Background: an optimization exercise with open tools, aiming at small area. Do not read the settings as production practice. The RTL was checked by simulation tests, not by an equivalence proof against the original design. The series may have gaps, and a smaller design here may also do less where the tests do not look. No activity file was given, so power comes from the tool's default toggle rates. No driver is modelled on the clock port, so clocking that relies on it looks cheaper here than on a real chip.

<file path="design/flow/config.mk">
export PLATFORM = sky130hd
export DESIGN_NAME = top
export DESIGN_NICKNAME = top
export VERILOG_FILES = /design/flow/design.v
export SDC_FILE = /design/flow/constraint.sdc
export NUM_CORES = 4
export LEC_CHECK = 0
export CAP_MARGIN = 20
export CORE_MARGIN = 2
export CORE_UTILIZATION = 40
export SLEW_MARGIN = 20
</file>
<file path="design/flow/constraint.sdc">
create_clock -name core_clock -period 7.5 [get_ports {clk}]
set_input_delay 1.5000 -clock core_clock [delete_from_list [all_inputs] [get_ports {clk}]]
set_output_delay 1.5000 -clock core_clock [all_outputs]
set_load 0.01 [all_outputs]
</file>
<file path="design/flow/design.v">
module top (
    input             clk,
    input             rst,
    input             div_ready,
    input             div_datavalid_i,
    input      [31:0] div_dividend_i,
    input      [31:0] div_divisor_i,
    output reg        div_doing_o,
    output reg        div_qrvalid_o,
    output reg [31:0] div_quotient_o,
    output reg [31:0] div_remainder_o
);
    wire v_in = div_datavalid_i & (|div_divisor_i);
    wire [0:0] t0 = div_dividend_i[31];
    wire hi0 = |div_divisor_i[31:1];
    wire [1:0] c0;
    wire [0:0] d0;
    assign c0[0] = 1'b0;
    assign d0[0] = t0[0] ^ div_divisor_i[0] ^ c0[0];
    assign c0[1] = (~t0[0] & (div_divisor_i[0] | c0[0])) | (div_divisor_i[0] & c0[0]);
    wire qb0 = ~c0[1] & ~hi0;
    wire [0:0] r0 = qb0 ? d0 : t0;
    wire [30:0] a0 = div_dividend_i[30:0];
    wire [0:0] q0 = qb0;
    wire [1:0] t1 = {r0, a0[30]};
    wire hi1 = |div_divisor_i[31:2];
    wire [2:0] c1;
    wire [1:0] d1;
    assign c1[0] = 1'b0;
    assign d1[0] = t1[0] ^ div_divisor_i[0] ^ c1[0];
    assign c1[1] = (~t1[0] & (div_divisor_i[0] | c1[0])) | (div_divisor_i[0] & c1[0]);
    assign d1[1] = t1[1] ^ div_divisor_i[1] ^ c1[1];
    assign c1[2] = (~t1[1] & (div_divisor_i[1] | c1[1])) | (div_divisor_i[1] & c1[1]);
    wire qb1 = ~c1[2] & ~hi1;
    wire [1:0] r1 = qb1 ? d1 : t1;
    wire [29:0] a1 = a0[29:0];
    wire [1:0] q1 = {q0, qb1};
    wire [2:0] t2 = {r1, a1[29]};
    wire hi2 = |div_divisor_i[31:3];
    wire [3:0] c2;
    wire [2:0] d2;
    assign c2[0] = 1'b0;
    assign d2[0] = t2[0] ^ div_divisor_i[0] ^ c2[0];
    assign c2[1] = (~t2[0] & (div_divisor_i[0] | c2[0])) | (div_divisor_i[0] & c2[0]);
    assign d2[1] = t2[1] ^ div_divisor_i[1] ^ c2[1];
    assign c2[2] = (~t2[1] & (div_divisor_i[1] | c2[1])) | (div_divisor_i[1] & c2[1]);
    assign d2[2] = t2[2] ^ div_divisor_i[2] ^ c2[2];
    assign c2[3] = (~t2[2] & (div_divisor_i[2] | c2[2])) | (div_divisor_i[2] & c2[2]);
    wire qb2 = ~c2[3] & ~hi2;
    wire [2:0] r2 = qb2 ? d2 : t2;
    wire [28:0] a2 = a1[28:0];
    wire [2:0] q2 = {q1, qb2};
    wire [3:0] t3 = {r2, a2[28]};
    wire hi3 = |div_divisor_i[31:4];
    wire [4:0] c3;
    wire [3:0] d3;
    assign c3[0] = 1'b0;
    assign d3[0] = t3[0] ^ div_divisor_i[0] ^ c3[0];
    assign c3[1] = (~t3[0] & (div_divisor_i[0] | c3[0])) | (div_divisor_i[0] & c3[0]);
    assign d3[1] = t3[1] ^ div_divisor_i[1] ^ c3[1];
    assign c3[2] = (~t3[1] & (div_divisor_i[1] | c3[1])) | (div_divisor_i[1] & c3[1]);
    assign d3[2] = t3[2] ^ div_divisor_i[2] ^ c3[2];
    assign c3[3] = (~t3[2] & (div_divisor_i[2] | c3[2])) | (div_divisor_i[2] & c3[2]);
    assign d3[3] = t3[3] ^ div_divisor_i[3] ^ c3[3];
    assign c3[4] = (~t3[3] & (div_divisor_i[3] | c3[3])) | (div_divisor_i[3] & c3[3]);
    wire qb3 = ~c3[4] & ~hi3;
    wire [3:0] r3 = qb3 ? d3 : t3;
    wire [27:0] a3 = a2[27:0];
    wire [3:0] q3 = {q2, qb3};
    reg v_s0;
    always @(posedge clk) v_s0 <= v_in & ~rst;
    reg [3:0] r_s0, q_s0;
    always @(posedge clk) begin r_s0 <= r3; q_s0 <= q3; end
    reg [27:0] a_s0;
    reg [31:0] b_s0;
    always @(posedge clk) begin a_s0 <= a3; b_s0 <= div_divisor_i; end
    wire [4:0] t4 = {r_s0, a_s0[27]};
    wire hi4 = |b_s0[31:5];
    wire [5:0] c4;
    wire [4:0] d4;
    assign c4[0] = 1'b0;
    assign d4[0] = t4[0] ^ b_s0[0] ^ c4[0];
    assign c4[1] = (~t4[0] & (b_s0[0] | c4[0])) | (b_s0[0] & c4[0]);
    assign d4[1] = t4[1] ^ b_s0[1] ^ c4[1];
    assign c4[2] = (~t4[1] & (b_s0[1] | c4[1])) | (b_s0[1] & c4[1]);
    assign d4[2] = t4[2] ^ b_s0[2] ^ c4[2];
    assign c4[3] = (~t4[2] & (b_s0[2] | c4[2])) | (b_s0[2] & c4[2]);
    assign d4[3] = t4[3] ^ b_s0[3] ^ c4[3];
    assign c4[4] = (~t4[3] & (b_s0[3] | c4[3])) | (b_s0[3] & c4[3]);
    assign d4[4] = t4[4] ^ b_s0[4] ^ c4[4];
    assign c4[5] = (~t4[4] & (b_s0[4] | c4[4])) | (b_s0[4] & c4[4]);
    wire qb4 = ~c4[5] & ~hi4;
    wire [4:0] r4 = qb4 ? d4 : t4;
    wire [26:0] a4 = a_s0[26:0];
    wire [4:0] q4 = {q_s0, qb4};
    wire [5:0] t5 = {r4, a4[26]};
    wire hi5 = |b_s0[31:6];
    wire [6:0] c5;
    wire [5:0] d5;
    assign c5[0] = 1'b0;
    assign d5[0] = t5[0] ^ b_s0[0] ^ c5[0];
    assign c5[1] = (~t5[0] & (b_s0[0] | c5[0])) | (b_s0[0] & c5[0]);
    assign d5[1] = t5[1] ^ b_s0[1] ^ c5[1];
    assign c5[2] = (~t5[1] & (b_s0[1] | c5[1])) | (b_s0[1] & c5[1]);
    assign d5[2] = t5[2] ^ b_s0[2] ^ c5[2];
    assign c5[3] = (~t5[2] & (b_s0[2] | c5[2])) | (b_s0[2] & c5[2]);
    assign d5[3] = t5[3] ^ b_s0[3] ^ c5[3];
    assign c5[4] = (~t5[3] & (b_s0[3] | c5[3])) | (b_s0[3] & c5[3]);
    assign d5[4] = t5[4] ^ b_s0[4] ^ c5[4];
    assign c5[5] = (~t5[4] & (b_s0[4] | c5[4])) | (b_s0[4] & c5[4]);
    assign d5[5] = t5[5] ^ b_s0[5] ^ c5[5];
    assign c5[6] = (~t5[5] & (b_s0[5] | c5[5])) | (b_s0[5] & c5[5]);
    wire qb5 = ~c5[6] & ~hi5;
    wire [5:0] r5 = qb5 ? d5 : t5;
    wire [25:0] a5 = a4[25:0];
    wire [5:0] q5 = {q4, qb5};
    reg v_s1;
    always @(posedge clk) v_s1 <= v_s0 & ~rst;
    reg [5:0] r_s1, q_s1;
    always @(posedge clk) begin r_s1 <= r5; q_s1 <= q5; end
    reg [25:0] a_s1;
    reg [31:0] b_s1;
    always @(posedge clk) begin a_s1 <= a5; b_s1 <= b_s0; end
    wire [6:0] t6 = {r_s1, a_s1[25]};
    wire hi6 = |b_s1[31:7];
    wire [6:0] g6 = ~t6 & b_s1[6:0];
    wire [6:0] p6 = ~(t6 ^ b_s1[6:0]);
    wire G6_0 = g6[1] | (p6[1] & g6[0]);
    wire P6_0 = p6[1] & p6[0];
    wire G6_1 = g6[3] | (p6[3] & g6[2]);
    wire P6_1 = p6[3] & p6[2];
    wire G6_2 = g6[5] | (p6[5] & g6[4]);
    wire P6_2 = p6[5] & p6[4];
    wire G6_3 = g6[2] | (p6[2] & G6_0);
    wire P6_3 = p6[2] & P6_0;
    wire G6_4 = G6_1 | (P6_1 & G6_0);
    wire P6_4 = P6_1 & P6_0;
    wire G6_5 = g6[6] | (p6[6] & G6_2);
    wire P6_5 = p6[6] & P6_2;
    wire G6_6 = g6[4] | (p6[4] & G6_4);
    wire P6_6 = p6[4] & P6_4;
    wire G6_7 = G6_2 | (P6_2 & G6_4);
    wire P6_7 = P6_2 & P6_4;
    wire G6_8 = G6_5 | (P6_5 & G6_4);
    wire P6_8 = P6_5 & P6_4;
    wire [7:0] c6;
    assign c6[0] = 1'b0;
    assign c6[1] = g6[0];
    assign c6[2] = G6_0;
    assign c6[3] = G6_3;
    assign c6[4] = G6_4;
    assign c6[5] = G6_6;
    assign c6[6] = G6_7;
    assign c6[7] = G6_8;
    wire [6:0] d6 = ~p6 ^ c6[6:0];
    wire qb6 = ~c6[7] & ~hi6;
    wire [6:0] r6 = qb6 ? d6 : t6;
    wire [24:0] a6 = a_s1[24:0];
    wire [6:0] q6 = {q_s1, qb6};
    wire [7:0] t7 = {r6, a6[24]};
    wire hi7 = |b_s1[31:8];
    wire [7:0] g7 = ~t7 & b_s1[7:0];
    wire [7:0] p7 = ~(t7 ^ b_s1[7:0]);
    wire G7_0 = g7[1] | (p7[1] & g7[0]);
    wire P7_0 = p7[1] & p7[0];
    wire G7_1 = g7[3] | (p7[3] & g7[2]);
    wire P7_1 = p7[3] & p7[2];
    wire G7_2 = g7[5] | (p7[5] & g7[4]);
    wire P7_2 = p7[5] & p7[4];
    wire G7_3 = g7[7] | (p7[7] & g7[6]);
    wire P7_3 = p7[7] & p7[6];
    wire G7_4 = g7[2] | (p7[2] & G7_0);
    wire P7_4 = p7[2] & P7_0;
    wire G7_5 = G7_1 | (P7_1 & G7_0);
    wire P7_5 = P7_1 & P7_0;
    wire G7_6 = g7[6] | (p7[6] & G7_2);
    wire P7_6 = p7[6] & P7_2;
    wire G7_7 = G7_3 | (P7_3 & G7_2);
    wire P7_7 = P7_3 & P7_2;
    wire G7_8 = g7[4] | (p7[4] & G7_5);
    wire P7_8 = p7[4] & P7_5;
    wire G7_9 = G7_2 | (P7_2 & G7_5);
    wire P7_9 = P7_2 & P7_5;
    wire G7_10 = G7_6 | (P7_6 & G7_5);
    wire P7_10 = P7_6 & P7_5;
    wire G7_11 = G7_7 | (P7_7 & G7_5);
    wire P7_11 = P7_7 & P7_5;
    wire [8:0] c7;
    assign c7[0] = 1'b0;
    assign c7[1] = g7[0];
    assign c7[2] = G7_0;
    assign c7[3] = G7_4;
    assign c7[4] = G7_5;
    assign c7[5] = G7_8;
    assign c7[6] = G7_9;
    assign c7[7] = G7_10;
    assign c7[8] = G7_11;
    wire [7:0] d7 = ~p7 ^ c7[7:0];
    wire qb7 = ~c7[8] & ~hi7;
    wire [7:0] r7 = qb7 ? d7 : t7;
    wire [23:0] a7 = a6[23:0];
    wire [7:0] q7 = {q6, qb7};
    reg v_s2;
    always @(posedge clk) v_s2 <= v_s1 & ~rst;
    reg [7:0] r_s2, q_s2;
    always @(posedge clk) begin r_s2 <= r7; q_s2 <= q7; end
    reg [23:0] a_s2;
    reg [31:0] b_s2;
    always @(posedge clk) begin a_s2 <= a7; b_s2 <= b_s1; end
    wire [8:0] t8 = {r_s2, a_s2[23]};
    wire hi8 = |b_s2[31:9];
    wire [8:0] g8 = ~t8 & b_s2[8:0];
    wire [8:0] p8 = ~(t8 ^ b_s2[8:0]);
    wire G8_0 = g8[1] | (p8[1] & g8[0]);
    wire P8_0 = p8[1] & p8[0];
    wire G8_1 = g8[3] | (p8[3] & g8[2]);
    wire P8_1 = p8[3] & p8[2];
    wire G8_2 = g8[5] | (p8[5] & g8[4]);
    wire P8_2 = p8[5] & p8[4];
    wire G8_3 = g8[7] | (p8[7] & g8[6]);
    wire P8_3 = p8[7] & p8[6];
    wire G8_4 = g8[2] | (p8[2] & G8_0);
    wire P8_4 = p8[2] & P8_0;
    wire G8_5 = G8_1 | (P8_1 & G8_0);
    wire P8_5 = P8_1 & P8_0;
    wire G8_6 = g8[6] | (p8[6] & G8_2);
    wire P8_6 = p8[6] & P8_2;
    wire G8_7 = G8_3 | (P8_3 & G8_2);
    wire P8_7 = P8_3 & P8_2;
    wire G8_8 = g8[4] | (p8[4] & G8_5);
    wire P8_8 = p8[4] & P8_5;
    wire G8_9 = G8_2 | (P8_2 & G8_5);
    wire P8_9 = P8_2 & P8_5;
    wire G8_10 = G8_6 | (P8_6 & G8_5);
    wire P8_10 = P8_6 & P8_5;
    wire G8_11 = G8_7 | (P8_7 & G8_5);
    wire P8_11 = P8_7 & P8_5;
    wire G8_12 = g8[8] | (p8[8] & G8_11);
    wire P8_12 = p8[8] & P8_11;
    wire [9:0] c8;
    assign c8[0] = 1'b0;
    assign c8[1] = g8[0];
    assign c8[2] = G8_0;
    assign c8[3] = G8_4;
    assign c8[4] = G8_5;
    assign c8[5] = G8_8;
    assign c8[6] = G8_9;
    assign c8[7] = G8_10;
    assign c8[8] = G8_11;
    assign c8[9] = G8_12;
    wire [8:0] d8 = ~p8 ^ c8[8:0];
    wire qb8 = ~c8[9] & ~hi8;
    wire [8:0] r8 = qb8 ? d8 : t8;
    wire [22:0] a8 = a_s2[22:0];
    wire [8:0] q8 = {q_s2, qb8};
    wire [9:0] t9 = {r8, a8[22]};
    wire hi9 = |b_s2[31:10];
    wire [9:0] g9 = ~t9 & b_s2[9:0];
    wire [9:0] p9 = ~(t9 ^ b_s2[9:0]);
    wire G9_0 = g9[1] | (p9[1] & g9[0]);
    wire P9_0 = p9[1] & p9[0];
    wire G9_1 = g9[3] | (p9[3] & g9[2]);
    wire P9_1 = p9[3] & p9[2];
    wire G9_2 = g9[5] | (p9[5] & g9[4]);
    wire P9_2 = p9[5] & p9[4];
    wire G9_3 = g9[7] | (p9[7] & g9[6]);
    wire P9_3 = p9[7] & p9[6];
    wire G9_4 = g9[9] | (p9[9] & g9[8]);
    wire P9_4 = p9[9] & p9[8];
    wire G9_5 = g9[2] | (p9[2] & G9_0);
    wire P9_5 = p9[2] & P9_0;
    wire G9_6 = G9_1 | (P9_1 & G9_0);
    wire P9_6 = P9_1 & P9_0;
    wire G9_7 = g9[6] | (p9[6] & G9_2);
    wire P9_7 = p9[6] & P9_2;
    wire G9_8 = G9_3 | (P9_3 & G9_2);
    wire P9_8 = P9_3 & P9_2;
    wire G9_9 = g9[4] | (p9[4] & G9_6);
    wire P9_9 = p9[4] & P9_6;
    wire G9_10 = G9_2 | (P9_2 & G9_6);
    wire P9_10 = P9_2 & P9_6;
    wire G9_11 = G9_7 | (P9_7 & G9_6);
    wire P9_11 = P9_7 & P9_6;
    wire G9_12 = G9_8 | (P9_8 & G9_6);
    wire P9_12 = P9_8 & P9_6;
    wire G9_13 = g9[8] | (p9[8] & G9_12);
    wire P9_13 = p9[8] & P9_12;
    wire G9_14 = G9_4 | (P9_4 & G9_12);
    wire P9_14 = P9_4 & P9_12;
    wire [10:0] c9;
    assign c9[0] = 1'b0;
    assign c9[1] = g9[0];
    assign c9[2] = G9_0;
    assign c9[3] = G9_5;
    assign c9[4] = G9_6;
    assign c9[5] = G9_9;
    assign c9[6] = G9_10;
    assign c9[7] = G9_11;
    assign c9[8] = G9_12;
    assign c9[9] = G9_13;
    assign c9[10] = G9_14;
    wire [9:0] d9 = ~p9 ^ c9[9:0];
    wire qb9 = ~c9[10] & ~hi9;
    wire [9:0] r9 = qb9 ? d9 : t9;
    wire [21:0] a9 = a8[21:0];
    wire [9:0] q9 = {q8, qb9};
    reg v_s3;
    always @(posedge clk) v_s3 <= v_s2 & ~rst;
    reg [9:0] r_s3, q_s3;
    always @(posedge clk) begin r_s3 <= r9; q_s3 <= q9; end
    reg [21:0] a_s3;
    reg [31:0] b_s3;
    always @(posedge clk) begin a_s3 <= a9; b_s3 <= b_s2; end
    wire [10:0] t10 = {r_s3, a_s3[21]};
    wire hi10 = |b_s3[31:11];
    wire [10:0] g10 = ~t10 & b_s3[10:0];
    wire [10:0] p10 = ~(t10 ^ b_s3[10:0]);
    wire G10_0 = g10[1] | (p10[1] & g10[0]);
    wire P10_0 = p10[1] & p10[0];
    wire G10_1 = g10[3] | (p10[3] & g10[2]);
    wire P10_1 = p10[3] & p10[2];
    wire G10_2 = g10[5] | (p10[5] & g10[4]);
    wire P10_2 = p10[5] & p10[4];
    wire G10_3 = g10[7] | (p10[7] & g10[6]);
    wire P10_3 = p10[7] & p10[6];
    wire G10_4 = g10[9] | (p10[9] & g10[8]);
    wire P10_4 = p10[9] & p10[8];
    wire G10_5 = g10[2] | (p10[2] & G10_0);
    wire P10_5 = p10[2] & P10_0;
    wire G10_6 = G10_1 | (P10_1 & G10_0);
    wire P10_6 = P10_1 & P10_0;
    wire G10_7 = g10[6] | (p10[6] & G10_2);
    wire P10_7 = p10[6] & P10_2;
    wire G10_8 = G10_3 | (P10_3 & G10_2);
    wire P10_8 = P10_3 & P10_2;
    wire G10_9 = g10[10] | (p10[10] & G10_4);
    wire P10_9 = p10[10] & P10_4;
    wire G10_10 = g10[4] | (p10[4] & G10_6);
    wire P10_10 = p10[4] & P10_6;
    wire G10_11 = G10_2 | (P10_2 & G10_6);
    wire P10_11 = P10_2 & P10_6;
    wire G10_12 = G10_7 | (P10_7 & G10_6);
    wire P10_12 = P10_7 & P10_6;
    wire G10_13 = G10_8 | (P10_8 & G10_6);
    wire P10_13 = P10_8 & P10_6;
    wire G10_14 = g10[8] | (p10[8] & G10_13);
    wire P10_14 = p10[8] & P10_13;
    wire G10_15 = G10_4 | (P10_4 & G10_13);
    wire P10_15 = P10_4 & P10_13;
    wire G10_16 = G10_9 | (P10_9 & G10_13);
    wire P10_16 = P10_9 & P10_13;
    wire [11:0] c10;
    assign c10[0] = 1'b0;
    assign c10[1] = g10[0];
    assign c10[2] = G10_0;
    assign c10[3] = G10_5;
    assign c10[4] = G10_6;
    assign c10[5] = G10_10;
    assign c10[6] = G10_11;
    assign c10[7] = G10_12;
    assign c10[8] = G10_13;
    assign c10[9] = G10_14;
    assign c10[10] = G10_15;
    assign c10[11] = G10_16;
    wire [10:0] d10 = ~p10 ^ c10[10:0];
    wire qb10 = ~c10[11] & ~hi10;
    wire [10:0] r10 = qb10 ? d10 : t10;
    wire [20:0] a10 = a_s3[20:0];
    wire [10:0] q10 = {q_s3, qb10};
    wire [11:0] t11 = {r10, a10[20]};
    wire hi11 = |b_s3[31:12];
    wire [11:0] g11 = ~t11 & b_s3[11:0];
    wire [11:0] p11 = ~(t11 ^ b_s3[11:0]);
    wire G11_0 = g11[1] | (p11[1] & g11[0]);
    wire P11_0 = p11[1] & p11[0];
    wire G11_1 = g11[3] | (p11[3] & g11[2]);
    wire P11_1 = p11[3] & p11[2];
    wire G11_2 = g11[5] | (p11[5] & g11[4]);
    wire P11_2 = p11[5] & p11[4];
    wire G11_3 = g11[7] | (p11[7] & g11[6]);
    wire P11_3 = p11[7] & p11[6];
    wire G11_4 = g11[9] | (p11[9] & g11[8]);
    wire P11_4 = p11[9] & p11[8];
    wire G11_5 = g11[11] | (p11[11] & g11[10]);
    wire P11_5 = p11[11] & p11[10];
    wire G11_6 = g11[2] | (p11[2] & G11_0);
    wire P11_6 = p11[2] & P11_0;
    wire G11_7 = G11_1 | (P11_1 & G11_0);
    wire P11_7 = P11_1 & P11_0;
    wire G11_8 = g11[6] | (p11[6] & G11_2);
    wire P11_8 = p11[6] & P11_2;
    wire G11_9 = G11_3 | (P11_3 & G11_2);
    wire P11_9 = P11_3 & P11_2;
    wire G11_10 = g11[10] | (p11[10] & G11_4);
    wire P11_10 = p11[10] & P11_4;
    wire G11_11 = G11_5 | (P11_5 & G11_4);
    wire P11_11 = P11_5 & P11_4;
    wire G11_12 = g11[4] | (p11[4] & G11_7);
    wire P11_12 = p11[4] & P11_7;
    wire G11_13 = G11_2 | (P11_2 & G11_7);
    wire P11_13 = P11_2 & P11_7;
    wire G11_14 = G11_8 | (P11_8 & G11_7);
    wire P11_14 = P11_8 & P11_7;
    wire G11_15 = G11_9 | (P11_9 & G11_7);
    wire P11_15 = P11_9 & P11_7;
    wire G11_16 = g11[8] | (p11[8] & G11_15);
    wire P11_16 = p11[8] & P11_15;
    wire G11_17 = G11_4 | (P11_4 & G11_15);
    wire P11_17 = P11_4 & P11_15;
    wire G11_18 = G11_10 | (P11_10 & G11_15);
    wire P11_18 = P11_10 & P11_15;
    wire G11_19 = G11_11 | (P11_11 & G11_15);
    wire P11_19 = P11_11 & P11_15;
    wire [12:0] c11;
    assign c11[0] = 1'b0;
    assign c11[1] = g11[0];
    assign c11[2] = G11_0;
    assign c11[3] = G11_6;
    assign c11[4] = G11_7;
    assign c11[5] = G11_12;
    assign c11[6] = G11_13;
    assign c11[7] = G11_14;
    assign c11[8] = G11_15;
    assign c11[9] = G11_16;
    assign c11[10] = G11_17;
    assign c11[11] = G11_18;
    assign c11[12] = G11_19;
    wire [11:0] d11 = ~p11 ^ c11[11:0];
    wire qb11 = ~c11[12] & ~hi11;
    wire [11:0] r11 = qb11 ? d11 : t11;
    wire [19:0] a11 = a10[19:0];
    wire [11:0] q11 = {q10, qb11};
    reg v_s4;
    always @(posedge clk) v_s4 <= v_s3 & ~rst;
    reg [11:0] r_s4, q_s4;
    always @(posedge clk) begin r_s4 <= r11; q_s4 <= q11; end
    reg [19:0] a_s4;
    reg [31:0] b_s4;
    always @(posedge clk) begin a_s4 <= a11; b_s4 <= b_s3; end
    wire [12:0] t12 = {r_s4, a_s4[19]};
    wire hi12 = |b_s4[31:13];
    wire [12:0] g12 = ~t12 & b_s4[12:0];
    wire [12:0] p12 = ~(t12 ^ b_s4[12:0]);
    wire G12_0 = g12[1] | (p12[1] & g12[0]);
    wire P12_0 = p12[1] & p12[0];
    wire G12_1 = g12[3] | (p12[3] & g12[2]);
    wire P12_1 = p12[3] & p12[2];
    wire G12_2 = g12[5] | (p12[5] & g12[4]);
    wire P12_2 = p12[5] & p12[4];
    wire G12_3 = g12[7] | (p12[7] & g12[6]);
    wire P12_3 = p12[7] & p12[6];
    wire G12_4 = g12[9] | (p12[9] & g12[8]);
    wire P12_4 = p12[9] & p12[8];
    wire G12_5 = g12[11] | (p12[11] & g12[10]);
    wire P12_5 = p12[11] & p12[10];
    wire G12_6 = g12[2] | (p12[2] & G12_0);
    wire P12_6 = p12[2] & P12_0;
    wire G12_7 = G12_1 | (P12_1 & G12_0);
    wire P12_7 = P12_1 & P12_0;
    wire G12_8 = g12[6] | (p12[6] & G12_2);
    wire P12_8 = p12[6] & P12_2;
    wire G12_9 = G12_3 | (P12_3 & G12_2);
    wire P12_9 = P12_3 & P12_2;
    wire G12_10 = g12[10] | (p12[10] & G12_4);
    wire P12_10 = p12[10] & P12_4;
    wire G12_11 = G12_5 | (P12_5 & G12_4);
    wire P12_11 = P12_5 & P12_4;
    wire G12_12 = g12[4] | (p12[4] & G12_7);
    wire P12_12 = p12[4] & P12_7;
    wire G12_13 = G12_2 | (P12_2 & G12_7);
    wire P12_13 = P12_2 & P12_7;
    wire G12_14 = G12_8 | (P12_8 & G12_7);
    wire P12_14 = P12_8 & P12_7;
    wire G12_15 = G12_9 | (P12_9 & G12_7);
    wire P12_15 = P12_9 & P12_7;
    wire G12_16 = g12[12] | (p12[12] & G12_11);
    wire P12_16 = p12[12] & P12_11;
    wire G12_17 = g12[8] | (p12[8] & G12_15);
    wire P12_17 = p12[8] & P12_15;
    wire G12_18 = G12_4 | (P12_4 & G12_15);
    wire P12_18 = P12_4 & P12_15;
    wire G12_19 = G12_10 | (P12_10 & G12_15);
    wire P12_19 = P12_10 & P12_15;
    wire G12_20 = G12_11 | (P12_11 & G12_15);
    wire P12_20 = P12_11 & P12_15;
    wire G12_21 = G12_16 | (P12_16 & G12_15);
    wire P12_21 = P12_16 & P12_15;
    wire [13:0] c12;
    assign c12[0] = 1'b0;
    assign c12[1] = g12[0];
    assign c12[2] = G12_0;
    assign c12[3] = G12_6;
    assign c12[4] = G12_7;
    assign c12[5] = G12_12;
    assign c12[6] = G12_13;
    assign c12[7] = G12_14;
    assign c12[8] = G12_15;
    assign c12[9] = G12_17;
    assign c12[10] = G12_18;
    assign c12[11] = G12_19;
    assign c12[12] = G12_20;
    assign c12[13] = G12_21;
    wire [12:0] d12 = ~p12 ^ c12[12:0];
    wire qb12 = ~c12[13] & ~hi12;
    wire [12:0] r12 = qb12 ? d12 : t12;
    wire [18:0] a12 = a_s4[18:0];
    wire [12:0] q12 = {q_s4, qb12};
    wire [13:0] t13 = {r12, a12[18]};
    wire hi13 = |b_s4[31:14];
    wire [13:0] g13 = ~t13 & b_s4[13:0];
    wire [13:0] p13 = ~(t13 ^ b_s4[13:0]);
    wire G13_0 = g13[1] | (p13[1] & g13[0]);
    wire P13_0 = p13[1] & p13[0];
    wire G13_1 = g13[3] | (p13[3] & g13[2]);
    wire P13_1 = p13[3] & p13[2];
    wire G13_2 = g13[5] | (p13[5] & g13[4]);
    wire P13_2 = p13[5] & p13[4];
    wire G13_3 = g13[7] | (p13[7] & g13[6]);
    wire P13_3 = p13[7] & p13[6];
    wire G13_4 = g13[9] | (p13[9] & g13[8]);
    wire P13_4 = p13[9] & p13[8];
    wire G13_5 = g13[11] | (p13[11] & g13[10]);
    wire P13_5 = p13[11] & p13[10];
    wire G13_6 = g13[13] | (p13[13] & g13[12]);
    wire P13_6 = p13[13] & p13[12];
    wire G13_7 = g13[2] | (p13[2] & G13_0);
    wire P13_7 = p13[2] & P13_0;
    wire G13_8 = G13_1 | (P13_1 & G13_0);
    wire P13_8 = P13_1 & P13_0;
    wire G13_9 = g13[6] | (p13[6] & G13_2);
    wire P13_9 = p13[6] & P13_2;
    wire G13_10 = G13_3 | (P13_3 & G13_2);
    wire P13_10 = P13_3 & P13_2;
    wire G13_11 = g13[10] | (p13[10] & G13_4);
    wire P13_11 = p13[10] & P13_4;
    wire G13_12 = G13_5 | (P13_5 & G13_4);
    wire P13_12 = P13_5 & P13_4;
    wire G13_13 = g13[4] | (p13[4] & G13_8);
    wire P13_13 = p13[4] & P13_8;
    wire G13_14 = G13_2 | (P13_2 & G13_8);
    wire P13_14 = P13_2 & P13_8;
    wire G13_15 = G13_9 | (P13_9 & G13_8);
    wire P13_15 = P13_9 & P13_8;
    wire G13_16 = G13_10 | (P13_10 & G13_8);
    wire P13_16 = P13_10 & P13_8;
    wire G13_17 = g13[12] | (p13[12] & G13_12);
    wire P13_17 = p13[12] & P13_12;
    wire G13_18 = G13_6 | (P13_6 & G13_12);
    wire P13_18 = P13_6 & P13_12;
    wire G13_19 = g13[8] | (p13[8] & G13_16);
    wire P13_19 = p13[8] & P13_16;
    wire G13_20 = G13_4 | (P13_4 & G13_16);
    wire P13_20 = P13_4 & P13_16;
    wire G13_21 = G13_11 | (P13_11 & G13_16);
    wire P13_21 = P13_11 & P13_16;
    wire G13_22 = G13_12 | (P13_12 & G13_16);
    wire P13_22 = P13_12 & P13_16;
    wire G13_23 = G13_17 | (P13_17 & G13_16);
    wire P13_23 = P13_17 & P13_16;
    wire G13_24 = G13_18 | (P13_18 & G13_16);
    wire P13_24 = P13_18 & P13_16;
    wire [14:0] c13;
    assign c13[0] = 1'b0;
    assign c13[1] = g13[0];
    assign c13[2] = G13_0;
    assign c13[3] = G13_7;
    assign c13[4] = G13_8;
    assign c13[5] = G13_13;
    assign c13[6] = G13_14;
    assign c13[7] = G13_15;
    assign c13[8] = G13_16;
    assign c13[9] = G13_19;
    assign c13[10] = G13_20;
    assign c13[11] = G13_21;
    assign c13[12] = G13_22;
    assign c13[13] = G13_23;
    assign c13[14] = G13_24;
    wire [13:0] d13 = ~p13 ^ c13[13:0];
    wire qb13 = ~c13[14] & ~hi13;
    wire [13:0] r13 = qb13 ? d13 : t13;
    wire [17:0] a13 = a12[17:0];
    wire [13:0] q13 = {q12, qb13};
    reg v_s5;
    always @(posedge clk) v_s5 <= v_s4 & ~rst;
    reg [13:0] r_s5, q_s5;
    always @(posedge clk) begin r_s5 <= r13; q_s5 <= q13; end
    reg [17:0] a_s5;
    reg [31:0] b_s5;
    always @(posedge clk) begin a_s5 <= a13; b_s5 <= b_s4; end
    wire [14:0] t14 = {r_s5, a_s5[17]};
    wire hi14 = |b_s5[31:15];
    wire [14:0] g14 = ~t14 & b_s5[14:0];
    wire [14:0] p14 = ~(t14 ^ b_s5[14:0]);
    wire G14_0 = g14[1] | (p14[1] & g14[0]);
    wire P14_0 = p14[1] & p14[0];
    wire G14_1 = g14[3] | (p14[3] & g14[2]);
    wire P14_1 = p14[3] & p14[2];
    wire G14_2 = g14[5] | (p14[5] & g14[4]);
    wire P14_2 = p14[5] & p14[4];
    wire G14_3 = g14[7] | (p14[7] & g14[6]);
    wire P14_3 = p14[7] & p14[6];
    wire G14_4 = g14[9] | (p14[9] & g14[8]);
    wire P14_4 = p14[9] & p14[8];
    wire G14_5 = g14[11] | (p14[11] & g14[10]);
    wire P14_5 = p14[11] & p14[10];
    wire G14_6 = g14[13] | (p14[13] & g14[12]);
    wire P14_6 = p14[13] & p14[12];
    wire G14_7 = g14[2] | (p14[2] & G14_0);
    wire P14_7 = p14[2] & P14_0;
    wire G14_8 = G14_1 | (P14_1 & G14_0);
    wire P14_8 = P14_1 & P14_0;
    wire G14_9 = g14[6] | (p14[6] & G14_2);
    wire P14_9 = p14[6] & P14_2;
    wire G14_10 = G14_3 | (P14_3 & G14_2);
    wire P14_10 = P14_3 & P14_2;
    wire G14_11 = g14[10] | (p14[10] & G14_4);
    wire P14_11 = p14[10] & P14_4;
    wire G14_12 = G14_5 | (P14_5 & G14_4);
    wire P14_12 = P14_5 & P14_4;
    wire G14_13 = g14[14] | (p14[14] & G14_6);
    wire P14_13 = p14[14] & P14_6;
    wire G14_14 = g14[4] | (p14[4] & G14_8);
    wire P14_14 = p14[4] & P14_8;
    wire G14_15 = G14_2 | (P14_2 & G14_8);
    wire P14_15 = P14_2 & P14_8;
    wire G14_16 = G14_9 | (P14_9 & G14_8);
    wire P14_16 = P14_9 & P14_8;
    wire G14_17 = G14_10 | (P14_10 & G14_8);
    wire P14_17 = P14_10 & P14_8;
    wire G14_18 = g14[12] | (p14[12] & G14_12);
    wire P14_18 = p14[12] & P14_12;
    wire G14_19 = G14_6 | (P14_6 & G14_12);
    wire P14_19 = P14_6 & P14_12;
    wire G14_20 = G14_13 | (P14_13 & G14_12);
    wire P14_20 = P14_13 & P14_12;
    wire G14_21 = g14[8] | (p14[8] & G14_17);
    wire P14_21 = p14[8] & P14_17;
    wire G14_22 = G14_4 | (P14_4 & G14_17);
    wire P14_22 = P14_4 & P14_17;
    wire G14_23 = G14_11 | (P14_11 & G14_17);
    wire P14_23 = P14_11 & P14_17;
    wire G14_24 = G14_12 | (P14_12 & G14_17);
    wire P14_24 = P14_12 & P14_17;
    wire G14_25 = G14_18 | (P14_18 & G14_17);
    wire P14_25 = P14_18 & P14_17;
    wire G14_26 = G14_19 | (P14_19 & G14_17);
    wire P14_26 = P14_19 & P14_17;
    wire G14_27 = G14_20 | (P14_20 & G14_17);
    wire P14_27 = P14_20 & P14_17;
    wire [15:0] c14;
    assign c14[0] = 1'b0;
    assign c14[1] = g14[0];
    assign c14[2] = G14_0;
    assign c14[3] = G14_7;
    assign c14[4] = G14_8;
    assign c14[5] = G14_14;
    assign c14[6] = G14_15;
    assign c14[7] = G14_16;
    assign c14[8] = G14_17;
    assign c14[9] = G14_21;
    assign c14[10] = G14_22;
    assign c14[11] = G14_23;
    assign c14[12] = G14_24;
    assign c14[13] = G14_25;
    assign c14[14] = G14_26;
    assign c14[15] = G14_27;
    wire [14:0] d14 = ~p14 ^ c14[14:0];
    wire qb14 = ~c14[15] & ~hi14;
    wire [14:0] r14 = qb14 ? d14 : t14;
    wire [16:0] a14 = a_s5[16:0];
    wire [14:0] q14 = {q_s5, qb14};
    wire [15:0] t15 = {r14, a14[16]};
    wire hi15 = |b_s5[31:16];
    wire [15:0] g15 = ~t15 & b_s5[15:0];
    wire [15:0] p15 = ~(t15 ^ b_s5[15:0]);
    wire G15_0 = g15[1] | (p15[1] & g15[0]);
    wire P15_0 = p15[1] & p15[0];
    wire G15_1 = g15[3] | (p15[3] & g15[2]);
    wire P15_1 = p15[3] & p15[2];
    wire G15_2 = g15[5] | (p15[5] & g15[4]);
    wire P15_2 = p15[5] & p15[4];
    wire G15_3 = g15[7] | (p15[7] & g15[6]);
    wire P15_3 = p15[7] & p15[6];
    wire G15_4 = g15[9] | (p15[9] & g15[8]);
    wire P15_4 = p15[9] & p15[8];
    wire G15_5 = g15[11] | (p15[11] & g15[10]);
    wire P15_5 = p15[11] & p15[10];
    wire G15_6 = g15[13] | (p15[13] & g15[12]);
    wire P15_6 = p15[13] & p15[12];
    wire G15_7 = g15[15] | (p15[15] & g15[14]);
    wire P15_7 = p15[15] & p15[14];
    wire G15_8 = g15[2] | (p15[2] & G15_0);
    wire P15_8 = p15[2] & P15_0;
    wire G15_9 = G15_1 | (P15_1 & G15_0);
    wire P15_9 = P15_1 & P15_0;
    wire G15_10 = g15[6] | (p15[6] & G15_2);
    wire P15_10 = p15[6] & P15_2;
    wire G15_11 = G15_3 | (P15_3 & G15_2);
    wire P15_11 = P15_3 & P15_2;
    wire G15_12 = g15[10] | (p15[10] & G15_4);
    wire P15_12 = p15[10] & P15_4;
    wire G15_13 = G15_5 | (P15_5 & G15_4);
    wire P15_13 = P15_5 & P15_4;
    wire G15_14 = g15[14] | (p15[14] & G15_6);
    wire P15_14 = p15[14] & P15_6;
    wire G15_15 = G15_7 | (P15_7 & G15_6);
    wire P15_15 = P15_7 & P15_6;
    wire G15_16 = g15[4] | (p15[4] & G15_9);
    wire P15_16 = p15[4] & P15_9;
    wire G15_17 = G15_2 | (P15_2 & G15_9);
    wire P15_17 = P15_2 & P15_9;
    wire G15_18 = G15_10 | (P15_10 & G15_9);
    wire P15_18 = P15_10 & P15_9;
    wire G15_19 = G15_11 | (P15_11 & G15_9);
    wire P15_19 = P15_11 & P15_9;
    wire G15_20 = g15[12] | (p15[12] & G15_13);
    wire P15_20 = p15[12] & P15_13;
    wire G15_21 = G15_6 | (P15_6 & G15_13);
    wire P15_21 = P15_6 & P15_13;
    wire G15_22 = G15_14 | (P15_14 & G15_13);
    wire P15_22 = P15_14 & P15_13;
    wire G15_23 = G15_15 | (P15_15 & G15_13);
    wire P15_23 = P15_15 & P15_13;
    wire G15_24 = g15[8] | (p15[8] & G15_19);
    wire P15_24 = p15[8] & P15_19;
    wire G15_25 = G15_4 | (P15_4 & G15_19);
    wire P15_25 = P15_4 & P15_19;
    wire G15_26 = G15_12 | (P15_12 & G15_19);
    wire P15_26 = P15_12 & P15_19;
    wire G15_27 = G15_13 | (P15_13 & G15_19);
    wire P15_27 = P15_13 & P15_19;
    wire G15_28 = G15_20 | (P15_20 & G15_19);
    wire P15_28 = P15_20 & P15_19;
    wire G15_29 = G15_21 | (P15_21 & G15_19);
    wire P15_29 = P15_21 & P15_19;
    wire G15_30 = G15_22 | (P15_22 & G15_19);
    wire P15_30 = P15_22 & P15_19;
    wire G15_31 = G15_23 | (P15_23 & G15_19);
    wire P15_31 = P15_23 & P15_19;
    wire [16:0] c15;
    assign c15[0] = 1'b0;
    assign c15[1] = g15[0];
    assign c15[2] = G15_0;
    assign c15[3] = G15_8;
    assign c15[4] = G15_9;
    assign c15[5] = G15_16;
    assign c15[6] = G15_17;
    assign c15[7] = G15_18;
    assign c15[8] = G15_19;
    assign c15[9] = G15_24;
    assign c15[10] = G15_25;
    assign c15[11] = G15_26;
    assign c15[12] = G15_27;
    assign c15[13] = G15_28;
    assign c15[14] = G15_29;
    assign c15[15] = G15_30;
    assign c15[16] = G15_31;
    wire [15:0] d15 = ~p15 ^ c15[15:0];
    wire qb15 = ~c15[16] & ~hi15;
    wire [15:0] r15 = qb15 ? d15 : t15;
    wire [15:0] a15 = a14[15:0];
    wire [15:0] q15 = {q14, qb15};
    reg v_s6;
    always @(posedge clk) v_s6 <= v_s5 & ~rst;
    reg [15:0] r_s6, q_s6;
    always @(posedge clk) begin r_s6 <= r15; q_s6 <= q15; end
    reg [15:0] a_s6;
    reg [31:0] b_s6;
    always @(posedge clk) begin a_s6 <= a15; b_s6 <= b_s5; end
    wire [16:0] t16 = {r_s6, a_s6[15]};
    wire hi16 = |b_s6[31:17];
    wire [16:0] g16 = ~t16 & b_s6[16:0];
    wire [16:0] p16 = ~(t16 ^ b_s6[16:0]);
    wire G16_0 = g16[1] | (p16[1] & g16[0]);
    wire P16_0 = p16[1] & p16[0];
    wire G16_1 = g16[3] | (p16[3] & g16[2]);
    wire P16_1 = p16[3] & p16[2];
    wire G16_2 = g16[5] | (p16[5] & g16[4]);
    wire P16_2 = p16[5] & p16[4];
    wire G16_3 = g16[7] | (p16[7] & g16[6]);
    wire P16_3 = p16[7] & p16[6];
    wire G16_4 = g16[9] | (p16[9] & g16[8]);
    wire P16_4 = p16[9] & p16[8];
    wire G16_5 = g16[11] | (p16[11] & g16[10]);
    wire P16_5 = p16[11] & p16[10];
    wire G16_6 = g16[13] | (p16[13] & g16[12]);
    wire P16_6 = p16[13] & p16[12];
    wire G16_7 = g16[15] | (p16[15] & g16[14]);
    wire P16_7 = p16[15] & p16[14];
    wire G16_8 = g16[2] | (p16[2] & G16_0);
    wire P16_8 = p16[2] & P16_0;
    wire G16_9 = G16_1 | (P16_1 & G16_0);
    wire P16_9 = P16_1 & P16_0;
    wire G16_10 = g16[6] | (p16[6] & G16_2);
    wire P16_10 = p16[6] & P16_2;
    wire G16_11 = G16_3 | (P16_3 & G16_2);
    wire P16_11 = P16_3 & P16_2;
    wire G16_12 = g16[10] | (p16[10] & G16_4);
    wire P16_12 = p16[10] & P16_4;
    wire G16_13 = G16_5 | (P16_5 & G16_4);
    wire P16_13 = P16_5 & P16_4;
    wire G16_14 = g16[14] | (p16[14] & G16_6);
    wire P16_14 = p16[14] & P16_6;
    wire G16_15 = G16_7 | (P16_7 & G16_6);
    wire P16_15 = P16_7 & P16_6;
    wire G16_16 = g16[4] | (p16[4] & G16_9);
    wire P16_16 = p16[4] & P16_9;
    wire G16_17 = G16_2 | (P16_2 & G16_9);
    wire P16_17 = P16_2 & P16_9;
    wire G16_18 = G16_10 | (P16_10 & G16_9);
    wire P16_18 = P16_10 & P16_9;
    wire G16_19 = G16_11 | (P16_11 & G16_9);
    wire P16_19 = P16_11 & P16_9;
    wire G16_20 = g16[12] | (p16[12] & G16_13);
    wire P16_20 = p16[12] & P16_13;
    wire G16_21 = G16_6 | (P16_6 & G16_13);
    wire P16_21 = P16_6 & P16_13;
    wire G16_22 = G16_14 | (P16_14 & G16_13);
    wire P16_22 = P16_14 & P16_13;
    wire G16_23 = G16_15 | (P16_15 & G16_13);
    wire P16_23 = P16_15 & P16_13;
    wire G16_24 = g16[8] | (p16[8] & G16_19);
    wire P16_24 = p16[8] & P16_19;
    wire G16_25 = G16_4 | (P16_4 & G16_19);
    wire P16_25 = P16_4 & P16_19;
    wire G16_26 = G16_12 | (P16_12 & G16_19);
    wire P16_26 = P16_12 & P16_19;
    wire G16_27 = G16_13 | (P16_13 & G16_19);
    wire P16_27 = P16_13 & P16_19;
    wire G16_28 = G16_20 | (P16_20 & G16_19);
    wire P16_28 = P16_20 & P16_19;
    wire G16_29 = G16_21 | (P16_21 & G16_19);
    wire P16_29 = P16_21 & P16_19;
    wire G16_30 = G16_22 | (P16_22 & G16_19);
    wire P16_30 = P16_22 & P16_19;
    wire G16_31 = G16_23 | (P16_23 & G16_19);
    wire P16_31 = P16_23 & P16_19;
    wire G16_32 = g16[16] | (p16[16] & G16_31);
    wire P16_32 = p16[16] & P16_31;
    wire [17:0] c16;
    assign c16[0] = 1'b0;
    assign c16[1] = g16[0];
    assign c16[2] = G16_0;
    assign c16[3] = G16_8;
    assign c16[4] = G16_9;
    assign c16[5] = G16_16;
    assign c16[6] = G16_17;
    assign c16[7] = G16_18;
    assign c16[8] = G16_19;
    assign c16[9] = G16_24;
    assign c16[10] = G16_25;
    assign c16[11] = G16_26;
    assign c16[12] = G16_27;
    assign c16[13] = G16_28;
    assign c16[14] = G16_29;
    assign c16[15] = G16_30;
    assign c16[16] = G16_31;
    assign c16[17] = G16_32;
    wire [16:0] d16 = ~p16 ^ c16[16:0];
    wire qb16 = ~c16[17] & ~hi16;
    wire [16:0] r16 = qb16 ? d16 : t16;
    wire [14:0] a16 = a_s6[14:0];
    wire [16:0] q16 = {q_s6, qb16};
    wire [17:0] t17 = {r16, a16[14]};
    wire hi17 = |b_s6[31:18];
    wire [17:0] g17 = ~t17 & b_s6[17:0];
    wire [17:0] p17 = ~(t17 ^ b_s6[17:0]);
    wire G17_0 = g17[1] | (p17[1] & g17[0]);
    wire P17_0 = p17[1] & p17[0];
    wire G17_1 = g17[3] | (p17[3] & g17[2]);
    wire P17_1 = p17[3] & p17[2];
    wire G17_2 = g17[5] | (p17[5] & g17[4]);
    wire P17_2 = p17[5] & p17[4];
    wire G17_3 = g17[7] | (p17[7] & g17[6]);
    wire P17_3 = p17[7] & p17[6];
    wire G17_4 = g17[9] | (p17[9] & g17[8]);
    wire P17_4 = p17[9] & p17[8];
    wire G17_5 = g17[11] | (p17[11] & g17[10]);
    wire P17_5 = p17[11] & p17[10];
    wire G17_6 = g17[13] | (p17[13] & g17[12]);
    wire P17_6 = p17[13] & p17[12];
    wire G17_7 = g17[15] | (p17[15] & g17[14]);
    wire P17_7 = p17[15] & p17[14];
    wire G17_8 = g17[17] | (p17[17] & g17[16]);
    wire P17_8 = p17[17] & p17[16];
    wire G17_9 = g17[2] | (p17[2] & G17_0);
    wire P17_9 = p17[2] & P17_0;
    wire G17_10 = G17_1 | (P17_1 & G17_0);
    wire P17_10 = P17_1 & P17_0;
    wire G17_11 = g17[6] | (p17[6] & G17_2);
    wire P17_11 = p17[6] & P17_2;
    wire G17_12 = G17_3 | (P17_3 & G17_2);
    wire P17_12 = P17_3 & P17_2;
    wire G17_13 = g17[10] | (p17[10] & G17_4);
    wire P17_13 = p17[10] & P17_4;
    wire G17_14 = G17_5 | (P17_5 & G17_4);
    wire P17_14 = P17_5 & P17_4;
    wire G17_15 = g17[14] | (p17[14] & G17_6);
    wire P17_15 = p17[14] & P17_6;
    wire G17_16 = G17_7 | (P17_7 & G17_6);
    wire P17_16 = P17_7 & P17_6;
    wire G17_17 = g17[4] | (p17[4] & G17_10);
    wire P17_17 = p17[4] & P17_10;
    wire G17_18 = G17_2 | (P17_2 & G17_10);
    wire P17_18 = P17_2 & P17_10;
    wire G17_19 = G17_11 | (P17_11 & G17_10);
    wire P17_19 = P17_11 & P17_10;
    wire G17_20 = G17_12 | (P17_12 & G17_10);
    wire P17_20 = P17_12 & P17_10;
    wire G17_21 = g17[12] | (p17[12] & G17_14);
    wire P17_21 = p17[12] & P17_14;
    wire G17_22 = G17_6 | (P17_6 & G17_14);
    wire P17_22 = P17_6 & P17_14;
    wire G17_23 = G17_15 | (P17_15 & G17_14);
    wire P17_23 = P17_15 & P17_14;
    wire G17_24 = G17_16 | (P17_16 & G17_14);
    wire P17_24 = P17_16 & P17_14;
    wire G17_25 = g17[8] | (p17[8] & G17_20);
    wire P17_25 = p17[8] & P17_20;
    wire G17_26 = G17_4 | (P17_4 & G17_20);
    wire P17_26 = P17_4 & P17_20;
    wire G17_27 = G17_13 | (P17_13 & G17_20);
    wire P17_27 = P17_13 & P17_20;
    wire G17_28 = G17_14 | (P17_14 & G17_20);
    wire P17_28 = P17_14 & P17_20;
    wire G17_29 = G17_21 | (P17_21 & G17_20);
    wire P17_29 = P17_21 & P17_20;
    wire G17_30 = G17_22 | (P17_22 & G17_20);
    wire P17_30 = P17_22 & P17_20;
    wire G17_31 = G17_23 | (P17_23 & G17_20);
    wire P17_31 = P17_23 & P17_20;
    wire G17_32 = G17_24 | (P17_24 & G17_20);
    wire P17_32 = P17_24 & P17_20;
    wire G17_33 = g17[16] | (p17[16] & G17_32);
    wire P17_33 = p17[16] & P17_32;
    wire G17_34 = G17_8 | (P17_8 & G17_32);
    wire P17_34 = P17_8 & P17_32;
    wire [18:0] c17;
    assign c17[0] = 1'b0;
    assign c17[1] = g17[0];
    assign c17[2] = G17_0;
    assign c17[3] = G17_9;
    assign c17[4] = G17_10;
    assign c17[5] = G17_17;
    assign c17[6] = G17_18;
    assign c17[7] = G17_19;
    assign c17[8] = G17_20;
    assign c17[9] = G17_25;
    assign c17[10] = G17_26;
    assign c17[11] = G17_27;
    assign c17[12] = G17_28;
    assign c17[13] = G17_29;
    assign c17[14] = G17_30;
    assign c17[15] = G17_31;
    assign c17[16] = G17_32;
    assign c17[17] = G17_33;
    assign c17[18] = G17_34;
    wire [17:0] d17 = ~p17 ^ c17[17:0];
    wire qb17 = ~c17[18] & ~hi17;
    wire [17:0] r17 = qb17 ? d17 : t17;
    wire [13:0] a17 = a16[13:0];
    wire [17:0] q17 = {q16, qb17};
    reg v_s7;
    always @(posedge clk) v_s7 <= v_s6 & ~rst;
    reg [17:0] r_s7, q_s7;
    always @(posedge clk) begin r_s7 <= r17; q_s7 <= q17; end
    reg [13:0] a_s7;
    reg [31:0] b_s7;
    always @(posedge clk) begin a_s7 <= a17; b_s7 <= b_s6; end
    wire [18:0] t18 = {r_s7, a_s7[13]};
    wire hi18 = |b_s7[31:19];
    wire [18:0] g18 = ~t18 & b_s7[18:0];
    wire [18:0] p18 = ~(t18 ^ b_s7[18:0]);
    wire G18_0 = g18[1] | (p18[1] & g18[0]);
    wire P18_0 = p18[1] & p18[0];
    wire G18_1 = g18[3] | (p18[3] & g18[2]);
    wire P18_1 = p18[3] & p18[2];
    wire G18_2 = g18[5] | (p18[5] & g18[4]);
    wire P18_2 = p18[5] & p18[4];
    wire G18_3 = g18[7] | (p18[7] & g18[6]);
    wire P18_3 = p18[7] & p18[6];
    wire G18_4 = g18[9] | (p18[9] & g18[8]);
    wire P18_4 = p18[9] & p18[8];
    wire G18_5 = g18[11] | (p18[11] & g18[10]);
    wire P18_5 = p18[11] & p18[10];
    wire G18_6 = g18[13] | (p18[13] & g18[12]);
    wire P18_6 = p18[13] & p18[12];
    wire G18_7 = g18[15] | (p18[15] & g18[14]);
    wire P18_7 = p18[15] & p18[14];
    wire G18_8 = g18[17] | (p18[17] & g18[16]);
    wire P18_8 = p18[17] & p18[16];
    wire G18_9 = g18[2] | (p18[2] & G18_0);
    wire P18_9 = p18[2] & P18_0;
    wire G18_10 = G18_1 | (P18_1 & G18_0);
    wire P18_10 = P18_1 & P18_0;
    wire G18_11 = g18[6] | (p18[6] & G18_2);
    wire P18_11 = p18[6] & P18_2;
    wire G18_12 = G18_3 | (P18_3 & G18_2);
    wire P18_12 = P18_3 & P18_2;
    wire G18_13 = g18[10] | (p18[10] & G18_4);
    wire P18_13 = p18[10] & P18_4;
    wire G18_14 = G18_5 | (P18_5 & G18_4);
    wire P18_14 = P18_5 & P18_4;
    wire G18_15 = g18[14] | (p18[14] & G18_6);
    wire P18_15 = p18[14] & P18_6;
    wire G18_16 = G18_7 | (P18_7 & G18_6);
    wire P18_16 = P18_7 & P18_6;
    wire G18_17 = g18[18] | (p18[18] & G18_8);
    wire P18_17 = p18[18] & P18_8;
    wire G18_18 = g18[4] | (p18[4] & G18_10);
    wire P18_18 = p18[4] & P18_10;
    wire G18_19 = G18_2 | (P18_2 & G18_10);
    wire P18_19 = P18_2 & P18_10;
    wire G18_20 = G18_11 | (P18_11 & G18_10);
    wire P18_20 = P18_11 & P18_10;
    wire G18_21 = G18_12 | (P18_12 & G18_10);
    wire P18_21 = P18_12 & P18_10;
    wire G18_22 = g18[12] | (p18[12] & G18_14);
    wire P18_22 = p18[12] & P18_14;
    wire G18_23 = G18_6 | (P18_6 & G18_14);
    wire P18_23 = P18_6 & P18_14;
    wire G18_24 = G18_15 | (P18_15 & G18_14);
    wire P18_24 = P18_15 & P18_14;
    wire G18_25 = G18_16 | (P18_16 & G18_14);
    wire P18_25 = P18_16 & P18_14;
    wire G18_26 = g18[8] | (p18[8] & G18_21);
    wire P18_26 = p18[8] & P18_21;
    wire G18_27 = G18_4 | (P18_4 & G18_21);
    wire P18_27 = P18_4 & P18_21;
    wire G18_28 = G18_13 | (P18_13 & G18_21);
    wire P18_28 = P18_13 & P18_21;
    wire G18_29 = G18_14 | (P18_14 & G18_21);
    wire P18_29 = P18_14 & P18_21;
    wire G18_30 = G18_22 | (P18_22 & G18_21);
    wire P18_30 = P18_22 & P18_21;
    wire G18_31 = G18_23 | (P18_23 & G18_21);
    wire P18_31 = P18_23 & P18_21;
    wire G18_32 = G18_24 | (P18_24 & G18_21);
    wire P18_32 = P18_24 & P18_21;
    wire G18_33 = G18_25 | (P18_25 & G18_21);
    wire P18_33 = P18_25 & P18_21;
    wire G18_34 = g18[16] | (p18[16] & G18_33);
    wire P18_34 = p18[16] & P18_33;
    wire G18_35 = G18_8 | (P18_8 & G18_33);
    wire P18_35 = P18_8 & P18_33;
    wire G18_36 = G18_17 | (P18_17 & G18_33);
    wire P18_36 = P18_17 & P18_33;
    wire [19:0] c18;
    assign c18[0] = 1'b0;
    assign c18[1] = g18[0];
    assign c18[2] = G18_0;
    assign c18[3] = G18_9;
    assign c18[4] = G18_10;
    assign c18[5] = G18_18;
    assign c18[6] = G18_19;
    assign c18[7] = G18_20;
    assign c18[8] = G18_21;
    assign c18[9] = G18_26;
    assign c18[10] = G18_27;
    assign c18[11] = G18_28;
    assign c18[12] = G18_29;
    assign c18[13] = G18_30;
    assign c18[14] = G18_31;
    assign c18[15] = G18_32;
    assign c18[16] = G18_33;
    assign c18[17] = G18_34;
    assign c18[18] = G18_35;
    assign c18[19] = G18_36;
    wire [18:0] d18 = ~p18 ^ c18[18:0];
    wire qb18 = ~c18[19] & ~hi18;
    wire [18:0] r18 = qb18 ? d18 : t18;
    wire [12:0] a18 = a_s7[12:0];
    wire [18:0] q18 = {q_s7, qb18};
    wire [19:0] t19 = {r18, a18[12]};
    wire hi19 = |b_s7[31:20];
    wire [19:0] g19 = ~t19 & b_s7[19:0];
    wire [19:0] p19 = ~(t19 ^ b_s7[19:0]);
    wire G19_0 = g19[1] | (p19[1] & g19[0]);
    wire P19_0 = p19[1] & p19[0];
    wire G19_1 = g19[3] | (p19[3] & g19[2]);
    wire P19_1 = p19[3] & p19[2];
    wire G19_2 = g19[5] | (p19[5] & g19[4]);
    wire P19_2 = p19[5] & p19[4];
    wire G19_3 = g19[7] | (p19[7] & g19[6]);
    wire P19_3 = p19[7] & p19[6];
    wire G19_4 = g19[9] | (p19[9] & g19[8]);
    wire P19_4 = p19[9] & p19[8];
    wire G19_5 = g19[11] | (p19[11] & g19[10]);
    wire P19_5 = p19[11] & p19[10];
    wire G19_6 = g19[13] | (p19[13] & g19[12]);
    wire P19_6 = p19[13] & p19[12];
    wire G19_7 = g19[15] | (p19[15] & g19[14]);
    wire P19_7 = p19[15] & p19[14];
    wire G19_8 = g19[17] | (p19[17] & g19[16]);
    wire P19_8 = p19[17] & p19[16];
    wire G19_9 = g19[19] | (p19[19] & g19[18]);
    wire P19_9 = p19[19] & p19[18];
    wire G19_10 = g19[2] | (p19[2] & G19_0);
    wire P19_10 = p19[2] & P19_0;
    wire G19_11 = G19_1 | (P19_1 & G19_0);
    wire P19_11 = P19_1 & P19_0;
    wire G19_12 = g19[6] | (p19[6] & G19_2);
    wire P19_12 = p19[6] & P19_2;
    wire G19_13 = G19_3 | (P19_3 & G19_2);
    wire P19_13 = P19_3 & P19_2;
    wire G19_14 = g19[10] | (p19[10] & G19_4);
    wire P19_14 = p19[10] & P19_4;
    wire G19_15 = G19_5 | (P19_5 & G19_4);
    wire P19_15 = P19_5 & P19_4;
    wire G19_16 = g19[14] | (p19[14] & G19_6);
    wire P19_16 = p19[14] & P19_6;
    wire G19_17 = G19_7 | (P19_7 & G19_6);
    wire P19_17 = P19_7 & P19_6;
    wire G19_18 = g19[18] | (p19[18] & G19_8);
    wire P19_18 = p19[18] & P19_8;
    wire G19_19 = G19_9 | (P19_9 & G19_8);
    wire P19_19 = P19_9 & P19_8;
    wire G19_20 = g19[4] | (p19[4] & G19_11);
    wire P19_20 = p19[4] & P19_11;
    wire G19_21 = G19_2 | (P19_2 & G19_11);
    wire P19_21 = P19_2 & P19_11;
    wire G19_22 = G19_12 | (P19_12 & G19_11);
    wire P19_22 = P19_12 & P19_11;
    wire G19_23 = G19_13 | (P19_13 & G19_11);
    wire P19_23 = P19_13 & P19_11;
    wire G19_24 = g19[12] | (p19[12] & G19_15);
    wire P19_24 = p19[12] & P19_15;
    wire G19_25 = G19_6 | (P19_6 & G19_15);
    wire P19_25 = P19_6 & P19_15;
    wire G19_26 = G19_16 | (P19_16 & G19_15);
    wire P19_26 = P19_16 & P19_15;
    wire G19_27 = G19_17 | (P19_17 & G19_15);
    wire P19_27 = P19_17 & P19_15;
    wire G19_28 = g19[8] | (p19[8] & G19_23);
    wire P19_28 = p19[8] & P19_23;
    wire G19_29 = G19_4 | (P19_4 & G19_23);
    wire P19_29 = P19_4 & P19_23;
    wire G19_30 = G19_14 | (P19_14 & G19_23);
    wire P19_30 = P19_14 & P19_23;
    wire G19_31 = G19_15 | (P19_15 & G19_23);
    wire P19_31 = P19_15 & P19_23;
    wire G19_32 = G19_24 | (P19_24 & G19_23);
    wire P19_32 = P19_24 & P19_23;
    wire G19_33 = G19_25 | (P19_25 & G19_23);
    wire P19_33 = P19_25 & P19_23;
    wire G19_34 = G19_26 | (P19_26 & G19_23);
    wire P19_34 = P19_26 & P19_23;
    wire G19_35 = G19_27 | (P19_27 & G19_23);
    wire P19_35 = P19_27 & P19_23;
    wire G19_36 = g19[16] | (p19[16] & G19_35);
    wire P19_36 = p19[16] & P19_35;
    wire G19_37 = G19_8 | (P19_8 & G19_35);
    wire P19_37 = P19_8 & P19_35;
    wire G19_38 = G19_18 | (P19_18 & G19_35);
    wire P19_38 = P19_18 & P19_35;
    wire G19_39 = G19_19 | (P19_19 & G19_35);
    wire P19_39 = P19_19 & P19_35;
    wire [20:0] c19;
    assign c19[0] = 1'b0;
    assign c19[1] = g19[0];
    assign c19[2] = G19_0;
    assign c19[3] = G19_10;
    assign c19[4] = G19_11;
    assign c19[5] = G19_20;
    assign c19[6] = G19_21;
    assign c19[7] = G19_22;
    assign c19[8] = G19_23;
    assign c19[9] = G19_28;
    assign c19[10] = G19_29;
    assign c19[11] = G19_30;
    assign c19[12] = G19_31;
    assign c19[13] = G19_32;
    assign c19[14] = G19_33;
    assign c19[15] = G19_34;
    assign c19[16] = G19_35;
    assign c19[17] = G19_36;
    assign c19[18] = G19_37;
    assign c19[19] = G19_38;
    assign c19[20] = G19_39;
    wire [19:0] d19 = ~p19 ^ c19[19:0];
    wire qb19 = ~c19[20] & ~hi19;
    wire [19:0] r19 = qb19 ? d19 : t19;
    wire [11:0] a19 = a18[11:0];
    wire [19:0] q19 = {q18, qb19};
    reg v_s8;
    always @(posedge clk) v_s8 <= v_s7 & ~rst;
    reg [19:0] r_s8, q_s8;
    always @(posedge clk) begin r_s8 <= r19; q_s8 <= q19; end
    reg [11:0] a_s8;
    reg [31:0] b_s8;
    always @(posedge clk) begin a_s8 <= a19; b_s8 <= b_s7; end
    wire [20:0] t20 = {r_s8, a_s8[11]};
    wire hi20 = |b_s8[31:21];
    wire [20:0] g20 = ~t20 & b_s8[20:0];
    wire [20:0] p20 = ~(t20 ^ b_s8[20:0]);
    wire G20_0 = g20[1] | (p20[1] & g20[0]);
    wire P20_0 = p20[1] & p20[0];
    wire G20_1 = g20[3] | (p20[3] & g20[2]);
    wire P20_1 = p20[3] & p20[2];
    wire G20_2 = g20[5] | (p20[5] & g20[4]);
    wire P20_2 = p20[5] & p20[4];
    wire G20_3 = g20[7] | (p20[7] & g20[6]);
    wire P20_3 = p20[7] & p20[6];
    wire G20_4 = g20[9] | (p20[9] & g20[8]);
    wire P20_4 = p20[9] & p20[8];
    wire G20_5 = g20[11] | (p20[11] & g20[10]);
    wire P20_5 = p20[11] & p20[10];
    wire G20_6 = g20[13] | (p20[13] & g20[12]);
    wire P20_6 = p20[13] & p20[12];
    wire G20_7 = g20[15] | (p20[15] & g20[14]);
    wire P20_7 = p20[15] & p20[14];
    wire G20_8 = g20[17] | (p20[17] & g20[16]);
    wire P20_8 = p20[17] & p20[16];
    wire G20_9 = g20[19] | (p20[19] & g20[18]);
    wire P20_9 = p20[19] & p20[18];
    wire G20_10 = g20[2] | (p20[2] & G20_0);
    wire P20_10 = p20[2] & P20_0;
    wire G20_11 = G20_1 | (P20_1 & G20_0);
    wire P20_11 = P20_1 & P20_0;
    wire G20_12 = g20[6] | (p20[6] & G20_2);
    wire P20_12 = p20[6] & P20_2;
    wire G20_13 = G20_3 | (P20_3 & G20_2);
    wire P20_13 = P20_3 & P20_2;
    wire G20_14 = g20[10] | (p20[10] & G20_4);
    wire P20_14 = p20[10] & P20_4;
    wire G20_15 = G20_5 | (P20_5 & G20_4);
    wire P20_15 = P20_5 & P20_4;
    wire G20_16 = g20[14] | (p20[14] & G20_6);
    wire P20_16 = p20[14] & P20_6;
    wire G20_17 = G20_7 | (P20_7 & G20_6);
    wire P20_17 = P20_7 & P20_6;
    wire G20_18 = g20[18] | (p20[18] & G20_8);
    wire P20_18 = p20[18] & P20_8;
    wire G20_19 = G20_9 | (P20_9 & G20_8);
    wire P20_19 = P20_9 & P20_8;
    wire G20_20 = g20[4] | (p20[4] & G20_11);
    wire P20_20 = p20[4] & P20_11;
    wire G20_21 = G20_2 | (P20_2 & G20_11);
    wire P20_21 = P20_2 & P20_11;
    wire G20_22 = G20_12 | (P20_12 & G20_11);
    wire P20_22 = P20_12 & P20_11;
    wire G20_23 = G20_13 | (P20_13 & G20_11);
    wire P20_23 = P20_13 & P20_11;
    wire G20_24 = g20[12] | (p20[12] & G20_15);
    wire P20_24 = p20[12] & P20_15;
    wire G20_25 = G20_6 | (P20_6 & G20_15);
    wire P20_25 = P20_6 & P20_15;
    wire G20_26 = G20_16 | (P20_16 & G20_15);
    wire P20_26 = P20_16 & P20_15;
    wire G20_27 = G20_17 | (P20_17 & G20_15);
    wire P20_27 = P20_17 & P20_15;
    wire G20_28 = g20[20] | (p20[20] & G20_19);
    wire P20_28 = p20[20] & P20_19;
    wire G20_29 = g20[8] | (p20[8] & G20_23);
    wire P20_29 = p20[8] & P20_23;
    wire G20_30 = G20_4 | (P20_4 & G20_23);
    wire P20_30 = P20_4 & P20_23;
    wire G20_31 = G20_14 | (P20_14 & G20_23);
    wire P20_31 = P20_14 & P20_23;
    wire G20_32 = G20_15 | (P20_15 & G20_23);
    wire P20_32 = P20_15 & P20_23;
    wire G20_33 = G20_24 | (P20_24 & G20_23);
    wire P20_33 = P20_24 & P20_23;
    wire G20_34 = G20_25 | (P20_25 & G20_23);
    wire P20_34 = P20_25 & P20_23;
    wire G20_35 = G20_26 | (P20_26 & G20_23);
    wire P20_35 = P20_26 & P20_23;
    wire G20_36 = G20_27 | (P20_27 & G20_23);
    wire P20_36 = P20_27 & P20_23;
    wire G20_37 = g20[16] | (p20[16] & G20_36);
    wire P20_37 = p20[16] & P20_36;
    wire G20_38 = G20_8 | (P20_8 & G20_36);
    wire P20_38 = P20_8 & P20_36;
    wire G20_39 = G20_18 | (P20_18 & G20_36);
    wire P20_39 = P20_18 & P20_36;
    wire G20_40 = G20_19 | (P20_19 & G20_36);
    wire P20_40 = P20_19 & P20_36;
    wire G20_41 = G20_28 | (P20_28 & G20_36);
    wire P20_41 = P20_28 & P20_36;
    wire [21:0] c20;
    assign c20[0] = 1'b0;
    assign c20[1] = g20[0];
    assign c20[2] = G20_0;
    assign c20[3] = G20_10;
    assign c20[4] = G20_11;
    assign c20[5] = G20_20;
    assign c20[6] = G20_21;
    assign c20[7] = G20_22;
    assign c20[8] = G20_23;
    assign c20[9] = G20_29;
    assign c20[10] = G20_30;
    assign c20[11] = G20_31;
    assign c20[12] = G20_32;
    assign c20[13] = G20_33;
    assign c20[14] = G20_34;
    assign c20[15] = G20_35;
    assign c20[16] = G20_36;
    assign c20[17] = G20_37;
    assign c20[18] = G20_38;
    assign c20[19] = G20_39;
    assign c20[20] = G20_40;
    assign c20[21] = G20_41;
    wire [20:0] d20 = ~p20 ^ c20[20:0];
    wire qb20 = ~c20[21] & ~hi20;
    wire [20:0] r20 = qb20 ? d20 : t20;
    wire [10:0] a20 = a_s8[10:0];
    wire [20:0] q20 = {q_s8, qb20};
    wire [21:0] t21 = {r20, a20[10]};
    wire hi21 = |b_s8[31:22];
    wire [21:0] g21 = ~t21 & b_s8[21:0];
    wire [21:0] p21 = ~(t21 ^ b_s8[21:0]);
    wire G21_0 = g21[1] | (p21[1] & g21[0]);
    wire P21_0 = p21[1] & p21[0];
    wire G21_1 = g21[3] | (p21[3] & g21[2]);
    wire P21_1 = p21[3] & p21[2];
    wire G21_2 = g21[5] | (p21[5] & g21[4]);
    wire P21_2 = p21[5] & p21[4];
    wire G21_3 = g21[7] | (p21[7] & g21[6]);
    wire P21_3 = p21[7] & p21[6];
    wire G21_4 = g21[9] | (p21[9] & g21[8]);
    wire P21_4 = p21[9] & p21[8];
    wire G21_5 = g21[11] | (p21[11] & g21[10]);
    wire P21_5 = p21[11] & p21[10];
    wire G21_6 = g21[13] | (p21[13] & g21[12]);
    wire P21_6 = p21[13] & p21[12];
    wire G21_7 = g21[15] | (p21[15] & g21[14]);
    wire P21_7 = p21[15] & p21[14];
    wire G21_8 = g21[17] | (p21[17] & g21[16]);
    wire P21_8 = p21[17] & p21[16];
    wire G21_9 = g21[19] | (p21[19] & g21[18]);
    wire P21_9 = p21[19] & p21[18];
    wire G21_10 = g21[21] | (p21[21] & g21[20]);
    wire P21_10 = p21[21] & p21[20];
    wire G21_11 = g21[2] | (p21[2] & G21_0);
    wire P21_11 = p21[2] & P21_0;
    wire G21_12 = G21_1 | (P21_1 & G21_0);
    wire P21_12 = P21_1 & P21_0;
    wire G21_13 = g21[6] | (p21[6] & G21_2);
    wire P21_13 = p21[6] & P21_2;
    wire G21_14 = G21_3 | (P21_3 & G21_2);
    wire P21_14 = P21_3 & P21_2;
    wire G21_15 = g21[10] | (p21[10] & G21_4);
    wire P21_15 = p21[10] & P21_4;
    wire G21_16 = G21_5 | (P21_5 & G21_4);
    wire P21_16 = P21_5 & P21_4;
    wire G21_17 = g21[14] | (p21[14] & G21_6);
    wire P21_17 = p21[14] & P21_6;
    wire G21_18 = G21_7 | (P21_7 & G21_6);
    wire P21_18 = P21_7 & P21_6;
    wire G21_19 = g21[18] | (p21[18] & G21_8);
    wire P21_19 = p21[18] & P21_8;
    wire G21_20 = G21_9 | (P21_9 & G21_8);
    wire P21_20 = P21_9 & P21_8;
    wire G21_21 = g21[4] | (p21[4] & G21_12);
    wire P21_21 = p21[4] & P21_12;
    wire G21_22 = G21_2 | (P21_2 & G21_12);
    wire P21_22 = P21_2 & P21_12;
    wire G21_23 = G21_13 | (P21_13 & G21_12);
    wire P21_23 = P21_13 & P21_12;
    wire G21_24 = G21_14 | (P21_14 & G21_12);
    wire P21_24 = P21_14 & P21_12;
    wire G21_25 = g21[12] | (p21[12] & G21_16);
    wire P21_25 = p21[12] & P21_16;
    wire G21_26 = G21_6 | (P21_6 & G21_16);
    wire P21_26 = P21_6 & P21_16;
    wire G21_27 = G21_17 | (P21_17 & G21_16);
    wire P21_27 = P21_17 & P21_16;
    wire G21_28 = G21_18 | (P21_18 & G21_16);
    wire P21_28 = P21_18 & P21_16;
    wire G21_29 = g21[20] | (p21[20] & G21_20);
    wire P21_29 = p21[20] & P21_20;
    wire G21_30 = G21_10 | (P21_10 & G21_20);
    wire P21_30 = P21_10 & P21_20;
    wire G21_31 = g21[8] | (p21[8] & G21_24);
    wire P21_31 = p21[8] & P21_24;
    wire G21_32 = G21_4 | (P21_4 & G21_24);
    wire P21_32 = P21_4 & P21_24;
    wire G21_33 = G21_15 | (P21_15 & G21_24);
    wire P21_33 = P21_15 & P21_24;
    wire G21_34 = G21_16 | (P21_16 & G21_24);
    wire P21_34 = P21_16 & P21_24;
    wire G21_35 = G21_25 | (P21_25 & G21_24);
    wire P21_35 = P21_25 & P21_24;
    wire G21_36 = G21_26 | (P21_26 & G21_24);
    wire P21_36 = P21_26 & P21_24;
    wire G21_37 = G21_27 | (P21_27 & G21_24);
    wire P21_37 = P21_27 & P21_24;
    wire G21_38 = G21_28 | (P21_28 & G21_24);
    wire P21_38 = P21_28 & P21_24;
    wire G21_39 = g21[16] | (p21[16] & G21_38);
    wire P21_39 = p21[16] & P21_38;
    wire G21_40 = G21_8 | (P21_8 & G21_38);
    wire P21_40 = P21_8 & P21_38;
    wire G21_41 = G21_19 | (P21_19 & G21_38);
    wire P21_41 = P21_19 & P21_38;
    wire G21_42 = G21_20 | (P21_20 & G21_38);
    wire P21_42 = P21_20 & P21_38;
    wire G21_43 = G21_29 | (P21_29 & G21_38);
    wire P21_43 = P21_29 & P21_38;
    wire G21_44 = G21_30 | (P21_30 & G21_38);
    wire P21_44 = P21_30 & P21_38;
    wire [22:0] c21;
    assign c21[0] = 1'b0;
    assign c21[1] = g21[0];
    assign c21[2] = G21_0;
    assign c21[3] = G21_11;
    assign c21[4] = G21_12;
    assign c21[5] = G21_21;
    assign c21[6] = G21_22;
    assign c21[7] = G21_23;
    assign c21[8] = G21_24;
    assign c21[9] = G21_31;
    assign c21[10] = G21_32;
    assign c21[11] = G21_33;
    assign c21[12] = G21_34;
    assign c21[13] = G21_35;
    assign c21[14] = G21_36;
    assign c21[15] = G21_37;
    assign c21[16] = G21_38;
    assign c21[17] = G21_39;
    assign c21[18] = G21_40;
    assign c21[19] = G21_41;
    assign c21[20] = G21_42;
    assign c21[21] = G21_43;
    assign c21[22] = G21_44;
    wire [21:0] d21 = ~p21 ^ c21[21:0];
    wire qb21 = ~c21[22] & ~hi21;
    wire [21:0] r21 = qb21 ? d21 : t21;
    wire [9:0] a21 = a20[9:0];
    wire [21:0] q21 = {q20, qb21};
    reg v_s9;
    always @(posedge clk) v_s9 <= v_s8 & ~rst;
    reg [21:0] r_s9, q_s9;
    always @(posedge clk) begin r_s9 <= r21; q_s9 <= q21; end
    reg [9:0] a_s9;
    reg [31:0] b_s9;
    always @(posedge clk) begin a_s9 <= a21; b_s9 <= b_s8; end
    wire [22:0] t22 = {r_s9, a_s9[9]};
    wire hi22 = |b_s9[31:23];
    wire [22:0] g22 = ~t22 & b_s9[22:0];
    wire [22:0] p22 = ~(t22 ^ b_s9[22:0]);
    wire G22_0 = g22[1] | (p22[1] & g22[0]);
    wire P22_0 = p22[1] & p22[0];
    wire G22_1 = g22[3] | (p22[3] & g22[2]);
    wire P22_1 = p22[3] & p22[2];
    wire G22_2 = g22[5] | (p22[5] & g22[4]);
    wire P22_2 = p22[5] & p22[4];
    wire G22_3 = g22[7] | (p22[7] & g22[6]);
    wire P22_3 = p22[7] & p22[6];
    wire G22_4 = g22[9] | (p22[9] & g22[8]);
    wire P22_4 = p22[9] & p22[8];
    wire G22_5 = g22[11] | (p22[11] & g22[10]);
    wire P22_5 = p22[11] & p22[10];
    wire G22_6 = g22[13] | (p22[13] & g22[12]);
    wire P22_6 = p22[13] & p22[12];
    wire G22_7 = g22[15] | (p22[15] & g22[14]);
    wire P22_7 = p22[15] & p22[14];
    wire G22_8 = g22[17] | (p22[17] & g22[16]);
    wire P22_8 = p22[17] & p22[16];
    wire G22_9 = g22[19] | (p22[19] & g22[18]);
    wire P22_9 = p22[19] & p22[18];
    wire G22_10 = g22[21] | (p22[21] & g22[20]);
    wire P22_10 = p22[21] & p22[20];
    wire G22_11 = g22[2] | (p22[2] & G22_0);
    wire P22_11 = p22[2] & P22_0;
    wire G22_12 = G22_1 | (P22_1 & G22_0);
    wire P22_12 = P22_1 & P22_0;
    wire G22_13 = g22[6] | (p22[6] & G22_2);
    wire P22_13 = p22[6] & P22_2;
    wire G22_14 = G22_3 | (P22_3 & G22_2);
    wire P22_14 = P22_3 & P22_2;
    wire G22_15 = g22[10] | (p22[10] & G22_4);
    wire P22_15 = p22[10] & P22_4;
    wire G22_16 = G22_5 | (P22_5 & G22_4);
    wire P22_16 = P22_5 & P22_4;
    wire G22_17 = g22[14] | (p22[14] & G22_6);
    wire P22_17 = p22[14] & P22_6;
    wire G22_18 = G22_7 | (P22_7 & G22_6);
    wire P22_18 = P22_7 & P22_6;
    wire G22_19 = g22[18] | (p22[18] & G22_8);
    wire P22_19 = p22[18] & P22_8;
    wire G22_20 = G22_9 | (P22_9 & G22_8);
    wire P22_20 = P22_9 & P22_8;
    wire G22_21 = g22[22] | (p22[22] & G22_10);
    wire P22_21 = p22[22] & P22_10;
    wire G22_22 = g22[4] | (p22[4] & G22_12);
    wire P22_22 = p22[4] & P22_12;
    wire G22_23 = G22_2 | (P22_2 & G22_12);
    wire P22_23 = P22_2 & P22_12;
    wire G22_24 = G22_13 | (P22_13 & G22_12);
    wire P22_24 = P22_13 & P22_12;
    wire G22_25 = G22_14 | (P22_14 & G22_12);
    wire P22_25 = P22_14 & P22_12;
    wire G22_26 = g22[12] | (p22[12] & G22_16);
    wire P22_26 = p22[12] & P22_16;
    wire G22_27 = G22_6 | (P22_6 & G22_16);
    wire P22_27 = P22_6 & P22_16;
    wire G22_28 = G22_17 | (P22_17 & G22_16);
    wire P22_28 = P22_17 & P22_16;
    wire G22_29 = G22_18 | (P22_18 & G22_16);
    wire P22_29 = P22_18 & P22_16;
    wire G22_30 = g22[20] | (p22[20] & G22_20);
    wire P22_30 = p22[20] & P22_20;
    wire G22_31 = G22_10 | (P22_10 & G22_20);
    wire P22_31 = P22_10 & P22_20;
    wire G22_32 = G22_21 | (P22_21 & G22_20);
    wire P22_32 = P22_21 & P22_20;
    wire G22_33 = g22[8] | (p22[8] & G22_25);
    wire P22_33 = p22[8] & P22_25;
    wire G22_34 = G22_4 | (P22_4 & G22_25);
    wire P22_34 = P22_4 & P22_25;
    wire G22_35 = G22_15 | (P22_15 & G22_25);
    wire P22_35 = P22_15 & P22_25;
    wire G22_36 = G22_16 | (P22_16 & G22_25);
    wire P22_36 = P22_16 & P22_25;
    wire G22_37 = G22_26 | (P22_26 & G22_25);
    wire P22_37 = P22_26 & P22_25;
    wire G22_38 = G22_27 | (P22_27 & G22_25);
    wire P22_38 = P22_27 & P22_25;
    wire G22_39 = G22_28 | (P22_28 & G22_25);
    wire P22_39 = P22_28 & P22_25;
    wire G22_40 = G22_29 | (P22_29 & G22_25);
    wire P22_40 = P22_29 & P22_25;
    wire G22_41 = g22[16] | (p22[16] & G22_40);
    wire P22_41 = p22[16] & P22_40;
    wire G22_42 = G22_8 | (P22_8 & G22_40);
    wire P22_42 = P22_8 & P22_40;
    wire G22_43 = G22_19 | (P22_19 & G22_40);
    wire P22_43 = P22_19 & P22_40;
    wire G22_44 = G22_20 | (P22_20 & G22_40);
    wire P22_44 = P22_20 & P22_40;
    wire G22_45 = G22_30 | (P22_30 & G22_40);
    wire P22_45 = P22_30 & P22_40;
    wire G22_46 = G22_31 | (P22_31 & G22_40);
    wire P22_46 = P22_31 & P22_40;
    wire G22_47 = G22_32 | (P22_32 & G22_40);
    wire P22_47 = P22_32 & P22_40;
    wire [23:0] c22;
    assign c22[0] = 1'b0;
    assign c22[1] = g22[0];
    assign c22[2] = G22_0;
    assign c22[3] = G22_11;
    assign c22[4] = G22_12;
    assign c22[5] = G22_22;
    assign c22[6] = G22_23;
    assign c22[7] = G22_24;
    assign c22[8] = G22_25;
    assign c22[9] = G22_33;
    assign c22[10] = G22_34;
    assign c22[11] = G22_35;
    assign c22[12] = G22_36;
    assign c22[13] = G22_37;
    assign c22[14] = G22_38;
    assign c22[15] = G22_39;
    assign c22[16] = G22_40;
    assign c22[17] = G22_41;
    assign c22[18] = G22_42;
    assign c22[19] = G22_43;
    assign c22[20] = G22_44;
    assign c22[21] = G22_45;
    assign c22[22] = G22_46;
    assign c22[23] = G22_47;
    wire [22:0] d22 = ~p22 ^ c22[22:0];
    wire qb22 = ~c22[23] & ~hi22;
    wire [22:0] r22 = qb22 ? d22 : t22;
    wire [8:0] a22 = a_s9[8:0];
    wire [22:0] q22 = {q_s9, qb22};
    wire [23:0] t23 = {r22, a22[8]};
    wire hi23 = |b_s9[31:24];
    wire [23:0] g23 = ~t23 & b_s9[23:0];
    wire [23:0] p23 = ~(t23 ^ b_s9[23:0]);
    wire G23_0 = g23[1] | (p23[1] & g23[0]);
    wire P23_0 = p23[1] & p23[0];
    wire G23_1 = g23[3] | (p23[3] & g23[2]);
    wire P23_1 = p23[3] & p23[2];
    wire G23_2 = g23[5] | (p23[5] & g23[4]);
    wire P23_2 = p23[5] & p23[4];
    wire G23_3 = g23[7] | (p23[7] & g23[6]);
    wire P23_3 = p23[7] & p23[6];
    wire G23_4 = g23[9] | (p23[9] & g23[8]);
    wire P23_4 = p23[9] & p23[8];
    wire G23_5 = g23[11] | (p23[11] & g23[10]);
    wire P23_5 = p23[11] & p23[10];
    wire G23_6 = g23[13] | (p23[13] & g23[12]);
    wire P23_6 = p23[13] & p23[12];
    wire G23_7 = g23[15] | (p23[15] & g23[14]);
    wire P23_7 = p23[15] & p23[14];
    wire G23_8 = g23[17] | (p23[17] & g23[16]);
    wire P23_8 = p23[17] & p23[16];
    wire G23_9 = g23[19] | (p23[19] & g23[18]);
    wire P23_9 = p23[19] & p23[18];
    wire G23_10 = g23[21] | (p23[21] & g23[20]);
    wire P23_10 = p23[21] & p23[20];
    wire G23_11 = g23[23] | (p23[23] & g23[22]);
    wire P23_11 = p23[23] & p23[22];
    wire G23_12 = g23[2] | (p23[2] & G23_0);
    wire P23_12 = p23[2] & P23_0;
    wire G23_13 = G23_1 | (P23_1 & G23_0);
    wire P23_13 = P23_1 & P23_0;
    wire G23_14 = g23[6] | (p23[6] & G23_2);
    wire P23_14 = p23[6] & P23_2;
    wire G23_15 = G23_3 | (P23_3 & G23_2);
    wire P23_15 = P23_3 & P23_2;
    wire G23_16 = g23[10] | (p23[10] & G23_4);
    wire P23_16 = p23[10] & P23_4;
    wire G23_17 = G23_5 | (P23_5 & G23_4);
    wire P23_17 = P23_5 & P23_4;
    wire G23_18 = g23[14] | (p23[14] & G23_6);
    wire P23_18 = p23[14] & P23_6;
    wire G23_19 = G23_7 | (P23_7 & G23_6);
    wire P23_19 = P23_7 & P23_6;
    wire G23_20 = g23[18] | (p23[18] & G23_8);
    wire P23_20 = p23[18] & P23_8;
    wire G23_21 = G23_9 | (P23_9 & G23_8);
    wire P23_21 = P23_9 & P23_8;
    wire G23_22 = g23[22] | (p23[22] & G23_10);
    wire P23_22 = p23[22] & P23_10;
    wire G23_23 = G23_11 | (P23_11 & G23_10);
    wire P23_23 = P23_11 & P23_10;
    wire G23_24 = g23[4] | (p23[4] & G23_13);
    wire P23_24 = p23[4] & P23_13;
    wire G23_25 = G23_2 | (P23_2 & G23_13);
    wire P23_25 = P23_2 & P23_13;
    wire G23_26 = G23_14 | (P23_14 & G23_13);
    wire P23_26 = P23_14 & P23_13;
    wire G23_27 = G23_15 | (P23_15 & G23_13);
    wire P23_27 = P23_15 & P23_13;
    wire G23_28 = g23[12] | (p23[12] & G23_17);
    wire P23_28 = p23[12] & P23_17;
    wire G23_29 = G23_6 | (P23_6 & G23_17);
    wire P23_29 = P23_6 & P23_17;
    wire G23_30 = G23_18 | (P23_18 & G23_17);
    wire P23_30 = P23_18 & P23_17;
    wire G23_31 = G23_19 | (P23_19 & G23_17);
    wire P23_31 = P23_19 & P23_17;
    wire G23_32 = g23[20] | (p23[20] & G23_21);
    wire P23_32 = p23[20] & P23_21;
    wire G23_33 = G23_10 | (P23_10 & G23_21);
    wire P23_33 = P23_10 & P23_21;
    wire G23_34 = G23_22 | (P23_22 & G23_21);
    wire P23_34 = P23_22 & P23_21;
    wire G23_35 = G23_23 | (P23_23 & G23_21);
    wire P23_35 = P23_23 & P23_21;
    wire G23_36 = g23[8] | (p23[8] & G23_27);
    wire P23_36 = p23[8] & P23_27;
    wire G23_37 = G23_4 | (P23_4 & G23_27);
    wire P23_37 = P23_4 & P23_27;
    wire G23_38 = G23_16 | (P23_16 & G23_27);
    wire P23_38 = P23_16 & P23_27;
    wire G23_39 = G23_17 | (P23_17 & G23_27);
    wire P23_39 = P23_17 & P23_27;
    wire G23_40 = G23_28 | (P23_28 & G23_27);
    wire P23_40 = P23_28 & P23_27;
    wire G23_41 = G23_29 | (P23_29 & G23_27);
    wire P23_41 = P23_29 & P23_27;
    wire G23_42 = G23_30 | (P23_30 & G23_27);
    wire P23_42 = P23_30 & P23_27;
    wire G23_43 = G23_31 | (P23_31 & G23_27);
    wire P23_43 = P23_31 & P23_27;
    wire G23_44 = g23[16] | (p23[16] & G23_43);
    wire P23_44 = p23[16] & P23_43;
    wire G23_45 = G23_8 | (P23_8 & G23_43);
    wire P23_45 = P23_8 & P23_43;
    wire G23_46 = G23_20 | (P23_20 & G23_43);
    wire P23_46 = P23_20 & P23_43;
    wire G23_47 = G23_21 | (P23_21 & G23_43);
    wire P23_47 = P23_21 & P23_43;
    wire G23_48 = G23_32 | (P23_32 & G23_43);
    wire P23_48 = P23_32 & P23_43;
    wire G23_49 = G23_33 | (P23_33 & G23_43);
    wire P23_49 = P23_33 & P23_43;
    wire G23_50 = G23_34 | (P23_34 & G23_43);
    wire P23_50 = P23_34 & P23_43;
    wire G23_51 = G23_35 | (P23_35 & G23_43);
    wire P23_51 = P23_35 & P23_43;
    wire [24:0] c23;
    assign c23[0] = 1'b0;
    assign c23[1] = g23[0];
    assign c23[2] = G23_0;
    assign c23[3] = G23_12;
    assign c23[4] = G23_13;
    assign c23[5] = G23_24;
    assign c23[6] = G23_25;
    assign c23[7] = G23_26;
    assign c23[8] = G23_27;
    assign c23[9] = G23_36;
    assign c23[10] = G23_37;
    assign c23[11] = G23_38;
    assign c23[12] = G23_39;
    assign c23[13] = G23_40;
    assign c23[14] = G23_41;
    assign c23[15] = G23_42;
    assign c23[16] = G23_43;
    assign c23[17] = G23_44;
    assign c23[18] = G23_45;
    assign c23[19] = G23_46;
    assign c23[20] = G23_47;
    assign c23[21] = G23_48;
    assign c23[22] = G23_49;
    assign c23[23] = G23_50;
    assign c23[24] = G23_51;
    wire [23:0] d23 = ~p23 ^ c23[23:0];
    wire qb23 = ~c23[24] & ~hi23;
    wire [23:0] r23 = qb23 ? d23 : t23;
    wire [7:0] a23 = a22[7:0];
    wire [23:0] q23 = {q22, qb23};
    reg v_s10;
    always @(posedge clk) v_s10 <= v_s9 & ~rst;
    reg [23:0] r_s10, q_s10;
    always @(posedge clk) begin r_s10 <= r23; q_s10 <= q23; end
    reg [7:0] a_s10;
    reg [31:0] b_s10;
    always @(posedge clk) begin a_s10 <= a23; b_s10 <= b_s9; end
    wire [24:0] t24 = {r_s10, a_s10[7]};
    wire hi24 = |b_s10[31:25];
    wire [24:0] g24 = ~t24 & b_s10[24:0];
    wire [24:0] p24 = ~(t24 ^ b_s10[24:0]);
    wire G24_0 = g24[1] | (p24[1] & g24[0]);
    wire P24_0 = p24[1] & p24[0];
    wire G24_1 = g24[3] | (p24[3] & g24[2]);
    wire P24_1 = p24[3] & p24[2];
    wire G24_2 = g24[5] | (p24[5] & g24[4]);
    wire P24_2 = p24[5] & p24[4];
    wire G24_3 = g24[7] | (p24[7] & g24[6]);
    wire P24_3 = p24[7] & p24[6];
    wire G24_4 = g24[9] | (p24[9] & g24[8]);
    wire P24_4 = p24[9] & p24[8];
    wire G24_5 = g24[11] | (p24[11] & g24[10]);
    wire P24_5 = p24[11] & p24[10];
    wire G24_6 = g24[13] | (p24[13] & g24[12]);
    wire P24_6 = p24[13] & p24[12];
    wire G24_7 = g24[15] | (p24[15] & g24[14]);
    wire P24_7 = p24[15] & p24[14];
    wire G24_8 = g24[17] | (p24[17] & g24[16]);
    wire P24_8 = p24[17] & p24[16];
    wire G24_9 = g24[19] | (p24[19] & g24[18]);
    wire P24_9 = p24[19] & p24[18];
    wire G24_10 = g24[21] | (p24[21] & g24[20]);
    wire P24_10 = p24[21] & p24[20];
    wire G24_11 = g24[23] | (p24[23] & g24[22]);
    wire P24_11 = p24[23] & p24[22];
    wire G24_12 = g24[2] | (p24[2] & G24_0);
    wire P24_12 = p24[2] & P24_0;
    wire G24_13 = G24_1 | (P24_1 & G24_0);
    wire P24_13 = P24_1 & P24_0;
    wire G24_14 = g24[6] | (p24[6] & G24_2);
    wire P24_14 = p24[6] & P24_2;
    wire G24_15 = G24_3 | (P24_3 & G24_2);
    wire P24_15 = P24_3 & P24_2;
    wire G24_16 = g24[10] | (p24[10] & G24_4);
    wire P24_16 = p24[10] & P24_4;
    wire G24_17 = G24_5 | (P24_5 & G24_4);
    wire P24_17 = P24_5 & P24_4;
    wire G24_18 = g24[14] | (p24[14] & G24_6);
    wire P24_18 = p24[14] & P24_6;
    wire G24_19 = G24_7 | (P24_7 & G24_6);
    wire P24_19 = P24_7 & P24_6;
    wire G24_20 = g24[18] | (p24[18] & G24_8);
    wire P24_20 = p24[18] & P24_8;
    wire G24_21 = G24_9 | (P24_9 & G24_8);
    wire P24_21 = P24_9 & P24_8;
    wire G24_22 = g24[22] | (p24[22] & G24_10);
    wire P24_22 = p24[22] & P24_10;
    wire G24_23 = G24_11 | (P24_11 & G24_10);
    wire P24_23 = P24_11 & P24_10;
    wire G24_24 = g24[4] | (p24[4] & G24_13);
    wire P24_24 = p24[4] & P24_13;
    wire G24_25 = G24_2 | (P24_2 & G24_13);
    wire P24_25 = P24_2 & P24_13;
    wire G24_26 = G24_14 | (P24_14 & G24_13);
    wire P24_26 = P24_14 & P24_13;
    wire G24_27 = G24_15 | (P24_15 & G24_13);
    wire P24_27 = P24_15 & P24_13;
    wire G24_28 = g24[12] | (p24[12] & G24_17);
    wire P24_28 = p24[12] & P24_17;
    wire G24_29 = G24_6 | (P24_6 & G24_17);
    wire P24_29 = P24_6 & P24_17;
    wire G24_30 = G24_18 | (P24_18 & G24_17);
    wire P24_30 = P24_18 & P24_17;
    wire G24_31 = G24_19 | (P24_19 & G24_17);
    wire P24_31 = P24_19 & P24_17;
    wire G24_32 = g24[20] | (p24[20] & G24_21);
    wire P24_32 = p24[20] & P24_21;
    wire G24_33 = G24_10 | (P24_10 & G24_21);
    wire P24_33 = P24_10 & P24_21;
    wire G24_34 = G24_22 | (P24_22 & G24_21);
    wire P24_34 = P24_22 & P24_21;
    wire G24_35 = G24_23 | (P24_23 & G24_21);
    wire P24_35 = P24_23 & P24_21;
    wire G24_36 = g24[8] | (p24[8] & G24_27);
    wire P24_36 = p24[8] & P24_27;
    wire G24_37 = G24_4 | (P24_4 & G24_27);
    wire P24_37 = P24_4 & P24_27;
    wire G24_38 = G24_16 | (P24_16 & G24_27);
    wire P24_38 = P24_16 & P24_27;
    wire G24_39 = G24_17 | (P24_17 & G24_27);
    wire P24_39 = P24_17 & P24_27;
    wire G24_40 = G24_28 | (P24_28 & G24_27);
    wire P24_40 = P24_28 & P24_27;
    wire G24_41 = G24_29 | (P24_29 & G24_27);
    wire P24_41 = P24_29 & P24_27;
    wire G24_42 = G24_30 | (P24_30 & G24_27);
    wire P24_42 = P24_30 & P24_27;
    wire G24_43 = G24_31 | (P24_31 & G24_27);
    wire P24_43 = P24_31 & P24_27;
    wire G24_44 = g24[24] | (p24[24] & G24_35);
    wire P24_44 = p24[24] & P24_35;
    wire G24_45 = g24[16] | (p24[16] & G24_43);
    wire P24_45 = p24[16] & P24_43;
    wire G24_46 = G24_8 | (P24_8 & G24_43);
    wire P24_46 = P24_8 & P24_43;
    wire G24_47 = G24_20 | (P24_20 & G24_43);
    wire P24_47 = P24_20 & P24_43;
    wire G24_48 = G24_21 | (P24_21 & G24_43);
    wire P24_48 = P24_21 & P24_43;
    wire G24_49 = G24_32 | (P24_32 & G24_43);
    wire P24_49 = P24_32 & P24_43;
    wire G24_50 = G24_33 | (P24_33 & G24_43);
    wire P24_50 = P24_33 & P24_43;
    wire G24_51 = G24_34 | (P24_34 & G24_43);
    wire P24_51 = P24_34 & P24_43;
    wire G24_52 = G24_35 | (P24_35 & G24_43);
    wire P24_52 = P24_35 & P24_43;
    wire G24_53 = G24_44 | (P24_44 & G24_43);
    wire P24_53 = P24_44 & P24_43;
    wire [25:0] c24;
    assign c24[0] = 1'b0;
    assign c24[1] = g24[0];
    assign c24[2] = G24_0;
    assign c24[3] = G24_12;
    assign c24[4] = G24_13;
    assign c24[5] = G24_24;
    assign c24[6] = G24_25;
    assign c24[7] = G24_26;
    assign c24[8] = G24_27;
    assign c24[9] = G24_36;
    assign c24[10] = G24_37;
    assign c24[11] = G24_38;
    assign c24[12] = G24_39;
    assign c24[13] = G24_40;
    assign c24[14] = G24_41;
    assign c24[15] = G24_42;
    assign c24[16] = G24_43;
    assign c24[17] = G24_45;
    assign c24[18] = G24_46;
    assign c24[19] = G24_47;
    assign c24[20] = G24_48;
    assign c24[21] = G24_49;
    assign c24[22] = G24_50;
    assign c24[23] = G24_51;
    assign c24[24] = G24_52;
    assign c24[25] = G24_53;
    wire [24:0] d24 = ~p24 ^ c24[24:0];
    wire qb24 = ~c24[25] & ~hi24;
    wire [24:0] r24 = qb24 ? d24 : t24;
    wire [6:0] a24 = a_s10[6:0];
    wire [24:0] q24 = {q_s10, qb24};
    wire [25:0] t25 = {r24, a24[6]};
    wire hi25 = |b_s10[31:26];
    wire [25:0] g25 = ~t25 & b_s10[25:0];
    wire [25:0] p25 = ~(t25 ^ b_s10[25:0]);
    wire G25_0 = g25[1] | (p25[1] & g25[0]);
    wire P25_0 = p25[1] & p25[0];
    wire G25_1 = g25[3] | (p25[3] & g25[2]);
    wire P25_1 = p25[3] & p25[2];
    wire G25_2 = g25[5] | (p25[5] & g25[4]);
    wire P25_2 = p25[5] & p25[4];
    wire G25_3 = g25[7] | (p25[7] & g25[6]);
    wire P25_3 = p25[7] & p25[6];
    wire G25_4 = g25[9] | (p25[9] & g25[8]);
    wire P25_4 = p25[9] & p25[8];
    wire G25_5 = g25[11] | (p25[11] & g25[10]);
    wire P25_5 = p25[11] & p25[10];
    wire G25_6 = g25[13] | (p25[13] & g25[12]);
    wire P25_6 = p25[13] & p25[12];
    wire G25_7 = g25[15] | (p25[15] & g25[14]);
    wire P25_7 = p25[15] & p25[14];
    wire G25_8 = g25[17] | (p25[17] & g25[16]);
    wire P25_8 = p25[17] & p25[16];
    wire G25_9 = g25[19] | (p25[19] & g25[18]);
    wire P25_9 = p25[19] & p25[18];
    wire G25_10 = g25[21] | (p25[21] & g25[20]);
    wire P25_10 = p25[21] & p25[20];
    wire G25_11 = g25[23] | (p25[23] & g25[22]);
    wire P25_11 = p25[23] & p25[22];
    wire G25_12 = g25[25] | (p25[25] & g25[24]);
    wire P25_12 = p25[25] & p25[24];
    wire G25_13 = g25[2] | (p25[2] & G25_0);
    wire P25_13 = p25[2] & P25_0;
    wire G25_14 = G25_1 | (P25_1 & G25_0);
    wire P25_14 = P25_1 & P25_0;
    wire G25_15 = g25[6] | (p25[6] & G25_2);
    wire P25_15 = p25[6] & P25_2;
    wire G25_16 = G25_3 | (P25_3 & G25_2);
    wire P25_16 = P25_3 & P25_2;
    wire G25_17 = g25[10] | (p25[10] & G25_4);
    wire P25_17 = p25[10] & P25_4;
    wire G25_18 = G25_5 | (P25_5 & G25_4);
    wire P25_18 = P25_5 & P25_4;
    wire G25_19 = g25[14] | (p25[14] & G25_6);
    wire P25_19 = p25[14] & P25_6;
    wire G25_20 = G25_7 | (P25_7 & G25_6);
    wire P25_20 = P25_7 & P25_6;
    wire G25_21 = g25[18] | (p25[18] & G25_8);
    wire P25_21 = p25[18] & P25_8;
    wire G25_22 = G25_9 | (P25_9 & G25_8);
    wire P25_22 = P25_9 & P25_8;
    wire G25_23 = g25[22] | (p25[22] & G25_10);
    wire P25_23 = p25[22] & P25_10;
    wire G25_24 = G25_11 | (P25_11 & G25_10);
    wire P25_24 = P25_11 & P25_10;
    wire G25_25 = g25[4] | (p25[4] & G25_14);
    wire P25_25 = p25[4] & P25_14;
    wire G25_26 = G25_2 | (P25_2 & G25_14);
    wire P25_26 = P25_2 & P25_14;
    wire G25_27 = G25_15 | (P25_15 & G25_14);
    wire P25_27 = P25_15 & P25_14;
    wire G25_28 = G25_16 | (P25_16 & G25_14);
    wire P25_28 = P25_16 & P25_14;
    wire G25_29 = g25[12] | (p25[12] & G25_18);
    wire P25_29 = p25[12] & P25_18;
    wire G25_30 = G25_6 | (P25_6 & G25_18);
    wire P25_30 = P25_6 & P25_18;
    wire G25_31 = G25_19 | (P25_19 & G25_18);
    wire P25_31 = P25_19 & P25_18;
    wire G25_32 = G25_20 | (P25_20 & G25_18);
    wire P25_32 = P25_20 & P25_18;
    wire G25_33 = g25[20] | (p25[20] & G25_22);
    wire P25_33 = p25[20] & P25_22;
    wire G25_34 = G25_10 | (P25_10 & G25_22);
    wire P25_34 = P25_10 & P25_22;
    wire G25_35 = G25_23 | (P25_23 & G25_22);
    wire P25_35 = P25_23 & P25_22;
    wire G25_36 = G25_24 | (P25_24 & G25_22);
    wire P25_36 = P25_24 & P25_22;
    wire G25_37 = g25[8] | (p25[8] & G25_28);
    wire P25_37 = p25[8] & P25_28;
    wire G25_38 = G25_4 | (P25_4 & G25_28);
    wire P25_38 = P25_4 & P25_28;
    wire G25_39 = G25_17 | (P25_17 & G25_28);
    wire P25_39 = P25_17 & P25_28;
    wire G25_40 = G25_18 | (P25_18 & G25_28);
    wire P25_40 = P25_18 & P25_28;
    wire G25_41 = G25_29 | (P25_29 & G25_28);
    wire P25_41 = P25_29 & P25_28;
    wire G25_42 = G25_30 | (P25_30 & G25_28);
    wire P25_42 = P25_30 & P25_28;
    wire G25_43 = G25_31 | (P25_31 & G25_28);
    wire P25_43 = P25_31 & P25_28;
    wire G25_44 = G25_32 | (P25_32 & G25_28);
    wire P25_44 = P25_32 & P25_28;
    wire G25_45 = g25[24] | (p25[24] & G25_36);
    wire P25_45 = p25[24] & P25_36;
    wire G25_46 = G25_12 | (P25_12 & G25_36);
    wire P25_46 = P25_12 & P25_36;
    wire G25_47 = g25[16] | (p25[16] & G25_44);
    wire P25_47 = p25[16] & P25_44;
    wire G25_48 = G25_8 | (P25_8 & G25_44);
    wire P25_48 = P25_8 & P25_44;
    wire G25_49 = G25_21 | (P25_21 & G25_44);
    wire P25_49 = P25_21 & P25_44;
    wire G25_50 = G25_22 | (P25_22 & G25_44);
    wire P25_50 = P25_22 & P25_44;
    wire G25_51 = G25_33 | (P25_33 & G25_44);
    wire P25_51 = P25_33 & P25_44;
    wire G25_52 = G25_34 | (P25_34 & G25_44);
    wire P25_52 = P25_34 & P25_44;
    wire G25_53 = G25_35 | (P25_35 & G25_44);
    wire P25_53 = P25_35 & P25_44;
    wire G25_54 = G25_36 | (P25_36 & G25_44);
    wire P25_54 = P25_36 & P25_44;
    wire G25_55 = G25_45 | (P25_45 & G25_44);
    wire P25_55 = P25_45 & P25_44;
    wire G25_56 = G25_46 | (P25_46 & G25_44);
    wire P25_56 = P25_46 & P25_44;
    wire [26:0] c25;
    assign c25[0] = 1'b0;
    assign c25[1] = g25[0];
    assign c25[2] = G25_0;
    assign c25[3] = G25_13;
    assign c25[4] = G25_14;
    assign c25[5] = G25_25;
    assign c25[6] = G25_26;
    assign c25[7] = G25_27;
    assign c25[8] = G25_28;
    assign c25[9] = G25_37;
    assign c25[10] = G25_38;
    assign c25[11] = G25_39;
    assign c25[12] = G25_40;
    assign c25[13] = G25_41;
    assign c25[14] = G25_42;
    assign c25[15] = G25_43;
    assign c25[16] = G25_44;
    assign c25[17] = G25_47;
    assign c25[18] = G25_48;
    assign c25[19] = G25_49;
    assign c25[20] = G25_50;
    assign c25[21] = G25_51;
    assign c25[22] = G25_52;
    assign c25[23] = G25_53;
    assign c25[24] = G25_54;
    assign c25[25] = G25_55;
    assign c25[26] = G25_56;
    wire [25:0] d25 = ~p25 ^ c25[25:0];
    wire qb25 = ~c25[26] & ~hi25;
    wire [25:0] r25 = qb25 ? d25 : t25;
    wire [5:0] a25 = a24[5:0];
    wire [25:0] q25 = {q24, qb25};
    reg v_s11;
    always @(posedge clk) v_s11 <= v_s10 & ~rst;
    reg [25:0] r_s11, q_s11;
    always @(posedge clk) begin r_s11 <= r25; q_s11 <= q25; end
    reg [5:0] a_s11;
    reg [31:0] b_s11;
    always @(posedge clk) begin a_s11 <= a25; b_s11 <= b_s10; end
    wire [26:0] t26 = {r_s11, a_s11[5]};
    wire hi26 = |b_s11[31:27];
    wire [26:0] g26 = ~t26 & b_s11[26:0];
    wire [26:0] p26 = ~(t26 ^ b_s11[26:0]);
    wire G26_0 = g26[1] | (p26[1] & g26[0]);
    wire P26_0 = p26[1] & p26[0];
    wire G26_1 = g26[3] | (p26[3] & g26[2]);
    wire P26_1 = p26[3] & p26[2];
    wire G26_2 = g26[5] | (p26[5] & g26[4]);
    wire P26_2 = p26[5] & p26[4];
    wire G26_3 = g26[7] | (p26[7] & g26[6]);
    wire P26_3 = p26[7] & p26[6];
    wire G26_4 = g26[9] | (p26[9] & g26[8]);
    wire P26_4 = p26[9] & p26[8];
    wire G26_5 = g26[11] | (p26[11] & g26[10]);
    wire P26_5 = p26[11] & p26[10];
    wire G26_6 = g26[13] | (p26[13] & g26[12]);
    wire P26_6 = p26[13] & p26[12];
    wire G26_7 = g26[15] | (p26[15] & g26[14]);
    wire P26_7 = p26[15] & p26[14];
    wire G26_8 = g26[17] | (p26[17] & g26[16]);
    wire P26_8 = p26[17] & p26[16];
    wire G26_9 = g26[19] | (p26[19] & g26[18]);
    wire P26_9 = p26[19] & p26[18];
    wire G26_10 = g26[21] | (p26[21] & g26[20]);
    wire P26_10 = p26[21] & p26[20];
    wire G26_11 = g26[23] | (p26[23] & g26[22]);
    wire P26_11 = p26[23] & p26[22];
    wire G26_12 = g26[25] | (p26[25] & g26[24]);
    wire P26_12 = p26[25] & p26[24];
    wire G26_13 = g26[2] | (p26[2] & G26_0);
    wire P26_13 = p26[2] & P26_0;
    wire G26_14 = G26_1 | (P26_1 & G26_0);
    wire P26_14 = P26_1 & P26_0;
    wire G26_15 = g26[6] | (p26[6] & G26_2);
    wire P26_15 = p26[6] & P26_2;
    wire G26_16 = G26_3 | (P26_3 & G26_2);
    wire P26_16 = P26_3 & P26_2;
    wire G26_17 = g26[10] | (p26[10] & G26_4);
    wire P26_17 = p26[10] & P26_4;
    wire G26_18 = G26_5 | (P26_5 & G26_4);
    wire P26_18 = P26_5 & P26_4;
    wire G26_19 = g26[14] | (p26[14] & G26_6);
    wire P26_19 = p26[14] & P26_6;
    wire G26_20 = G26_7 | (P26_7 & G26_6);
    wire P26_20 = P26_7 & P26_6;
    wire G26_21 = g26[18] | (p26[18] & G26_8);
    wire P26_21 = p26[18] & P26_8;
    wire G26_22 = G26_9 | (P26_9 & G26_8);
    wire P26_22 = P26_9 & P26_8;
    wire G26_23 = g26[22] | (p26[22] & G26_10);
    wire P26_23 = p26[22] & P26_10;
    wire G26_24 = G26_11 | (P26_11 & G26_10);
    wire P26_24 = P26_11 & P26_10;
    wire G26_25 = g26[26] | (p26[26] & G26_12);
    wire P26_25 = p26[26] & P26_12;
    wire G26_26 = g26[4] | (p26[4] & G26_14);
    wire P26_26 = p26[4] & P26_14;
    wire G26_27 = G26_2 | (P26_2 & G26_14);
    wire P26_27 = P26_2 & P26_14;
    wire G26_28 = G26_15 | (P26_15 & G26_14);
    wire P26_28 = P26_15 & P26_14;
    wire G26_29 = G26_16 | (P26_16 & G26_14);
    wire P26_29 = P26_16 & P26_14;
    wire G26_30 = g26[12] | (p26[12] & G26_18);
    wire P26_30 = p26[12] & P26_18;
    wire G26_31 = G26_6 | (P26_6 & G26_18);
    wire P26_31 = P26_6 & P26_18;
    wire G26_32 = G26_19 | (P26_19 & G26_18);
    wire P26_32 = P26_19 & P26_18;
    wire G26_33 = G26_20 | (P26_20 & G26_18);
    wire P26_33 = P26_20 & P26_18;
    wire G26_34 = g26[20] | (p26[20] & G26_22);
    wire P26_34 = p26[20] & P26_22;
    wire G26_35 = G26_10 | (P26_10 & G26_22);
    wire P26_35 = P26_10 & P26_22;
    wire G26_36 = G26_23 | (P26_23 & G26_22);
    wire P26_36 = P26_23 & P26_22;
    wire G26_37 = G26_24 | (P26_24 & G26_22);
    wire P26_37 = P26_24 & P26_22;
    wire G26_38 = g26[8] | (p26[8] & G26_29);
    wire P26_38 = p26[8] & P26_29;
    wire G26_39 = G26_4 | (P26_4 & G26_29);
    wire P26_39 = P26_4 & P26_29;
    wire G26_40 = G26_17 | (P26_17 & G26_29);
    wire P26_40 = P26_17 & P26_29;
    wire G26_41 = G26_18 | (P26_18 & G26_29);
    wire P26_41 = P26_18 & P26_29;
    wire G26_42 = G26_30 | (P26_30 & G26_29);
    wire P26_42 = P26_30 & P26_29;
    wire G26_43 = G26_31 | (P26_31 & G26_29);
    wire P26_43 = P26_31 & P26_29;
    wire G26_44 = G26_32 | (P26_32 & G26_29);
    wire P26_44 = P26_32 & P26_29;
    wire G26_45 = G26_33 | (P26_33 & G26_29);
    wire P26_45 = P26_33 & P26_29;
    wire G26_46 = g26[24] | (p26[24] & G26_37);
    wire P26_46 = p26[24] & P26_37;
    wire G26_47 = G26_12 | (P26_12 & G26_37);
    wire P26_47 = P26_12 & P26_37;
    wire G26_48 = G26_25 | (P26_25 & G26_37);
    wire P26_48 = P26_25 & P26_37;
    wire G26_49 = g26[16] | (p26[16] & G26_45);
    wire P26_49 = p26[16] & P26_45;
    wire G26_50 = G26_8 | (P26_8 & G26_45);
    wire P26_50 = P26_8 & P26_45;
    wire G26_51 = G26_21 | (P26_21 & G26_45);
    wire P26_51 = P26_21 & P26_45;
    wire G26_52 = G26_22 | (P26_22 & G26_45);
    wire P26_52 = P26_22 & P26_45;
    wire G26_53 = G26_34 | (P26_34 & G26_45);
    wire P26_53 = P26_34 & P26_45;
    wire G26_54 = G26_35 | (P26_35 & G26_45);
    wire P26_54 = P26_35 & P26_45;
    wire G26_55 = G26_36 | (P26_36 & G26_45);
    wire P26_55 = P26_36 & P26_45;
    wire G26_56 = G26_37 | (P26_37 & G26_45);
    wire P26_56 = P26_37 & P26_45;
    wire G26_57 = G26_46 | (P26_46 & G26_45);
    wire P26_57 = P26_46 & P26_45;
    wire G26_58 = G26_47 | (P26_47 & G26_45);
    wire P26_58 = P26_47 & P26_45;
    wire G26_59 = G26_48 | (P26_48 & G26_45);
    wire P26_59 = P26_48 & P26_45;
    wire [27:0] c26;
    assign c26[0] = 1'b0;
    assign c26[1] = g26[0];
    assign c26[2] = G26_0;
    assign c26[3] = G26_13;
    assign c26[4] = G26_14;
    assign c26[5] = G26_26;
    assign c26[6] = G26_27;
    assign c26[7] = G26_28;
    assign c26[8] = G26_29;
    assign c26[9] = G26_38;
    assign c26[10] = G26_39;
    assign c26[11] = G26_40;
    assign c26[12] = G26_41;
    assign c26[13] = G26_42;
    assign c26[14] = G26_43;
    assign c26[15] = G26_44;
    assign c26[16] = G26_45;
    assign c26[17] = G26_49;
    assign c26[18] = G26_50;
    assign c26[19] = G26_51;
    assign c26[20] = G26_52;
    assign c26[21] = G26_53;
    assign c26[22] = G26_54;
    assign c26[23] = G26_55;
    assign c26[24] = G26_56;
    assign c26[25] = G26_57;
    assign c26[26] = G26_58;
    assign c26[27] = G26_59;
    wire [26:0] d26 = ~p26 ^ c26[26:0];
    wire qb26 = ~c26[27] & ~hi26;
    wire [26:0] r26 = qb26 ? d26 : t26;
    wire [4:0] a26 = a_s11[4:0];
    wire [26:0] q26 = {q_s11, qb26};
    wire [27:0] t27 = {r26, a26[4]};
    wire hi27 = |b_s11[31:28];
    wire [27:0] g27 = ~t27 & b_s11[27:0];
    wire [27:0] p27 = ~(t27 ^ b_s11[27:0]);
    wire G27_0 = g27[1] | (p27[1] & g27[0]);
    wire P27_0 = p27[1] & p27[0];
    wire G27_1 = g27[3] | (p27[3] & g27[2]);
    wire P27_1 = p27[3] & p27[2];
    wire G27_2 = g27[5] | (p27[5] & g27[4]);
    wire P27_2 = p27[5] & p27[4];
    wire G27_3 = g27[7] | (p27[7] & g27[6]);
    wire P27_3 = p27[7] & p27[6];
    wire G27_4 = g27[9] | (p27[9] & g27[8]);
    wire P27_4 = p27[9] & p27[8];
    wire G27_5 = g27[11] | (p27[11] & g27[10]);
    wire P27_5 = p27[11] & p27[10];
    wire G27_6 = g27[13] | (p27[13] & g27[12]);
    wire P27_6 = p27[13] & p27[12];
    wire G27_7 = g27[15] | (p27[15] & g27[14]);
    wire P27_7 = p27[15] & p27[14];
    wire G27_8 = g27[17] | (p27[17] & g27[16]);
    wire P27_8 = p27[17] & p27[16];
    wire G27_9 = g27[19] | (p27[19] & g27[18]);
    wire P27_9 = p27[19] & p27[18];
    wire G27_10 = g27[21] | (p27[21] & g27[20]);
    wire P27_10 = p27[21] & p27[20];
    wire G27_11 = g27[23] | (p27[23] & g27[22]);
    wire P27_11 = p27[23] & p27[22];
    wire G27_12 = g27[25] | (p27[25] & g27[24]);
    wire P27_12 = p27[25] & p27[24];
    wire G27_13 = g27[27] | (p27[27] & g27[26]);
    wire P27_13 = p27[27] & p27[26];
    wire G27_14 = g27[2] | (p27[2] & G27_0);
    wire P27_14 = p27[2] & P27_0;
    wire G27_15 = G27_1 | (P27_1 & G27_0);
    wire P27_15 = P27_1 & P27_0;
    wire G27_16 = g27[6] | (p27[6] & G27_2);
    wire P27_16 = p27[6] & P27_2;
    wire G27_17 = G27_3 | (P27_3 & G27_2);
    wire P27_17 = P27_3 & P27_2;
    wire G27_18 = g27[10] | (p27[10] & G27_4);
    wire P27_18 = p27[10] & P27_4;
    wire G27_19 = G27_5 | (P27_5 & G27_4);
    wire P27_19 = P27_5 & P27_4;
    wire G27_20 = g27[14] | (p27[14] & G27_6);
    wire P27_20 = p27[14] & P27_6;
    wire G27_21 = G27_7 | (P27_7 & G27_6);
    wire P27_21 = P27_7 & P27_6;
    wire G27_22 = g27[18] | (p27[18] & G27_8);
    wire P27_22 = p27[18] & P27_8;
    wire G27_23 = G27_9 | (P27_9 & G27_8);
    wire P27_23 = P27_9 & P27_8;
    wire G27_24 = g27[22] | (p27[22] & G27_10);
    wire P27_24 = p27[22] & P27_10;
    wire G27_25 = G27_11 | (P27_11 & G27_10);
    wire P27_25 = P27_11 & P27_10;
    wire G27_26 = g27[26] | (p27[26] & G27_12);
    wire P27_26 = p27[26] & P27_12;
    wire G27_27 = G27_13 | (P27_13 & G27_12);
    wire P27_27 = P27_13 & P27_12;
    wire G27_28 = g27[4] | (p27[4] & G27_15);
    wire P27_28 = p27[4] & P27_15;
    wire G27_29 = G27_2 | (P27_2 & G27_15);
    wire P27_29 = P27_2 & P27_15;
    wire G27_30 = G27_16 | (P27_16 & G27_15);
    wire P27_30 = P27_16 & P27_15;
    wire G27_31 = G27_17 | (P27_17 & G27_15);
    wire P27_31 = P27_17 & P27_15;
    wire G27_32 = g27[12] | (p27[12] & G27_19);
    wire P27_32 = p27[12] & P27_19;
    wire G27_33 = G27_6 | (P27_6 & G27_19);
    wire P27_33 = P27_6 & P27_19;
    wire G27_34 = G27_20 | (P27_20 & G27_19);
    wire P27_34 = P27_20 & P27_19;
    wire G27_35 = G27_21 | (P27_21 & G27_19);
    wire P27_35 = P27_21 & P27_19;
    wire G27_36 = g27[20] | (p27[20] & G27_23);
    wire P27_36 = p27[20] & P27_23;
    wire G27_37 = G27_10 | (P27_10 & G27_23);
    wire P27_37 = P27_10 & P27_23;
    wire G27_38 = G27_24 | (P27_24 & G27_23);
    wire P27_38 = P27_24 & P27_23;
    wire G27_39 = G27_25 | (P27_25 & G27_23);
    wire P27_39 = P27_25 & P27_23;
    wire G27_40 = g27[8] | (p27[8] & G27_31);
    wire P27_40 = p27[8] & P27_31;
    wire G27_41 = G27_4 | (P27_4 & G27_31);
    wire P27_41 = P27_4 & P27_31;
    wire G27_42 = G27_18 | (P27_18 & G27_31);
    wire P27_42 = P27_18 & P27_31;
    wire G27_43 = G27_19 | (P27_19 & G27_31);
    wire P27_43 = P27_19 & P27_31;
    wire G27_44 = G27_32 | (P27_32 & G27_31);
    wire P27_44 = P27_32 & P27_31;
    wire G27_45 = G27_33 | (P27_33 & G27_31);
    wire P27_45 = P27_33 & P27_31;
    wire G27_46 = G27_34 | (P27_34 & G27_31);
    wire P27_46 = P27_34 & P27_31;
    wire G27_47 = G27_35 | (P27_35 & G27_31);
    wire P27_47 = P27_35 & P27_31;
    wire G27_48 = g27[24] | (p27[24] & G27_39);
    wire P27_48 = p27[24] & P27_39;
    wire G27_49 = G27_12 | (P27_12 & G27_39);
    wire P27_49 = P27_12 & P27_39;
    wire G27_50 = G27_26 | (P27_26 & G27_39);
    wire P27_50 = P27_26 & P27_39;
    wire G27_51 = G27_27 | (P27_27 & G27_39);
    wire P27_51 = P27_27 & P27_39;
    wire G27_52 = g27[16] | (p27[16] & G27_47);
    wire P27_52 = p27[16] & P27_47;
    wire G27_53 = G27_8 | (P27_8 & G27_47);
    wire P27_53 = P27_8 & P27_47;
    wire G27_54 = G27_22 | (P27_22 & G27_47);
    wire P27_54 = P27_22 & P27_47;
    wire G27_55 = G27_23 | (P27_23 & G27_47);
    wire P27_55 = P27_23 & P27_47;
    wire G27_56 = G27_36 | (P27_36 & G27_47);
    wire P27_56 = P27_36 & P27_47;
    wire G27_57 = G27_37 | (P27_37 & G27_47);
    wire P27_57 = P27_37 & P27_47;
    wire G27_58 = G27_38 | (P27_38 & G27_47);
    wire P27_58 = P27_38 & P27_47;
    wire G27_59 = G27_39 | (P27_39 & G27_47);
    wire P27_59 = P27_39 & P27_47;
    wire G27_60 = G27_48 | (P27_48 & G27_47);
    wire P27_60 = P27_48 & P27_47;
    wire G27_61 = G27_49 | (P27_49 & G27_47);
    wire P27_61 = P27_49 & P27_47;
    wire G27_62 = G27_50 | (P27_50 & G27_47);
    wire P27_62 = P27_50 & P27_47;
    wire G27_63 = G27_51 | (P27_51 & G27_47);
    wire P27_63 = P27_51 & P27_47;
    wire [28:0] c27;
    assign c27[0] = 1'b0;
    assign c27[1] = g27[0];
    assign c27[2] = G27_0;
    assign c27[3] = G27_14;
    assign c27[4] = G27_15;
    assign c27[5] = G27_28;
    assign c27[6] = G27_29;
    assign c27[7] = G27_30;
    assign c27[8] = G27_31;
    assign c27[9] = G27_40;
    assign c27[10] = G27_41;
    assign c27[11] = G27_42;
    assign c27[12] = G27_43;
    assign c27[13] = G27_44;
    assign c27[14] = G27_45;
    assign c27[15] = G27_46;
    assign c27[16] = G27_47;
    assign c27[17] = G27_52;
    assign c27[18] = G27_53;
    assign c27[19] = G27_54;
    assign c27[20] = G27_55;
    assign c27[21] = G27_56;
    assign c27[22] = G27_57;
    assign c27[23] = G27_58;
    assign c27[24] = G27_59;
    assign c27[25] = G27_60;
    assign c27[26] = G27_61;
    assign c27[27] = G27_62;
    assign c27[28] = G27_63;
    wire [27:0] d27 = ~p27 ^ c27[27:0];
    wire qb27 = ~c27[28] & ~hi27;
    wire [27:0] r27 = qb27 ? d27 : t27;
    wire [3:0] a27 = a26[3:0];
    wire [27:0] q27 = {q26, qb27};
    reg v_s12;
    always @(posedge clk) v_s12 <= v_s11 & ~rst;
    reg [27:0] r_s12, q_s12;
    always @(posedge clk) begin r_s12 <= r27; q_s12 <= q27; end
    reg [3:0] a_s12;
    reg [31:0] b_s12;
    always @(posedge clk) begin a_s12 <= a27; b_s12 <= b_s11; end
    wire [28:0] t28 = {r_s12, a_s12[3]};
    wire hi28 = |b_s12[31:29];
    wire [28:0] g28 = ~t28 & b_s12[28:0];
    wire [28:0] p28 = ~(t28 ^ b_s12[28:0]);
    wire G28_0 = g28[1] | (p28[1] & g28[0]);
    wire P28_0 = p28[1] & p28[0];
    wire G28_1 = g28[3] | (p28[3] & g28[2]);
    wire P28_1 = p28[3] & p28[2];
    wire G28_2 = g28[5] | (p28[5] & g28[4]);
    wire P28_2 = p28[5] & p28[4];
    wire G28_3 = g28[7] | (p28[7] & g28[6]);
    wire P28_3 = p28[7] & p28[6];
    wire G28_4 = g28[9] | (p28[9] & g28[8]);
    wire P28_4 = p28[9] & p28[8];
    wire G28_5 = g28[11] | (p28[11] & g28[10]);
    wire P28_5 = p28[11] & p28[10];
    wire G28_6 = g28[13] | (p28[13] & g28[12]);
    wire P28_6 = p28[13] & p28[12];
    wire G28_7 = g28[15] | (p28[15] & g28[14]);
    wire P28_7 = p28[15] & p28[14];
    wire G28_8 = g28[17] | (p28[17] & g28[16]);
    wire P28_8 = p28[17] & p28[16];
    wire G28_9 = g28[19] | (p28[19] & g28[18]);
    wire P28_9 = p28[19] & p28[18];
    wire G28_10 = g28[21] | (p28[21] & g28[20]);
    wire P28_10 = p28[21] & p28[20];
    wire G28_11 = g28[23] | (p28[23] & g28[22]);
    wire P28_11 = p28[23] & p28[22];
    wire G28_12 = g28[25] | (p28[25] & g28[24]);
    wire P28_12 = p28[25] & p28[24];
    wire G28_13 = g28[27] | (p28[27] & g28[26]);
    wire P28_13 = p28[27] & p28[26];
    wire G28_14 = g28[2] | (p28[2] & G28_0);
    wire P28_14 = p28[2] & P28_0;
    wire G28_15 = G28_1 | (P28_1 & G28_0);
    wire P28_15 = P28_1 & P28_0;
    wire G28_16 = g28[6] | (p28[6] & G28_2);
    wire P28_16 = p28[6] & P28_2;
    wire G28_17 = G28_3 | (P28_3 & G28_2);
    wire P28_17 = P28_3 & P28_2;
    wire G28_18 = g28[10] | (p28[10] & G28_4);
    wire P28_18 = p28[10] & P28_4;
    wire G28_19 = G28_5 | (P28_5 & G28_4);
    wire P28_19 = P28_5 & P28_4;
    wire G28_20 = g28[14] | (p28[14] & G28_6);
    wire P28_20 = p28[14] & P28_6;
    wire G28_21 = G28_7 | (P28_7 & G28_6);
    wire P28_21 = P28_7 & P28_6;
    wire G28_22 = g28[18] | (p28[18] & G28_8);
    wire P28_22 = p28[18] & P28_8;
    wire G28_23 = G28_9 | (P28_9 & G28_8);
    wire P28_23 = P28_9 & P28_8;
    wire G28_24 = g28[22] | (p28[22] & G28_10);
    wire P28_24 = p28[22] & P28_10;
    wire G28_25 = G28_11 | (P28_11 & G28_10);
    wire P28_25 = P28_11 & P28_10;
    wire G28_26 = g28[26] | (p28[26] & G28_12);
    wire P28_26 = p28[26] & P28_12;
    wire G28_27 = G28_13 | (P28_13 & G28_12);
    wire P28_27 = P28_13 & P28_12;
    wire G28_28 = g28[4] | (p28[4] & G28_15);
    wire P28_28 = p28[4] & P28_15;
    wire G28_29 = G28_2 | (P28_2 & G28_15);
    wire P28_29 = P28_2 & P28_15;
    wire G28_30 = G28_16 | (P28_16 & G28_15);
    wire P28_30 = P28_16 & P28_15;
    wire G28_31 = G28_17 | (P28_17 & G28_15);
    wire P28_31 = P28_17 & P28_15;
    wire G28_32 = g28[12] | (p28[12] & G28_19);
    wire P28_32 = p28[12] & P28_19;
    wire G28_33 = G28_6 | (P28_6 & G28_19);
    wire P28_33 = P28_6 & P28_19;
    wire G28_34 = G28_20 | (P28_20 & G28_19);
    wire P28_34 = P28_20 & P28_19;
    wire G28_35 = G28_21 | (P28_21 & G28_19);
    wire P28_35 = P28_21 & P28_19;
    wire G28_36 = g28[20] | (p28[20] & G28_23);
    wire P28_36 = p28[20] & P28_23;
    wire G28_37 = G28_10 | (P28_10 & G28_23);
    wire P28_37 = P28_10 & P28_23;
    wire G28_38 = G28_24 | (P28_24 & G28_23);
    wire P28_38 = P28_24 & P28_23;
    wire G28_39 = G28_25 | (P28_25 & G28_23);
    wire P28_39 = P28_25 & P28_23;
    wire G28_40 = g28[28] | (p28[28] & G28_27);
    wire P28_40 = p28[28] & P28_27;
    wire G28_41 = g28[8] | (p28[8] & G28_31);
    wire P28_41 = p28[8] & P28_31;
    wire G28_42 = G28_4 | (P28_4 & G28_31);
    wire P28_42 = P28_4 & P28_31;
    wire G28_43 = G28_18 | (P28_18 & G28_31);
    wire P28_43 = P28_18 & P28_31;
    wire G28_44 = G28_19 | (P28_19 & G28_31);
    wire P28_44 = P28_19 & P28_31;
    wire G28_45 = G28_32 | (P28_32 & G28_31);
    wire P28_45 = P28_32 & P28_31;
    wire G28_46 = G28_33 | (P28_33 & G28_31);
    wire P28_46 = P28_33 & P28_31;
    wire G28_47 = G28_34 | (P28_34 & G28_31);
    wire P28_47 = P28_34 & P28_31;
    wire G28_48 = G28_35 | (P28_35 & G28_31);
    wire P28_48 = P28_35 & P28_31;
    wire G28_49 = g28[24] | (p28[24] & G28_39);
    wire P28_49 = p28[24] & P28_39;
    wire G28_50 = G28_12 | (P28_12 & G28_39);
    wire P28_50 = P28_12 & P28_39;
    wire G28_51 = G28_26 | (P28_26 & G28_39);
    wire P28_51 = P28_26 & P28_39;
    wire G28_52 = G28_27 | (P28_27 & G28_39);
    wire P28_52 = P28_27 & P28_39;
    wire G28_53 = G28_40 | (P28_40 & G28_39);
    wire P28_53 = P28_40 & P28_39;
    wire G28_54 = g28[16] | (p28[16] & G28_48);
    wire P28_54 = p28[16] & P28_48;
    wire G28_55 = G28_8 | (P28_8 & G28_48);
    wire P28_55 = P28_8 & P28_48;
    wire G28_56 = G28_22 | (P28_22 & G28_48);
    wire P28_56 = P28_22 & P28_48;
    wire G28_57 = G28_23 | (P28_23 & G28_48);
    wire P28_57 = P28_23 & P28_48;
    wire G28_58 = G28_36 | (P28_36 & G28_48);
    wire P28_58 = P28_36 & P28_48;
    wire G28_59 = G28_37 | (P28_37 & G28_48);
    wire P28_59 = P28_37 & P28_48;
    wire G28_60 = G28_38 | (P28_38 & G28_48);
    wire P28_60 = P28_38 & P28_48;
    wire G28_61 = G28_39 | (P28_39 & G28_48);
    wire P28_61 = P28_39 & P28_48;
    wire G28_62 = G28_49 | (P28_49 & G28_48);
    wire P28_62 = P28_49 & P28_48;
    wire G28_63 = G28_50 | (P28_50 & G28_48);
    wire P28_63 = P28_50 & P28_48;
    wire G28_64 = G28_51 | (P28_51 & G28_48);
    wire P28_64 = P28_51 & P28_48;
    wire G28_65 = G28_52 | (P28_52 & G28_48);
    wire P28_65 = P28_52 & P28_48;
    wire G28_66 = G28_53 | (P28_53 & G28_48);
    wire P28_66 = P28_53 & P28_48;
    wire [29:0] c28;
    assign c28[0] = 1'b0;
    assign c28[1] = g28[0];
    assign c28[2] = G28_0;
    assign c28[3] = G28_14;
    assign c28[4] = G28_15;
    assign c28[5] = G28_28;
    assign c28[6] = G28_29;
    assign c28[7] = G28_30;
    assign c28[8] = G28_31;
    assign c28[9] = G28_41;
    assign c28[10] = G28_42;
    assign c28[11] = G28_43;
    assign c28[12] = G28_44;
    assign c28[13] = G28_45;
    assign c28[14] = G28_46;
    assign c28[15] = G28_47;
    assign c28[16] = G28_48;
    assign c28[17] = G28_54;
    assign c28[18] = G28_55;
    assign c28[19] = G28_56;
    assign c28[20] = G28_57;
    assign c28[21] = G28_58;
    assign c28[22] = G28_59;
    assign c28[23] = G28_60;
    assign c28[24] = G28_61;
    assign c28[25] = G28_62;
    assign c28[26] = G28_63;
    assign c28[27] = G28_64;
    assign c28[28] = G28_65;
    assign c28[29] = G28_66;
    wire [28:0] d28 = ~p28 ^ c28[28:0];
    wire qb28 = ~c28[29] & ~hi28;
    wire [28:0] r28 = qb28 ? d28 : t28;
    wire [2:0] a28 = a_s12[2:0];
    wire [28:0] q28 = {q_s12, qb28};
    wire [29:0] t29 = {r28, a28[2]};
    wire hi29 = |b_s12[31:30];
    wire [29:0] g29 = ~t29 & b_s12[29:0];
    wire [29:0] p29 = ~(t29 ^ b_s12[29:0]);
    wire G29_0 = g29[1] | (p29[1] & g29[0]);
    wire P29_0 = p29[1] & p29[0];
    wire G29_1 = g29[3] | (p29[3] & g29[2]);
    wire P29_1 = p29[3] & p29[2];
    wire G29_2 = g29[5] | (p29[5] & g29[4]);
    wire P29_2 = p29[5] & p29[4];
    wire G29_3 = g29[7] | (p29[7] & g29[6]);
    wire P29_3 = p29[7] & p29[6];
    wire G29_4 = g29[9] | (p29[9] & g29[8]);
    wire P29_4 = p29[9] & p29[8];
    wire G29_5 = g29[11] | (p29[11] & g29[10]);
    wire P29_5 = p29[11] & p29[10];
    wire G29_6 = g29[13] | (p29[13] & g29[12]);
    wire P29_6 = p29[13] & p29[12];
    wire G29_7 = g29[15] | (p29[15] & g29[14]);
    wire P29_7 = p29[15] & p29[14];
    wire G29_8 = g29[17] | (p29[17] & g29[16]);
    wire P29_8 = p29[17] & p29[16];
    wire G29_9 = g29[19] | (p29[19] & g29[18]);
    wire P29_9 = p29[19] & p29[18];
    wire G29_10 = g29[21] | (p29[21] & g29[20]);
    wire P29_10 = p29[21] & p29[20];
    wire G29_11 = g29[23] | (p29[23] & g29[22]);
    wire P29_11 = p29[23] & p29[22];
    wire G29_12 = g29[25] | (p29[25] & g29[24]);
    wire P29_12 = p29[25] & p29[24];
    wire G29_13 = g29[27] | (p29[27] & g29[26]);
    wire P29_13 = p29[27] & p29[26];
    wire G29_14 = g29[29] | (p29[29] & g29[28]);
    wire P29_14 = p29[29] & p29[28];
    wire G29_15 = g29[2] | (p29[2] & G29_0);
    wire P29_15 = p29[2] & P29_0;
    wire G29_16 = G29_1 | (P29_1 & G29_0);
    wire P29_16 = P29_1 & P29_0;
    wire G29_17 = g29[6] | (p29[6] & G29_2);
    wire P29_17 = p29[6] & P29_2;
    wire G29_18 = G29_3 | (P29_3 & G29_2);
    wire P29_18 = P29_3 & P29_2;
    wire G29_19 = g29[10] | (p29[10] & G29_4);
    wire P29_19 = p29[10] & P29_4;
    wire G29_20 = G29_5 | (P29_5 & G29_4);
    wire P29_20 = P29_5 & P29_4;
    wire G29_21 = g29[14] | (p29[14] & G29_6);
    wire P29_21 = p29[14] & P29_6;
    wire G29_22 = G29_7 | (P29_7 & G29_6);
    wire P29_22 = P29_7 & P29_6;
    wire G29_23 = g29[18] | (p29[18] & G29_8);
    wire P29_23 = p29[18] & P29_8;
    wire G29_24 = G29_9 | (P29_9 & G29_8);
    wire P29_24 = P29_9 & P29_8;
    wire G29_25 = g29[22] | (p29[22] & G29_10);
    wire P29_25 = p29[22] & P29_10;
    wire G29_26 = G29_11 | (P29_11 & G29_10);
    wire P29_26 = P29_11 & P29_10;
    wire G29_27 = g29[26] | (p29[26] & G29_12);
    wire P29_27 = p29[26] & P29_12;
    wire G29_28 = G29_13 | (P29_13 & G29_12);
    wire P29_28 = P29_13 & P29_12;
    wire G29_29 = g29[4] | (p29[4] & G29_16);
    wire P29_29 = p29[4] & P29_16;
    wire G29_30 = G29_2 | (P29_2 & G29_16);
    wire P29_30 = P29_2 & P29_16;
    wire G29_31 = G29_17 | (P29_17 & G29_16);
    wire P29_31 = P29_17 & P29_16;
    wire G29_32 = G29_18 | (P29_18 & G29_16);
    wire P29_32 = P29_18 & P29_16;
    wire G29_33 = g29[12] | (p29[12] & G29_20);
    wire P29_33 = p29[12] & P29_20;
    wire G29_34 = G29_6 | (P29_6 & G29_20);
    wire P29_34 = P29_6 & P29_20;
    wire G29_35 = G29_21 | (P29_21 & G29_20);
    wire P29_35 = P29_21 & P29_20;
    wire G29_36 = G29_22 | (P29_22 & G29_20);
    wire P29_36 = P29_22 & P29_20;
    wire G29_37 = g29[20] | (p29[20] & G29_24);
    wire P29_37 = p29[20] & P29_24;
    wire G29_38 = G29_10 | (P29_10 & G29_24);
    wire P29_38 = P29_10 & P29_24;
    wire G29_39 = G29_25 | (P29_25 & G29_24);
    wire P29_39 = P29_25 & P29_24;
    wire G29_40 = G29_26 | (P29_26 & G29_24);
    wire P29_40 = P29_26 & P29_24;
    wire G29_41 = g29[28] | (p29[28] & G29_28);
    wire P29_41 = p29[28] & P29_28;
    wire G29_42 = G29_14 | (P29_14 & G29_28);
    wire P29_42 = P29_14 & P29_28;
    wire G29_43 = g29[8] | (p29[8] & G29_32);
    wire P29_43 = p29[8] & P29_32;
    wire G29_44 = G29_4 | (P29_4 & G29_32);
    wire P29_44 = P29_4 & P29_32;
    wire G29_45 = G29_19 | (P29_19 & G29_32);
    wire P29_45 = P29_19 & P29_32;
    wire G29_46 = G29_20 | (P29_20 & G29_32);
    wire P29_46 = P29_20 & P29_32;
    wire G29_47 = G29_33 | (P29_33 & G29_32);
    wire P29_47 = P29_33 & P29_32;
    wire G29_48 = G29_34 | (P29_34 & G29_32);
    wire P29_48 = P29_34 & P29_32;
    wire G29_49 = G29_35 | (P29_35 & G29_32);
    wire P29_49 = P29_35 & P29_32;
    wire G29_50 = G29_36 | (P29_36 & G29_32);
    wire P29_50 = P29_36 & P29_32;
    wire G29_51 = g29[24] | (p29[24] & G29_40);
    wire P29_51 = p29[24] & P29_40;
    wire G29_52 = G29_12 | (P29_12 & G29_40);
    wire P29_52 = P29_12 & P29_40;
    wire G29_53 = G29_27 | (P29_27 & G29_40);
    wire P29_53 = P29_27 & P29_40;
    wire G29_54 = G29_28 | (P29_28 & G29_40);
    wire P29_54 = P29_28 & P29_40;
    wire G29_55 = G29_41 | (P29_41 & G29_40);
    wire P29_55 = P29_41 & P29_40;
    wire G29_56 = G29_42 | (P29_42 & G29_40);
    wire P29_56 = P29_42 & P29_40;
    wire G29_57 = g29[16] | (p29[16] & G29_50);
    wire P29_57 = p29[16] & P29_50;
    wire G29_58 = G29_8 | (P29_8 & G29_50);
    wire P29_58 = P29_8 & P29_50;
    wire G29_59 = G29_23 | (P29_23 & G29_50);
    wire P29_59 = P29_23 & P29_50;
    wire G29_60 = G29_24 | (P29_24 & G29_50);
    wire P29_60 = P29_24 & P29_50;
    wire G29_61 = G29_37 | (P29_37 & G29_50);
    wire P29_61 = P29_37 & P29_50;
    wire G29_62 = G29_38 | (P29_38 & G29_50);
    wire P29_62 = P29_38 & P29_50;
    wire G29_63 = G29_39 | (P29_39 & G29_50);
    wire P29_63 = P29_39 & P29_50;
    wire G29_64 = G29_40 | (P29_40 & G29_50);
    wire P29_64 = P29_40 & P29_50;
    wire G29_65 = G29_51 | (P29_51 & G29_50);
    wire P29_65 = P29_51 & P29_50;
    wire G29_66 = G29_52 | (P29_52 & G29_50);
    wire P29_66 = P29_52 & P29_50;
    wire G29_67 = G29_53 | (P29_53 & G29_50);
    wire P29_67 = P29_53 & P29_50;
    wire G29_68 = G29_54 | (P29_54 & G29_50);
    wire P29_68 = P29_54 & P29_50;
    wire G29_69 = G29_55 | (P29_55 & G29_50);
    wire P29_69 = P29_55 & P29_50;
    wire G29_70 = G29_56 | (P29_56 & G29_50);
    wire P29_70 = P29_56 & P29_50;
    wire [30:0] c29;
    assign c29[0] = 1'b0;
    assign c29[1] = g29[0];
    assign c29[2] = G29_0;
    assign c29[3] = G29_15;
    assign c29[4] = G29_16;
    assign c29[5] = G29_29;
    assign c29[6] = G29_30;
    assign c29[7] = G29_31;
    assign c29[8] = G29_32;
    assign c29[9] = G29_43;
    assign c29[10] = G29_44;
    assign c29[11] = G29_45;
    assign c29[12] = G29_46;
    assign c29[13] = G29_47;
    assign c29[14] = G29_48;
    assign c29[15] = G29_49;
    assign c29[16] = G29_50;
    assign c29[17] = G29_57;
    assign c29[18] = G29_58;
    assign c29[19] = G29_59;
    assign c29[20] = G29_60;
    assign c29[21] = G29_61;
    assign c29[22] = G29_62;
    assign c29[23] = G29_63;
    assign c29[24] = G29_64;
    assign c29[25] = G29_65;
    assign c29[26] = G29_66;
    assign c29[27] = G29_67;
    assign c29[28] = G29_68;
    assign c29[29] = G29_69;
    assign c29[30] = G29_70;
    wire [29:0] d29 = ~p29 ^ c29[29:0];
    wire qb29 = ~c29[30] & ~hi29;
    wire [29:0] r29 = qb29 ? d29 : t29;
    wire [1:0] a29 = a28[1:0];
    wire [29:0] q29 = {q28, qb29};
    reg v_s13;
    always @(posedge clk) v_s13 <= v_s12 & ~rst;
    reg [29:0] r_s13, q_s13;
    always @(posedge clk) begin r_s13 <= r29; q_s13 <= q29; end
    reg [1:0] a_s13;
    reg [31:0] b_s13;
    always @(posedge clk) begin a_s13 <= a29; b_s13 <= b_s12; end
    wire [30:0] t30 = {r_s13, a_s13[1]};
    wire hi30 = |b_s13[31:31];
    wire [30:0] g30 = ~t30 & b_s13[30:0];
    wire [30:0] p30 = ~(t30 ^ b_s13[30:0]);
    wire G30_0 = g30[1] | (p30[1] & g30[0]);
    wire P30_0 = p30[1] & p30[0];
    wire G30_1 = g30[3] | (p30[3] & g30[2]);
    wire P30_1 = p30[3] & p30[2];
    wire G30_2 = g30[5] | (p30[5] & g30[4]);
    wire P30_2 = p30[5] & p30[4];
    wire G30_3 = g30[7] | (p30[7] & g30[6]);
    wire P30_3 = p30[7] & p30[6];
    wire G30_4 = g30[9] | (p30[9] & g30[8]);
    wire P30_4 = p30[9] & p30[8];
    wire G30_5 = g30[11] | (p30[11] & g30[10]);
    wire P30_5 = p30[11] & p30[10];
    wire G30_6 = g30[13] | (p30[13] & g30[12]);
    wire P30_6 = p30[13] & p30[12];
    wire G30_7 = g30[15] | (p30[15] & g30[14]);
    wire P30_7 = p30[15] & p30[14];
    wire G30_8 = g30[17] | (p30[17] & g30[16]);
    wire P30_8 = p30[17] & p30[16];
    wire G30_9 = g30[19] | (p30[19] & g30[18]);
    wire P30_9 = p30[19] & p30[18];
    wire G30_10 = g30[21] | (p30[21] & g30[20]);
    wire P30_10 = p30[21] & p30[20];
    wire G30_11 = g30[23] | (p30[23] & g30[22]);
    wire P30_11 = p30[23] & p30[22];
    wire G30_12 = g30[25] | (p30[25] & g30[24]);
    wire P30_12 = p30[25] & p30[24];
    wire G30_13 = g30[27] | (p30[27] & g30[26]);
    wire P30_13 = p30[27] & p30[26];
    wire G30_14 = g30[29] | (p30[29] & g30[28]);
    wire P30_14 = p30[29] & p30[28];
    wire G30_15 = g30[2] | (p30[2] & G30_0);
    wire P30_15 = p30[2] & P30_0;
    wire G30_16 = G30_1 | (P30_1 & G30_0);
    wire P30_16 = P30_1 & P30_0;
    wire G30_17 = g30[6] | (p30[6] & G30_2);
    wire P30_17 = p30[6] & P30_2;
    wire G30_18 = G30_3 | (P30_3 & G30_2);
    wire P30_18 = P30_3 & P30_2;
    wire G30_19 = g30[10] | (p30[10] & G30_4);
    wire P30_19 = p30[10] & P30_4;
    wire G30_20 = G30_5 | (P30_5 & G30_4);
    wire P30_20 = P30_5 & P30_4;
    wire G30_21 = g30[14] | (p30[14] & G30_6);
    wire P30_21 = p30[14] & P30_6;
    wire G30_22 = G30_7 | (P30_7 & G30_6);
    wire P30_22 = P30_7 & P30_6;
    wire G30_23 = g30[18] | (p30[18] & G30_8);
    wire P30_23 = p30[18] & P30_8;
    wire G30_24 = G30_9 | (P30_9 & G30_8);
    wire P30_24 = P30_9 & P30_8;
    wire G30_25 = g30[22] | (p30[22] & G30_10);
    wire P30_25 = p30[22] & P30_10;
    wire G30_26 = G30_11 | (P30_11 & G30_10);
    wire P30_26 = P30_11 & P30_10;
    wire G30_27 = g30[26] | (p30[26] & G30_12);
    wire P30_27 = p30[26] & P30_12;
    wire G30_28 = G30_13 | (P30_13 & G30_12);
    wire P30_28 = P30_13 & P30_12;
    wire G30_29 = g30[30] | (p30[30] & G30_14);
    wire P30_29 = p30[30] & P30_14;
    wire G30_30 = g30[4] | (p30[4] & G30_16);
    wire P30_30 = p30[4] & P30_16;
    wire G30_31 = G30_2 | (P30_2 & G30_16);
    wire P30_31 = P30_2 & P30_16;
    wire G30_32 = G30_17 | (P30_17 & G30_16);
    wire P30_32 = P30_17 & P30_16;
    wire G30_33 = G30_18 | (P30_18 & G30_16);
    wire P30_33 = P30_18 & P30_16;
    wire G30_34 = g30[12] | (p30[12] & G30_20);
    wire P30_34 = p30[12] & P30_20;
    wire G30_35 = G30_6 | (P30_6 & G30_20);
    wire P30_35 = P30_6 & P30_20;
    wire G30_36 = G30_21 | (P30_21 & G30_20);
    wire P30_36 = P30_21 & P30_20;
    wire G30_37 = G30_22 | (P30_22 & G30_20);
    wire P30_37 = P30_22 & P30_20;
    wire G30_38 = g30[20] | (p30[20] & G30_24);
    wire P30_38 = p30[20] & P30_24;
    wire G30_39 = G30_10 | (P30_10 & G30_24);
    wire P30_39 = P30_10 & P30_24;
    wire G30_40 = G30_25 | (P30_25 & G30_24);
    wire P30_40 = P30_25 & P30_24;
    wire G30_41 = G30_26 | (P30_26 & G30_24);
    wire P30_41 = P30_26 & P30_24;
    wire G30_42 = g30[28] | (p30[28] & G30_28);
    wire P30_42 = p30[28] & P30_28;
    wire G30_43 = G30_14 | (P30_14 & G30_28);
    wire P30_43 = P30_14 & P30_28;
    wire G30_44 = G30_29 | (P30_29 & G30_28);
    wire P30_44 = P30_29 & P30_28;
    wire G30_45 = g30[8] | (p30[8] & G30_33);
    wire P30_45 = p30[8] & P30_33;
    wire G30_46 = G30_4 | (P30_4 & G30_33);
    wire P30_46 = P30_4 & P30_33;
    wire G30_47 = G30_19 | (P30_19 & G30_33);
    wire P30_47 = P30_19 & P30_33;
    wire G30_48 = G30_20 | (P30_20 & G30_33);
    wire P30_48 = P30_20 & P30_33;
    wire G30_49 = G30_34 | (P30_34 & G30_33);
    wire P30_49 = P30_34 & P30_33;
    wire G30_50 = G30_35 | (P30_35 & G30_33);
    wire P30_50 = P30_35 & P30_33;
    wire G30_51 = G30_36 | (P30_36 & G30_33);
    wire P30_51 = P30_36 & P30_33;
    wire G30_52 = G30_37 | (P30_37 & G30_33);
    wire P30_52 = P30_37 & P30_33;
    wire G30_53 = g30[24] | (p30[24] & G30_41);
    wire P30_53 = p30[24] & P30_41;
    wire G30_54 = G30_12 | (P30_12 & G30_41);
    wire P30_54 = P30_12 & P30_41;
    wire G30_55 = G30_27 | (P30_27 & G30_41);
    wire P30_55 = P30_27 & P30_41;
    wire G30_56 = G30_28 | (P30_28 & G30_41);
    wire P30_56 = P30_28 & P30_41;
    wire G30_57 = G30_42 | (P30_42 & G30_41);
    wire P30_57 = P30_42 & P30_41;
    wire G30_58 = G30_43 | (P30_43 & G30_41);
    wire P30_58 = P30_43 & P30_41;
    wire G30_59 = G30_44 | (P30_44 & G30_41);
    wire P30_59 = P30_44 & P30_41;
    wire G30_60 = g30[16] | (p30[16] & G30_52);
    wire P30_60 = p30[16] & P30_52;
    wire G30_61 = G30_8 | (P30_8 & G30_52);
    wire P30_61 = P30_8 & P30_52;
    wire G30_62 = G30_23 | (P30_23 & G30_52);
    wire P30_62 = P30_23 & P30_52;
    wire G30_63 = G30_24 | (P30_24 & G30_52);
    wire P30_63 = P30_24 & P30_52;
    wire G30_64 = G30_38 | (P30_38 & G30_52);
    wire P30_64 = P30_38 & P30_52;
    wire G30_65 = G30_39 | (P30_39 & G30_52);
    wire P30_65 = P30_39 & P30_52;
    wire G30_66 = G30_40 | (P30_40 & G30_52);
    wire P30_66 = P30_40 & P30_52;
    wire G30_67 = G30_41 | (P30_41 & G30_52);
    wire P30_67 = P30_41 & P30_52;
    wire G30_68 = G30_53 | (P30_53 & G30_52);
    wire P30_68 = P30_53 & P30_52;
    wire G30_69 = G30_54 | (P30_54 & G30_52);
    wire P30_69 = P30_54 & P30_52;
    wire G30_70 = G30_55 | (P30_55 & G30_52);
    wire P30_70 = P30_55 & P30_52;
    wire G30_71 = G30_56 | (P30_56 & G30_52);
    wire P30_71 = P30_56 & P30_52;
    wire G30_72 = G30_57 | (P30_57 & G30_52);
    wire P30_72 = P30_57 & P30_52;
    wire G30_73 = G30_58 | (P30_58 & G30_52);
    wire P30_73 = P30_58 & P30_52;
    wire G30_74 = G30_59 | (P30_59 & G30_52);
    wire P30_74 = P30_59 & P30_52;
    wire [31:0] c30;
    assign c30[0] = 1'b0;
    assign c30[1] = g30[0];
    assign c30[2] = G30_0;
    assign c30[3] = G30_15;
    assign c30[4] = G30_16;
    assign c30[5] = G30_30;
    assign c30[6] = G30_31;
    assign c30[7] = G30_32;
    assign c30[8] = G30_33;
    assign c30[9] = G30_45;
    assign c30[10] = G30_46;
    assign c30[11] = G30_47;
    assign c30[12] = G30_48;
    assign c30[13] = G30_49;
    assign c30[14] = G30_50;
    assign c30[15] = G30_51;
    assign c30[16] = G30_52;
    assign c30[17] = G30_60;
    assign c30[18] = G30_61;
    assign c30[19] = G30_62;
    assign c30[20] = G30_63;
    assign c30[21] = G30_64;
    assign c30[22] = G30_65;
    assign c30[23] = G30_66;
    assign c30[24] = G30_67;
    assign c30[25] = G30_68;
    assign c30[26] = G30_69;
    assign c30[27] = G30_70;
    assign c30[28] = G30_71;
    assign c30[29] = G30_72;
    assign c30[30] = G30_73;
    assign c30[31] = G30_74;
    wire [30:0] d30 = ~p30 ^ c30[30:0];
    wire qb30 = ~c30[31] & ~hi30;
    wire [30:0] r30 = qb30 ? d30 : t30;
    wire [0:0] a30 = a_s13[0:0];
    wire [30:0] q30 = {q_s13, qb30};
    wire [31:0] t31 = {r30, a30[0]};
    wire hi31 = 1'b0;
    wire [31:0] g31 = ~t31 & b_s13[31:0];
    wire [31:0] p31 = ~(t31 ^ b_s13[31:0]);
    wire G31_0 = g31[1] | (p31[1] & g31[0]);
    wire P31_0 = p31[1] & p31[0];
    wire G31_1 = g31[3] | (p31[3] & g31[2]);
    wire P31_1 = p31[3] & p31[2];
    wire G31_2 = g31[5] | (p31[5] & g31[4]);
    wire P31_2 = p31[5] & p31[4];
    wire G31_3 = g31[7] | (p31[7] & g31[6]);
    wire P31_3 = p31[7] & p31[6];
    wire G31_4 = g31[9] | (p31[9] & g31[8]);
    wire P31_4 = p31[9] & p31[8];
    wire G31_5 = g31[11] | (p31[11] & g31[10]);
    wire P31_5 = p31[11] & p31[10];
    wire G31_6 = g31[13] | (p31[13] & g31[12]);
    wire P31_6 = p31[13] & p31[12];
    wire G31_7 = g31[15] | (p31[15] & g31[14]);
    wire P31_7 = p31[15] & p31[14];
    wire G31_8 = g31[17] | (p31[17] & g31[16]);
    wire P31_8 = p31[17] & p31[16];
    wire G31_9 = g31[19] | (p31[19] & g31[18]);
    wire P31_9 = p31[19] & p31[18];
    wire G31_10 = g31[21] | (p31[21] & g31[20]);
    wire P31_10 = p31[21] & p31[20];
    wire G31_11 = g31[23] | (p31[23] & g31[22]);
    wire P31_11 = p31[23] & p31[22];
    wire G31_12 = g31[25] | (p31[25] & g31[24]);
    wire P31_12 = p31[25] & p31[24];
    wire G31_13 = g31[27] | (p31[27] & g31[26]);
    wire P31_13 = p31[27] & p31[26];
    wire G31_14 = g31[29] | (p31[29] & g31[28]);
    wire P31_14 = p31[29] & p31[28];
    wire G31_15 = g31[31] | (p31[31] & g31[30]);
    wire P31_15 = p31[31] & p31[30];
    wire G31_16 = g31[2] | (p31[2] & G31_0);
    wire P31_16 = p31[2] & P31_0;
    wire G31_17 = G31_1 | (P31_1 & G31_0);
    wire P31_17 = P31_1 & P31_0;
    wire G31_18 = g31[6] | (p31[6] & G31_2);
    wire P31_18 = p31[6] & P31_2;
    wire G31_19 = G31_3 | (P31_3 & G31_2);
    wire P31_19 = P31_3 & P31_2;
    wire G31_20 = g31[10] | (p31[10] & G31_4);
    wire P31_20 = p31[10] & P31_4;
    wire G31_21 = G31_5 | (P31_5 & G31_4);
    wire P31_21 = P31_5 & P31_4;
    wire G31_22 = g31[14] | (p31[14] & G31_6);
    wire P31_22 = p31[14] & P31_6;
    wire G31_23 = G31_7 | (P31_7 & G31_6);
    wire P31_23 = P31_7 & P31_6;
    wire G31_24 = g31[18] | (p31[18] & G31_8);
    wire P31_24 = p31[18] & P31_8;
    wire G31_25 = G31_9 | (P31_9 & G31_8);
    wire P31_25 = P31_9 & P31_8;
    wire G31_26 = g31[22] | (p31[22] & G31_10);
    wire P31_26 = p31[22] & P31_10;
    wire G31_27 = G31_11 | (P31_11 & G31_10);
    wire P31_27 = P31_11 & P31_10;
    wire G31_28 = g31[26] | (p31[26] & G31_12);
    wire P31_28 = p31[26] & P31_12;
    wire G31_29 = G31_13 | (P31_13 & G31_12);
    wire P31_29 = P31_13 & P31_12;
    wire G31_30 = g31[30] | (p31[30] & G31_14);
    wire P31_30 = p31[30] & P31_14;
    wire G31_31 = G31_15 | (P31_15 & G31_14);
    wire P31_31 = P31_15 & P31_14;
    wire G31_32 = g31[4] | (p31[4] & G31_17);
    wire P31_32 = p31[4] & P31_17;
    wire G31_33 = G31_2 | (P31_2 & G31_17);
    wire P31_33 = P31_2 & P31_17;
    wire G31_34 = G31_18 | (P31_18 & G31_17);
    wire P31_34 = P31_18 & P31_17;
    wire G31_35 = G31_19 | (P31_19 & G31_17);
    wire P31_35 = P31_19 & P31_17;
    wire G31_36 = g31[12] | (p31[12] & G31_21);
    wire P31_36 = p31[12] & P31_21;
    wire G31_37 = G31_6 | (P31_6 & G31_21);
    wire P31_37 = P31_6 & P31_21;
    wire G31_38 = G31_22 | (P31_22 & G31_21);
    wire P31_38 = P31_22 & P31_21;
    wire G31_39 = G31_23 | (P31_23 & G31_21);
    wire P31_39 = P31_23 & P31_21;
    wire G31_40 = g31[20] | (p31[20] & G31_25);
    wire P31_40 = p31[20] & P31_25;
    wire G31_41 = G31_10 | (P31_10 & G31_25);
    wire P31_41 = P31_10 & P31_25;
    wire G31_42 = G31_26 | (P31_26 & G31_25);
    wire P31_42 = P31_26 & P31_25;
    wire G31_43 = G31_27 | (P31_27 & G31_25);
    wire P31_43 = P31_27 & P31_25;
    wire G31_44 = g31[28] | (p31[28] & G31_29);
    wire P31_44 = p31[28] & P31_29;
    wire G31_45 = G31_14 | (P31_14 & G31_29);
    wire P31_45 = P31_14 & P31_29;
    wire G31_46 = G31_30 | (P31_30 & G31_29);
    wire P31_46 = P31_30 & P31_29;
    wire G31_47 = G31_31 | (P31_31 & G31_29);
    wire P31_47 = P31_31 & P31_29;
    wire G31_48 = g31[8] | (p31[8] & G31_35);
    wire P31_48 = p31[8] & P31_35;
    wire G31_49 = G31_4 | (P31_4 & G31_35);
    wire P31_49 = P31_4 & P31_35;
    wire G31_50 = G31_20 | (P31_20 & G31_35);
    wire P31_50 = P31_20 & P31_35;
    wire G31_51 = G31_21 | (P31_21 & G31_35);
    wire P31_51 = P31_21 & P31_35;
    wire G31_52 = G31_36 | (P31_36 & G31_35);
    wire P31_52 = P31_36 & P31_35;
    wire G31_53 = G31_37 | (P31_37 & G31_35);
    wire P31_53 = P31_37 & P31_35;
    wire G31_54 = G31_38 | (P31_38 & G31_35);
    wire P31_54 = P31_38 & P31_35;
    wire G31_55 = G31_39 | (P31_39 & G31_35);
    wire P31_55 = P31_39 & P31_35;
    wire G31_56 = g31[24] | (p31[24] & G31_43);
    wire P31_56 = p31[24] & P31_43;
    wire G31_57 = G31_12 | (P31_12 & G31_43);
    wire P31_57 = P31_12 & P31_43;
    wire G31_58 = G31_28 | (P31_28 & G31_43);
    wire P31_58 = P31_28 & P31_43;
    wire G31_59 = G31_29 | (P31_29 & G31_43);
    wire P31_59 = P31_29 & P31_43;
    wire G31_60 = G31_44 | (P31_44 & G31_43);
    wire P31_60 = P31_44 & P31_43;
    wire G31_61 = G31_45 | (P31_45 & G31_43);
    wire P31_61 = P31_45 & P31_43;
    wire G31_62 = G31_46 | (P31_46 & G31_43);
    wire P31_62 = P31_46 & P31_43;
    wire G31_63 = G31_47 | (P31_47 & G31_43);
    wire P31_63 = P31_47 & P31_43;
    wire G31_64 = g31[16] | (p31[16] & G31_55);
    wire P31_64 = p31[16] & P31_55;
    wire G31_65 = G31_8 | (P31_8 & G31_55);
    wire P31_65 = P31_8 & P31_55;
    wire G31_66 = G31_24 | (P31_24 & G31_55);
    wire P31_66 = P31_24 & P31_55;
    wire G31_67 = G31_25 | (P31_25 & G31_55);
    wire P31_67 = P31_25 & P31_55;
    wire G31_68 = G31_40 | (P31_40 & G31_55);
    wire P31_68 = P31_40 & P31_55;
    wire G31_69 = G31_41 | (P31_41 & G31_55);
    wire P31_69 = P31_41 & P31_55;
    wire G31_70 = G31_42 | (P31_42 & G31_55);
    wire P31_70 = P31_42 & P31_55;
    wire G31_71 = G31_43 | (P31_43 & G31_55);
    wire P31_71 = P31_43 & P31_55;
    wire G31_72 = G31_56 | (P31_56 & G31_55);
    wire P31_72 = P31_56 & P31_55;
    wire G31_73 = G31_57 | (P31_57 & G31_55);
    wire P31_73 = P31_57 & P31_55;
    wire G31_74 = G31_58 | (P31_58 & G31_55);
    wire P31_74 = P31_58 & P31_55;
    wire G31_75 = G31_59 | (P31_59 & G31_55);
    wire P31_75 = P31_59 & P31_55;
    wire G31_76 = G31_60 | (P31_60 & G31_55);
    wire P31_76 = P31_60 & P31_55;
    wire G31_77 = G31_61 | (P31_61 & G31_55);
    wire P31_77 = P31_61 & P31_55;
    wire G31_78 = G31_62 | (P31_62 & G31_55);
    wire P31_78 = P31_62 & P31_55;
    wire G31_79 = G31_63 | (P31_63 & G31_55);
    wire P31_79 = P31_63 & P31_55;
    wire [32:0] c31;
    assign c31[0] = 1'b0;
    assign c31[1] = g31[0];
    assign c31[2] = G31_0;
    assign c31[3] = G31_16;
    assign c31[4] = G31_17;
    assign c31[5] = G31_32;
    assign c31[6] = G31_33;
    assign c31[7] = G31_34;
    assign c31[8] = G31_35;
    assign c31[9] = G31_48;
    assign c31[10] = G31_49;
    assign c31[11] = G31_50;
    assign c31[12] = G31_51;
    assign c31[13] = G31_52;
    assign c31[14] = G31_53;
    assign c31[15] = G31_54;
    assign c31[16] = G31_55;
    assign c31[17] = G31_64;
    assign c31[18] = G31_65;
    assign c31[19] = G31_66;
    assign c31[20] = G31_67;
    assign c31[21] = G31_68;
    assign c31[22] = G31_69;
    assign c31[23] = G31_70;
    assign c31[24] = G31_71;
    assign c31[25] = G31_72;
    assign c31[26] = G31_73;
    assign c31[27] = G31_74;
    assign c31[28] = G31_75;
    assign c31[29] = G31_76;
    assign c31[30] = G31_77;
    assign c31[31] = G31_78;
    assign c31[32] = G31_79;
    wire [31:0] d31 = ~p31 ^ c31[31:0];
    wire qb31 = ~c31[32] & ~hi31;
    wire [31:0] r31 = qb31 ? d31 : t31;
    wire [31:0] q31 = {q30, qb31};
    reg [4:0] lm_w;   
    integer li;
    always @* begin
        lm_w = 5'd0;
        for (li = 0; li < 32; li = li + 1) if (b_s13[li]) lm_w = li;
    end
    wire [32:0] x_w;
    assign x_w[0] = q31[0];
    assign x_w[32] = r31[0];
    genvar xi;
    generate for (xi = 1; xi < 32; xi = xi + 1) begin : pk
        assign x_w[xi] = q31[xi] | r31[32-xi];
    end endgenerate
    reg v_s14;
    always @(posedge clk) v_s14 <= v_s13 & ~rst;
    reg [32:0] x_s14;
    reg [4:0] lm_s14;
    always @(posedge clk) begin x_s14 <= x_w; lm_s14 <= lm_w; end
    reg v_s15;
    always @(posedge clk) v_s15 <= v_s14 & ~rst;
    reg [32:0] x_s15;
    reg [4:0] lm_s15;
    always @(posedge clk) begin x_s15 <= x_s14; lm_s15 <= lm_s14; end
    reg v_s16;
    always @(posedge clk) v_s16 <= v_s15 & ~rst;
    reg [32:0] x_s16;
    reg [4:0] lm_s16;
    always @(posedge clk) begin x_s16 <= x_s15; lm_s16 <= lm_s15; end
    reg v_s17;
    always @(posedge clk) v_s17 <= v_s16 & ~rst;
    reg [32:0] x_s17;
    reg [4:0] lm_s17;
    always @(posedge clk) begin x_s17 <= x_s16; lm_s17 <= lm_s16; end
    reg v_s18;
    always @(posedge clk) v_s18 <= v_s17 & ~rst;
    reg [32:0] x_s18;
    reg [4:0] lm_s18;
    always @(posedge clk) begin x_s18 <= x_s17; lm_s18 <= lm_s17; end
    reg v_s19;
    always @(posedge clk) v_s19 <= v_s18 & ~rst;
    reg [32:0] x_s19;
    reg [4:0] lm_s19;
    always @(posedge clk) begin x_s19 <= x_s18; lm_s19 <= lm_s18; end
    reg v_s20;
    always @(posedge clk) v_s20 <= v_s19 & ~rst;
    reg [32:0] x_s20;
    reg [4:0] lm_s20;
    always @(posedge clk) begin x_s20 <= x_s19; lm_s20 <= lm_s19; end
    reg v_s21;
    always @(posedge clk) v_s21 <= v_s20 & ~rst;
    reg [32:0] x_s21;
    reg [4:0] lm_s21;
    always @(posedge clk) begin x_s21 <= x_s20; lm_s21 <= lm_s20; end
    reg v_s22;
    always @(posedge clk) v_s22 <= v_s21 & ~rst;
    reg [32:0] x_s22;
    reg [4:0] lm_s22;
    always @(posedge clk) begin x_s22 <= x_s21; lm_s22 <= lm_s21; end
    reg v_s23;
    always @(posedge clk) v_s23 <= v_s22 & ~rst;
    reg [32:0] x_s23;
    reg [4:0] lm_s23;
    always @(posedge clk) begin x_s23 <= x_s22; lm_s23 <= lm_s22; end
    reg v_s24;
    always @(posedge clk) v_s24 <= v_s23 & ~rst;
    reg [32:0] x_s24;
    reg [4:0] lm_s24;
    always @(posedge clk) begin x_s24 <= x_s23; lm_s24 <= lm_s23; end
    reg v_s25;
    always @(posedge clk) v_s25 <= v_s24 & ~rst;
    reg [32:0] x_s25;
    reg [4:0] lm_s25;
    always @(posedge clk) begin x_s25 <= x_s24; lm_s25 <= lm_s24; end
    reg v_s26;
    always @(posedge clk) v_s26 <= v_s25 & ~rst;
    reg [32:0] x_s26;
    reg [4:0] lm_s26;
    always @(posedge clk) begin x_s26 <= x_s25; lm_s26 <= lm_s25; end
    reg v_s27;
    always @(posedge clk) v_s27 <= v_s26 & ~rst;
    reg [32:0] x_s27;
    reg [4:0] lm_s27;
    always @(posedge clk) begin x_s27 <= x_s26; lm_s27 <= lm_s26; end
    reg v_s28;
    always @(posedge clk) v_s28 <= v_s27 & ~rst;
    reg [32:0] x_s28;
    reg [4:0] lm_s28;
    always @(posedge clk) begin x_s28 <= x_s27; lm_s28 <= lm_s27; end
    reg v_s29;
    always @(posedge clk) v_s29 <= v_s28 & ~rst;
    reg [32:0] x_s29;
    reg [4:0] lm_s29;
    always @(posedge clk) begin x_s29 <= x_s28; lm_s29 <= lm_s28; end
    reg v_s30;
    always @(posedge clk) v_s30 <= v_s29 & ~rst;
    reg [32:0] x_s30;
    reg [4:0] lm_s30;
    always @(posedge clk) begin x_s30 <= x_s29; lm_s30 <= lm_s29; end
    reg v_s31;
    always @(posedge clk) v_s31 <= v_s30 & ~rst;
    reg [32:0] x_s31;
    reg [4:0] lm_s31;
    always @(posedge clk) begin x_s31 <= x_s30; lm_s31 <= lm_s30; end
    reg v_s32;
    always @(posedge clk) v_s32 <= v_s31 & ~rst;
    reg [32:0] x_s32;
    reg [4:0] lm_s32;
    always @(posedge clk) begin x_s32 <= x_s31; lm_s32 <= lm_s31; end
    wire [31:0] th, qf, rf;
    genvar ui;
    generate for (ui = 0; ui < 32; ui = ui + 1) begin : up
        assign th[ui] = (ui <= lm_s32);
        assign rf[ui] = x_s32[32-ui] & th[ui];
        if (ui == 0) begin : u0 assign qf[ui] = x_s32[0]; end
        else begin : un assign qf[ui] = x_s32[ui] & ~th[32-ui]; end
    end endgenerate
    always @(posedge clk) begin
        if (rst | div_ready) begin
            div_qrvalid_o   <= 1'b0;
            div_quotient_o  <= 32'd0;
            div_remainder_o <= 32'd0;
        end else if (v_s32) begin
            div_qrvalid_o   <= 1'b1;
            div_quotient_o  <= qf;
            div_remainder_o <= rf;
        end
    end
    always @(posedge clk) begin
        if (rst)
            div_doing_o <= 1'b0;
        else if (div_qrvalid_o)
            div_doing_o <= 1'b0;
        else if (div_datavalid_i)
            div_doing_o <= 1'b1;
    end
endmodule
</file>
<file path="design/flow/run.sh">
#!/bin/bash
# synth_recipe.tcl (not shown) runs the flow's synth.tcl, then flattens the netlist and writes it again
# the make line also repeats each setting of config.mk as NAME=value (left out here)
make -C /OpenROAD-flow-scripts/flow DESIGN_CONFIG=/design/flow/config.mk WORK_HOME=/design/flow/orfs CLKGATE_MAP_FILE= SYNTH_SCRIPT=/design/flow/synth_recipe.tcl finish
</file>
==> reports/metrics.csv, run 1 <==
metric,value,unit
period_minus_slack,6.92,ns
clk_latency,0.85,ns
antenna_found_initial,0,
synth_cell_types,89,
final_cell_mix,"dfxtp_1, inv_1, ha_1",
nNetsFinal,6784,
drive_gt1_frac,0.0789,
syn_avg_cell_area,11.5,µm²
rsz0062_at_grt,no,
leakage,33.9,nW
synth_top_family_by_area,adder cells,
wl_met1,54700,µm
synth-compound-area-share,0.102,
numCtsBuffers,188,
synth_seq_area_share,0.584,
synth_area,67000,µm²
dp_hpwl,93300,µm
start_kind,flop,
start_util,0.402,
worst-path-max-fanout,21,
wl_met2,60800,µm
final-hold-violation-count,0,
drv_slew,0,
final_common_cell,dfxtp_1,
synth-xor-area-share,0.0352,
routed_wl,124000,µm
clock_path_buffers,3,
fill_cells,14908,
synth_simple_gate_area_frac,0.0775,
numClockSinks,1955,
synth_fa_ha_area_frac,0.130,
synth_warnings,1,
muxShareOfSynthArea,0.0361,
wl_met3,3930,µm
die_area,171000,µm²
grt_pass1_wl,201000,µm
cp.required,8.18,ns
first_pass_iters,5,
peakVddDrop,223,µV
portBuffers,133,
vias_per_cell,4.67,
htree_levels,4,
critPathKind,flop to flop,
routed.top_layer,met4,
synth_top_area_frac,0.584,
arrival,7.60,ns
hold_path.class,flop to flop,
synth_nets,6505,
fin_tns_setup,0,ns
worstMarginPinSlew,1.03,ns
holdWs,0.289,ns
syn_to_final_growth,16.2,%
core_area,167000,µm²
cts_tree,yes,
ys_top_cells_by_area,"dfxtp_1, ha_1, fa_1",
finClkSkew,0.0892,ns
fmax,144,MHz
slew_headroom,0.313,
cap_viol_max_count,0,
cp-end-kind,flop,
ys_ff_latch,1955,
drc,0,
antenna_left,0,
power_density,330,nW/µm²
holdBufCountCts,0,
grt_pass1_vias,39424,
drtIter0Drc,1676,
grt_max_degree,128,
layout.cells.non_filler,8454,
synthArstFlopShare,0,
synth_ff_type,dfxtp_1,
synth_edf_count,0,
finalSetupViolations,0,
place.gp.congestion,0.870,
ios,134,
die-width,413,µm
track_usage,0.146,
finalCritPeriodShare,0.923,
clockRootBuffer,clkbuf_16,
vias,39458,
fp-row-count,150,
dp.cells,8112,
outcome,timing/DRC/antenna clean,
syn_inst,5819,
synth_top_area_cell,dfxtp_1,
die_y,413,µm
clk_pin_slew,0.06,ns
grt_overflow_total,0,
detail_route.wl_per_cell,14.6,µm
[run 1: routing by layer]
layer,GRT usage,up-vias
li1,-,20327
met1,0.173,18298
met2,0.261,585
met3,0.0264,248
met4,0.0569,0
met5,0,-
[run 1: per-stage QoR]
stage          area [µm²]   util  setup slack, ns  power, mW
2_1_floorplan       67000      -             1.10       15.3
3_3_place_gp        71200  0.427           -0.207       16.2
3_5_place_dp        71200  0.427           -0.248       16.3
4_1_cts             77800  0.466            0.389       26.1
5_1_grt             77800  0.467           0.0717       27.0
6_report            77800  0.467            0.575       25.7
[run 1: layout make-up]
| type | instances | area [µm²] | area share |
|---|---|---|---|
| clock inverters | 86 | 1260 | 0.0162 |
| multi-input cells | 3263 | 25600 | 0.329 |
| diodes | 1 | 2.50 | 0.0000321 |
| repair buffers | 193 | 1860 | 0.0238 |
| flip-flops and latches | 1955 | 39100 | 0.503 |
| inverters | 497 | 1870 | 0.0240 |
| well taps | 2204 | 2760 | 0.0354 |
| clock buffers | 255 | 5370 | 0.0690 |
[run 1: power breakdown]
part,leakage [nW],total (mW),internal (mW),switching (mW)
clock,3.20,9.67,5.67,4.00
combinational,14.4,2.93,1.33,1.60
sequential,16.3,13.1,12.5,0.633
[run 1: cells in the mapped netlist (all sizes together) (9+ instances only)]
| library cell | n |
|---|---|
| clkbuf | 58 |
| nand3 | 80 |
| nand2b | 89 |
| inv | 496 |
| mux2 | 55 |
| and3 | 32 |
| dfxtp | 1955 |
| a31oi | 28 |
| o21a | 64 |
| a2111oi | 9 |
| a21o | 127 |
| o21ai | 207 |
| xor2 | 113 |
| nand4 | 27 |
| or2 | 14 |
| buf | 46 |
| ha | 485 |
| nor2b | 70 |
| nor4 | 61 |
| o21bai | 41 |
| and2 | 13 |
| a211oi | 31 |
| o211ai | 15 |
| nor2 | 326 |
| nor3b | 11 |
| o31ai | 25 |
| nor3 | 91 |
| mux2i | 180 |
| or3 | 28 |
| nand2 | 194 |
| a21oi | 413 |
| xnor2 | 156 |
| a221oi | 10 |
| fa | 133 |
| or4 | 10 |
| a211o | 9 |
[run 1: logic make-up after synthesis]
logic type	count (synthesis)
DFF	1955
AOI/OAI and AO/OA	1080
and+or+nand+nor	1061
adders and majority gates	618
buffers and inverters	601
xor gates and xnor gates	269
muxes	235
[run 1: worst max-delay path, cell delays in order (launching register included)]
cell and delay (ns):
dfxtp_1 0.39, ha_1 0.23, fa_1 0.43, a211oi_1 0.25, o21bai_1 0.16, o211a_1 0.30
a311oi_2 0.53, nor3b_1 0.17, o21ai_2 0.26, a31oi_1 0.23, a21oi_4 0.37, buf_4 0.41
mux2i_2 0.46, inv_1 0.08, ha_1 0.26, a21oi_1 0.19, nor2_1 0.07, nor3b_1 0.16
o21ai_0 0.11, a21oi_1 0.21, o221ai_1 0.24, a211o_1 0.37, a31o_2 0.33, buf_4 0.23
nor3b_1 0.25, a21oi_1 0.06
[run 1: repair_timing]
item / CTS / global route
setup buffers: 0 / 0
endpoints found under the setup margin: 0 / 1
resized for setup: 0 / 1
endpoints found under the hold margin: 0 / 0
[run 1: path summary, 6_finish.rpt]
path	startpoint	endpoint	slack, ns	cells past startpoint
worst min-delay path	a_s7[2]$_DFF_P_	a_s8[2]$_DFF_P_	0.29	0
worst max register to register	b_s12[0]$_DFF_P_	r_s13[6]$_DFF_P_	0.58	25
worst max-delay path	b_s12[0]$_DFF_P_	r_s13[6]$_DFF_P_	0.58	25
worst min register to register	a_s7[2]$_DFF_P_	a_s8[2]$_DFF_P_	0.29	0
==> run_1/io_fan.png <==
Scale: 1 px per µm.
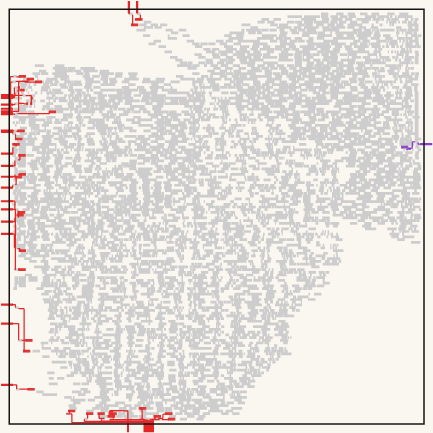
Red marks div_dividend_i, bits 32, direction input, edge 21 west, 9 south, 2 north, end cells 34, buffers 32, wire 946 µm. Purple marks div_qrvalid_o, bits 1, direction output, edge east, end cells 1, buffers 1, wire 24.3 µm.

==> run_1/clk_routes.png <==
Scale: 1.5 px per µm.
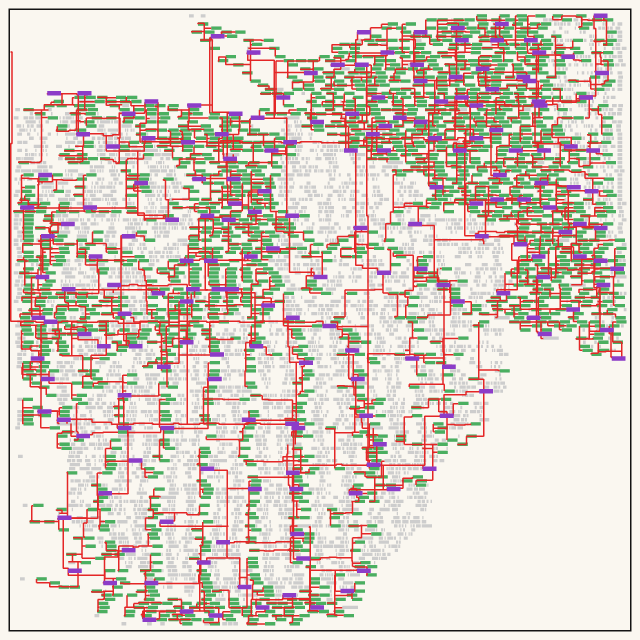
Green marks flip-flops, count 1955. Red marks clock wires, length 20.4 mm. Purple marks clock drivers, count 188.
There are 189 routed clock nets.

==> run_1/wires.png <==
Scale: 1 px per µm.
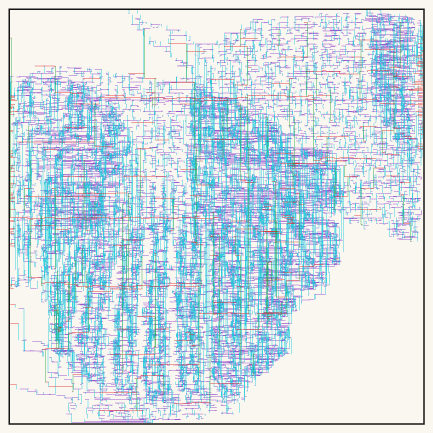
Green marks metal 4, wire length 4170 µm. Red marks metal 3, wire length 3930 µm. Purple marks metal 1, wire length 54.7 mm. Cyan marks metal 2, wire length 60.8 mm.

==> run 1 -> run 2 <==
--- a/design/flow/config.mk
+++ b/design/flow/config.mk
@@ -7,5 +7,7 @@
 export LEC_CHECK = 0
 export CAP_MARGIN = 20
 export CORE_MARGIN = 2
-export CORE_UTILIZATION = 40
+export CORE_UTILIZATION = 60
+export CTS_BUF_LIST = sky130_fd_sc_hd__clkbuf_8
+export CTS_CLUSTER_SIZE = 30
 export SLEW_MARGIN = 20
==> run_2/io_fan.png <==
Scale: 1.5 px per µm.
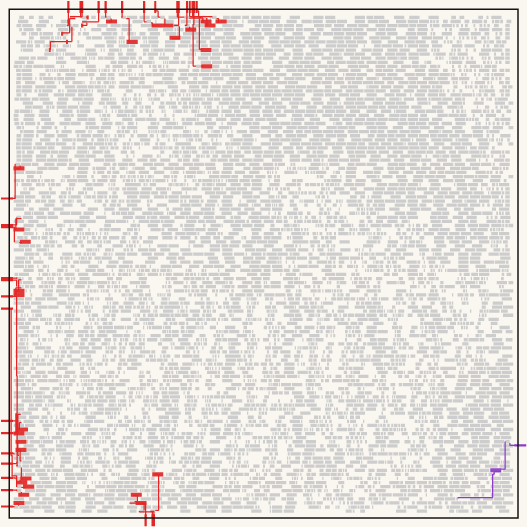
Red marks div_dividend_i, bits 32, direction input, edge 15 north, 14 west, 3 south, end cells 34, buffers 32, wire 846 µm. Purple marks div_qrvalid_o, bits 1, direction output, edge east, end cells 1, buffers 1, wire 73.3 µm.

==> run 2 against run 1 <==
Register-to-register slack about the same; die area fell by 33%; worst setup slack improved by 0.010 ns; largest cell class unchanged.
==> reports/metrics.csv, run 2 <==
metric,value,unit,change
grt_max_degree,111,,-13%
synth_top_area_frac,0.584,,unchanged
ys_top_cells_by_count,"dfxtp_1, inv_1, ha_1, a21oi_1, nor2_1",,
ys_top_cells_by_area,"dfxtp_1, ha_1, fa_1",,
synth_nets,6505,,unchanged
wl_met3,5990,µm,+53%
grt_pass1_wl,201000,µm,-0.11%
synth_area,67000,µm²,unchanged
drv_slew,0,,unchanged
clkPwrFrac,0.350,,-0.026
placed_area,70200,µm²,-1.3%
die-width,338,µm,-18%
antenna_left,0,,unchanged
cts_tree,yes,,
critPathKind,flop to flop,,
postLayoutCellArea,76400,µm²,-1.8%
core_area,111000,µm²,-34%
final_common_cell,dfxtp_1,,
dp_hpwl,92600,µm,-0.74%
final_cell_mix,"dfxtp_1, inv_1, ha_1",,
sw_frac_of_total,0.246,,+0.00323
ys_ff_latch,1955,,unchanged
fin_tns_setup,0,ns,unchanged
drive_gt1_frac,0.0953,,+0.0164
peakVddDrop,220,µV,-1.3%
die_y,338,µm,-18%
syn_avg_cell_area,11.5,µm²,unchanged
start_kind,flop,,
syn_to_final_growth,14.1,%,
grt_overflow_total,0,,unchanged
fp-row-count,122,,-19%
worstMarginPinSlew,0.930,ns,-0.101 ns
drtIter0Drc,1540,,-8.1%
holdBufCountCts,0,,unchanged
vias_per_cell,5.06,,+8.4%
synth_seq_area_share,0.584,,unchanged
numClockSinks,1955,,unchanged
period_minus_slack,6.91,ns,-0.0104 ns
final-hold-violation-count,0,,unchanged
fin_ws,0.586,ns,+0.0104 ns
p_int,18.7,mW,-4.0%
fill_cells,8247,,-45%
worst-path-max-fanout,14,,-33%
first_pass_iters,5,,unchanged
clk_latency,0.93,ns,+0.08 ns
track_usage,0.216,,+0.0698
routed_wl,122000,µm,-0.99%
syn_inst,5819,,unchanged
vias,40077,,+1.6%
cp-end-kind,flop,,
arrival,7.67,ns,+0.07 ns
numCtsBuffers,312,,+66%
cap_viol_max_count,0,,unchanged
clk_pin_slew,0.06,ns,about the same
die_area,114000,µm²,-33%
p_sw,6.09,mW,-2.3%
routed.top_layer,met5,,
synth_edf_count,0,,unchanged
nNetsFinal,6905,,+1.8%
holdWs,0.268,ns,-0.0211 ns
fmax,145,MHz,+0.15%
antenna_found_initial,4,,+4
seqPwrFrac,0.532,,+0.022
clockRootBuffer,clkbuf_8,,
finClkSkew,0.0612,ns,-0.0280 ns
slew_headroom,0.364,,+0.0511
synth_top_area_cell,dfxtp_1,,
hold_path.class,flop to flop,,
rsz0062_at_grt,no,,
synth_warnings,1,,unchanged
place.gp.congestion,0.914,,+5.1%
htree_levels,5,,+1
portBuffers,133,,unchanged
pre_cts_slack,-0.0955,ns,+0.153 ns
leakage,34.2,nW,+0.78%
power_density,325,nW/µm²,-1.8%
finalCritPeriodShare,0.922,,-0.00138
clock_path_buffers,4,,+1
cp.required,8.25,ns,+0.07 ns
synthArstFlopShare,0,,unchanged
grt_pass1_vias,39922,,+1.3%
finalPower,24.8,mW,-3.6%
start_util,0.605,,+0.204
ios,134,,unchanged
wl_met1,53600,µm,-2.0%
synth.most_common_cell,dfxtp_1,,
outcome,timing/DRC/antenna clean,,
finalSetupViolations,0,,unchanged
synth_cell_types,89,,unchanged
synth_ff_type,dfxtp_1,,
detail_route.wl_per_cell,15.4,µm,+5.6%
p_comb_frac,0.117,,+0.003
drc,0,,unchanged
wl_met2,58500,µm,-3.8%
==> run_2/sizes.png <==
Scale: 1.5 px per µm.
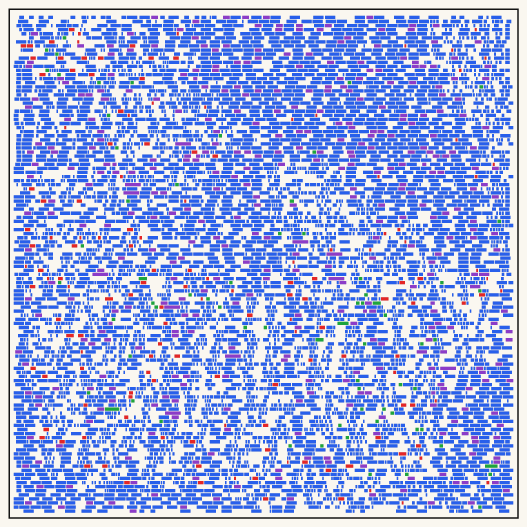
Purple marks _6 and larger, cells 398, most used clkbuf_8. Blue marks _0 and _1 cells, cells 5817, most used dfxtp_1. Red marks _2 cells, cells 146, most used mux2_2. Green marks _3 and _4 cells, cells 69, most used buf_4.

run 2: path summary, 6_finish.rpt:
kind,start,to,slack (ns),depth (start not counted)
setup / recovery,a_s6[15]$_DFF_P_,r_s7[16]$_DFF_P_,0.59,25
hold / removal,x_s29[15]$_DFF_P_,x_s30[15]$_DFF_P_,0.27,0
setup reg to reg,a_s6[15]$_DFF_P_,r_s7[16]$_DFF_P_,0.59,25
hold reg to reg,x_s29[15]$_DFF_P_,x_s30[15]$_DFF_P_,0.27,0
run 2: cell families after synthesis:
kind of cell | share of synthesized area
DFF | 0.584
muxes | 0.0361
and+or+nand+nor | 0.0775
xor gates and xnor gates | 0.0352
AOI/OAI and AO/OA | 0.102
buffers and inverters | 0.0349
adders and majority gates | 0.130
run 2: stage by stage:
step / cells / util
after floorplan: 5819 / -
after global placement: 7392 / 0.635
after detailed placement: 7392 / 0.635
after CTS: 7917 / 0.690
after global routing: 7920 / 0.690
final: 7923 / 0.690
run 2: layer usage:
| metal | up-vias | track usage |
|---|---|---|
| met3 | 233 | 0.0467 |
| met2 | 734 | 0.367 |
| met5 | - | 0 |
| met4 | 2 | 0.0924 |
| met1 | 18477 | 0.265 |
| li1 | 20631 | - |
run 2: power by group through the flow:
stage          registers (mW)  logic, mW  clock network, mW
2_1_floorplan            13.1       2.28                  0
3_3_place_gp             13.4       2.82                  0
3_5_place_dp             13.4       2.88                  0
4_1_cts                  13.3       2.91               8.96
5_1_grt                  13.4       3.30               9.45
6_report                 13.2       2.91               8.69
run 2: timing repair:
action                     in CTS  in global routing
buffers inserted                0                  0
gates resized for setup         0                  1
setup endpoints to repair       0                  1
run 2: critical path, cell delays in order (launching register included):
cell and delay, ns:
dfxtp_1 0.33, inv_1 0.04, ha_1 0.21, fa_1 0.41, a21o_1 0.20, a22o_1 0.21, a211oi_1 0.34, o31ai_1 0.22
nor4_1 0.21, a21oi_1 0.11, a21o_1 0.21, fa_1 0.36, or3_1 0.63, o21ai_1 0.35, inv_1 0.08, ha_1 0.28
a21o_1 0.18, a21o_1 0.19, a21oi_1 0.23, nand2_1 0.13, a221oi_2 0.37, o21ai_1 0.22, o41ai_2 0.34, o21ba_2 0.24
fa_1 0.42, mux2_2 0.26
run 2: cell type report:
| class | instances | area [µm²] | share of cell area |
|---|---|---|---|
| Antenna cell | 5 | 12.5 | 0.000164 |
| Clock buffer | 375 | 5160 | 0.0675 |
| Clock inverter | 150 | 982 | 0.0129 |
| Inverter | 497 | 1870 | 0.0244 |
| Multi-Input combinational cell | 3263 | 25600 | 0.335 |
| Sequential cell | 1955 | 39100 | 0.512 |
| Tap cell | 1488 | 1860 | 0.0244 |
| Timing Repair Buffer | 190 | 1800 | 0.0235 |
==> run_2/clk_routes.png <==
Scale: 2 px per µm.
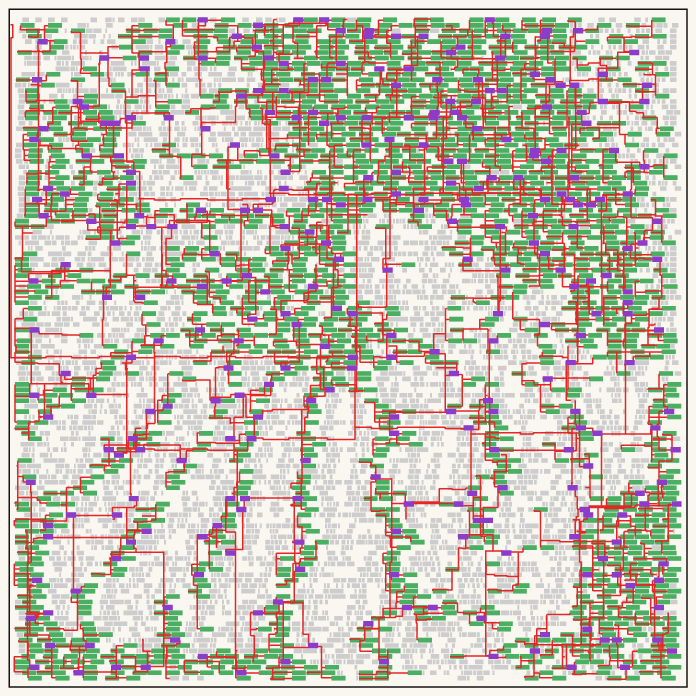

==> run 2 -> run 3 <==
--- a/design/flow/config.mk
+++ b/design/flow/config.mk
@@ -8,6 +8,5 @@
 export CAP_MARGIN = 20
 export CORE_MARGIN = 2
 export CORE_UTILIZATION = 60
-export CTS_BUF_LIST = sky130_fd_sc_hd__clkbuf_8
-export CTS_CLUSTER_SIZE = 30
+export CTS_BUF_LIST = sky130_fd_sc_hd__clkbuf_4
 export SLEW_MARGIN = 20
==> run_3/clk_routes.png <==
Scale: 2 px per µm.
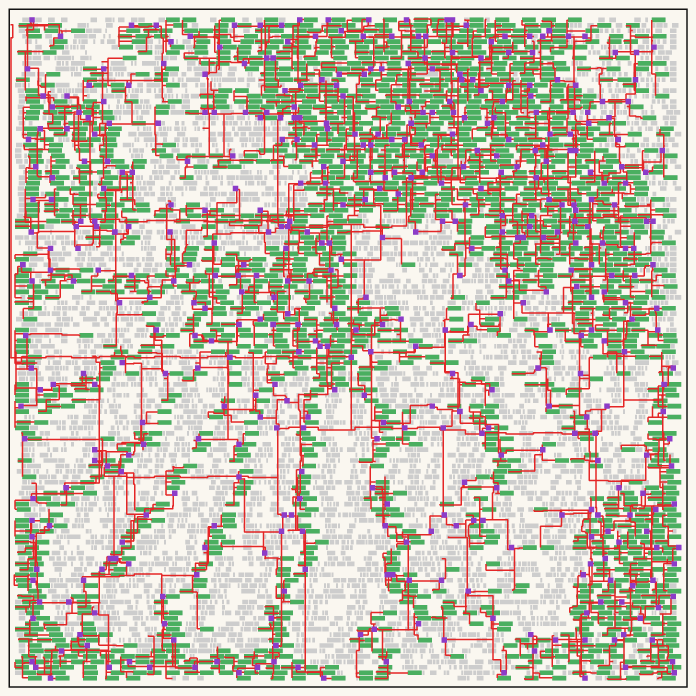
Green marks flip-flops, count 1955. Red marks clock wires, length 20.8 mm. Purple marks clock drivers, count 460.
There are 461 routed clock nets. Position of the flops: widely spread.

==> run_3/sizes.png <==
Scale: 1.5 px per µm.
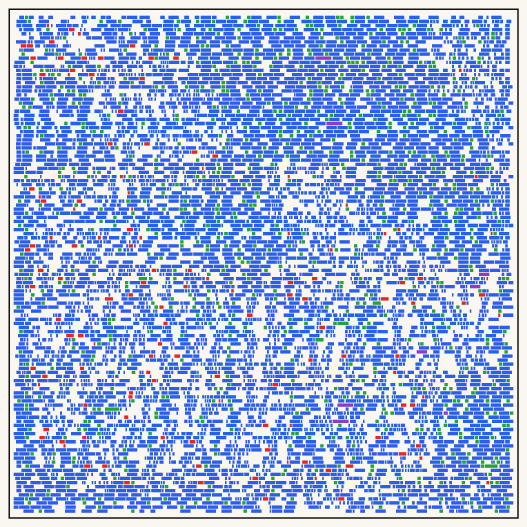
Red marks _2 cells, cells 131, most used mux2_2. Green marks _3 and _4 cells, cells 760, most used clkbuf_4. Purple marks _6 and larger, cells 8, most used bufinv_16. Blue marks _0 and _1 cells, cells 5798, most used dfxtp_1.

==> run 3 against run 2 <==
Sequential power barely moved; worst hold slack got worse by 0.019 ns; clock power down 7.4%; via count up 2.3%; total power shrank 2.7%; maximum frequency down 0.26%; still clean on timing, DRC and antenna; worst setup slack got worse by 0.018 ns; sequential share of layout area is 0.27 points higher; area after synthesis did not move; utilization is 0.36 points lower; cell count is 3.5% higher; count of clock-buffer cells in the layout up 323.
==> reports/metrics.csv, run 3 <==
metric,value,unit,change
die_y,338,µm,unchanged
die-width,338,µm,unchanged
numCtsBuffers,460,,+47%
synth_nets,6505,,unchanged
slew_headroom,0.347,,-0.0164
seqPwrFrac,0.546,,+0.014
leakage,34.2,nW,-0.12%
clk_latency,1.24,ns,+0.31 ns
antenna_found_initial,4,,unchanged
post_cts_buffers,0,,unchanged
synth.most_common_cell,dfxtp_1,,
synth_seq_area_share,0.584,,unchanged
syn_to_final_growth,13.5,%,
numClockSinks,1955,,unchanged
outcome,timing/DRC/antenna clean,,
routed_wl,122000,µm,-0.14%
synth_warnings,1,,unchanged
drtIter0Drc,1552,,+0.78%
vias_per_cell,5.00,,-1.1%
cts_tree,yes,,
core_area,111000,µm²,unchanged
fmax,144,MHz,-0.26%
start_util,0.605,,unchanged
period_minus_slack,6.93,ns,+0.0182 ns
critPathKind,flop to flop,,
cp-end-kind,flop,,
hold_path.class,flop to flop,,
vias,40998,,+2.3%
dp.cells,7392,,unchanged
synth_edf_count,0,,unchanged
grt_max_degree,111,,unchanged
finalCritPeriodShare,0.924,,+0.00243
first_pass_iters,5,,unchanged
synth_ff_type,dfxtp_1,,
synth_top_area_cell,dfxtp_1,,
fp-row-count,122,,unchanged
detail_route.wl_per_cell,14.9,µm,-3.5%
synth_area,67000,µm²,unchanged
syn_avg_cell_area,11.5,µm²,unchanged
arrival,7.99,ns,+0.32 ns
dp_hpwl,92600,µm,unchanged
final_common_cell,dfxtp_1,,
crit_top_cell,a21o_1,,
synthArstFlopShare,0,,unchanged
synth_top_area_frac,0.584,,unchanged
clockRootBuffer,clkbuf_4,,
critPathMaxStageDelay,0.63,ns,about the same
ys_ff_latch,1955,,unchanged
ys_top_cells_by_area,"dfxtp_1, ha_1, fa_1",,
syn_inst,5819,,unchanged
nNetsFinal,7053,,+2.1%
slowest_stage,or3_1,,
finClkSkew,0.120,ns,+0.0590 ns
start_kind,flop,,
die_area,114000,µm²,unchanged
p_int,18.1,mW,-3.0%
finalSetupViolations,0,,unchanged
holdBufCountCts,0,,unchanged
grt_pass1_vias,41378,,+3.6%
sw_frac_of_total,0.248,,+0.00248
drive_gt1_frac,0.134,,+0.0389
place.gp.congestion,0.914,,unchanged
clk_pin_slew,0.06,ns,about the same
final_cell_mix,"dfxtp_1, clkbuf_4, inv_1",,
portBuffers,133,,unchanged
antenna_left,0,,unchanged
final-hold-violation-count,0,,unchanged
rsz0062_at_grt,no,,
worstMarginPinSlew,0.954,ns,+0.0240 ns
cp.required,8.56,ns,+0.31 ns
clock_path_buffers,4,,unchanged
htree_levels,5,,unchanged
synth_cell_types,89,,unchanged
grt_overflow_total,0,,unchanged
grt_pass1_wl,203000,µm,+0.91%
layout.cells.non_filler,8197,,+3.5%
ios,134,,unchanged
drv_slew,0,,unchanged
fin_tns_setup,0,ns,unchanged
power_density,318,nW/µm²,-2.2%
peakVddDrop,234,µV,+6.5%
ys_top_cells_by_count,"dfxtp_1, inv_1, ha_1, a21oi_1, nor2_1",,
cts_resized,0,,unchanged
fill_cells,8388,,+1.7%
drc,0,,unchanged
worst-path-max-fanout,14,,unchanged
track_usage,0.218,,+0.00202
p_sw,5.99,mW,-1.7%
cap_viol_max_count,0,,unchanged
p_comb_frac,0.120,,+0.003
clkPwrFrac,0.333,,-0.017
[run 3: cell counts after synthesis]
No cell type changed its count.
[run 3: layout make-up]
| cell class | count | area (µm²) | share of cell area |
|---|---|---|---|
| multi-input combinational | 3263 | 25600 | 0.337 |
| inverter | 497 | 1870 | 0.0245 |
| tap | 1488 | 1860 | 0.0245 |
| sequential | 1955 | 39100 | 0.515 |
| clock inverter | 94 | 490 | 0.00645 |
| timing repair buffer | 190 | 1800 | 0.0236 |
| clock buffer | 698 | 5240 | 0.0689 |
| antenna | 12 | 30.0 | 0.000395 |
[run 3: stage by stage]
step | total power, mW | hold slack [ns] | setup WS [ns] | util | instance area [µm²]
detailed placement | 16.3 | 0.312 | -0.0955 | 0.635 | 70200
global placement | 16.2 | 0.310 | -0.0202 | 0.635 | 70200
global route | 25.6 | 0.221 | 0.0990 | 0.687 | 76000
finish | 24.1 | 0.249 | 0.567 | 0.687 | 76000
CTS | 24.5 | 0.220 | 0.427 | 0.686 | 76000
floorplan | 15.3 | 0.310 | 1.10 | - | 67000
[run 3: worst paths after layout]
check	startpoint	to	slack, ns	cells past startpoint
setup reg to reg	a_s6[15]$_DFF_P_	r_s7[16]$_DFF_P_	0.57	25
hold / removal	q_s12[11]$_DFF_P_	q_s13[13]$_DFF_P_	0.25	0
setup / recovery	a_s6[15]$_DFF_P_	r_s7[16]$_DFF_P_	0.57	25
hold reg to reg	q_s12[11]$_DFF_P_	q_s13[13]$_DFF_P_	0.25	0
[run 3: kinds of logic (layout without fill, tap and decap cells)]
kind of cell,count (synthesis),count (layout),synth area share
AOI/OAI and AO/OA,1080,1080,0.102
adders and majority gates,618,618,0.130
xor gates and xnor gates,269,269,0.0352
DFF,1955,1955,0.584
other,0,12,0
and+or+nand+nor,1061,1061,0.0775
muxes,235,235,0.0361
buffers and inverters,601,1479,0.0349
[run 3: power by group through the flow]
stage	logic [mW]	registers, mW	clock network, mW
2_1_floorplan	2.28	13.1	0
3_3_place_gp	2.82	13.4	0
3_5_place_dp	2.88	13.4	0
4_1_cts	2.90	13.2	8.37
5_1_grt	3.30	13.4	8.95
6_report	2.90	13.2	8.05
[run 3: worst max-delay path, delay by kind of cell (launching register included)]
family | cells | cell delay (ns)
AOI/OAI and AO/OA | 14 | 3.39
adders and majority gates | 5 | 1.69
and+or+nand+nor | 3 | 0.97
DFF | 1 | 0.33
muxes | 1 | 0.26
buffers and inverters | 2 | 0.13
[run 3: routing by layer]
layer	global-route usage	wire length (µm)	vias up
li1	-	-	21200
met1	0.259	53200	18805
met2	0.367	58400	763
met3	0.0548	6090	228
met4	0.107	4440	2
met5	0	13	-
==> run_3/wires.png <==
Scale: 1.5 px per µm.
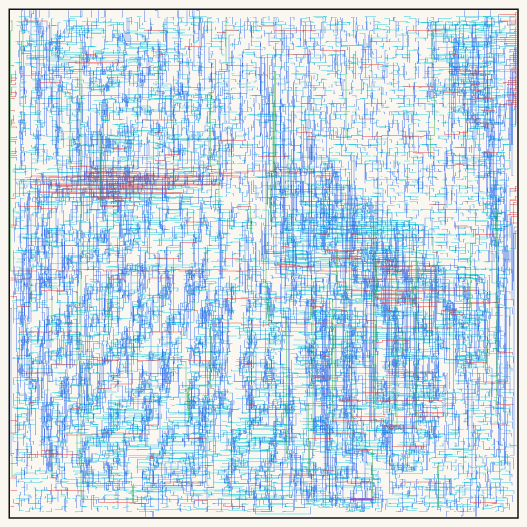

==> run 3 -> run 4 <==
--- a/design/flow/config.mk
+++ b/design/flow/config.mk
@@ -7,6 +7,7 @@
 export LEC_CHECK = 0
 export CAP_MARGIN = 20
 export CORE_MARGIN = 2
-export CORE_UTILIZATION = 60
-export CTS_BUF_LIST = sky130_fd_sc_hd__clkbuf_4
+export CORE_UTILIZATION = 40
+export CTS_CLUSTER_DIAMETER = 120
+export CTS_CLUSTER_SIZE = 30
 export SLEW_MARGIN = 20
==> run_4/wires.png <==
Scale: 1 px per µm.
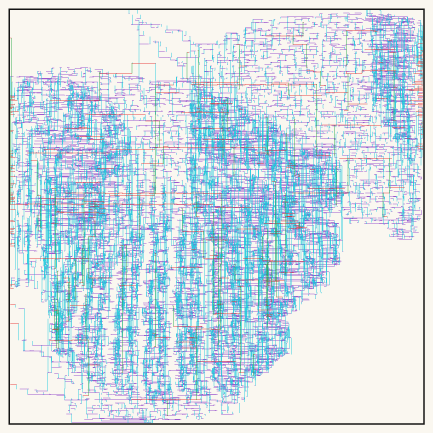
Cyan marks metal 2, wire length 59.3 mm. Purple marks metal 1, wire length 54.0 mm. Green marks metal 4, wire length 3340 µm. Red marks metal 3, wire length 3750 µm.

==> run_4/clk_routes.png <==
Scale: 1.5 px per µm.
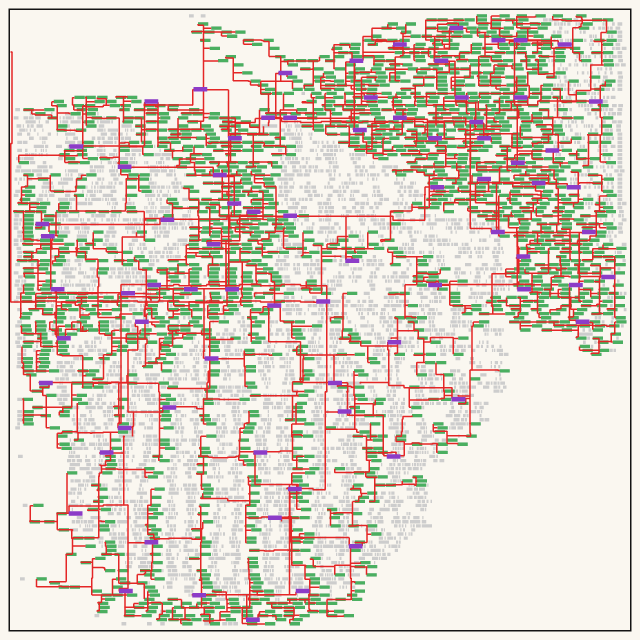
Green marks flip-flops, count 1955. Red marks clock wires, length 18200 µm. Purple marks clock drivers, count 76.
There are 77 routed clock nets.

==> run 4 against run 3 <==
Still clean; combinational power is essentially flat; utilization shrank 25 points; design area shrank 3.4%; flip-flop and latch count is the same; via count shrank 5.9%; count of clock-buffer cells in the layout shrank 622; synthesized cell count is the same; area after synthesis is the same; cell count is essentially flat; critical path depth is the same; global-route usage shrank 7.7 points; worst setup slack gained 0.0082 ns; highest routed layer is now met4.
==> reports/metrics.csv, run 4 <==
metric,value,unit,change
finalCritPeriodShare,0.923,,-0.00109
syn_inst,5819,,unchanged
cts_resized,0,,unchanged
fp-row-count,150,,+23%
synth_nets,6505,,unchanged
start_util,0.402,,-0.204
postLayoutCellArea,73400,µm²,-3.4%
numClockSinks,1955,,unchanged
finClkSkew,0.0492,ns,-0.0710 ns
drv_slew,0,,unchanged
cp.required,8.12,ns,-0.44 ns
synth_top_area_cell,dfxtp_1,,
nNetsFinal,6672,,-5.4%
cap_viol_max_count,0,,unchanged
power_density,286,nW/µm²,-9.9%
fin_ws,0.576,ns,+0.00818 ns
core_area,167000,µm²,+51%
dp_hpwl,93300,µm,+0.74%
p_int,15.7,mW,-13%
die_y,413,µm,+22%
slew_headroom,0.318,,-0.0296
r2r_slack,0.58,ns,about the same
rsz0062_at_grt,no,,
cts_tree,yes,,
ys_ff_latch,1955,,unchanged
seqPwrFrac,0.623,,+0.077
detail_route.wl_per_cell,14.7,µm,-1.5%
synth_ff_type,dfxtp_1,,
outcome,timing/DRC/antenna clean,,
p_sw,5.27,mW,-12%
r2r-start,b_s12[0]$_DFF_P_,,
routed_wl,120000,µm,-1.4%
pre_cts_slack,-0.248,ns,-0.153 ns
arrival,7.54,ns,-0.45 ns
first_pass_iters,5,,unchanged
cp-end-kind,flop,,
numCtsBuffers,76,,-83%
synthArstFlopShare,0,,unchanged
start_kind,flop,,
synth_seq_area_share,0.584,,unchanged
ys_top_cells_by_count,"dfxtp_1, inv_1, ha_1, a21oi_1, nor2_1",,
antenna_found_initial,0,,-4
htree_levels,3,,-2
peakVddDrop,218,µV,-6.9%
drtIter0Drc,1723,,+11%
p_comb_frac,0.139,,+0.019
finalSetupViolations,0,,unchanged
vias,38567,,-5.9%
synth_top_area_frac,0.584,,unchanged
syn_to_final_growth,9.56,%,
grt_overflow_total,0,,unchanged
synth_edf_count,0,,unchanged
portBuffers,133,,unchanged
reg2reg_depth,25,,unchanged
track_usage,0.141,,-0.0767
clock_path_buffers,3,,-1
crit_end,r_s13[6]$_DFF_P_,,
ys_top_cells_by_area,"dfxtp_1, ha_1, fa_1",,
final_common_cell,dfxtp_1,,
vias_per_cell,4.70,,-6.0%
crit_start,b_s12[0]$_DFF_P_,,
min_from,a_s8[4]$_DFF_P_,,
finalPower,21.0,mW,-13%
clockRootBuffer,clkbuf_16,,
die-width,413,µm,+22%
period_minus_slack,6.92,ns,-0.00818 ns
post_cts_buffers,0,,unchanged
die_area,171000,µm²,+49%
syn_avg_cell_area,11.5,µm²,unchanged
clkPwrFrac,0.238,,-0.095
grt_max_degree,128,,+15%
clk_latency,0.74,ns,-0.50 ns
drive_gt1_frac,0.0449,,-0.0894
final_cell_mix,"dfxtp_1, inv_1, ha_1",,
clk_pin_slew,0.12,ns,+0.06 ns
ios,134,,unchanged
synth_warnings,1,,unchanged
antenna_left,0,,unchanged
critPathKind,flop to flop,,
num_antenna_cells,0,,-12
sw_frac_of_total,0.251,,+0.00300
worstMarginPinSlew,1.02,ns,+0.0690 ns
synth_area,67000,µm²,unchanged
fmax,144,MHz,+0.12%
synth_cell_types,89,,unchanged
leakage,31.8,nW,-6.9%
hold_path.class,flop to flop,,
reg2reg_to,r_s13[6]$_DFF_P_,,
worst-path-max-fanout,21,,+7
final-hold-violation-count,0,,unchanged
fin_tns_setup,0,ns,unchanged
## run 4: cell counts after synthesis
No cell type changed its count.
## run 4: per-stage QoR
| stage | std cells | hold slack [ns] | util |
|---|---|---|---|
| after floorplan | 5819 | 0.310 | - |
| after global placement | 8111 | 0.310 | 0.427 |
| after detailed placement | 8112 | 0.312 | 0.427 |
| after CTS | 8201 | 0.309 | 0.440 |
| after global routing | 8201 | 0.314 | 0.440 |
| final | 8201 | 0.310 | 0.440 |
## run 4: per-layer routing
| metal | track usage | up-vias | routed length, µm |
|---|---|---|---|
| met5 | 0 | - | 0 |
| met2 | 0.255 | 527 | 59300 |
| met1 | 0.173 | 17903 | 54000 |
| met4 | 0.0448 | 0 | 3340 |
| li1 | - | 19966 | - |
| met3 | 0.0188 | 171 | 3750 |
## run 4: how the worst min path moves through the flow
| stage | endpoint | slack (ns) | cells after the start |
|---|---|---|---|
| finish | a_s9[4]$_DFF_P_ | 0.31 | 0 |
| detailed placement | a_s1[19]$_DFF_P_ | 0.31 | 0 |
| global route | a_s9[4]$_DFF_P_ | 0.31 | 0 |
| floorplan | a_s10[0]$_DFF_P_ | 0.31 | 0 |
| global placement | a_s1[21]$_DFF_P_ | 0.31 | 0 |
| CTS | a_s9[4]$_DFF_P_ | 0.31 | 0 |
## run 4: area by class of cell
cell class / instances / area [µm²]
Sequential cell: 1955 / 39100
Multi-Input combinational cell: 3263 / 25600
Inverter: 497 / 1870
Clock inverter: 13 / 292
Tap cell: 2204 / 2760
Clock buffer: 76 / 1900
Fill cell: 15304 / 93400
Timing Repair Buffer: 193 / 1860
## run 4: cells by family after synthesis
family,count (synthesis),synth area share
DFF,1955,0.584
muxes,235,0.0361
buffers and inverters,601,0.0349
xor gates and xnor gates,269,0.0352
and+or+nand+nor,1061,0.0775
adders and majority gates,618,0.130
AOI/OAI and AO/OA,1080,0.102
## run 4: critical path, stage by stage, from the launching register on
cell and delay [ns]:
dfxtp_1 0.41, ha_1 0.23, fa_1 0.43, a211oi_1 0.25
o21bai_1 0.16, o211a_1 0.30, a311oi_2 0.54, nor3b_1 0.17
o21ai_2 0.25, a31oi_1 0.23, a21oi_4 0.37, buf_4 0.41
mux2i_2 0.49, inv_1 0.09, ha_1 0.25, a21oi_1 0.18
nor2_1 0.07, nor3b_1 0.16, o21ai_0 0.11, a21oi_1 0.21
o221ai_1 0.24, a211o_1 0.37, a31o_2 0.33, buf_4 0.23
nor3b_1 0.25, a21oi_1 0.06
## run 4: power groups by stage
stage	clock network [mW]	registers (mW)	logic, mW
6_report	5.00	13.1	2.92
5_1_grt	5.58	13.3	3.32
4_1_cts	5.24	13.1	2.94
3_5_place_dp	0	13.4	2.92
3_3_place_gp	0	13.3	2.84
2_1_floorplan	0	13.1	2.28
==> run_4/io_fan.png <==
Scale: 1 px per µm.
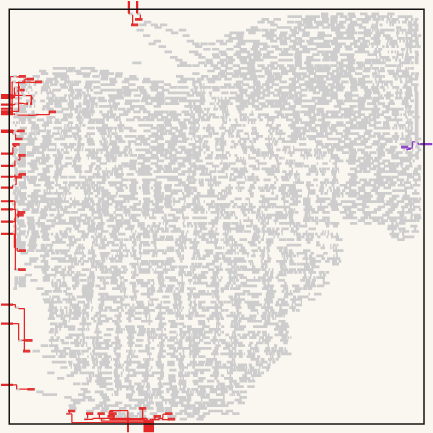

==> run 4 -> run 5 <==
--- a/design/flow/config.mk
+++ b/design/flow/config.mk
@@ -8,6 +8,6 @@
 export CAP_MARGIN = 20
 export CORE_MARGIN = 2
 export CORE_UTILIZATION = 40
-export CTS_CLUSTER_DIAMETER = 120
-export CTS_CLUSTER_SIZE = 30
+export CTS_CLUSTER_DIAMETER = 100
+export CTS_CLUSTER_SIZE = 24
 export SLEW_MARGIN = 20
==> run_5/io_fan.png <==
Scale: 1 px per µm.
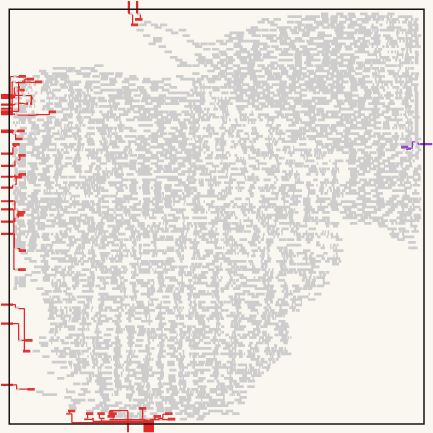
Red marks div_dividend_i, bits 32, direction input, edge 21 west, 9 south, 2 north, end cells 34, buffers 32, wire 948 µm. Purple marks div_qrvalid_o, bits 1, direction output, edge east, end cells 1, buffers 1, wire 24.3 µm.

==> run_5/wires.png <==
Scale: 1 px per µm.
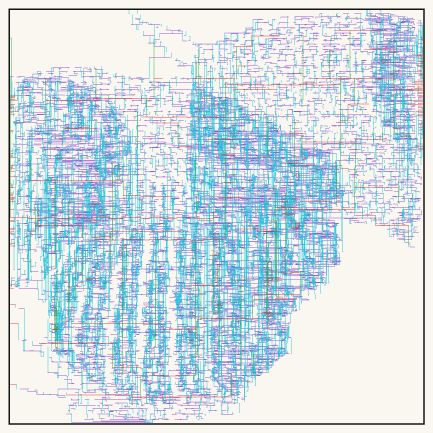
Green marks metal 4, wire length 3460 µm. Cyan marks metal 2, wire length 59.3 mm. Purple marks metal 1, wire length 54.4 mm. Red marks metal 3, wire length 3620 µm.

==> run 5 against run 4 <==
Clock power up 8.4%; first-iteration DRC count down 1.8%; utilization up 0.24 points; clock skew up 0.0054 ns; critical endpoint unchanged; total power up 2.1%; highest routed layer unchanged; flip-flop and latch count unchanged; still clean.
==> reports/metrics.csv, run 5 <==
metric,value,unit,change
critPathMaxStageDelay,0.54,ns,about the same
antenna_found_initial,0,,unchanged
grt_pass1_vias,38388,,
layout.cells.non_filler,8221,,+0.24%
sw_frac_of_total,0.250,,-0.00144
synth_area,67000,µm²,unchanged
grt_max_degree,128,,unchanged
synth_warnings,1,,unchanged
critPathKind,flop to flop,,
p_sw,5.35,mW,+1.5%
synth_edf_count,0,,unchanged
slew_headroom,0.311,,-0.00702
seqPwrFrac,0.611,,-0.012
post_cts_buffers,0,,unchanged
ys_top_cells_by_count,"dfxtp_1, inv_1, ha_1, a21oi_1, nor2_1",,
fmax,144,MHz,-0.53%
reg2reg_depth,25,,unchanged
synth_ff_type,dfxtp_1,,
p_int,16.1,mW,+2.3%
pre_cts_slack,-0.248,ns,unchanged
syn_to_final_growth,10.2,%,
leakage,32.0,nW,+0.62%
die-width,413,µm,unchanged
peakVddDrop,196,µV,-10%
cap_viol_max_count,0,,unchanged
start_kind,flop,,
antenna_left,0,,unchanged
synth_top_area_cell,dfxtp_1,,
fin_util,0.442,,+0.00244
clockRootBuffer,clkbuf_16,,
ys_top_cells_by_area,"dfxtp_1, ha_1, fa_1",,
core_area,167000,µm²,unchanged
crit_start,b_s12[0]$_DFF_P_,,
grt_overflow_total,0,,unchanged
portBuffers,133,,unchanged
reg2reg_to,r_s13[6]$_DFF_P_,,
worstMarginPinSlew,1.03,ns,+0.0105 ns
outcome,timing/DRC/antenna clean,,
drc,0,,
finClkSkew,0.0546,ns,+0.00544 ns
fin_ws,0.539,ns,-0.0366 ns
first_pass_iters,5,,unchanged
grt_pass1_wl,197000,µm,
hold_path.class,flop to flop,,
final_cell_mix,"dfxtp_1, inv_1, ha_1",,
holdBufCountCts,0,,
fp-row-count,150,,unchanged
min_path_cells,0,,unchanged
cts_tree,yes,,
synthArstFlopShare,0,,unchanged
htree_levels,3,,unchanged
dp.cells,8112,,unchanged
synth_seq_area_share,0.584,,unchanged
power_density,290,nW/µm²,+1.5%
numCtsBuffers,93,,+22%
die_y,413,µm,unchanged
finalSetupViolations,0,,unchanged
cp.required,8.13,ns,about the same
dp_hpwl,93300,µm,unchanged
worst-path-max-fanout,21,,unchanged
cts_resized,0,,unchanged
r2r-start,b_s12[0]$_DFF_P_,,
rsz0062_at_grt,no,,
synth_top_area_frac,0.584,,unchanged
synth.most_common_cell,dfxtp_1,,
clkPwrFrac,0.253,,+0.015
cp-end-kind,flop,,
drive_gt1_frac,0.0474,,+0.00252
die_area,171000,µm²,unchanged
synth_nets,6505,,unchanged
start_util,0.402,,unchanged
track_usage,0.142,,+0.00114
synth_cell_types,89,,unchanged
drtIter0Drc,1692,,-1.8%
detail_route.wl_per_cell,14.7,µm,about the same
ys_ff_latch,1955,,unchanged
finalCritPeriodShare,0.928,,+0.00488
clock_path_buffers,3,,unchanged
syn_inst,5819,,unchanged
routed_wl,121000,µm,+0.31%
vias,38688,,+0.31%
drv_slew,0,,unchanged
clk_pin_slew,0.10,ns,-0.02 ns
ios,134,,unchanged
final-hold-violation-count,0,,unchanged
nNetsFinal,6689,,+0.25%
p_comb_frac,0.136,,-0.003
arrival,7.60,ns,+0.06 ns
r2r_slack,0.54,ns,-0.04 ns
numClockSinks,1955,,unchanged
syn_avg_cell_area,11.5,µm²,unchanged
period_minus_slack,6.96,ns,+0.0366 ns
slowest_stage,a311oi_2,,
vias_per_cell,4.71,,about the same
crit_end,r_s13[6]$_DFF_P_,,
clk_latency,0.78,ns,+0.04 ns
fill_cells,15266,,-0.25%
final_common_cell,dfxtp_1,,
place.gp.congestion,0.870,,
run 5: how the worst min path moves through the flow:
| stage | endpoint | startpoint |
|---|---|---|
| global placement | a_s1[21]$_DFF_P_ | a_s0[21]$_DFF_P_ |
| finish | x_s16[9]$_DFF_P_ | x_s15[9]$_DFF_P_ |
| detailed placement | a_s1[19]$_DFF_P_ | a_s0[19]$_DFF_P_ |
| CTS | q_s11[2]$_DFF_P_ | q_s10[0]$_DFF_P_ |
| global route | x_s16[9]$_DFF_P_ | x_s15[9]$_DFF_P_ |
| floorplan | a_s10[0]$_DFF_P_ | a_s9[0]$_DFF_P_ |
run 5: power groups by stage:
stage          logic (mW)  clock network (mW)  registers, mW
2_1_floorplan        2.28                   0           13.1
6_report             2.92                5.42           13.1
4_1_cts              2.94                5.68           13.1
3_5_place_dp         2.92                   0           13.4
5_1_grt              3.32                6.04           13.3
3_3_place_gp         2.84                   0           13.3
run 5: cell families after synthesis:
group	Yosys count	synth area share
flops	1955	0.584
compound gates	1080	0.102
simple gates	1061	0.0775
fa+ha+maj	618	0.130
buf+inv	601	0.0349
xor+xnor	269	0.0352
mux	235	0.0361
run 5: critical path: cells and delay by family (launching register included):
kind                     cells  cell delay [ns]
adder cells (fa/ha/maj)      3             0.91
buffers and inverters        3             0.72
AND/OR/NAND/NOR              4             0.66
AO/OA/AOI/OAI               14             3.63
multiplexers                 1             0.47
flip-flops                   1             0.41
run 5: area by class of cell:
type,count,area (µm²),share of cell area
Sequential cell,1955,39100,0.530
Timing Repair Buffer,193,1860,0.0251
Clock buffer,97,2350,0.0319
Tap cell,2204,2760,0.0374
Clock inverter,11,245,0.00332
Multi-Input combinational cell,3263,25600,0.347
Antenna cell,1,2.50,0.0000339
Inverter,497,1870,0.0253
run 5: per-layer routing:
layer	track usage	up-vias	wire, µm
li1	-	20001	-
met3	0.0201	183	3620
met5	0	-	0
met1	0.173	17983	54400
met2	0.256	521	59300
met4	0.0473	0	3460
run 5: through the flow:
stage                     total power, mW  setup TNS [ns]  hold slack [ns]  instance area (µm²)
after global placement               16.2          -0.761            0.310                71200
after global routing                 22.7               0            0.295                73800
after floorplan                      15.3               0            0.310                67000
final                                21.4               0            0.302                73800
after detailed placement             16.3          -0.961            0.312                71200
after CTS                            21.8               0            0.292                73800
==> run_5/clk_routes.png <==
Scale: 1.5 px per µm.
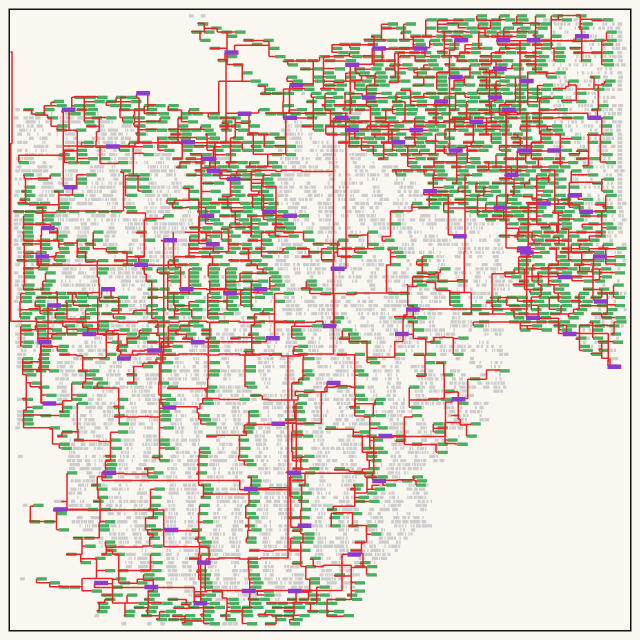

==> run 5 -> run 6 <==
==> design/flow/flow/run.sh (new file) <==
#!/bin/bash
# Standard layout, with clock tree synthesis told not to add dummy loads.
set -euo pipefail
export CTS_ARGS="-sink_clustering_enable -repair_clock_nets -dont_use_dummy_load"
bash standard.sh > standard_flow.log 2>&1
==> design/flow/standard.sh (new file) <==
#!/bin/bash
# synth_recipe.tcl (not shown) runs the flow's synth.tcl, then flattens the netlist and writes it again
# the make line also repeats each setting of config.mk as NAME=value (left out here)
make -C /OpenROAD-flow-scripts/flow DESIGN_CONFIG=/design/flow/config.mk WORK_HOME=/design/flow/orfs CLKGATE_MAP_FILE= SYNTH_SCRIPT=/design/flow/synth_recipe.tcl "${@:-finish}"
--- a/design/flow/config.mk
+++ b/design/flow/config.mk
@@ -8,6 +8,4 @@
 export CAP_MARGIN = 20
 export CORE_MARGIN = 2
 export CORE_UTILIZATION = 40
-export CTS_CLUSTER_DIAMETER = 100
-export CTS_CLUSTER_SIZE = 24
 export SLEW_MARGIN = 20
removed: design/flow/run.sh
==> run_6/clk_routes.png <==
Scale: 1.5 px per µm.
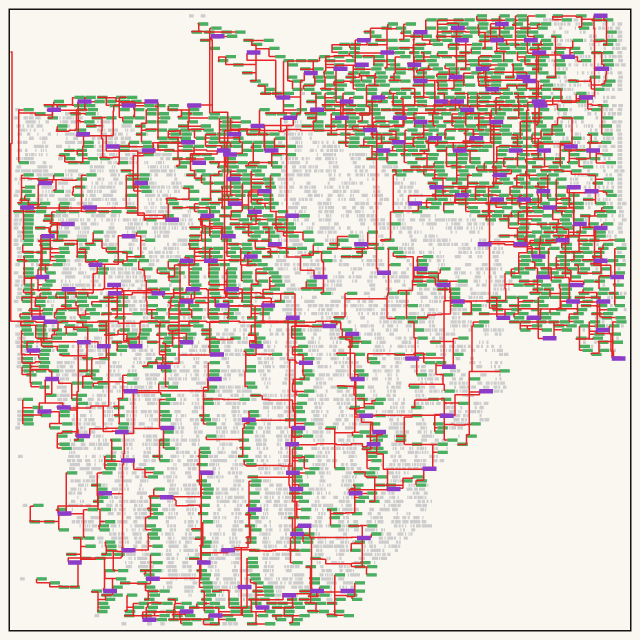
Purple marks clock drivers, count 188. Green marks flip-flops, count 1955. Red marks clock wires, length 19900 µm.
Position of the flops: widely spread.

==> run 6 against run 5 <==
First-iteration DRC count down 2.1%; clock skew grew 0.061 ns; sequential share of layout area down 1.5 points; still clean on timing, DRC and antenna.
==> reports/metrics.csv, run 6 <==
metric,value,unit,change
track_usage,0.145,,+0.00252
place.gp.congestion,0.870,,unchanged
fmax,143,MHz,-0.19%
portBuffers,133,,unchanged
cp.required,8.13,ns,about the same
nNetsFinal,6784,,+1.4%
period_minus_slack,6.97,ns,+0.0134 ns
final_common_cell,dfxtp_1,,
ys_top_cells_by_area,"dfxtp_1, ha_1, fa_1",,
outcome,timing/DRC/antenna clean,,
holdBufCountCts,0,,unchanged
clk_pin_slew,0.06,ns,-0.04 ns
vias_per_cell,4.73,,+0.43%
clockRootBuffer,clkbuf_16,,
syn_avg_cell_area,11.5,µm²,unchanged
grt_pass1_wl,199000,µm,+1.3%
synth_cell_types,89,,unchanged
die_y,413,µm,unchanged
hold_path.class,flop to flop,,
clock_path_buffers,3,,unchanged
ys_ff_latch,1955,,unchanged
drtIter0Drc,1656,,-2.1%
worstMarginPinSlew,1.01,ns,-0.0193 ns
die_area,171000,µm²,unchanged
start_kind,flop,,
detail_route.wl_per_cell,14.8,µm,+0.53%
synth_nets,6505,,unchanged
peakVddDrop,222,µV,+13%
slowest_stage,a311oi_2,,
postLayoutCellArea,75900,µm²,+2.9%
synth_top_area_cell,dfxtp_1,,
cp-end-kind,flop,,
finalSetupViolations,0,,unchanged
wl_met3,4190,µm,+16%
finClkSkew,0.116,ns,+0.0612 ns
worst-path-max-fanout,21,,unchanged
grt_overflow_total,0,,unchanged
final-hold-violation-count,0,,unchanged
core_area,167000,µm²,unchanged
synth_area,67000,µm²,unchanged
synth_seq_area_share,0.584,,unchanged
numCtsBuffers,188,,+100%
routed_wl,123000,µm,+1.5%
die-width,413,µm,unchanged
synth_top_area_frac,0.584,,unchanged
vias,39233,,+1.4%
critPathMaxStageDelay,0.58,ns,+0.04 ns
start_util,0.402,,unchanged
finalCritPeriodShare,0.930,,+0.00179
synth.most_common_cell,dfxtp_1,,
finalPower,23.8,mW,+11%
slew_headroom,0.324,,+0.0128
ios,134,,unchanged
synth_edf_count,0,,unchanged
syn_to_final_growth,13.3,%,
placed_area,71200,µm²,unchanged
cts_tree,yes,,
arrival,7.60,ns,about the same
reg2reg_depth,25,,unchanged
drive_gt1_frac,0.0604,,+0.0130
antenna_left,0,,unchanged
first_pass_iters,5,,unchanged
drv_slew,0,,unchanged
htree_levels,4,,+1
final_cell_mix,"dfxtp_1, inv_1, ha_1",,
synthArstFlopShare,0,,unchanged
routed.top_layer,met4,,
synth_warnings,1,,unchanged
drc,0,,unchanged
grt_pass1_vias,39226,,+2.2%
numClockSinks,1955,,unchanged
grt_max_degree,128,,unchanged
ys_top_cells_by_count,"dfxtp_1, inv_1, ha_1, a21oi_1, nor2_1",,
clk_latency,0.82,ns,+0.04 ns
dp_hpwl,93300,µm,unchanged
holdWs,0.274,ns,-0.0276 ns
min_path_cells,0,,unchanged
antenna_found_initial,0,,unchanged
rsz0062_at_grt,no,,
critPathKind,flop to flop,,
fp-row-count,150,,unchanged
post_cts_buffers,0,,unchanged
wl_met2,60500,µm,+1.9%
synth_ff_type,dfxtp_1,,
cap_viol_max_count,0,,unchanged
wl_met1,53900,µm,-0.82%
fin_tns_setup,0,ns,unchanged
syn_inst,5819,,unchanged
leakage,33.0,nW,+3.3%
power_density,313,nW/µm²,+7.9%
==> run_6/io_fan.png <==
Scale: 1 px per µm.
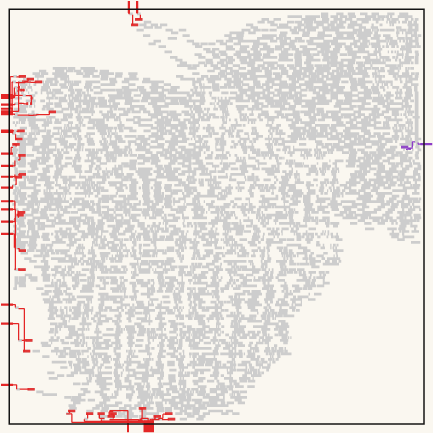
Purple marks div_qrvalid_o, bits 1, direction output, edge east, end cells 1, buffers 1, wire 24.3 µm. Red marks div_dividend_i, bits 32, direction input, edge 21 west, 9 south, 2 north, end cells 34, buffers 32, wire 948 µm.

## run 6: worst max-delay path: cells and delay by family, from the launching register on
kind / cells / cell delay (ns)
compound gates: 14 / 3.66
fa+ha+maj: 3 / 0.91
buf+inv: 3 / 0.73
simple gates: 4 / 0.66
mux: 1 / 0.47
flops: 1 / 0.39
## run 6: metrics by stage
step / setup slack, ns / cells / utilization
2_1_floorplan: 1.10 / 5819 / -
3_3_place_gp: -0.207 / 8111 / 0.427
3_5_place_dp: -0.248 / 8112 / 0.427
4_1_cts: 0.394 / 8300 / 0.455
5_1_grt: 0.0612 / 8300 / 0.455
6_report: 0.526 / 8301 / 0.455
## run 6: cells by family (layout without fill, tap and decap cells)
| group | Yosys count | in the layout | share of synthesized area |
|---|---|---|---|
| AO/OA/AOI/OAI | 1080 | 1080 | 0.102 |
| XOR/XNOR | 269 | 269 | 0.0352 |
| multiplexers | 235 | 235 | 0.0361 |
| other | 0 | 1 | 0 |
| adder cells (fa/ha/maj) | 618 | 618 | 0.130 |
| AND/OR/NAND/NOR | 1061 | 1061 | 0.0775 |
| flip-flops | 1955 | 1955 | 0.584 |
| buffers and inverters | 601 | 878 | 0.0349 |
## run 6: area by class of cell
class | instances | area (µm²)
fillers | 15057 | 90900
well taps | 2204 | 2760
flip-flops and latches | 1955 | 39100
clock buffers | 188 | 4700
diodes | 1 | 2.50
multi-input cells | 3263 | 25600
inverters | 497 | 1870
repair buffers | 193 | 1860
## run 6: routing by layer
metal / up-vias / track usage
li1: 20195 / -
met5: - / 0
met4: 0 / 0.0564
met2: 637 / 0.258
met3: 225 / 0.0256
met1: 18176 / 0.172
## run 6: repair_timing
item                                    4_1_cts  5_1_grt
endpoints found under the setup margin        0        1
endpoints found under the hold margin         0        0
resized for setup                             0        1
## run 6: report_power, final
group	switching [mW]	leakage [nW]	internal, mW
clock	3.39	2.32	4.36
sequential	0.627	16.3	12.5
combinational	1.60	14.4	1.33
total	5.61	33.0	18.2
## run 6: worst paths after layout
path                                        start           endpoint  slack, ns
worst min register to register  x_s16[13]$_DFF_P_  x_s17[13]$_DFF_P_       0.27
worst max register to register   b_s12[0]$_DFF_P_   r_s13[6]$_DFF_P_       0.53
worst min-delay path            x_s16[13]$_DFF_P_  x_s17[13]$_DFF_P_       0.27
worst max-delay path             b_s12[0]$_DFF_P_   r_s13[6]$_DFF_P_       0.53
==> run_6/wires.png <==
Scale: 1 px per µm.
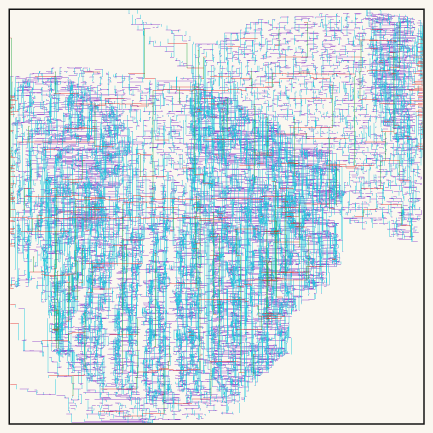

==> run 6 -> run 7 <==
==> design/flow/flow/run.sh (replaced) <==
#!/bin/bash
# Standard layout, with clock tree synthesis told not to add dummy loads and to use larger sink clusters.
set -euo pipefail
export CTS_ARGS="-sink_clustering_enable -repair_clock_nets -dont_use_dummy_load -sink_clustering_size 30 -sink_clustering_max_diameter 120"
bash standard.sh > standard_flow.log 2>&1
==> run_7/wires.png <==
Scale: 1 px per µm.
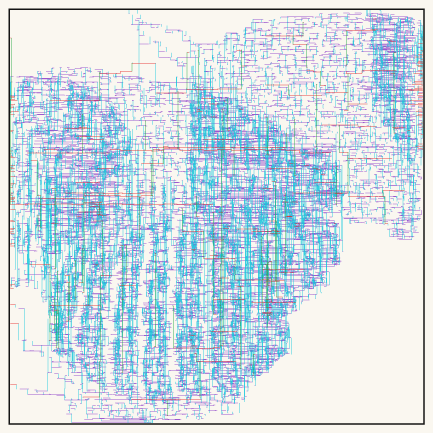
Purple marks metal 1, wire length 54.3 mm. Cyan marks metal 2, wire length 59.2 mm. Red marks metal 3, wire length 3330 µm. Green marks metal 4, wire length 3530 µm.

==> run_7/clk_routes.png <==
Scale: 1.5 px per µm.
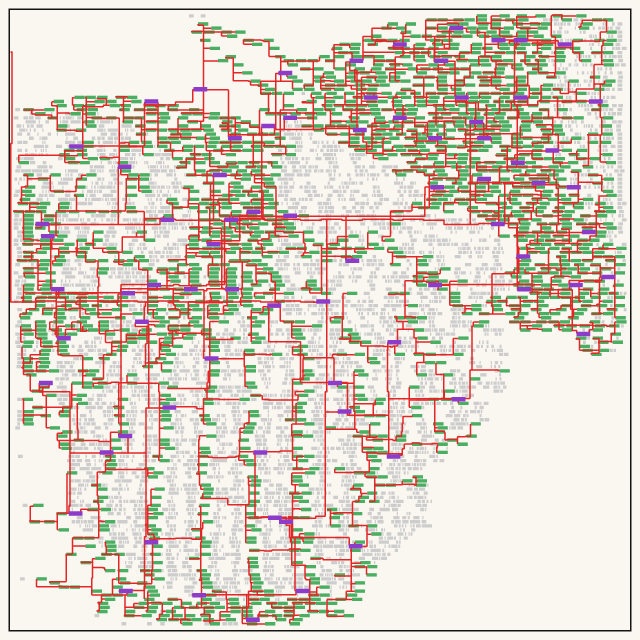
Green marks flip-flops, count 1955. Red marks clock wires, length 18200 µm. Purple marks clock drivers, count 76.
Position of the flops: widely spread. There are 77 routed clock nets.

==> run 7 against run 6 <==
Register-to-register slack better by 0.02 ns; critical path depth down 1; die area is the same; largest power group unchanged.
==> reports/metrics.csv, run 7 <==
metric,value,unit,change
outcome,timing/DRC/antenna clean,,
critPathKind,flop to flop,,
post_cts_buffers,0,,unchanged
first_pass_iters,5,,unchanged
numClockSinks,1955,,unchanged
die-width,413,µm,unchanged
vias_per_cell,4.71,,-0.42%
routed_wl,120000,µm,-1.9%
peakVddDrop,217,µV,-2.1%
synthArstFlopShare,0,,unchanged
synth_top_family_by_area,adder cells,,
period_minus_slack,6.95,ns,-0.0202 ns
detail_route.wl_per_cell,14.7,µm,-0.54%
dp_hpwl,93300,µm,unchanged
grt_pass1_wl,195000,µm,-2.0%
r2r_slack,0.55,ns,+0.02 ns
synth_top_area_cell,dfxtp_1,,
synth.most_common_cell,dfxtp_1,,
sw_frac_of_total,0.247,,+0.0106
synth_cell_types,89,,unchanged
p_int,15.6,mW,-14%
htree_levels,3,,-1
drive_gt1_frac,0.0428,,-0.0176
rsz0062_at_grt,no,,
fmax,144,MHz,+0.29%
ys_top_cells_by_area,"dfxtp_1, ha_1, fa_1",,
fin_util,0.438,,-0.0168
die_y,413,µm,unchanged
holdBufCountCts,0,,unchanged
p_comb_frac,0.141,,+0.018
place.gp.congestion,0.870,,unchanged
synth_seq_area_share,0.584,,unchanged
syn_inst,5819,,unchanged
finClkSkew,0.100,ns,-0.0158 ns
grt-busiest-layer,met2,,
fin_ws,0.546,ns,+0.0202 ns
worst-path-max-fanout,21,,unchanged
finalCritPeriodShare,0.927,,-0.00269
synth_area,67000,µm²,unchanged
drtIter0Drc,1674,,+1.1%
synth_ff_type,dfxtp_1,,
cts_resized,0,,unchanged
die_area,171000,µm²,unchanged
drc,0,,unchanged
cp-end-kind,flop,,
portBuffers,133,,unchanged
fp-row-count,150,,unchanged
start_kind,flop,,
reg2reg_depth,24,,-4.0%
grt_util_met2,0.255,,-0.00329
synth_nets,6505,,unchanged
pre_cts_slack,-0.248,ns,unchanged
p_sw,5.11,mW,-8.9%
fill_cells,15331,,+1.8%
antenna_found_initial,0,,unchanged
syn_to_final_growth,9.13,%,
num_antenna_cells,0,,-1
synth_top_area_frac,0.584,,unchanged
nNetsFinal,6672,,-1.7%
min_from,x_s14[9]$_DFF_P_,,
cts_tree,yes,,
arrival,7.52,ns,-0.08 ns
grt_overflow_total,0,,unchanged
antenna_left,0,,unchanged
final_cell_mix,"dfxtp_1, inv_1, ha_1",,
muxShareOfSynthArea,0.0361,,unchanged
clkPwrFrac,0.228,,-0.098
min_path_cells,0,,unchanged
multi_input_area,25600,µm²,unchanged
worstMarginPinSlew,1.02,ns,+0.00999 ns
track_usage,0.141,,-0.00384
fin_tns_setup,0,ns,unchanged
finalPower,20.7,mW,-13%
synth-compound-area-share,0.102,,unchanged
start_util,0.402,,unchanged
grt_use_met3,0.0170,,-0.00862
worst_hold_path.endpoint,x_s15[9]$_DFF_P_,,
clk_pin_slew,0.12,ns,+0.06 ns
clock_path_buffers,3,,unchanged
regArea,39100,µm²,unchanged
synth_fa_ha_area_frac,0.130,,unchanged
grt_pass1_vias,38094,,-2.9%
synth_warnings,1,,unchanged
final-hold-violation-count,0,,unchanged
r2r-start,b_s12[0]$_DFF_P_,,
reg2reg_to,r_s13[8]$_DFF_P_,,
synth_simple_gate_area_frac,0.0775,,unchanged
hold_path.class,flop to flop,,
power_density,284,nW/µm²,-9.5%
cp.required,8.07,ns,-0.06 ns
holdWs,0.283,ns,+0.00910 ns
ios,134,,unchanged
ys_top_cells_by_count,"dfxtp_1, inv_1, ha_1, a21oi_1, nor2_1",,
clockRootBuffer,clkbuf_16,,
numCtsBuffers,76,,-60%
==> run 7: changes by cell type in the layout (fill, tap and decap cells not counted) <==
| cell | change |
|---|---|
| diode_2 | -1 |
| clkbuf_16 | -112 |
==> run 7: logic make-up (layout without fill, tap and decap cells) <==
group,count (synthesis),count (layout)
buffers and inverters,601,766
muxes,235,235
and+or+nand+nor,1061,1061
adders and majority gates,618,618
DFF,1955,1955
AOI/OAI and AO/OA,1080,1080
xor gates and xnor gates,269,269
==> run 7: power by group through the flow <==
| stage | Clock (mW) | Sequential, mW | Combinational [mW] |
|---|---|---|---|
| floorplan | 0 | 13.1 | 2.28 |
| global placement | 0 | 13.3 | 2.84 |
| detailed placement | 0 | 13.4 | 2.92 |
| CTS | 4.96 | 13.1 | 2.94 |
| global route | 5.29 | 13.3 | 3.32 |
| finish | 4.72 | 13.1 | 2.92 |
==> run 7: area by class of cell <==
class,instances,share of cell area
Tap cell,2204,0.0377
Sequential cell,1955,0.535
Clock buffer,76,0.0260
Inverter,497,0.0255
Timing Repair Buffer,193,0.0254
Multi-Input combinational cell,3263,0.350
==> run 7: routing by layer <==
layer,vias to the layer above,wire [µm]
met5,-,0
met4,0,3530
met3,166,3330
met2,493,59200
met1,17931,54300
li1,19946,-
==> run 7: through the flow <==
step                      instance area (µm²)  cells
after floorplan                         67000   5819
after global placement                  71200   8111
after detailed placement                71200   8112
after CTS                               73100   8188
after global routing                    73100   8188
final                                   73100   8188
==> run 7: worst max path at each step <==
stage | start | end | cells past startpoint
6_report | b_s12[0]$_DFF_P_ | r_s13[8]$_DFF_P_ | 24
5_1_grt | div_divisor_i[27] | r_s0[1]$_DFF_P_ | 24
4_1_cts | b_s12[0]$_DFF_P_ | r_s13[8]$_DFF_P_ | 24
3_5_place_dp | div_divisor_i[27] | r_s0[1]$_DFF_P_ | 24
3_3_place_gp | div_divisor_i[27] | r_s0[2]$_DFF_P_ | 24
2_1_floorplan | div_divisor_i[4] | r_s0[1]$_DFF_P_ | 22
==> run 7: critical path: stages (launching register included) <==
cell	delay (ns)
dfxtp_1	0.41
ha_1	0.23
fa_1	0.43
a211oi_1	0.25
o21bai_1	0.16
o211a_1	0.30
a311oi_2	0.57
nor3b_1	0.18
o21ai_2	0.26
a31oi_1	0.22
a21oi_4	0.36
buf_4	0.41
mux2i_2	0.49
inv_1	0.09
ha_1	0.25
a21oi_1	0.18
nor2_1	0.07
nor3b_1	0.16
o21ai_0	0.11
a21oi_1	0.21
o221ai_1	0.24
a211o_1	0.37
a31o_2	0.33
buf_4	0.23
mux2_2	0.29
==> run_7/io_fan.png <==
Scale: 1 px per µm.
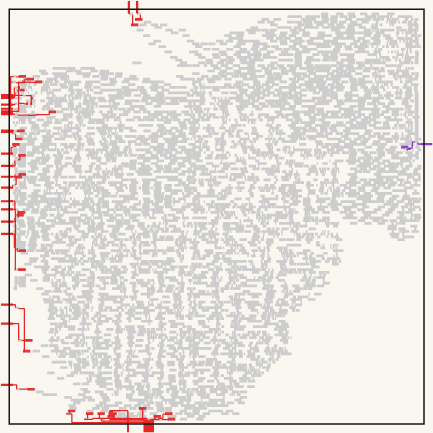

==> run 7 -> run 8 <==
--- a/design/flow/design.v
+++ b/design/flow/design.v
@@ -7,8 +7,8 @@
     input      [31:0] div_divisor_i,
     output reg        div_doing_o,
     output reg        div_qrvalid_o,
-    output reg [31:0] div_quotient_o,
-    output reg [31:0] div_remainder_o
+    output     [31:0] div_quotient_o,
+    output     [31:0] div_remainder_o
 );
     wire v_in = div_datavalid_i & (|div_divisor_i);
     wire [0:0] t0 = div_dividend_i[31];
@@ -125,6 +125,7 @@
     wire hi6 = |b_s1[31:7];
     wire [6:0] g6 = ~t6 & b_s1[6:0];
     wire [6:0] p6 = ~(t6 ^ b_s1[6:0]);
+    wire [6:0] po6 = ~t6 | b_s1[6:0];
     wire G6_0 = g6[1] | (p6[1] & g6[0]);
     wire P6_0 = p6[1] & p6[0];
     wire G6_1 = g6[3] | (p6[3] & g6[2]);
@@ -161,6 +162,7 @@
     wire hi7 = |b_s1[31:8];
     wire [7:0] g7 = ~t7 & b_s1[7:0];
     wire [7:0] p7 = ~(t7 ^ b_s1[7:0]);
+    wire [7:0] po7 = ~t7 | b_s1[7:0];
     wire G7_0 = g7[1] | (p7[1] & g7[0]);
     wire P7_0 = p7[1] & p7[0];
     wire G7_1 = g7[3] | (p7[3] & g7[2]);
@@ -211,6 +213,7 @@
     wire hi8 = |b_s2[31:9];
     wire [8:0] g8 = ~t8 & b_s2[8:0];
     wire [8:0] p8 = ~(t8 ^ b_s2[8:0]);
+    wire [8:0] po8 = ~t8 | b_s2[8:0];
     wire G8_0 = g8[1] | (p8[1] & g8[0]);
     wire P8_0 = p8[1] & p8[0];
     wire G8_1 = g8[3] | (p8[3] & g8[2]);
@@ -257,6 +260,7 @@
     wire hi9 = |b_s2[31:10];
     wire [9:0] g9 = ~t9 & b_s2[9:0];
     wire [9:0] p9 = ~(t9 ^ b_s2[9:0]);
+    wire [9:0] po9 = ~t9 | b_s2[9:0];
     wire G9_0 = g9[1] | (p9[1] & g9[0]);
     wire P9_0 = p9[1] & p9[0];
     wire G9_1 = g9[3] | (p9[3] & g9[2]);
@@ -315,6 +319,7 @@
     wire hi10 = |b_s3[31:11];
     wire [10:0] g10 = ~t10 & b_s3[10:0];
     wire [10:0] p10 = ~(t10 ^ b_s3[10:0]);
+    wire [10:0] po10 = ~t10 | b_s3[10:0];
     wire G10_0 = g10[1] | (p10[1] & g10[0]);
     wire P10_0 = p10[1] & p10[0];
     wire G10_1 = g10[3] | (p10[3] & g10[2]);
@@ -371,6 +376,7 @@
     wire hi11 = |b_s3[31:12];
     wire [11:0] g11 = ~t11 & b_s3[11:0];
     wire [11:0] p11 = ~(t11 ^ b_s3[11:0]);
+    wire [11:0] po11 = ~t11 | b_s3[11:0];
     wire G11_0 = g11[1] | (p11[1] & g11[0]);
     wire P11_0 = p11[1] & p11[0];
     wire G11_1 = g11[3] | (p11[3] & g11[2]);
@@ -441,6 +447,7 @@
     wire hi12 = |b_s4[31:13];
     wire [12:0] g12 = ~t12 & b_s4[12:0];
     wire [12:0] p12 = ~(t12 ^ b_s4[12:0]);
+    wire [12:0] po12 = ~t12 | b_s4[12:0];
     wire G12_0 = g12[1] | (p12[1] & g12[0]);
     wire P12_0 = p12[1] & p12[0];
     wire G12_1 = g12[3] | (p12[3] & g12[2]);
@@ -509,6 +516,7 @@
     wire hi13 = |b_s4[31:14];
     wire [13:0] g13 = ~t13 & b_s4[13:0];
     wire [13:0] p13 = ~(t13 ^ b_s4[13:0]);
+    wire [13:0] po13 = ~t13 | b_s4[13:0];
     wire G13_0 = g13[1] | (p13[1] & g13[0]);
     wire P13_0 = p13[1] & p13[0];
     wire G13_1 = g13[3] | (p13[3] & g13[2]);
@@ -591,6 +599,7 @@
     wire hi14 = |b_s5[31:15];
     wire [14:0] g14 = ~t14 & b_s5[14:0];
     wire [14:0] p14 = ~(t14 ^ b_s5[14:0]);
+    wire [14:0] po14 = ~t14 | b_s5[14:0];
     wire G14_0 = g14[1] | (p14[1] & g14[0]);
     wire P14_0 = p14[1] & p14[0];
     wire G14_1 = g14[3] | (p14[3] & g14[2]);
@@ -673,6 +682,7 @@
     wire hi15 = |b_s5[31:16];
     wire [15:0] g15 = ~t15 & b_s5[15:0];
     wire [15:0] p15 = ~(t15 ^ b_s5[15:0]);
+    wire [15:0] po15 = ~t15 | b_s5[15:0];
     wire G15_0 = g15[1] | (p15[1] & g15[0]);
     wire P15_0 = p15[1] & p15[0];
     wire G15_1 = g15[3] | (p15[3] & g15[2]);
@@ -771,6 +781,7 @@
     wire hi16 = |b_s6[31:17];
     wire [16:0] g16 = ~t16 & b_s6[16:0];
     wire [16:0] p16 = ~(t16 ^ b_s6[16:0]);
+    wire [16:0] po16 = ~t16 | b_s6[16:0];
     wire G16_0 = g16[1] | (p16[1] & g16[0]);
     wire P16_0 = p16[1] & p16[0];
     wire G16_1 = g16[3] | (p16[3] & g16[2]);
@@ -865,6 +876,7 @@
     wire hi17 = |b_s6[31:18];
     wire [17:0] g17 = ~t17 & b_s6[17:0];
     wire [17:0] p17 = ~(t17 ^ b_s6[17:0]);
+    wire [17:0] po17 = ~t17 | b_s6[17:0];
     wire G17_0 = g17[1] | (p17[1] & g17[0]);
     wire P17_0 = p17[1] & p17[0];
     wire G17_1 = g17[3] | (p17[3] & g17[2]);
@@ -971,6 +983,7 @@
     wire hi18 = |b_s7[31:19];
     wire [18:0] g18 = ~t18 & b_s7[18:0];
     wire [18:0] p18 = ~(t18 ^ b_s7[18:0]);
+    wire [18:0] po18 = ~t18 | b_s7[18:0];
     wire G18_0 = g18[1] | (p18[1] & g18[0]);
     wire P18_0 = p18[1] & p18[0];
     wire G18_1 = g18[3] | (p18[3] & g18[2]);
@@ -1075,6 +1088,7 @@
     wire hi19 = |b_s7[31:20];
     wire [19:0] g19 = ~t19 & b_s7[19:0];
     wire [19:0] p19 = ~(t19 ^ b_s7[19:0]);
+    wire [19:0] po19 = ~t19 | b_s7[19:0];
     wire G19_0 = g19[1] | (p19[1] & g19[0]);
     wire P19_0 = p19[1] & p19[0];
     wire G19_1 = g19[3] | (p19[3] & g19[2]);
@@ -1193,6 +1207,7 @@
     wire hi20 = |b_s8[31:21];
     wire [20:0] g20 = ~t20 & b_s8[20:0];
     wire [20:0] p20 = ~(t20 ^ b_s8[20:0]);
+    wire [20:0] po20 = ~t20 | b_s8[20:0];
     wire G20_0 = g20[1] | (p20[1] & g20[0]);
     wire P20_0 = p20[1] & p20[0];
     wire G20_1 = g20[3] | (p20[3] & g20[2]);
@@ -1309,6 +1324,7 @@
     wire hi21 = |b_s8[31:22];
     wire [21:0] g21 = ~t21 & b_s8[21:0];
     wire [21:0] p21 = ~(t21 ^ b_s8[21:0]);
+    wire [21:0] po21 = ~t21 | b_s8[21:0];
     wire G21_0 = g21[1] | (p21[1] & g21[0]);
     wire P21_0 = p21[1] & p21[0];
     wire G21_1 = g21[3] | (p21[3] & g21[2]);
@@ -1439,6 +1455,7 @@
     wire hi22 = |b_s9[31:23];
     wire [22:0] g22 = ~t22 & b_s9[22:0];
     wire [22:0] p22 = ~(t22 ^ b_s9[22:0]);
+    wire [22:0] po22 = ~t22 | b_s9[22:0];
     wire G22_0 = g22[1] | (p22[1] & g22[0]);
     wire P22_0 = p22[1] & p22[0];
     wire G22_1 = g22[3] | (p22[3] & g22[2]);
@@ -1569,6 +1586,7 @@
     wire hi23 = |b_s9[31:24];
     wire [23:0] g23 = ~t23 & b_s9[23:0];
     wire [23:0] p23 = ~(t23 ^ b_s9[23:0]);
+    wire [23:0] po23 = ~t23 | b_s9[23:0];
     wire G23_0 = g23[1] | (p23[1] & g23[0]);
     wire P23_0 = p23[1] & p23[0];
     wire G23_1 = g23[3] | (p23[3] & g23[2]);
@@ -1715,6 +1733,7 @@
     wire hi24 = |b_s10[31:25];
     wire [24:0] g24 = ~t24 & b_s10[24:0];
     wire [24:0] p24 = ~(t24 ^ b_s10[24:0]);
+    wire [24:0] po24 = ~t24 | b_s10[24:0];
     wire G24_0 = g24[1] | (p24[1] & g24[0]);
     wire P24_0 = p24[1] & p24[0];
     wire G24_1 = g24[3] | (p24[3] & g24[2]);
@@ -1859,6 +1878,7 @@
     wire hi25 = |b_s10[31:26];
     wire [25:0] g25 = ~t25 & b_s10[25:0];
     wire [25:0] p25 = ~(t25 ^ b_s10[25:0]);
+    wire [25:0] po25 = ~t25 | b_s10[25:0];
     wire G25_0 = g25[1] | (p25[1] & g25[0]);
     wire P25_0 = p25[1] & p25[0];
     wire G25_1 = g25[3] | (p25[3] & g25[2]);
@@ -2017,6 +2037,7 @@
     wire hi26 = |b_s11[31:27];
     wire [26:0] g26 = ~t26 & b_s11[26:0];
     wire [26:0] p26 = ~(t26 ^ b_s11[26:0]);
+    wire [26:0] po26 = ~t26 | b_s11[26:0];
     wire G26_0 = g26[1] | (p26[1] & g26[0]);
     wire P26_0 = p26[1] & p26[0];
     wire G26_1 = g26[3] | (p26[3] & g26[2]);
@@ -2175,6 +2196,7 @@
     wire hi27 = |b_s11[31:28];
     wire [27:0] g27 = ~t27 & b_s11[27:0];
     wire [27:0] p27 = ~(t27 ^ b_s11[27:0]);
+    wire [27:0] po27 = ~t27 | b_s11[27:0];
     wire G27_0 = g27[1] | (p27[1] & g27[0]);
     wire P27_0 = p27[1] & p27[0];
     wire G27_1 = g27[3] | (p27[3] & g27[2]);
@@ -2349,6 +2371,7 @@
     wire hi28 = |b_s12[31:29];
     wire [28:0] g28 = ~t28 & b_s12[28:0];
     wire [28:0] p28 = ~(t28 ^ b_s12[28:0]);
+    wire [28:0] po28 = ~t28 | b_s12[28:0];
     wire G28_0 = g28[1] | (p28[1] & g28[0]);
     wire P28_0 = p28[1] & p28[0];
     wire G28_1 = g28[3] | (p28[3] & g28[2]);
@@ -2523,6 +2546,7 @@
     wire hi29 = |b_s12[31:30];
     wire [29:0] g29 = ~t29 & b_s12[29:0];
     wire [29:0] p29 = ~(t29 ^ b_s12[29:0]);
+    wire [29:0] po29 = ~t29 | b_s12[29:0];
     wire G29_0 = g29[1] | (p29[1] & g29[0]);
     wire P29_0 = p29[1] & p29[0];
     wire G29_1 = g29[3] | (p29[3] & g29[2]);
@@ -2713,6 +2737,7 @@
     wire hi30 = |b_s13[31:31];
     wire [30:0] g30 = ~t30 & b_s13[30:0];
     wire [30:0] p30 = ~(t30 ^ b_s13[30:0]);
+    wire [30:0] po30 = ~t30 | b_s13[30:0];
     wire G30_0 = g30[1] | (p30[1] & g30[0]);
     wire P30_0 = p30[1] & p30[0];
     wire G30_1 = g30[3] | (p30[3] & g30[2]);
@@ -2905,6 +2930,7 @@
     wire hi31 = 1'b0;
     wire [31:0] g31 = ~t31 & b_s13[31:0];
     wire [31:0] p31 = ~(t31 ^ b_s13[31:0]);
+    wire [31:0] po31 = ~t31 | b_s13[31:0];
     wire G31_0 = g31[1] | (p31[1] & g31[0]);
     wire P31_0 = p31[1] & p31[0];
     wire G31_1 = g31[3] | (p31[3] & g31[2]);
@@ -3211,25 +3237,27 @@
     reg [32:0] x_s32;
     reg [4:0] lm_s32;
     always @(posedge clk) begin x_s32 <= x_s31; lm_s32 <= lm_s31; end
-    wire [31:0] th, qf, rf;
-    genvar ui;
-    generate for (ui = 0; ui < 32; ui = ui + 1) begin : up
-        assign th[ui] = (ui <= lm_s32);
-        assign rf[ui] = x_s32[32-ui] & th[ui];
-        if (ui == 0) begin : u0 assign qf[ui] = x_s32[0]; end
-        else begin : un assign qf[ui] = x_s32[ui] & ~th[32-ui]; end
-    end endgenerate
+    reg [32:0] x_o;
+    reg [4:0] lm_o;
     always @(posedge clk) begin
         if (rst | div_ready) begin
-            div_qrvalid_o   <= 1'b0;
-            div_quotient_o  <= 32'd0;
-            div_remainder_o <= 32'd0;
+            div_qrvalid_o <= 1'b0;
+            x_o           <= 33'd0;
+            lm_o          <= 5'd0;
         end else if (v_s32) begin
-            div_qrvalid_o   <= 1'b1;
-            div_quotient_o  <= qf;
-            div_remainder_o <= rf;
+            div_qrvalid_o <= 1'b1;
+            x_o           <= x_s32;
+            lm_o          <= lm_s32;
         end
     end
+    wire [31:0] th;
+    genvar ui;
+    generate for (ui = 0; ui < 32; ui = ui + 1) begin : up
+        assign th[ui] = (ui <= lm_o);
+        assign div_remainder_o[ui] = x_o[32-ui] & th[ui];
+        if (ui == 0) begin : u0 assign div_quotient_o[ui] = x_o[0]; end
+        else begin : un assign div_quotient_o[ui] = x_o[ui] & ~th[32-ui]; end
+    end endgenerate
     always @(posedge clk) begin
         if (rst)
             div_doing_o <= 1'b0;
==> design/flow/run.sh (new file) <==
#!/bin/bash
# synth_recipe.tcl (not shown) runs the flow's synth.tcl, then flattens the netlist and writes it again
# the make line also repeats each setting of config.mk as NAME=value (left out here)
make -C /OpenROAD-flow-scripts/flow DESIGN_CONFIG=/design/flow/config.mk WORK_HOME=/design/flow/orfs CLKGATE_MAP_FILE= SYNTH_SCRIPT=/design/flow/synth_recipe.tcl finish
--- a/design/flow/config.mk
+++ b/design/flow/config.mk
@@ -8,4 +8,6 @@
 export CAP_MARGIN = 20
 export CORE_MARGIN = 2
 export CORE_UTILIZATION = 40
+export CTS_CLUSTER_DIAMETER = 120
+export CTS_CLUSTER_SIZE = 30
 export SLEW_MARGIN = 20
removed: design/flow/flow/run.sh
removed: design/flow/standard.sh
==> run_8/io_fan.png <==
Scale: 1 px per µm.
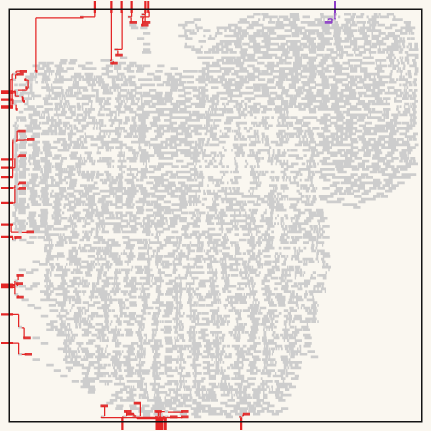
Red marks div_dividend_i, bits 32, direction input, edge 17 west, 9 south, 6 north, end cells 34, buffers 32, wire 943 µm. Purple marks div_qrvalid_o, bits 1, direction output, edge north, end cells 1, buffers 1, wire 17.8 µm.

==> run 8 against run 7 <==
Synthesized cell count decreased by 1.2%; via count shrank 0.99%; global-route usage up 0.19 points; flip-flop and latch count decreased by 26; clock skew shrank 0.064 ns; cell count is 0.53% lower; first-iteration DRC count is 4.5% lower; combinational power about the same; largest cell class unchanged.
==> reports/metrics.csv, run 8 <==
metric,value,unit,change
arrival,7.58,ns,+0.06 ns
ios,134,,unchanged
clockRootBuffer,clkbuf_16,,
synth_ff_type,dfxtp_1,,
pre_cts_slack,0.00389,ns,+0.252 ns
die_area,169000,µm²,-1.1%
period_minus_slack,6.96,ns,+0.00610 ns
fin_tns_setup,0,ns,unchanged
core_area,165000,µm²,
routed_wl,120000,µm,-0.45%
final-hold-violation-count,0,,unchanged
finalPower,20.7,mW,-0.32%
postLayoutCellArea,72700,µm²,-0.54%
synth_edf_count,0,,
final_cell_mix,"dfxtp_1, ha_1, inv_1",,
critPathKind,flop to flop,,
numClockSinks,1929,,-1.3%
synth_seq_area_share,0.583,,-0.00104
syn_avg_cell_area,11.5,µm²,
drive_gt1_frac,0.0473,,+0.00457
fill_cells,15208,,-0.80%
dp.cells,8057,,-0.68%
synth_warnings,1,,unchanged
drtIter0Drc,1598,,-4.5%
power_density,284,nW/µm²,+0.22%
num_antenna_cells,0,,unchanged
layout.cells.non_filler,8145,,-0.53%
nNetsFinal,6631,,-0.61%
synth_area,66200,µm²,-1.2%
cp-end-kind,flop,,
ys_top_cells_by_area,"dfxtp_1, ha_1, fa_1",,
synth_nets,6437,,-1.0%
synth_cell_types,89,,unchanged
syn_to_final_growth,9.81,%,
grt_pass1_vias,38008,,-0.23%
rsz0062_at_grt,no,,
ys_top_cells_by_count,"dfxtp_1, ha_1, inv_1, nor2_1, a21oi_1",,
grt_max_degree,40,,
cp.required,8.12,ns,+0.05 ns
finalSetupViolations,0,,
hold_path.class,flop to flop,,
worstMarginPinSlew,0.937,ns,-0.0875 ns
holdWs,0.319,ns,+0.0356 ns
post_cts_buffers,0,,unchanged
fin_util,0.442,,+0.00355
ys_ff_latch,1929,,
slew_headroom,0.375,,
track_usage,0.143,,+0.00186
placed_area,70600,µm²,-0.88%
dp_hpwl,94200,µm,+1.0%
cts_tree,yes,,
portBuffers,133,,unchanged
clock_path_buffers,3,,unchanged
die_y,411,µm,-0.57%
vias,38154,,
cap_viol_max_count,0,,
synth_top_area_frac,0.583,,-0.00104
grt_pass1_wl,197000,µm,+0.67%
final_common_cell,dfxtp_1,,
drc,0,,unchanged
die-width,411,µm,-0.57%
numCtsBuffers,75,,-1.3%
finClkSkew,0.0358,ns,-0.0642 ns
detail_route.wl_per_cell,14.7,µm,about the same
drv_slew,0,,
grt_overflow_total,0,,unchanged
fp-row-count,149,,-0.67%
start_kind,flop,,
synthArstFlopShare,0,,unchanged
syn_inst,5751,,-1.2%
synth.most_common_cell,dfxtp_1,,
leakage,31.6,nW,
outcome,timing/DRC/antenna clean,,
holdBufCountCts,0,,unchanged
antenna_found_initial,6,,+6
finalCritPeriodShare,0.928,,about the same
peakVddDrop,168,µV,-23%
antenna_left,0,,unchanged
worst-path-max-fanout,36,,+71%
htree_levels,3,,unchanged
fin_ws,0.540,ns,-0.00610 ns
place.gp.congestion,0.865,,-0.56%
synth_top_area_cell,dfxtp_1,,
fmax,144,MHz,about the same
vias_per_cell,4.68,,-0.47%
clk_pin_slew,0.11,ns,about the same
clk_latency,0.73,ns,
start_util,0.402,,+0.000744
first_pass_iters,5,,unchanged
==> run_8/clk_routes.png <==
Scale: 1.5 px per µm.
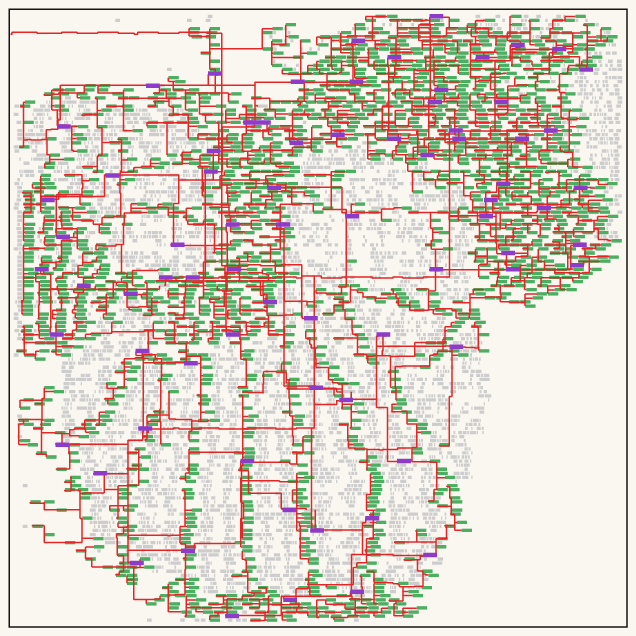
Red marks clock wires, length 17700 µm. Purple marks clock drivers, count 75. Green marks flip-flops, count 1929.
There are 76 routed clock nets. Position of the flops: widely spread.

[run 8: cell types whose count changed after synthesis, sizes merged, moves of 14 or more]
cell | previous run | this run
nand2b | 89 | 37
mux2 | 55 | 40
nand3 | 80 | 63
inv | 496 | 481
nor2 | 326 | 388
and2 | 13 | 29
a21boi | 6 | 20
a21oi | 413 | 387
nor3 | 91 | 63
dfxtp | 1955 | 1929
o21ai | 207 | 221
[run 8: final cells by class]
type	instances	area (µm²)	share of cell area
clock buffer	75	1880	0.0258
sequential	1929	38600	0.531
timing repair buffer	214	2010	0.0277
multi-input combinational	3242	25400	0.349
clock inverter	13	241	0.00332
tap	2189	2740	0.0377
inverter	483	1810	0.0249
[run 8: where the power goes]
group	switching [mW]	internal (mW)	leakage, nW
Clock	2.97	1.88	1.02
Combinational	1.60	1.31	14.4
Sequential	0.593	12.3	16.1
[run 8: path summary, 6_finish.rpt]
kind,startpoint,end,slack (ns),cells past startpoint
max,a_s11[5]$_DFF_P_,r_s12[4]$_DFF_P_,0.54,27
min,a_s2[20]$_DFF_P_,a_s3[20]$_DFF_P_,0.32,0
min reg2reg,a_s2[20]$_DFF_P_,a_s3[20]$_DFF_P_,0.32,0
max reg2reg,a_s11[5]$_DFF_P_,r_s12[4]$_DFF_P_,0.54,27
[run 8: routing by layer]
metal  vias to the layer above  global-route usage  share of wire
li1                      19714                   -              -
met1                     17807               0.176           0.45
met2                       478               0.258           0.49
met3                       155              0.0202          0.032
met4                         0              0.0390          0.022
met5                         -                   0              0
[run 8: timing repair]
item | CTS | global route
gates resized for setup | 0 | 5
setup endpoints to repair | 0 | 25
endpoints found under the hold margin | 0 | 0
[run 8: worst max-delay path, stage by stage (launching register included)]
cell,delay (ns)
dfxtp_1,0.34
inv_1,0.05
ha_1,0.21
fa_1,0.42
a211oi_1,0.29
o21ai_0,0.22
a21boi_0,0.31
o31ai_1,0.13
buf_4,0.16
a31oi_1,0.19
buf_4,0.16
nand2_1,0.11
a41o_1,0.42
o21ai_1,0.32
inv_1,0.08
ha_1,0.30
a211oi_1,0.30
o21ai_1,0.19
a311oi_1,0.40
buf_4,0.18
o31ai_1,0.07
buf_4,0.16
a31o_2,0.26
a31oi_1,0.44
o21ai_1,0.28
a31oi_4,0.28
buf_12,0.22
mux2_2,0.35
[run 8: logic make-up (layout without fill, tap and decap cells)]
kind of cell             count (synthesis)  count (layout)  share of synthesized area
multiplexers                           226             226                     0.0350
buffers and inverters                  580             785                     0.0343
AND/OR/NAND/NOR                       1048            1048                     0.0760
flip-flops                            1929            1929                      0.583
adder cells (fa/ha/maj)                618             618                      0.132
XOR/XNOR                               284             284                     0.0376
AO/OA/AOI/OAI                         1066            1066                      0.102
==> run_8/wires.png <==
Scale: 1 px per µm.
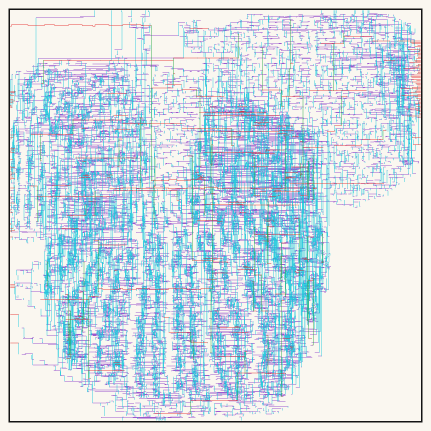

==> run 8 -> run 9 <==
--- a/design/flow/config.mk
+++ b/design/flow/config.mk
@@ -8,6 +8,6 @@
 export CAP_MARGIN = 20
 export CORE_MARGIN = 2
 export CORE_UTILIZATION = 40
-export CTS_CLUSTER_DIAMETER = 120
+export CTS_CLUSTER_DIAMETER = 70
 export CTS_CLUSTER_SIZE = 30
 export SLEW_MARGIN = 20
==> run_9/wires.png <==
Scale: 1 px per µm.
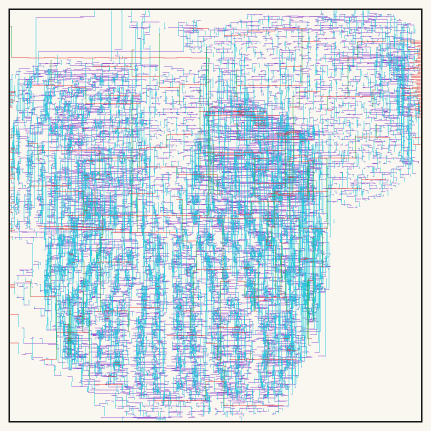
Red marks metal 3, wire length 3930 µm. Green marks metal 4, wire length 3050 µm. Cyan marks metal 2, wire length 59.1 mm. Purple marks metal 1, wire length 54.4 mm.

==> run_9/clk_routes.png <==
Scale: 1.5 px per µm.
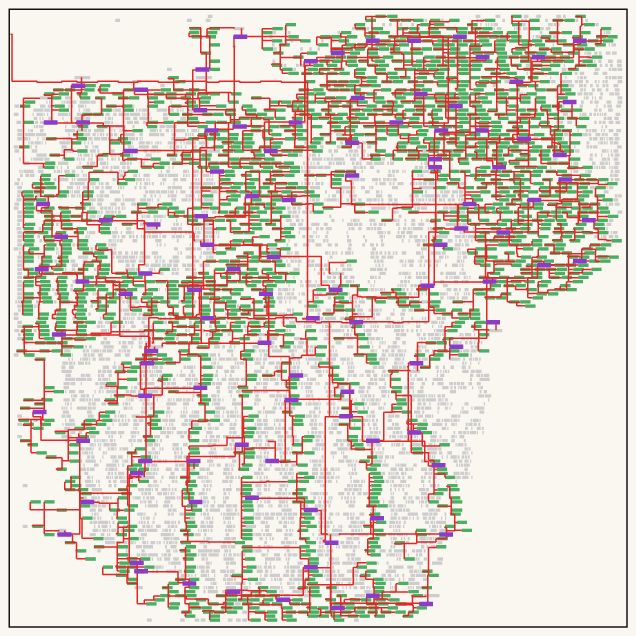
Purple marks clock drivers, count 107. Red marks clock wires, length 18400 µm. Green marks flip-flops, count 1929.
Position of the flops: widely spread. There are 108 routed clock nets.

==> run 9 against run 8 <==
Maximum frequency rose by 1.5%; utilization is 1.1 points higher; critical path depth shrank 4; worst hold slack worse by 0.062 ns; combinational power hardly changed; via count grew 0.76%; routed wire length up 0.65%; first-iteration DRC count is 1.6% lower; cell count grew 1.1%; clock power rose by 39%; register-to-register slack gained 0.10 ns; largest power group unchanged; highest routed layer unchanged.
==> reports/metrics.csv, run 9 <==
metric,value,unit,change
ys_top_cells_by_count,"dfxtp_1, ha_1, inv_1, nor2_1, a21oi_1",,
final_cell_mix,"dfxtp_1, ha_1, inv_1",,
die_area,169000,µm²,unchanged
arrival,7.51,ns,-0.07 ns
numClockSinks,1929,,unchanged
peakVddDrop,245,µV,+45%
grt_max_degree,40,,unchanged
outcome,timing/DRC/antenna clean,,
syn_inst,5751,,unchanged
drive_gt1_frac,0.0612,,+0.0139
synth_top_area_frac,0.583,,unchanged
postLayoutCellArea,74600,µm²,+2.5%
antenna_left,0,,unchanged
period_minus_slack,6.86,ns,-0.101 ns
drv_slew,0,,unchanged
fp-row-count,149,,unchanged
slowest_stage,a31o_2,,
clk_pin_slew,0.10,ns,about the same
clockRootBuffer,clkbuf_16,,
synth_edf_count,0,,unchanged
finalCritPeriodShare,0.915,,-0.0134
critPathMaxStageDelay,0.51,ns,+0.07 ns
dp_hpwl,94200,µm,unchanged
cts_resized,0,,unchanged
worstMarginPinSlew,0.938,ns,+0.000851 ns
fin_ws,0.640,ns,+0.101 ns
die-width,411,µm,unchanged
nNetsFinal,6663,,+0.48%
synth_seq_area_share,0.583,,unchanged
htree_levels,3,,unchanged
synth.most_common_cell,dfxtp_1,,
syn_avg_cell_area,11.5,µm²,unchanged
finalSetupViolations,0,,unchanged
critPathKind,flop to flop,,
path_cells,ha_1 > inv_1 > fa_1 > nor2b_1 > o31a_1 > o41ai_4 > o2111ai_2 > a211oi_4 > o32ai_2 > a31o_2 > buf_4 > mux2i_1 > ha_1 > o21ai_0 > nor2_1 > or4_1 > a221o_1 > a21oi_2 > o31a_2 > nor3_4 > o211a_1 > nor4_1 > a21oi_1,,
vias,38444,,+0.76%
vias_per_cell,4.67,,-0.33%
ios,134,,unchanged
synth_nets,6437,,unchanged
synth_warnings,1,,unchanged
num_antenna_cells,0,,unchanged
synth_ff_type,dfxtp_1,,
clk_latency,0.80,ns,+0.07 ns
portBuffers,133,,unchanged
synth_area,66200,µm²,unchanged
core_area,165000,µm²,unchanged
cp-end-kind,flop,,
start_util,0.402,,unchanged
routed_wl,121000,µm,+0.65%
placed_area,70600,µm²,unchanged
numCtsBuffers,107,,+43%
cap_viol_max_count,0,,unchanged
ys_top_cells_by_area,"dfxtp_1, ha_1, fa_1",,
path_buf_inv,2,,-5
detail_route.wl_per_cell,14.6,µm,-0.44%
track_usage,0.144,,+0.000897
grt_pass1_wl,198000,µm,+0.68%
cp.required,8.15,ns,+0.03 ns
finClkSkew,0.0936,ns,+0.0578 ns
drc,0,,unchanged
synth_top_area_cell,dfxtp_1,,
worst-path-max-fanout,14,,-61%
post_cts_buffers,0,,unchanged
==> run 9: final timing paths <==
kind                            slack, ns  cells past startpoint              from                 to
worst min register to register       0.26                      0  q_s12[2]$_DFF_P_   q_s13[4]$_DFF_P_
worst max register to register       0.64                     23  b_s13[0]$_DFF_P_  x_s14[13]$_DFF_P_
worst min-delay path                 0.26                      0  q_s12[2]$_DFF_P_   q_s13[4]$_DFF_P_
worst max-delay path                 0.64                     23  b_s13[0]$_DFF_P_  x_s14[13]$_DFF_P_
==> run 9: final cells by class <==
class                           instances  area [µm²]
Inverter                              483        1810
Multi-Input combinational cell       3242       25400
Timing Repair Buffer                  214        2010
Sequential cell                      1929       38600
Clock inverter                         67        1240
Clock buffer                          110        2710
Fill cell                           15035       90100
Tap cell                             2189        2740
==> run 9: per-layer routing <==
| metal | vias up | global-route usage | routed length [µm] |
|---|---|---|---|
| met2 | 501 | 0.259 | 59100 |
| li1 | 19856 | - | - |
| met4 | 0 | 0.0444 | 3050 |
| met3 | 192 | 0.0195 | 3930 |
| met5 | - | 0 | 0 |
| met1 | 17895 | 0.177 | 54400 |
==> run 9: logic make-up after synthesis <==
logic type | after synthesis | synth area share
flops | 1929 | 0.583
simple gates | 1048 | 0.0760
xor+xnor | 284 | 0.0376
mux | 226 | 0.0350
buf+inv | 580 | 0.0343
fa+ha+maj | 618 | 0.132
compound gates | 1066 | 0.102
==> run 9: report_power, final <==
group	switching, mW	internal [mW]	leakage (nW)
sequential	0.591	12.3	16.1
combinational	1.61	1.31	14.4
clock	3.80	2.95	1.87
total	5.99	16.6	32.4
==> run 9: metrics by stage <==
step | util | total power, mW | cells | TNS [ns] | hold slack, ns
3_5_place_dp | 0.429 | 16.1 | 8057 | 0 | 0.312
4_1_cts | 0.453 | 22.9 | 8234 | 0 | 0.246
3_3_place_gp | 0.429 | 16.0 | 8057 | -0.00706 | 0.310
5_1_grt | 0.453 | 23.8 | 8234 | 0 | 0.265
2_1_floorplan | - | 15.1 | 5751 | 0 | 0.310
6_report | 0.453 | 22.6 | 8234 | 0 | 0.257
==> run_9/io_fan.png <==
Scale: 1 px per µm.
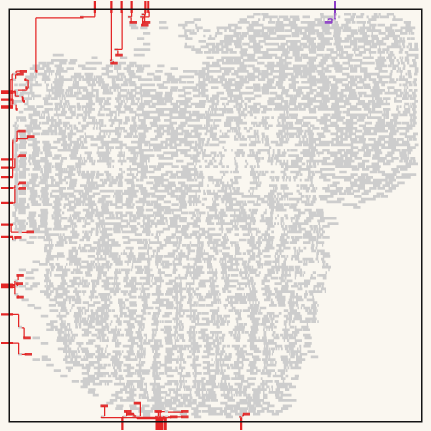

==> run 9 -> run 10 <==
--- a/design/flow/config.mk
+++ b/design/flow/config.mk
@@ -8,6 +8,6 @@
 export CAP_MARGIN = 20
 export CORE_MARGIN = 2
 export CORE_UTILIZATION = 40
-export CTS_CLUSTER_DIAMETER = 70
-export CTS_CLUSTER_SIZE = 30
+export CTS_CLUSTER_DIAMETER = 110
+export CTS_CLUSTER_SIZE = 28
 export SLEW_MARGIN = 20
==> run_10/io_fan.png <==
Scale: 1 px per µm.
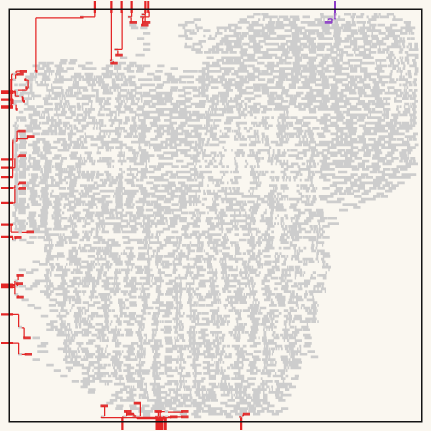
Purple marks div_qrvalid_o, bits 1, direction output, edge north, end cells 1, buffers 1, wire 17.8 µm. Red marks div_dividend_i, bits 32, direction input, edge 17 west, 9 south, 6 north, end cells 34, buffers 32, wire 943 µm.

==> run_10/wires.png <==
Scale: 1 px per µm.
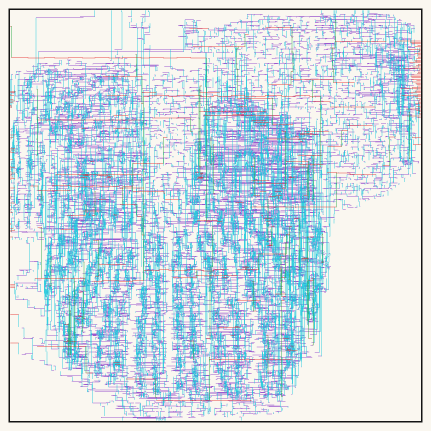
Green marks metal 4, wire length 2820 µm. Red marks metal 3, wire length 3610 µm. Cyan marks metal 2, wire length 59.0 mm. Purple marks metal 1, wire length 54.5 mm.

==> run 10 against run 9 <==
Still clean; routed wire length decreased by 0.45%; cell count is 0.95% lower; global-route usage shrank 0.050 points; synthesized cell count unchanged; register-to-register slack got worse by 0.16 ns; worst setup slack got worse by 0.16 ns; die area did not move; count of clock-buffer cells in the layout down 27; critical path type unchanged; largest cell class unchanged.
==> reports/metrics.csv, run 10 <==
metric,value,unit,change
r2r_slack,0.48,ns,-0.16 ns
ys_top_cells_by_count,"dfxtp_1, ha_1, inv_1, nor2_1, a21oi_1",,
dp_hpwl,94200,µm,unchanged
final_cell_mix,"dfxtp_1, ha_1, inv_1",,
rsz0062_at_grt,no,,
nNetsFinal,6637,,-0.39%
finalCritPeriodShare,0.936,,+0.0215
clkPwrFrac,0.242,,-0.057
fp-row-count,149,,unchanged
synth_area,66200,µm²,unchanged
period_minus_slack,7.02,ns,+0.161 ns
routed_wl,120000,µm,-0.45%
arrival,7.62,ns,+0.11 ns
drive_gt1_frac,0.0488,,-0.0124
track_usage,0.143,,-0.000502
synth_top_area_cell,dfxtp_1,,
multi_input_area,25400,µm²,unchanged
place.gp.congestion,0.865,,
reg2reg_depth,27,,+17%
clock_path_buffers,3,,
post_cts_buffers,0,,unchanged
numCtsBuffers,81,,-24%
final_common_cell,dfxtp_1,,
min_path_cells,0,,unchanged
clockRootBuffer,clkbuf_16,,
first_pass_iters,6,,
fill_cells,15181,,+0.97%
start_kind,flop,,
ios,134,,unchanged
fmax,142,MHz,
cap_viol_max_count,0,,unchanged
path_buf_inv,7,,+5
fin_tns_setup,0,ns,unchanged
worst-path-stages,27,,+17%
finalPower,20.9,mW,-7.4%
ys_ff_latch,1929,,
final-hold-violation-count,0,,
finalSetupViolations,0,,unchanged
finClkSkew,0.0546,ns,-0.0389 ns
vias_per_cell,4.68,,+0.27%
synth_nets,6437,,unchanged
die_area,169000,µm²,unchanged
hold_path.class,flop to flop,,
die-width,411,µm,unchanged
seqPwrFrac,0.618,,+0.047
syn_inst,5751,,unchanged
synth_warnings,1,,unchanged
numClockSinks,1929,,unchanged
start_util,0.402,,unchanged
synthArstFlopShare,0,,
cp.required,8.10,ns,-0.05 ns
synth_seq_area_share,0.583,,unchanged
grt_util_met2,0.258,,-0.000522
worst-path-max-fanout,36,,+22
ys_top_cells_by_area,"dfxtp_1, ha_1, fa_1",,
clk_pin_slew,0.11,ns,about the same
slew_headroom,0.375,,
p_int,15.6,mW,-5.6%
synth_top_area_frac,0.583,,unchanged
drtIter0Drc,1640,,
syn_to_final_growth,10.1,%,
peakVddDrop,197,µV,-20%
p_comb_frac,0.140,,+0.010
num_antenna_cells,0,,unchanged
grt-busiest-layer,met2,,
outcome,timing/DRC/antenna clean,,
critPathMaxStageDelay,0.46,ns,-0.05 ns
dp.cells,8057,,unchanged
syn_avg_cell_area,11.5,µm²,unchanged
layout.cells.non_filler,8156,,-0.95%
critPathKind,flop to flop,,
cts_resized,0,,unchanged
antenna_found_initial,6,,
grt_overflow_total,0,,
cts_tree,yes,,
grtUsageMet1,0.177,,about the same
worstMarginPinSlew,0.936,ns,-0.00192 ns
grt_pass1_vias,38132,,
die_y,411,µm,
core_area,165000,µm²,unchanged
detail_route.wl_per_cell,14.7,µm,+0.50%
fin_ws,0.479,ns,-0.161 ns
grt_pass1_wl,197000,µm,-0.37%
drc,0,,unchanged
synth_ff_type,dfxtp_1,,
synth.most_common_cell,dfxtp_1,,
drv_slew,0,,unchanged
cp-end-kind,flop,,
slowest_stage,a31oi_1,,
power_density,286,nW/µm²,
pre_cts_slack,0.00389,ns,
grt_use_met3,0.0198,,+0.000344
sw_frac_of_total,0.251,,-0.0148
portBuffers,133,,unchanged
crit_family,compound AO/OA/AOI/OAI gates,,
regArea,38600,µm²,unchanged
leakage,31.7,nW,
synth_edf_count,0,,unchanged
synth_cell_types,89,,
p_sw,5.24,mW,-13%
vias,38184,,-0.68%
holdBufCountCts,0,,
clk_latency,0.73,ns,-0.07 ns
crit_top_cell,buf_4,,
grt_max_degree,40,,unchanged
htree_levels,3,,unchanged
antenna_left,0,,unchanged
==> run 10: cell counts after synthesis <==
No cell type changed its count.
==> run 10: power groups by stage <==
stage / registers [mW] / clock network, mW / logic, mW
floorplan: 12.9 / 0 / 2.25
global placement: 13.1 / 0 / 2.84
detailed placement: 13.2 / 0 / 2.91
CTS: 12.9 / 5.32 / 2.93
global route: 13.1 / 5.67 / 3.31
finish: 12.9 / 5.06 / 2.92
==> run 10: worst paths after layout <==
check | from | endpoint
worst max-delay path | a_s11[5]$_DFF_P_ | r_s12[4]$_DFF_P_
worst min-delay path | a_s3[11]$_DFF_P_ | a_s4[11]$_DFF_P_
worst max register to register | a_s11[5]$_DFF_P_ | r_s12[4]$_DFF_P_
worst min register to register | a_s3[11]$_DFF_P_ | a_s4[11]$_DFF_P_
==> run 10: cells by family after synthesis <==
family	Yosys count	synth area share
flops	1929	0.583
compound gates	1066	0.102
simple gates	1048	0.0760
fa+ha+maj	618	0.132
buf+inv	580	0.0343
xor+xnor	284	0.0376
mux	226	0.0350
==> run 10: final cells by class <==
cell class                      count  share of cell area
Multi-Input combinational cell   3242               0.349
Sequential cell                  1929               0.530
Clock buffer                       83              0.0279
Inverter                          483              0.0249
Tap cell                         2189              0.0376
Timing Repair Buffer              214              0.0276
Clock inverter                     16             0.00400
==> run 10: worst reg2reg max path, cell delays in order (launching register included) <==
cell and delay (ns):
dfxtp_1 0.34, inv_1 0.05, ha_1 0.21, fa_1 0.42, a211oi_1 0.29, o21ai_0 0.22, a21boi_0 0.31, o31ai_1 0.14
buf_4 0.16, a31oi_1 0.19, buf_4 0.16, nand2_1 0.11, a41o_1 0.42, o21ai_1 0.33, inv_1 0.08, ha_1 0.30
a211oi_1 0.30, o21ai_1 0.19, a311oi_1 0.41, buf_4 0.18, o31ai_1 0.07, buf_4 0.15, a31o_2 0.26, a31oi_1 0.46
o21ai_1 0.29, a31oi_4 0.28, buf_12 0.21, mux2_2 0.39
==> run 10: per-layer routing <==
layer	vias to the layer above	routed length, µm
met5	-	0
met4	0	2820
met3	164	3610
met2	476	59000
met1	17795	54500
li1	19749	-
==> run 10: per-stage QoR <==
| stage | util | instance area [µm²] | hold slack, ns |
|---|---|---|---|
| after CTS | 0.443 | 72900 | 0.309 |
| after detailed placement | 0.429 | 70600 | 0.312 |
| after floorplan | - | 66200 | 0.310 |
| after global routing | 0.443 | 72900 | 0.316 |
| final | 0.443 | 72900 | 0.313 |
| after global placement | 0.429 | 70600 | 0.310 |

-- what the ideal ports hide --
Ports are ideal in the flow. The routed layouts listed here were re-timed in OpenROAD. Step 1: set_driving_cell puts a clkbuf_16 on clk and a buf_2 on each other input, an assumption about the parent block. Step 2 adds t to the input delays and takes it off the output delays; t is the mean of the earliest and latest rising clock arrival at the registers after step 1. Input paths then give back, and output paths get back, about the clock's delay inside the block. a / b / c = ideal ports / drivers / drivers and shift; a / b = the first two.
run | shift t [ns] | slack for setup (ns) | worst register clock-pin slew, ns
run 1 | 0.890 | 0.575 / 0.575 / -0.059 | 0.07 / 0.07
run 2 | 0.961 | 0.586 / 0.586 / 0.265 | 0.07 / 0.07
run 3 | 1.262 | 0.567 / 0.567 / 0.211 | 0.08 / 0.08
run 4 | 0.795 | 0.576 / 0.576 / -0.056 | 0.12 / 0.12
run 5 | 0.830 | 0.539 / 0.539 / -0.080 | 0.10 / 0.10
run 6 | 0.847 | 0.526 / 0.526 / -0.049 | 0.06 / 0.06
run 7 | 0.774 | 0.546 / 0.546 / -0.088 | 0.12 / 0.12
run 8 | 0.791 | 0.540 / 0.540 / 0.170 | 0.12 / 0.12
run 9 | 0.835 | 0.640 / 0.640 / 0.137 | 0.11 / 0.11
run 10 | 0.787 | 0.479 / 0.479 / 0.172 | 0.11 / 0.11
Met with ideal ports but missed after step 2: setup timing in 5 of these runs.
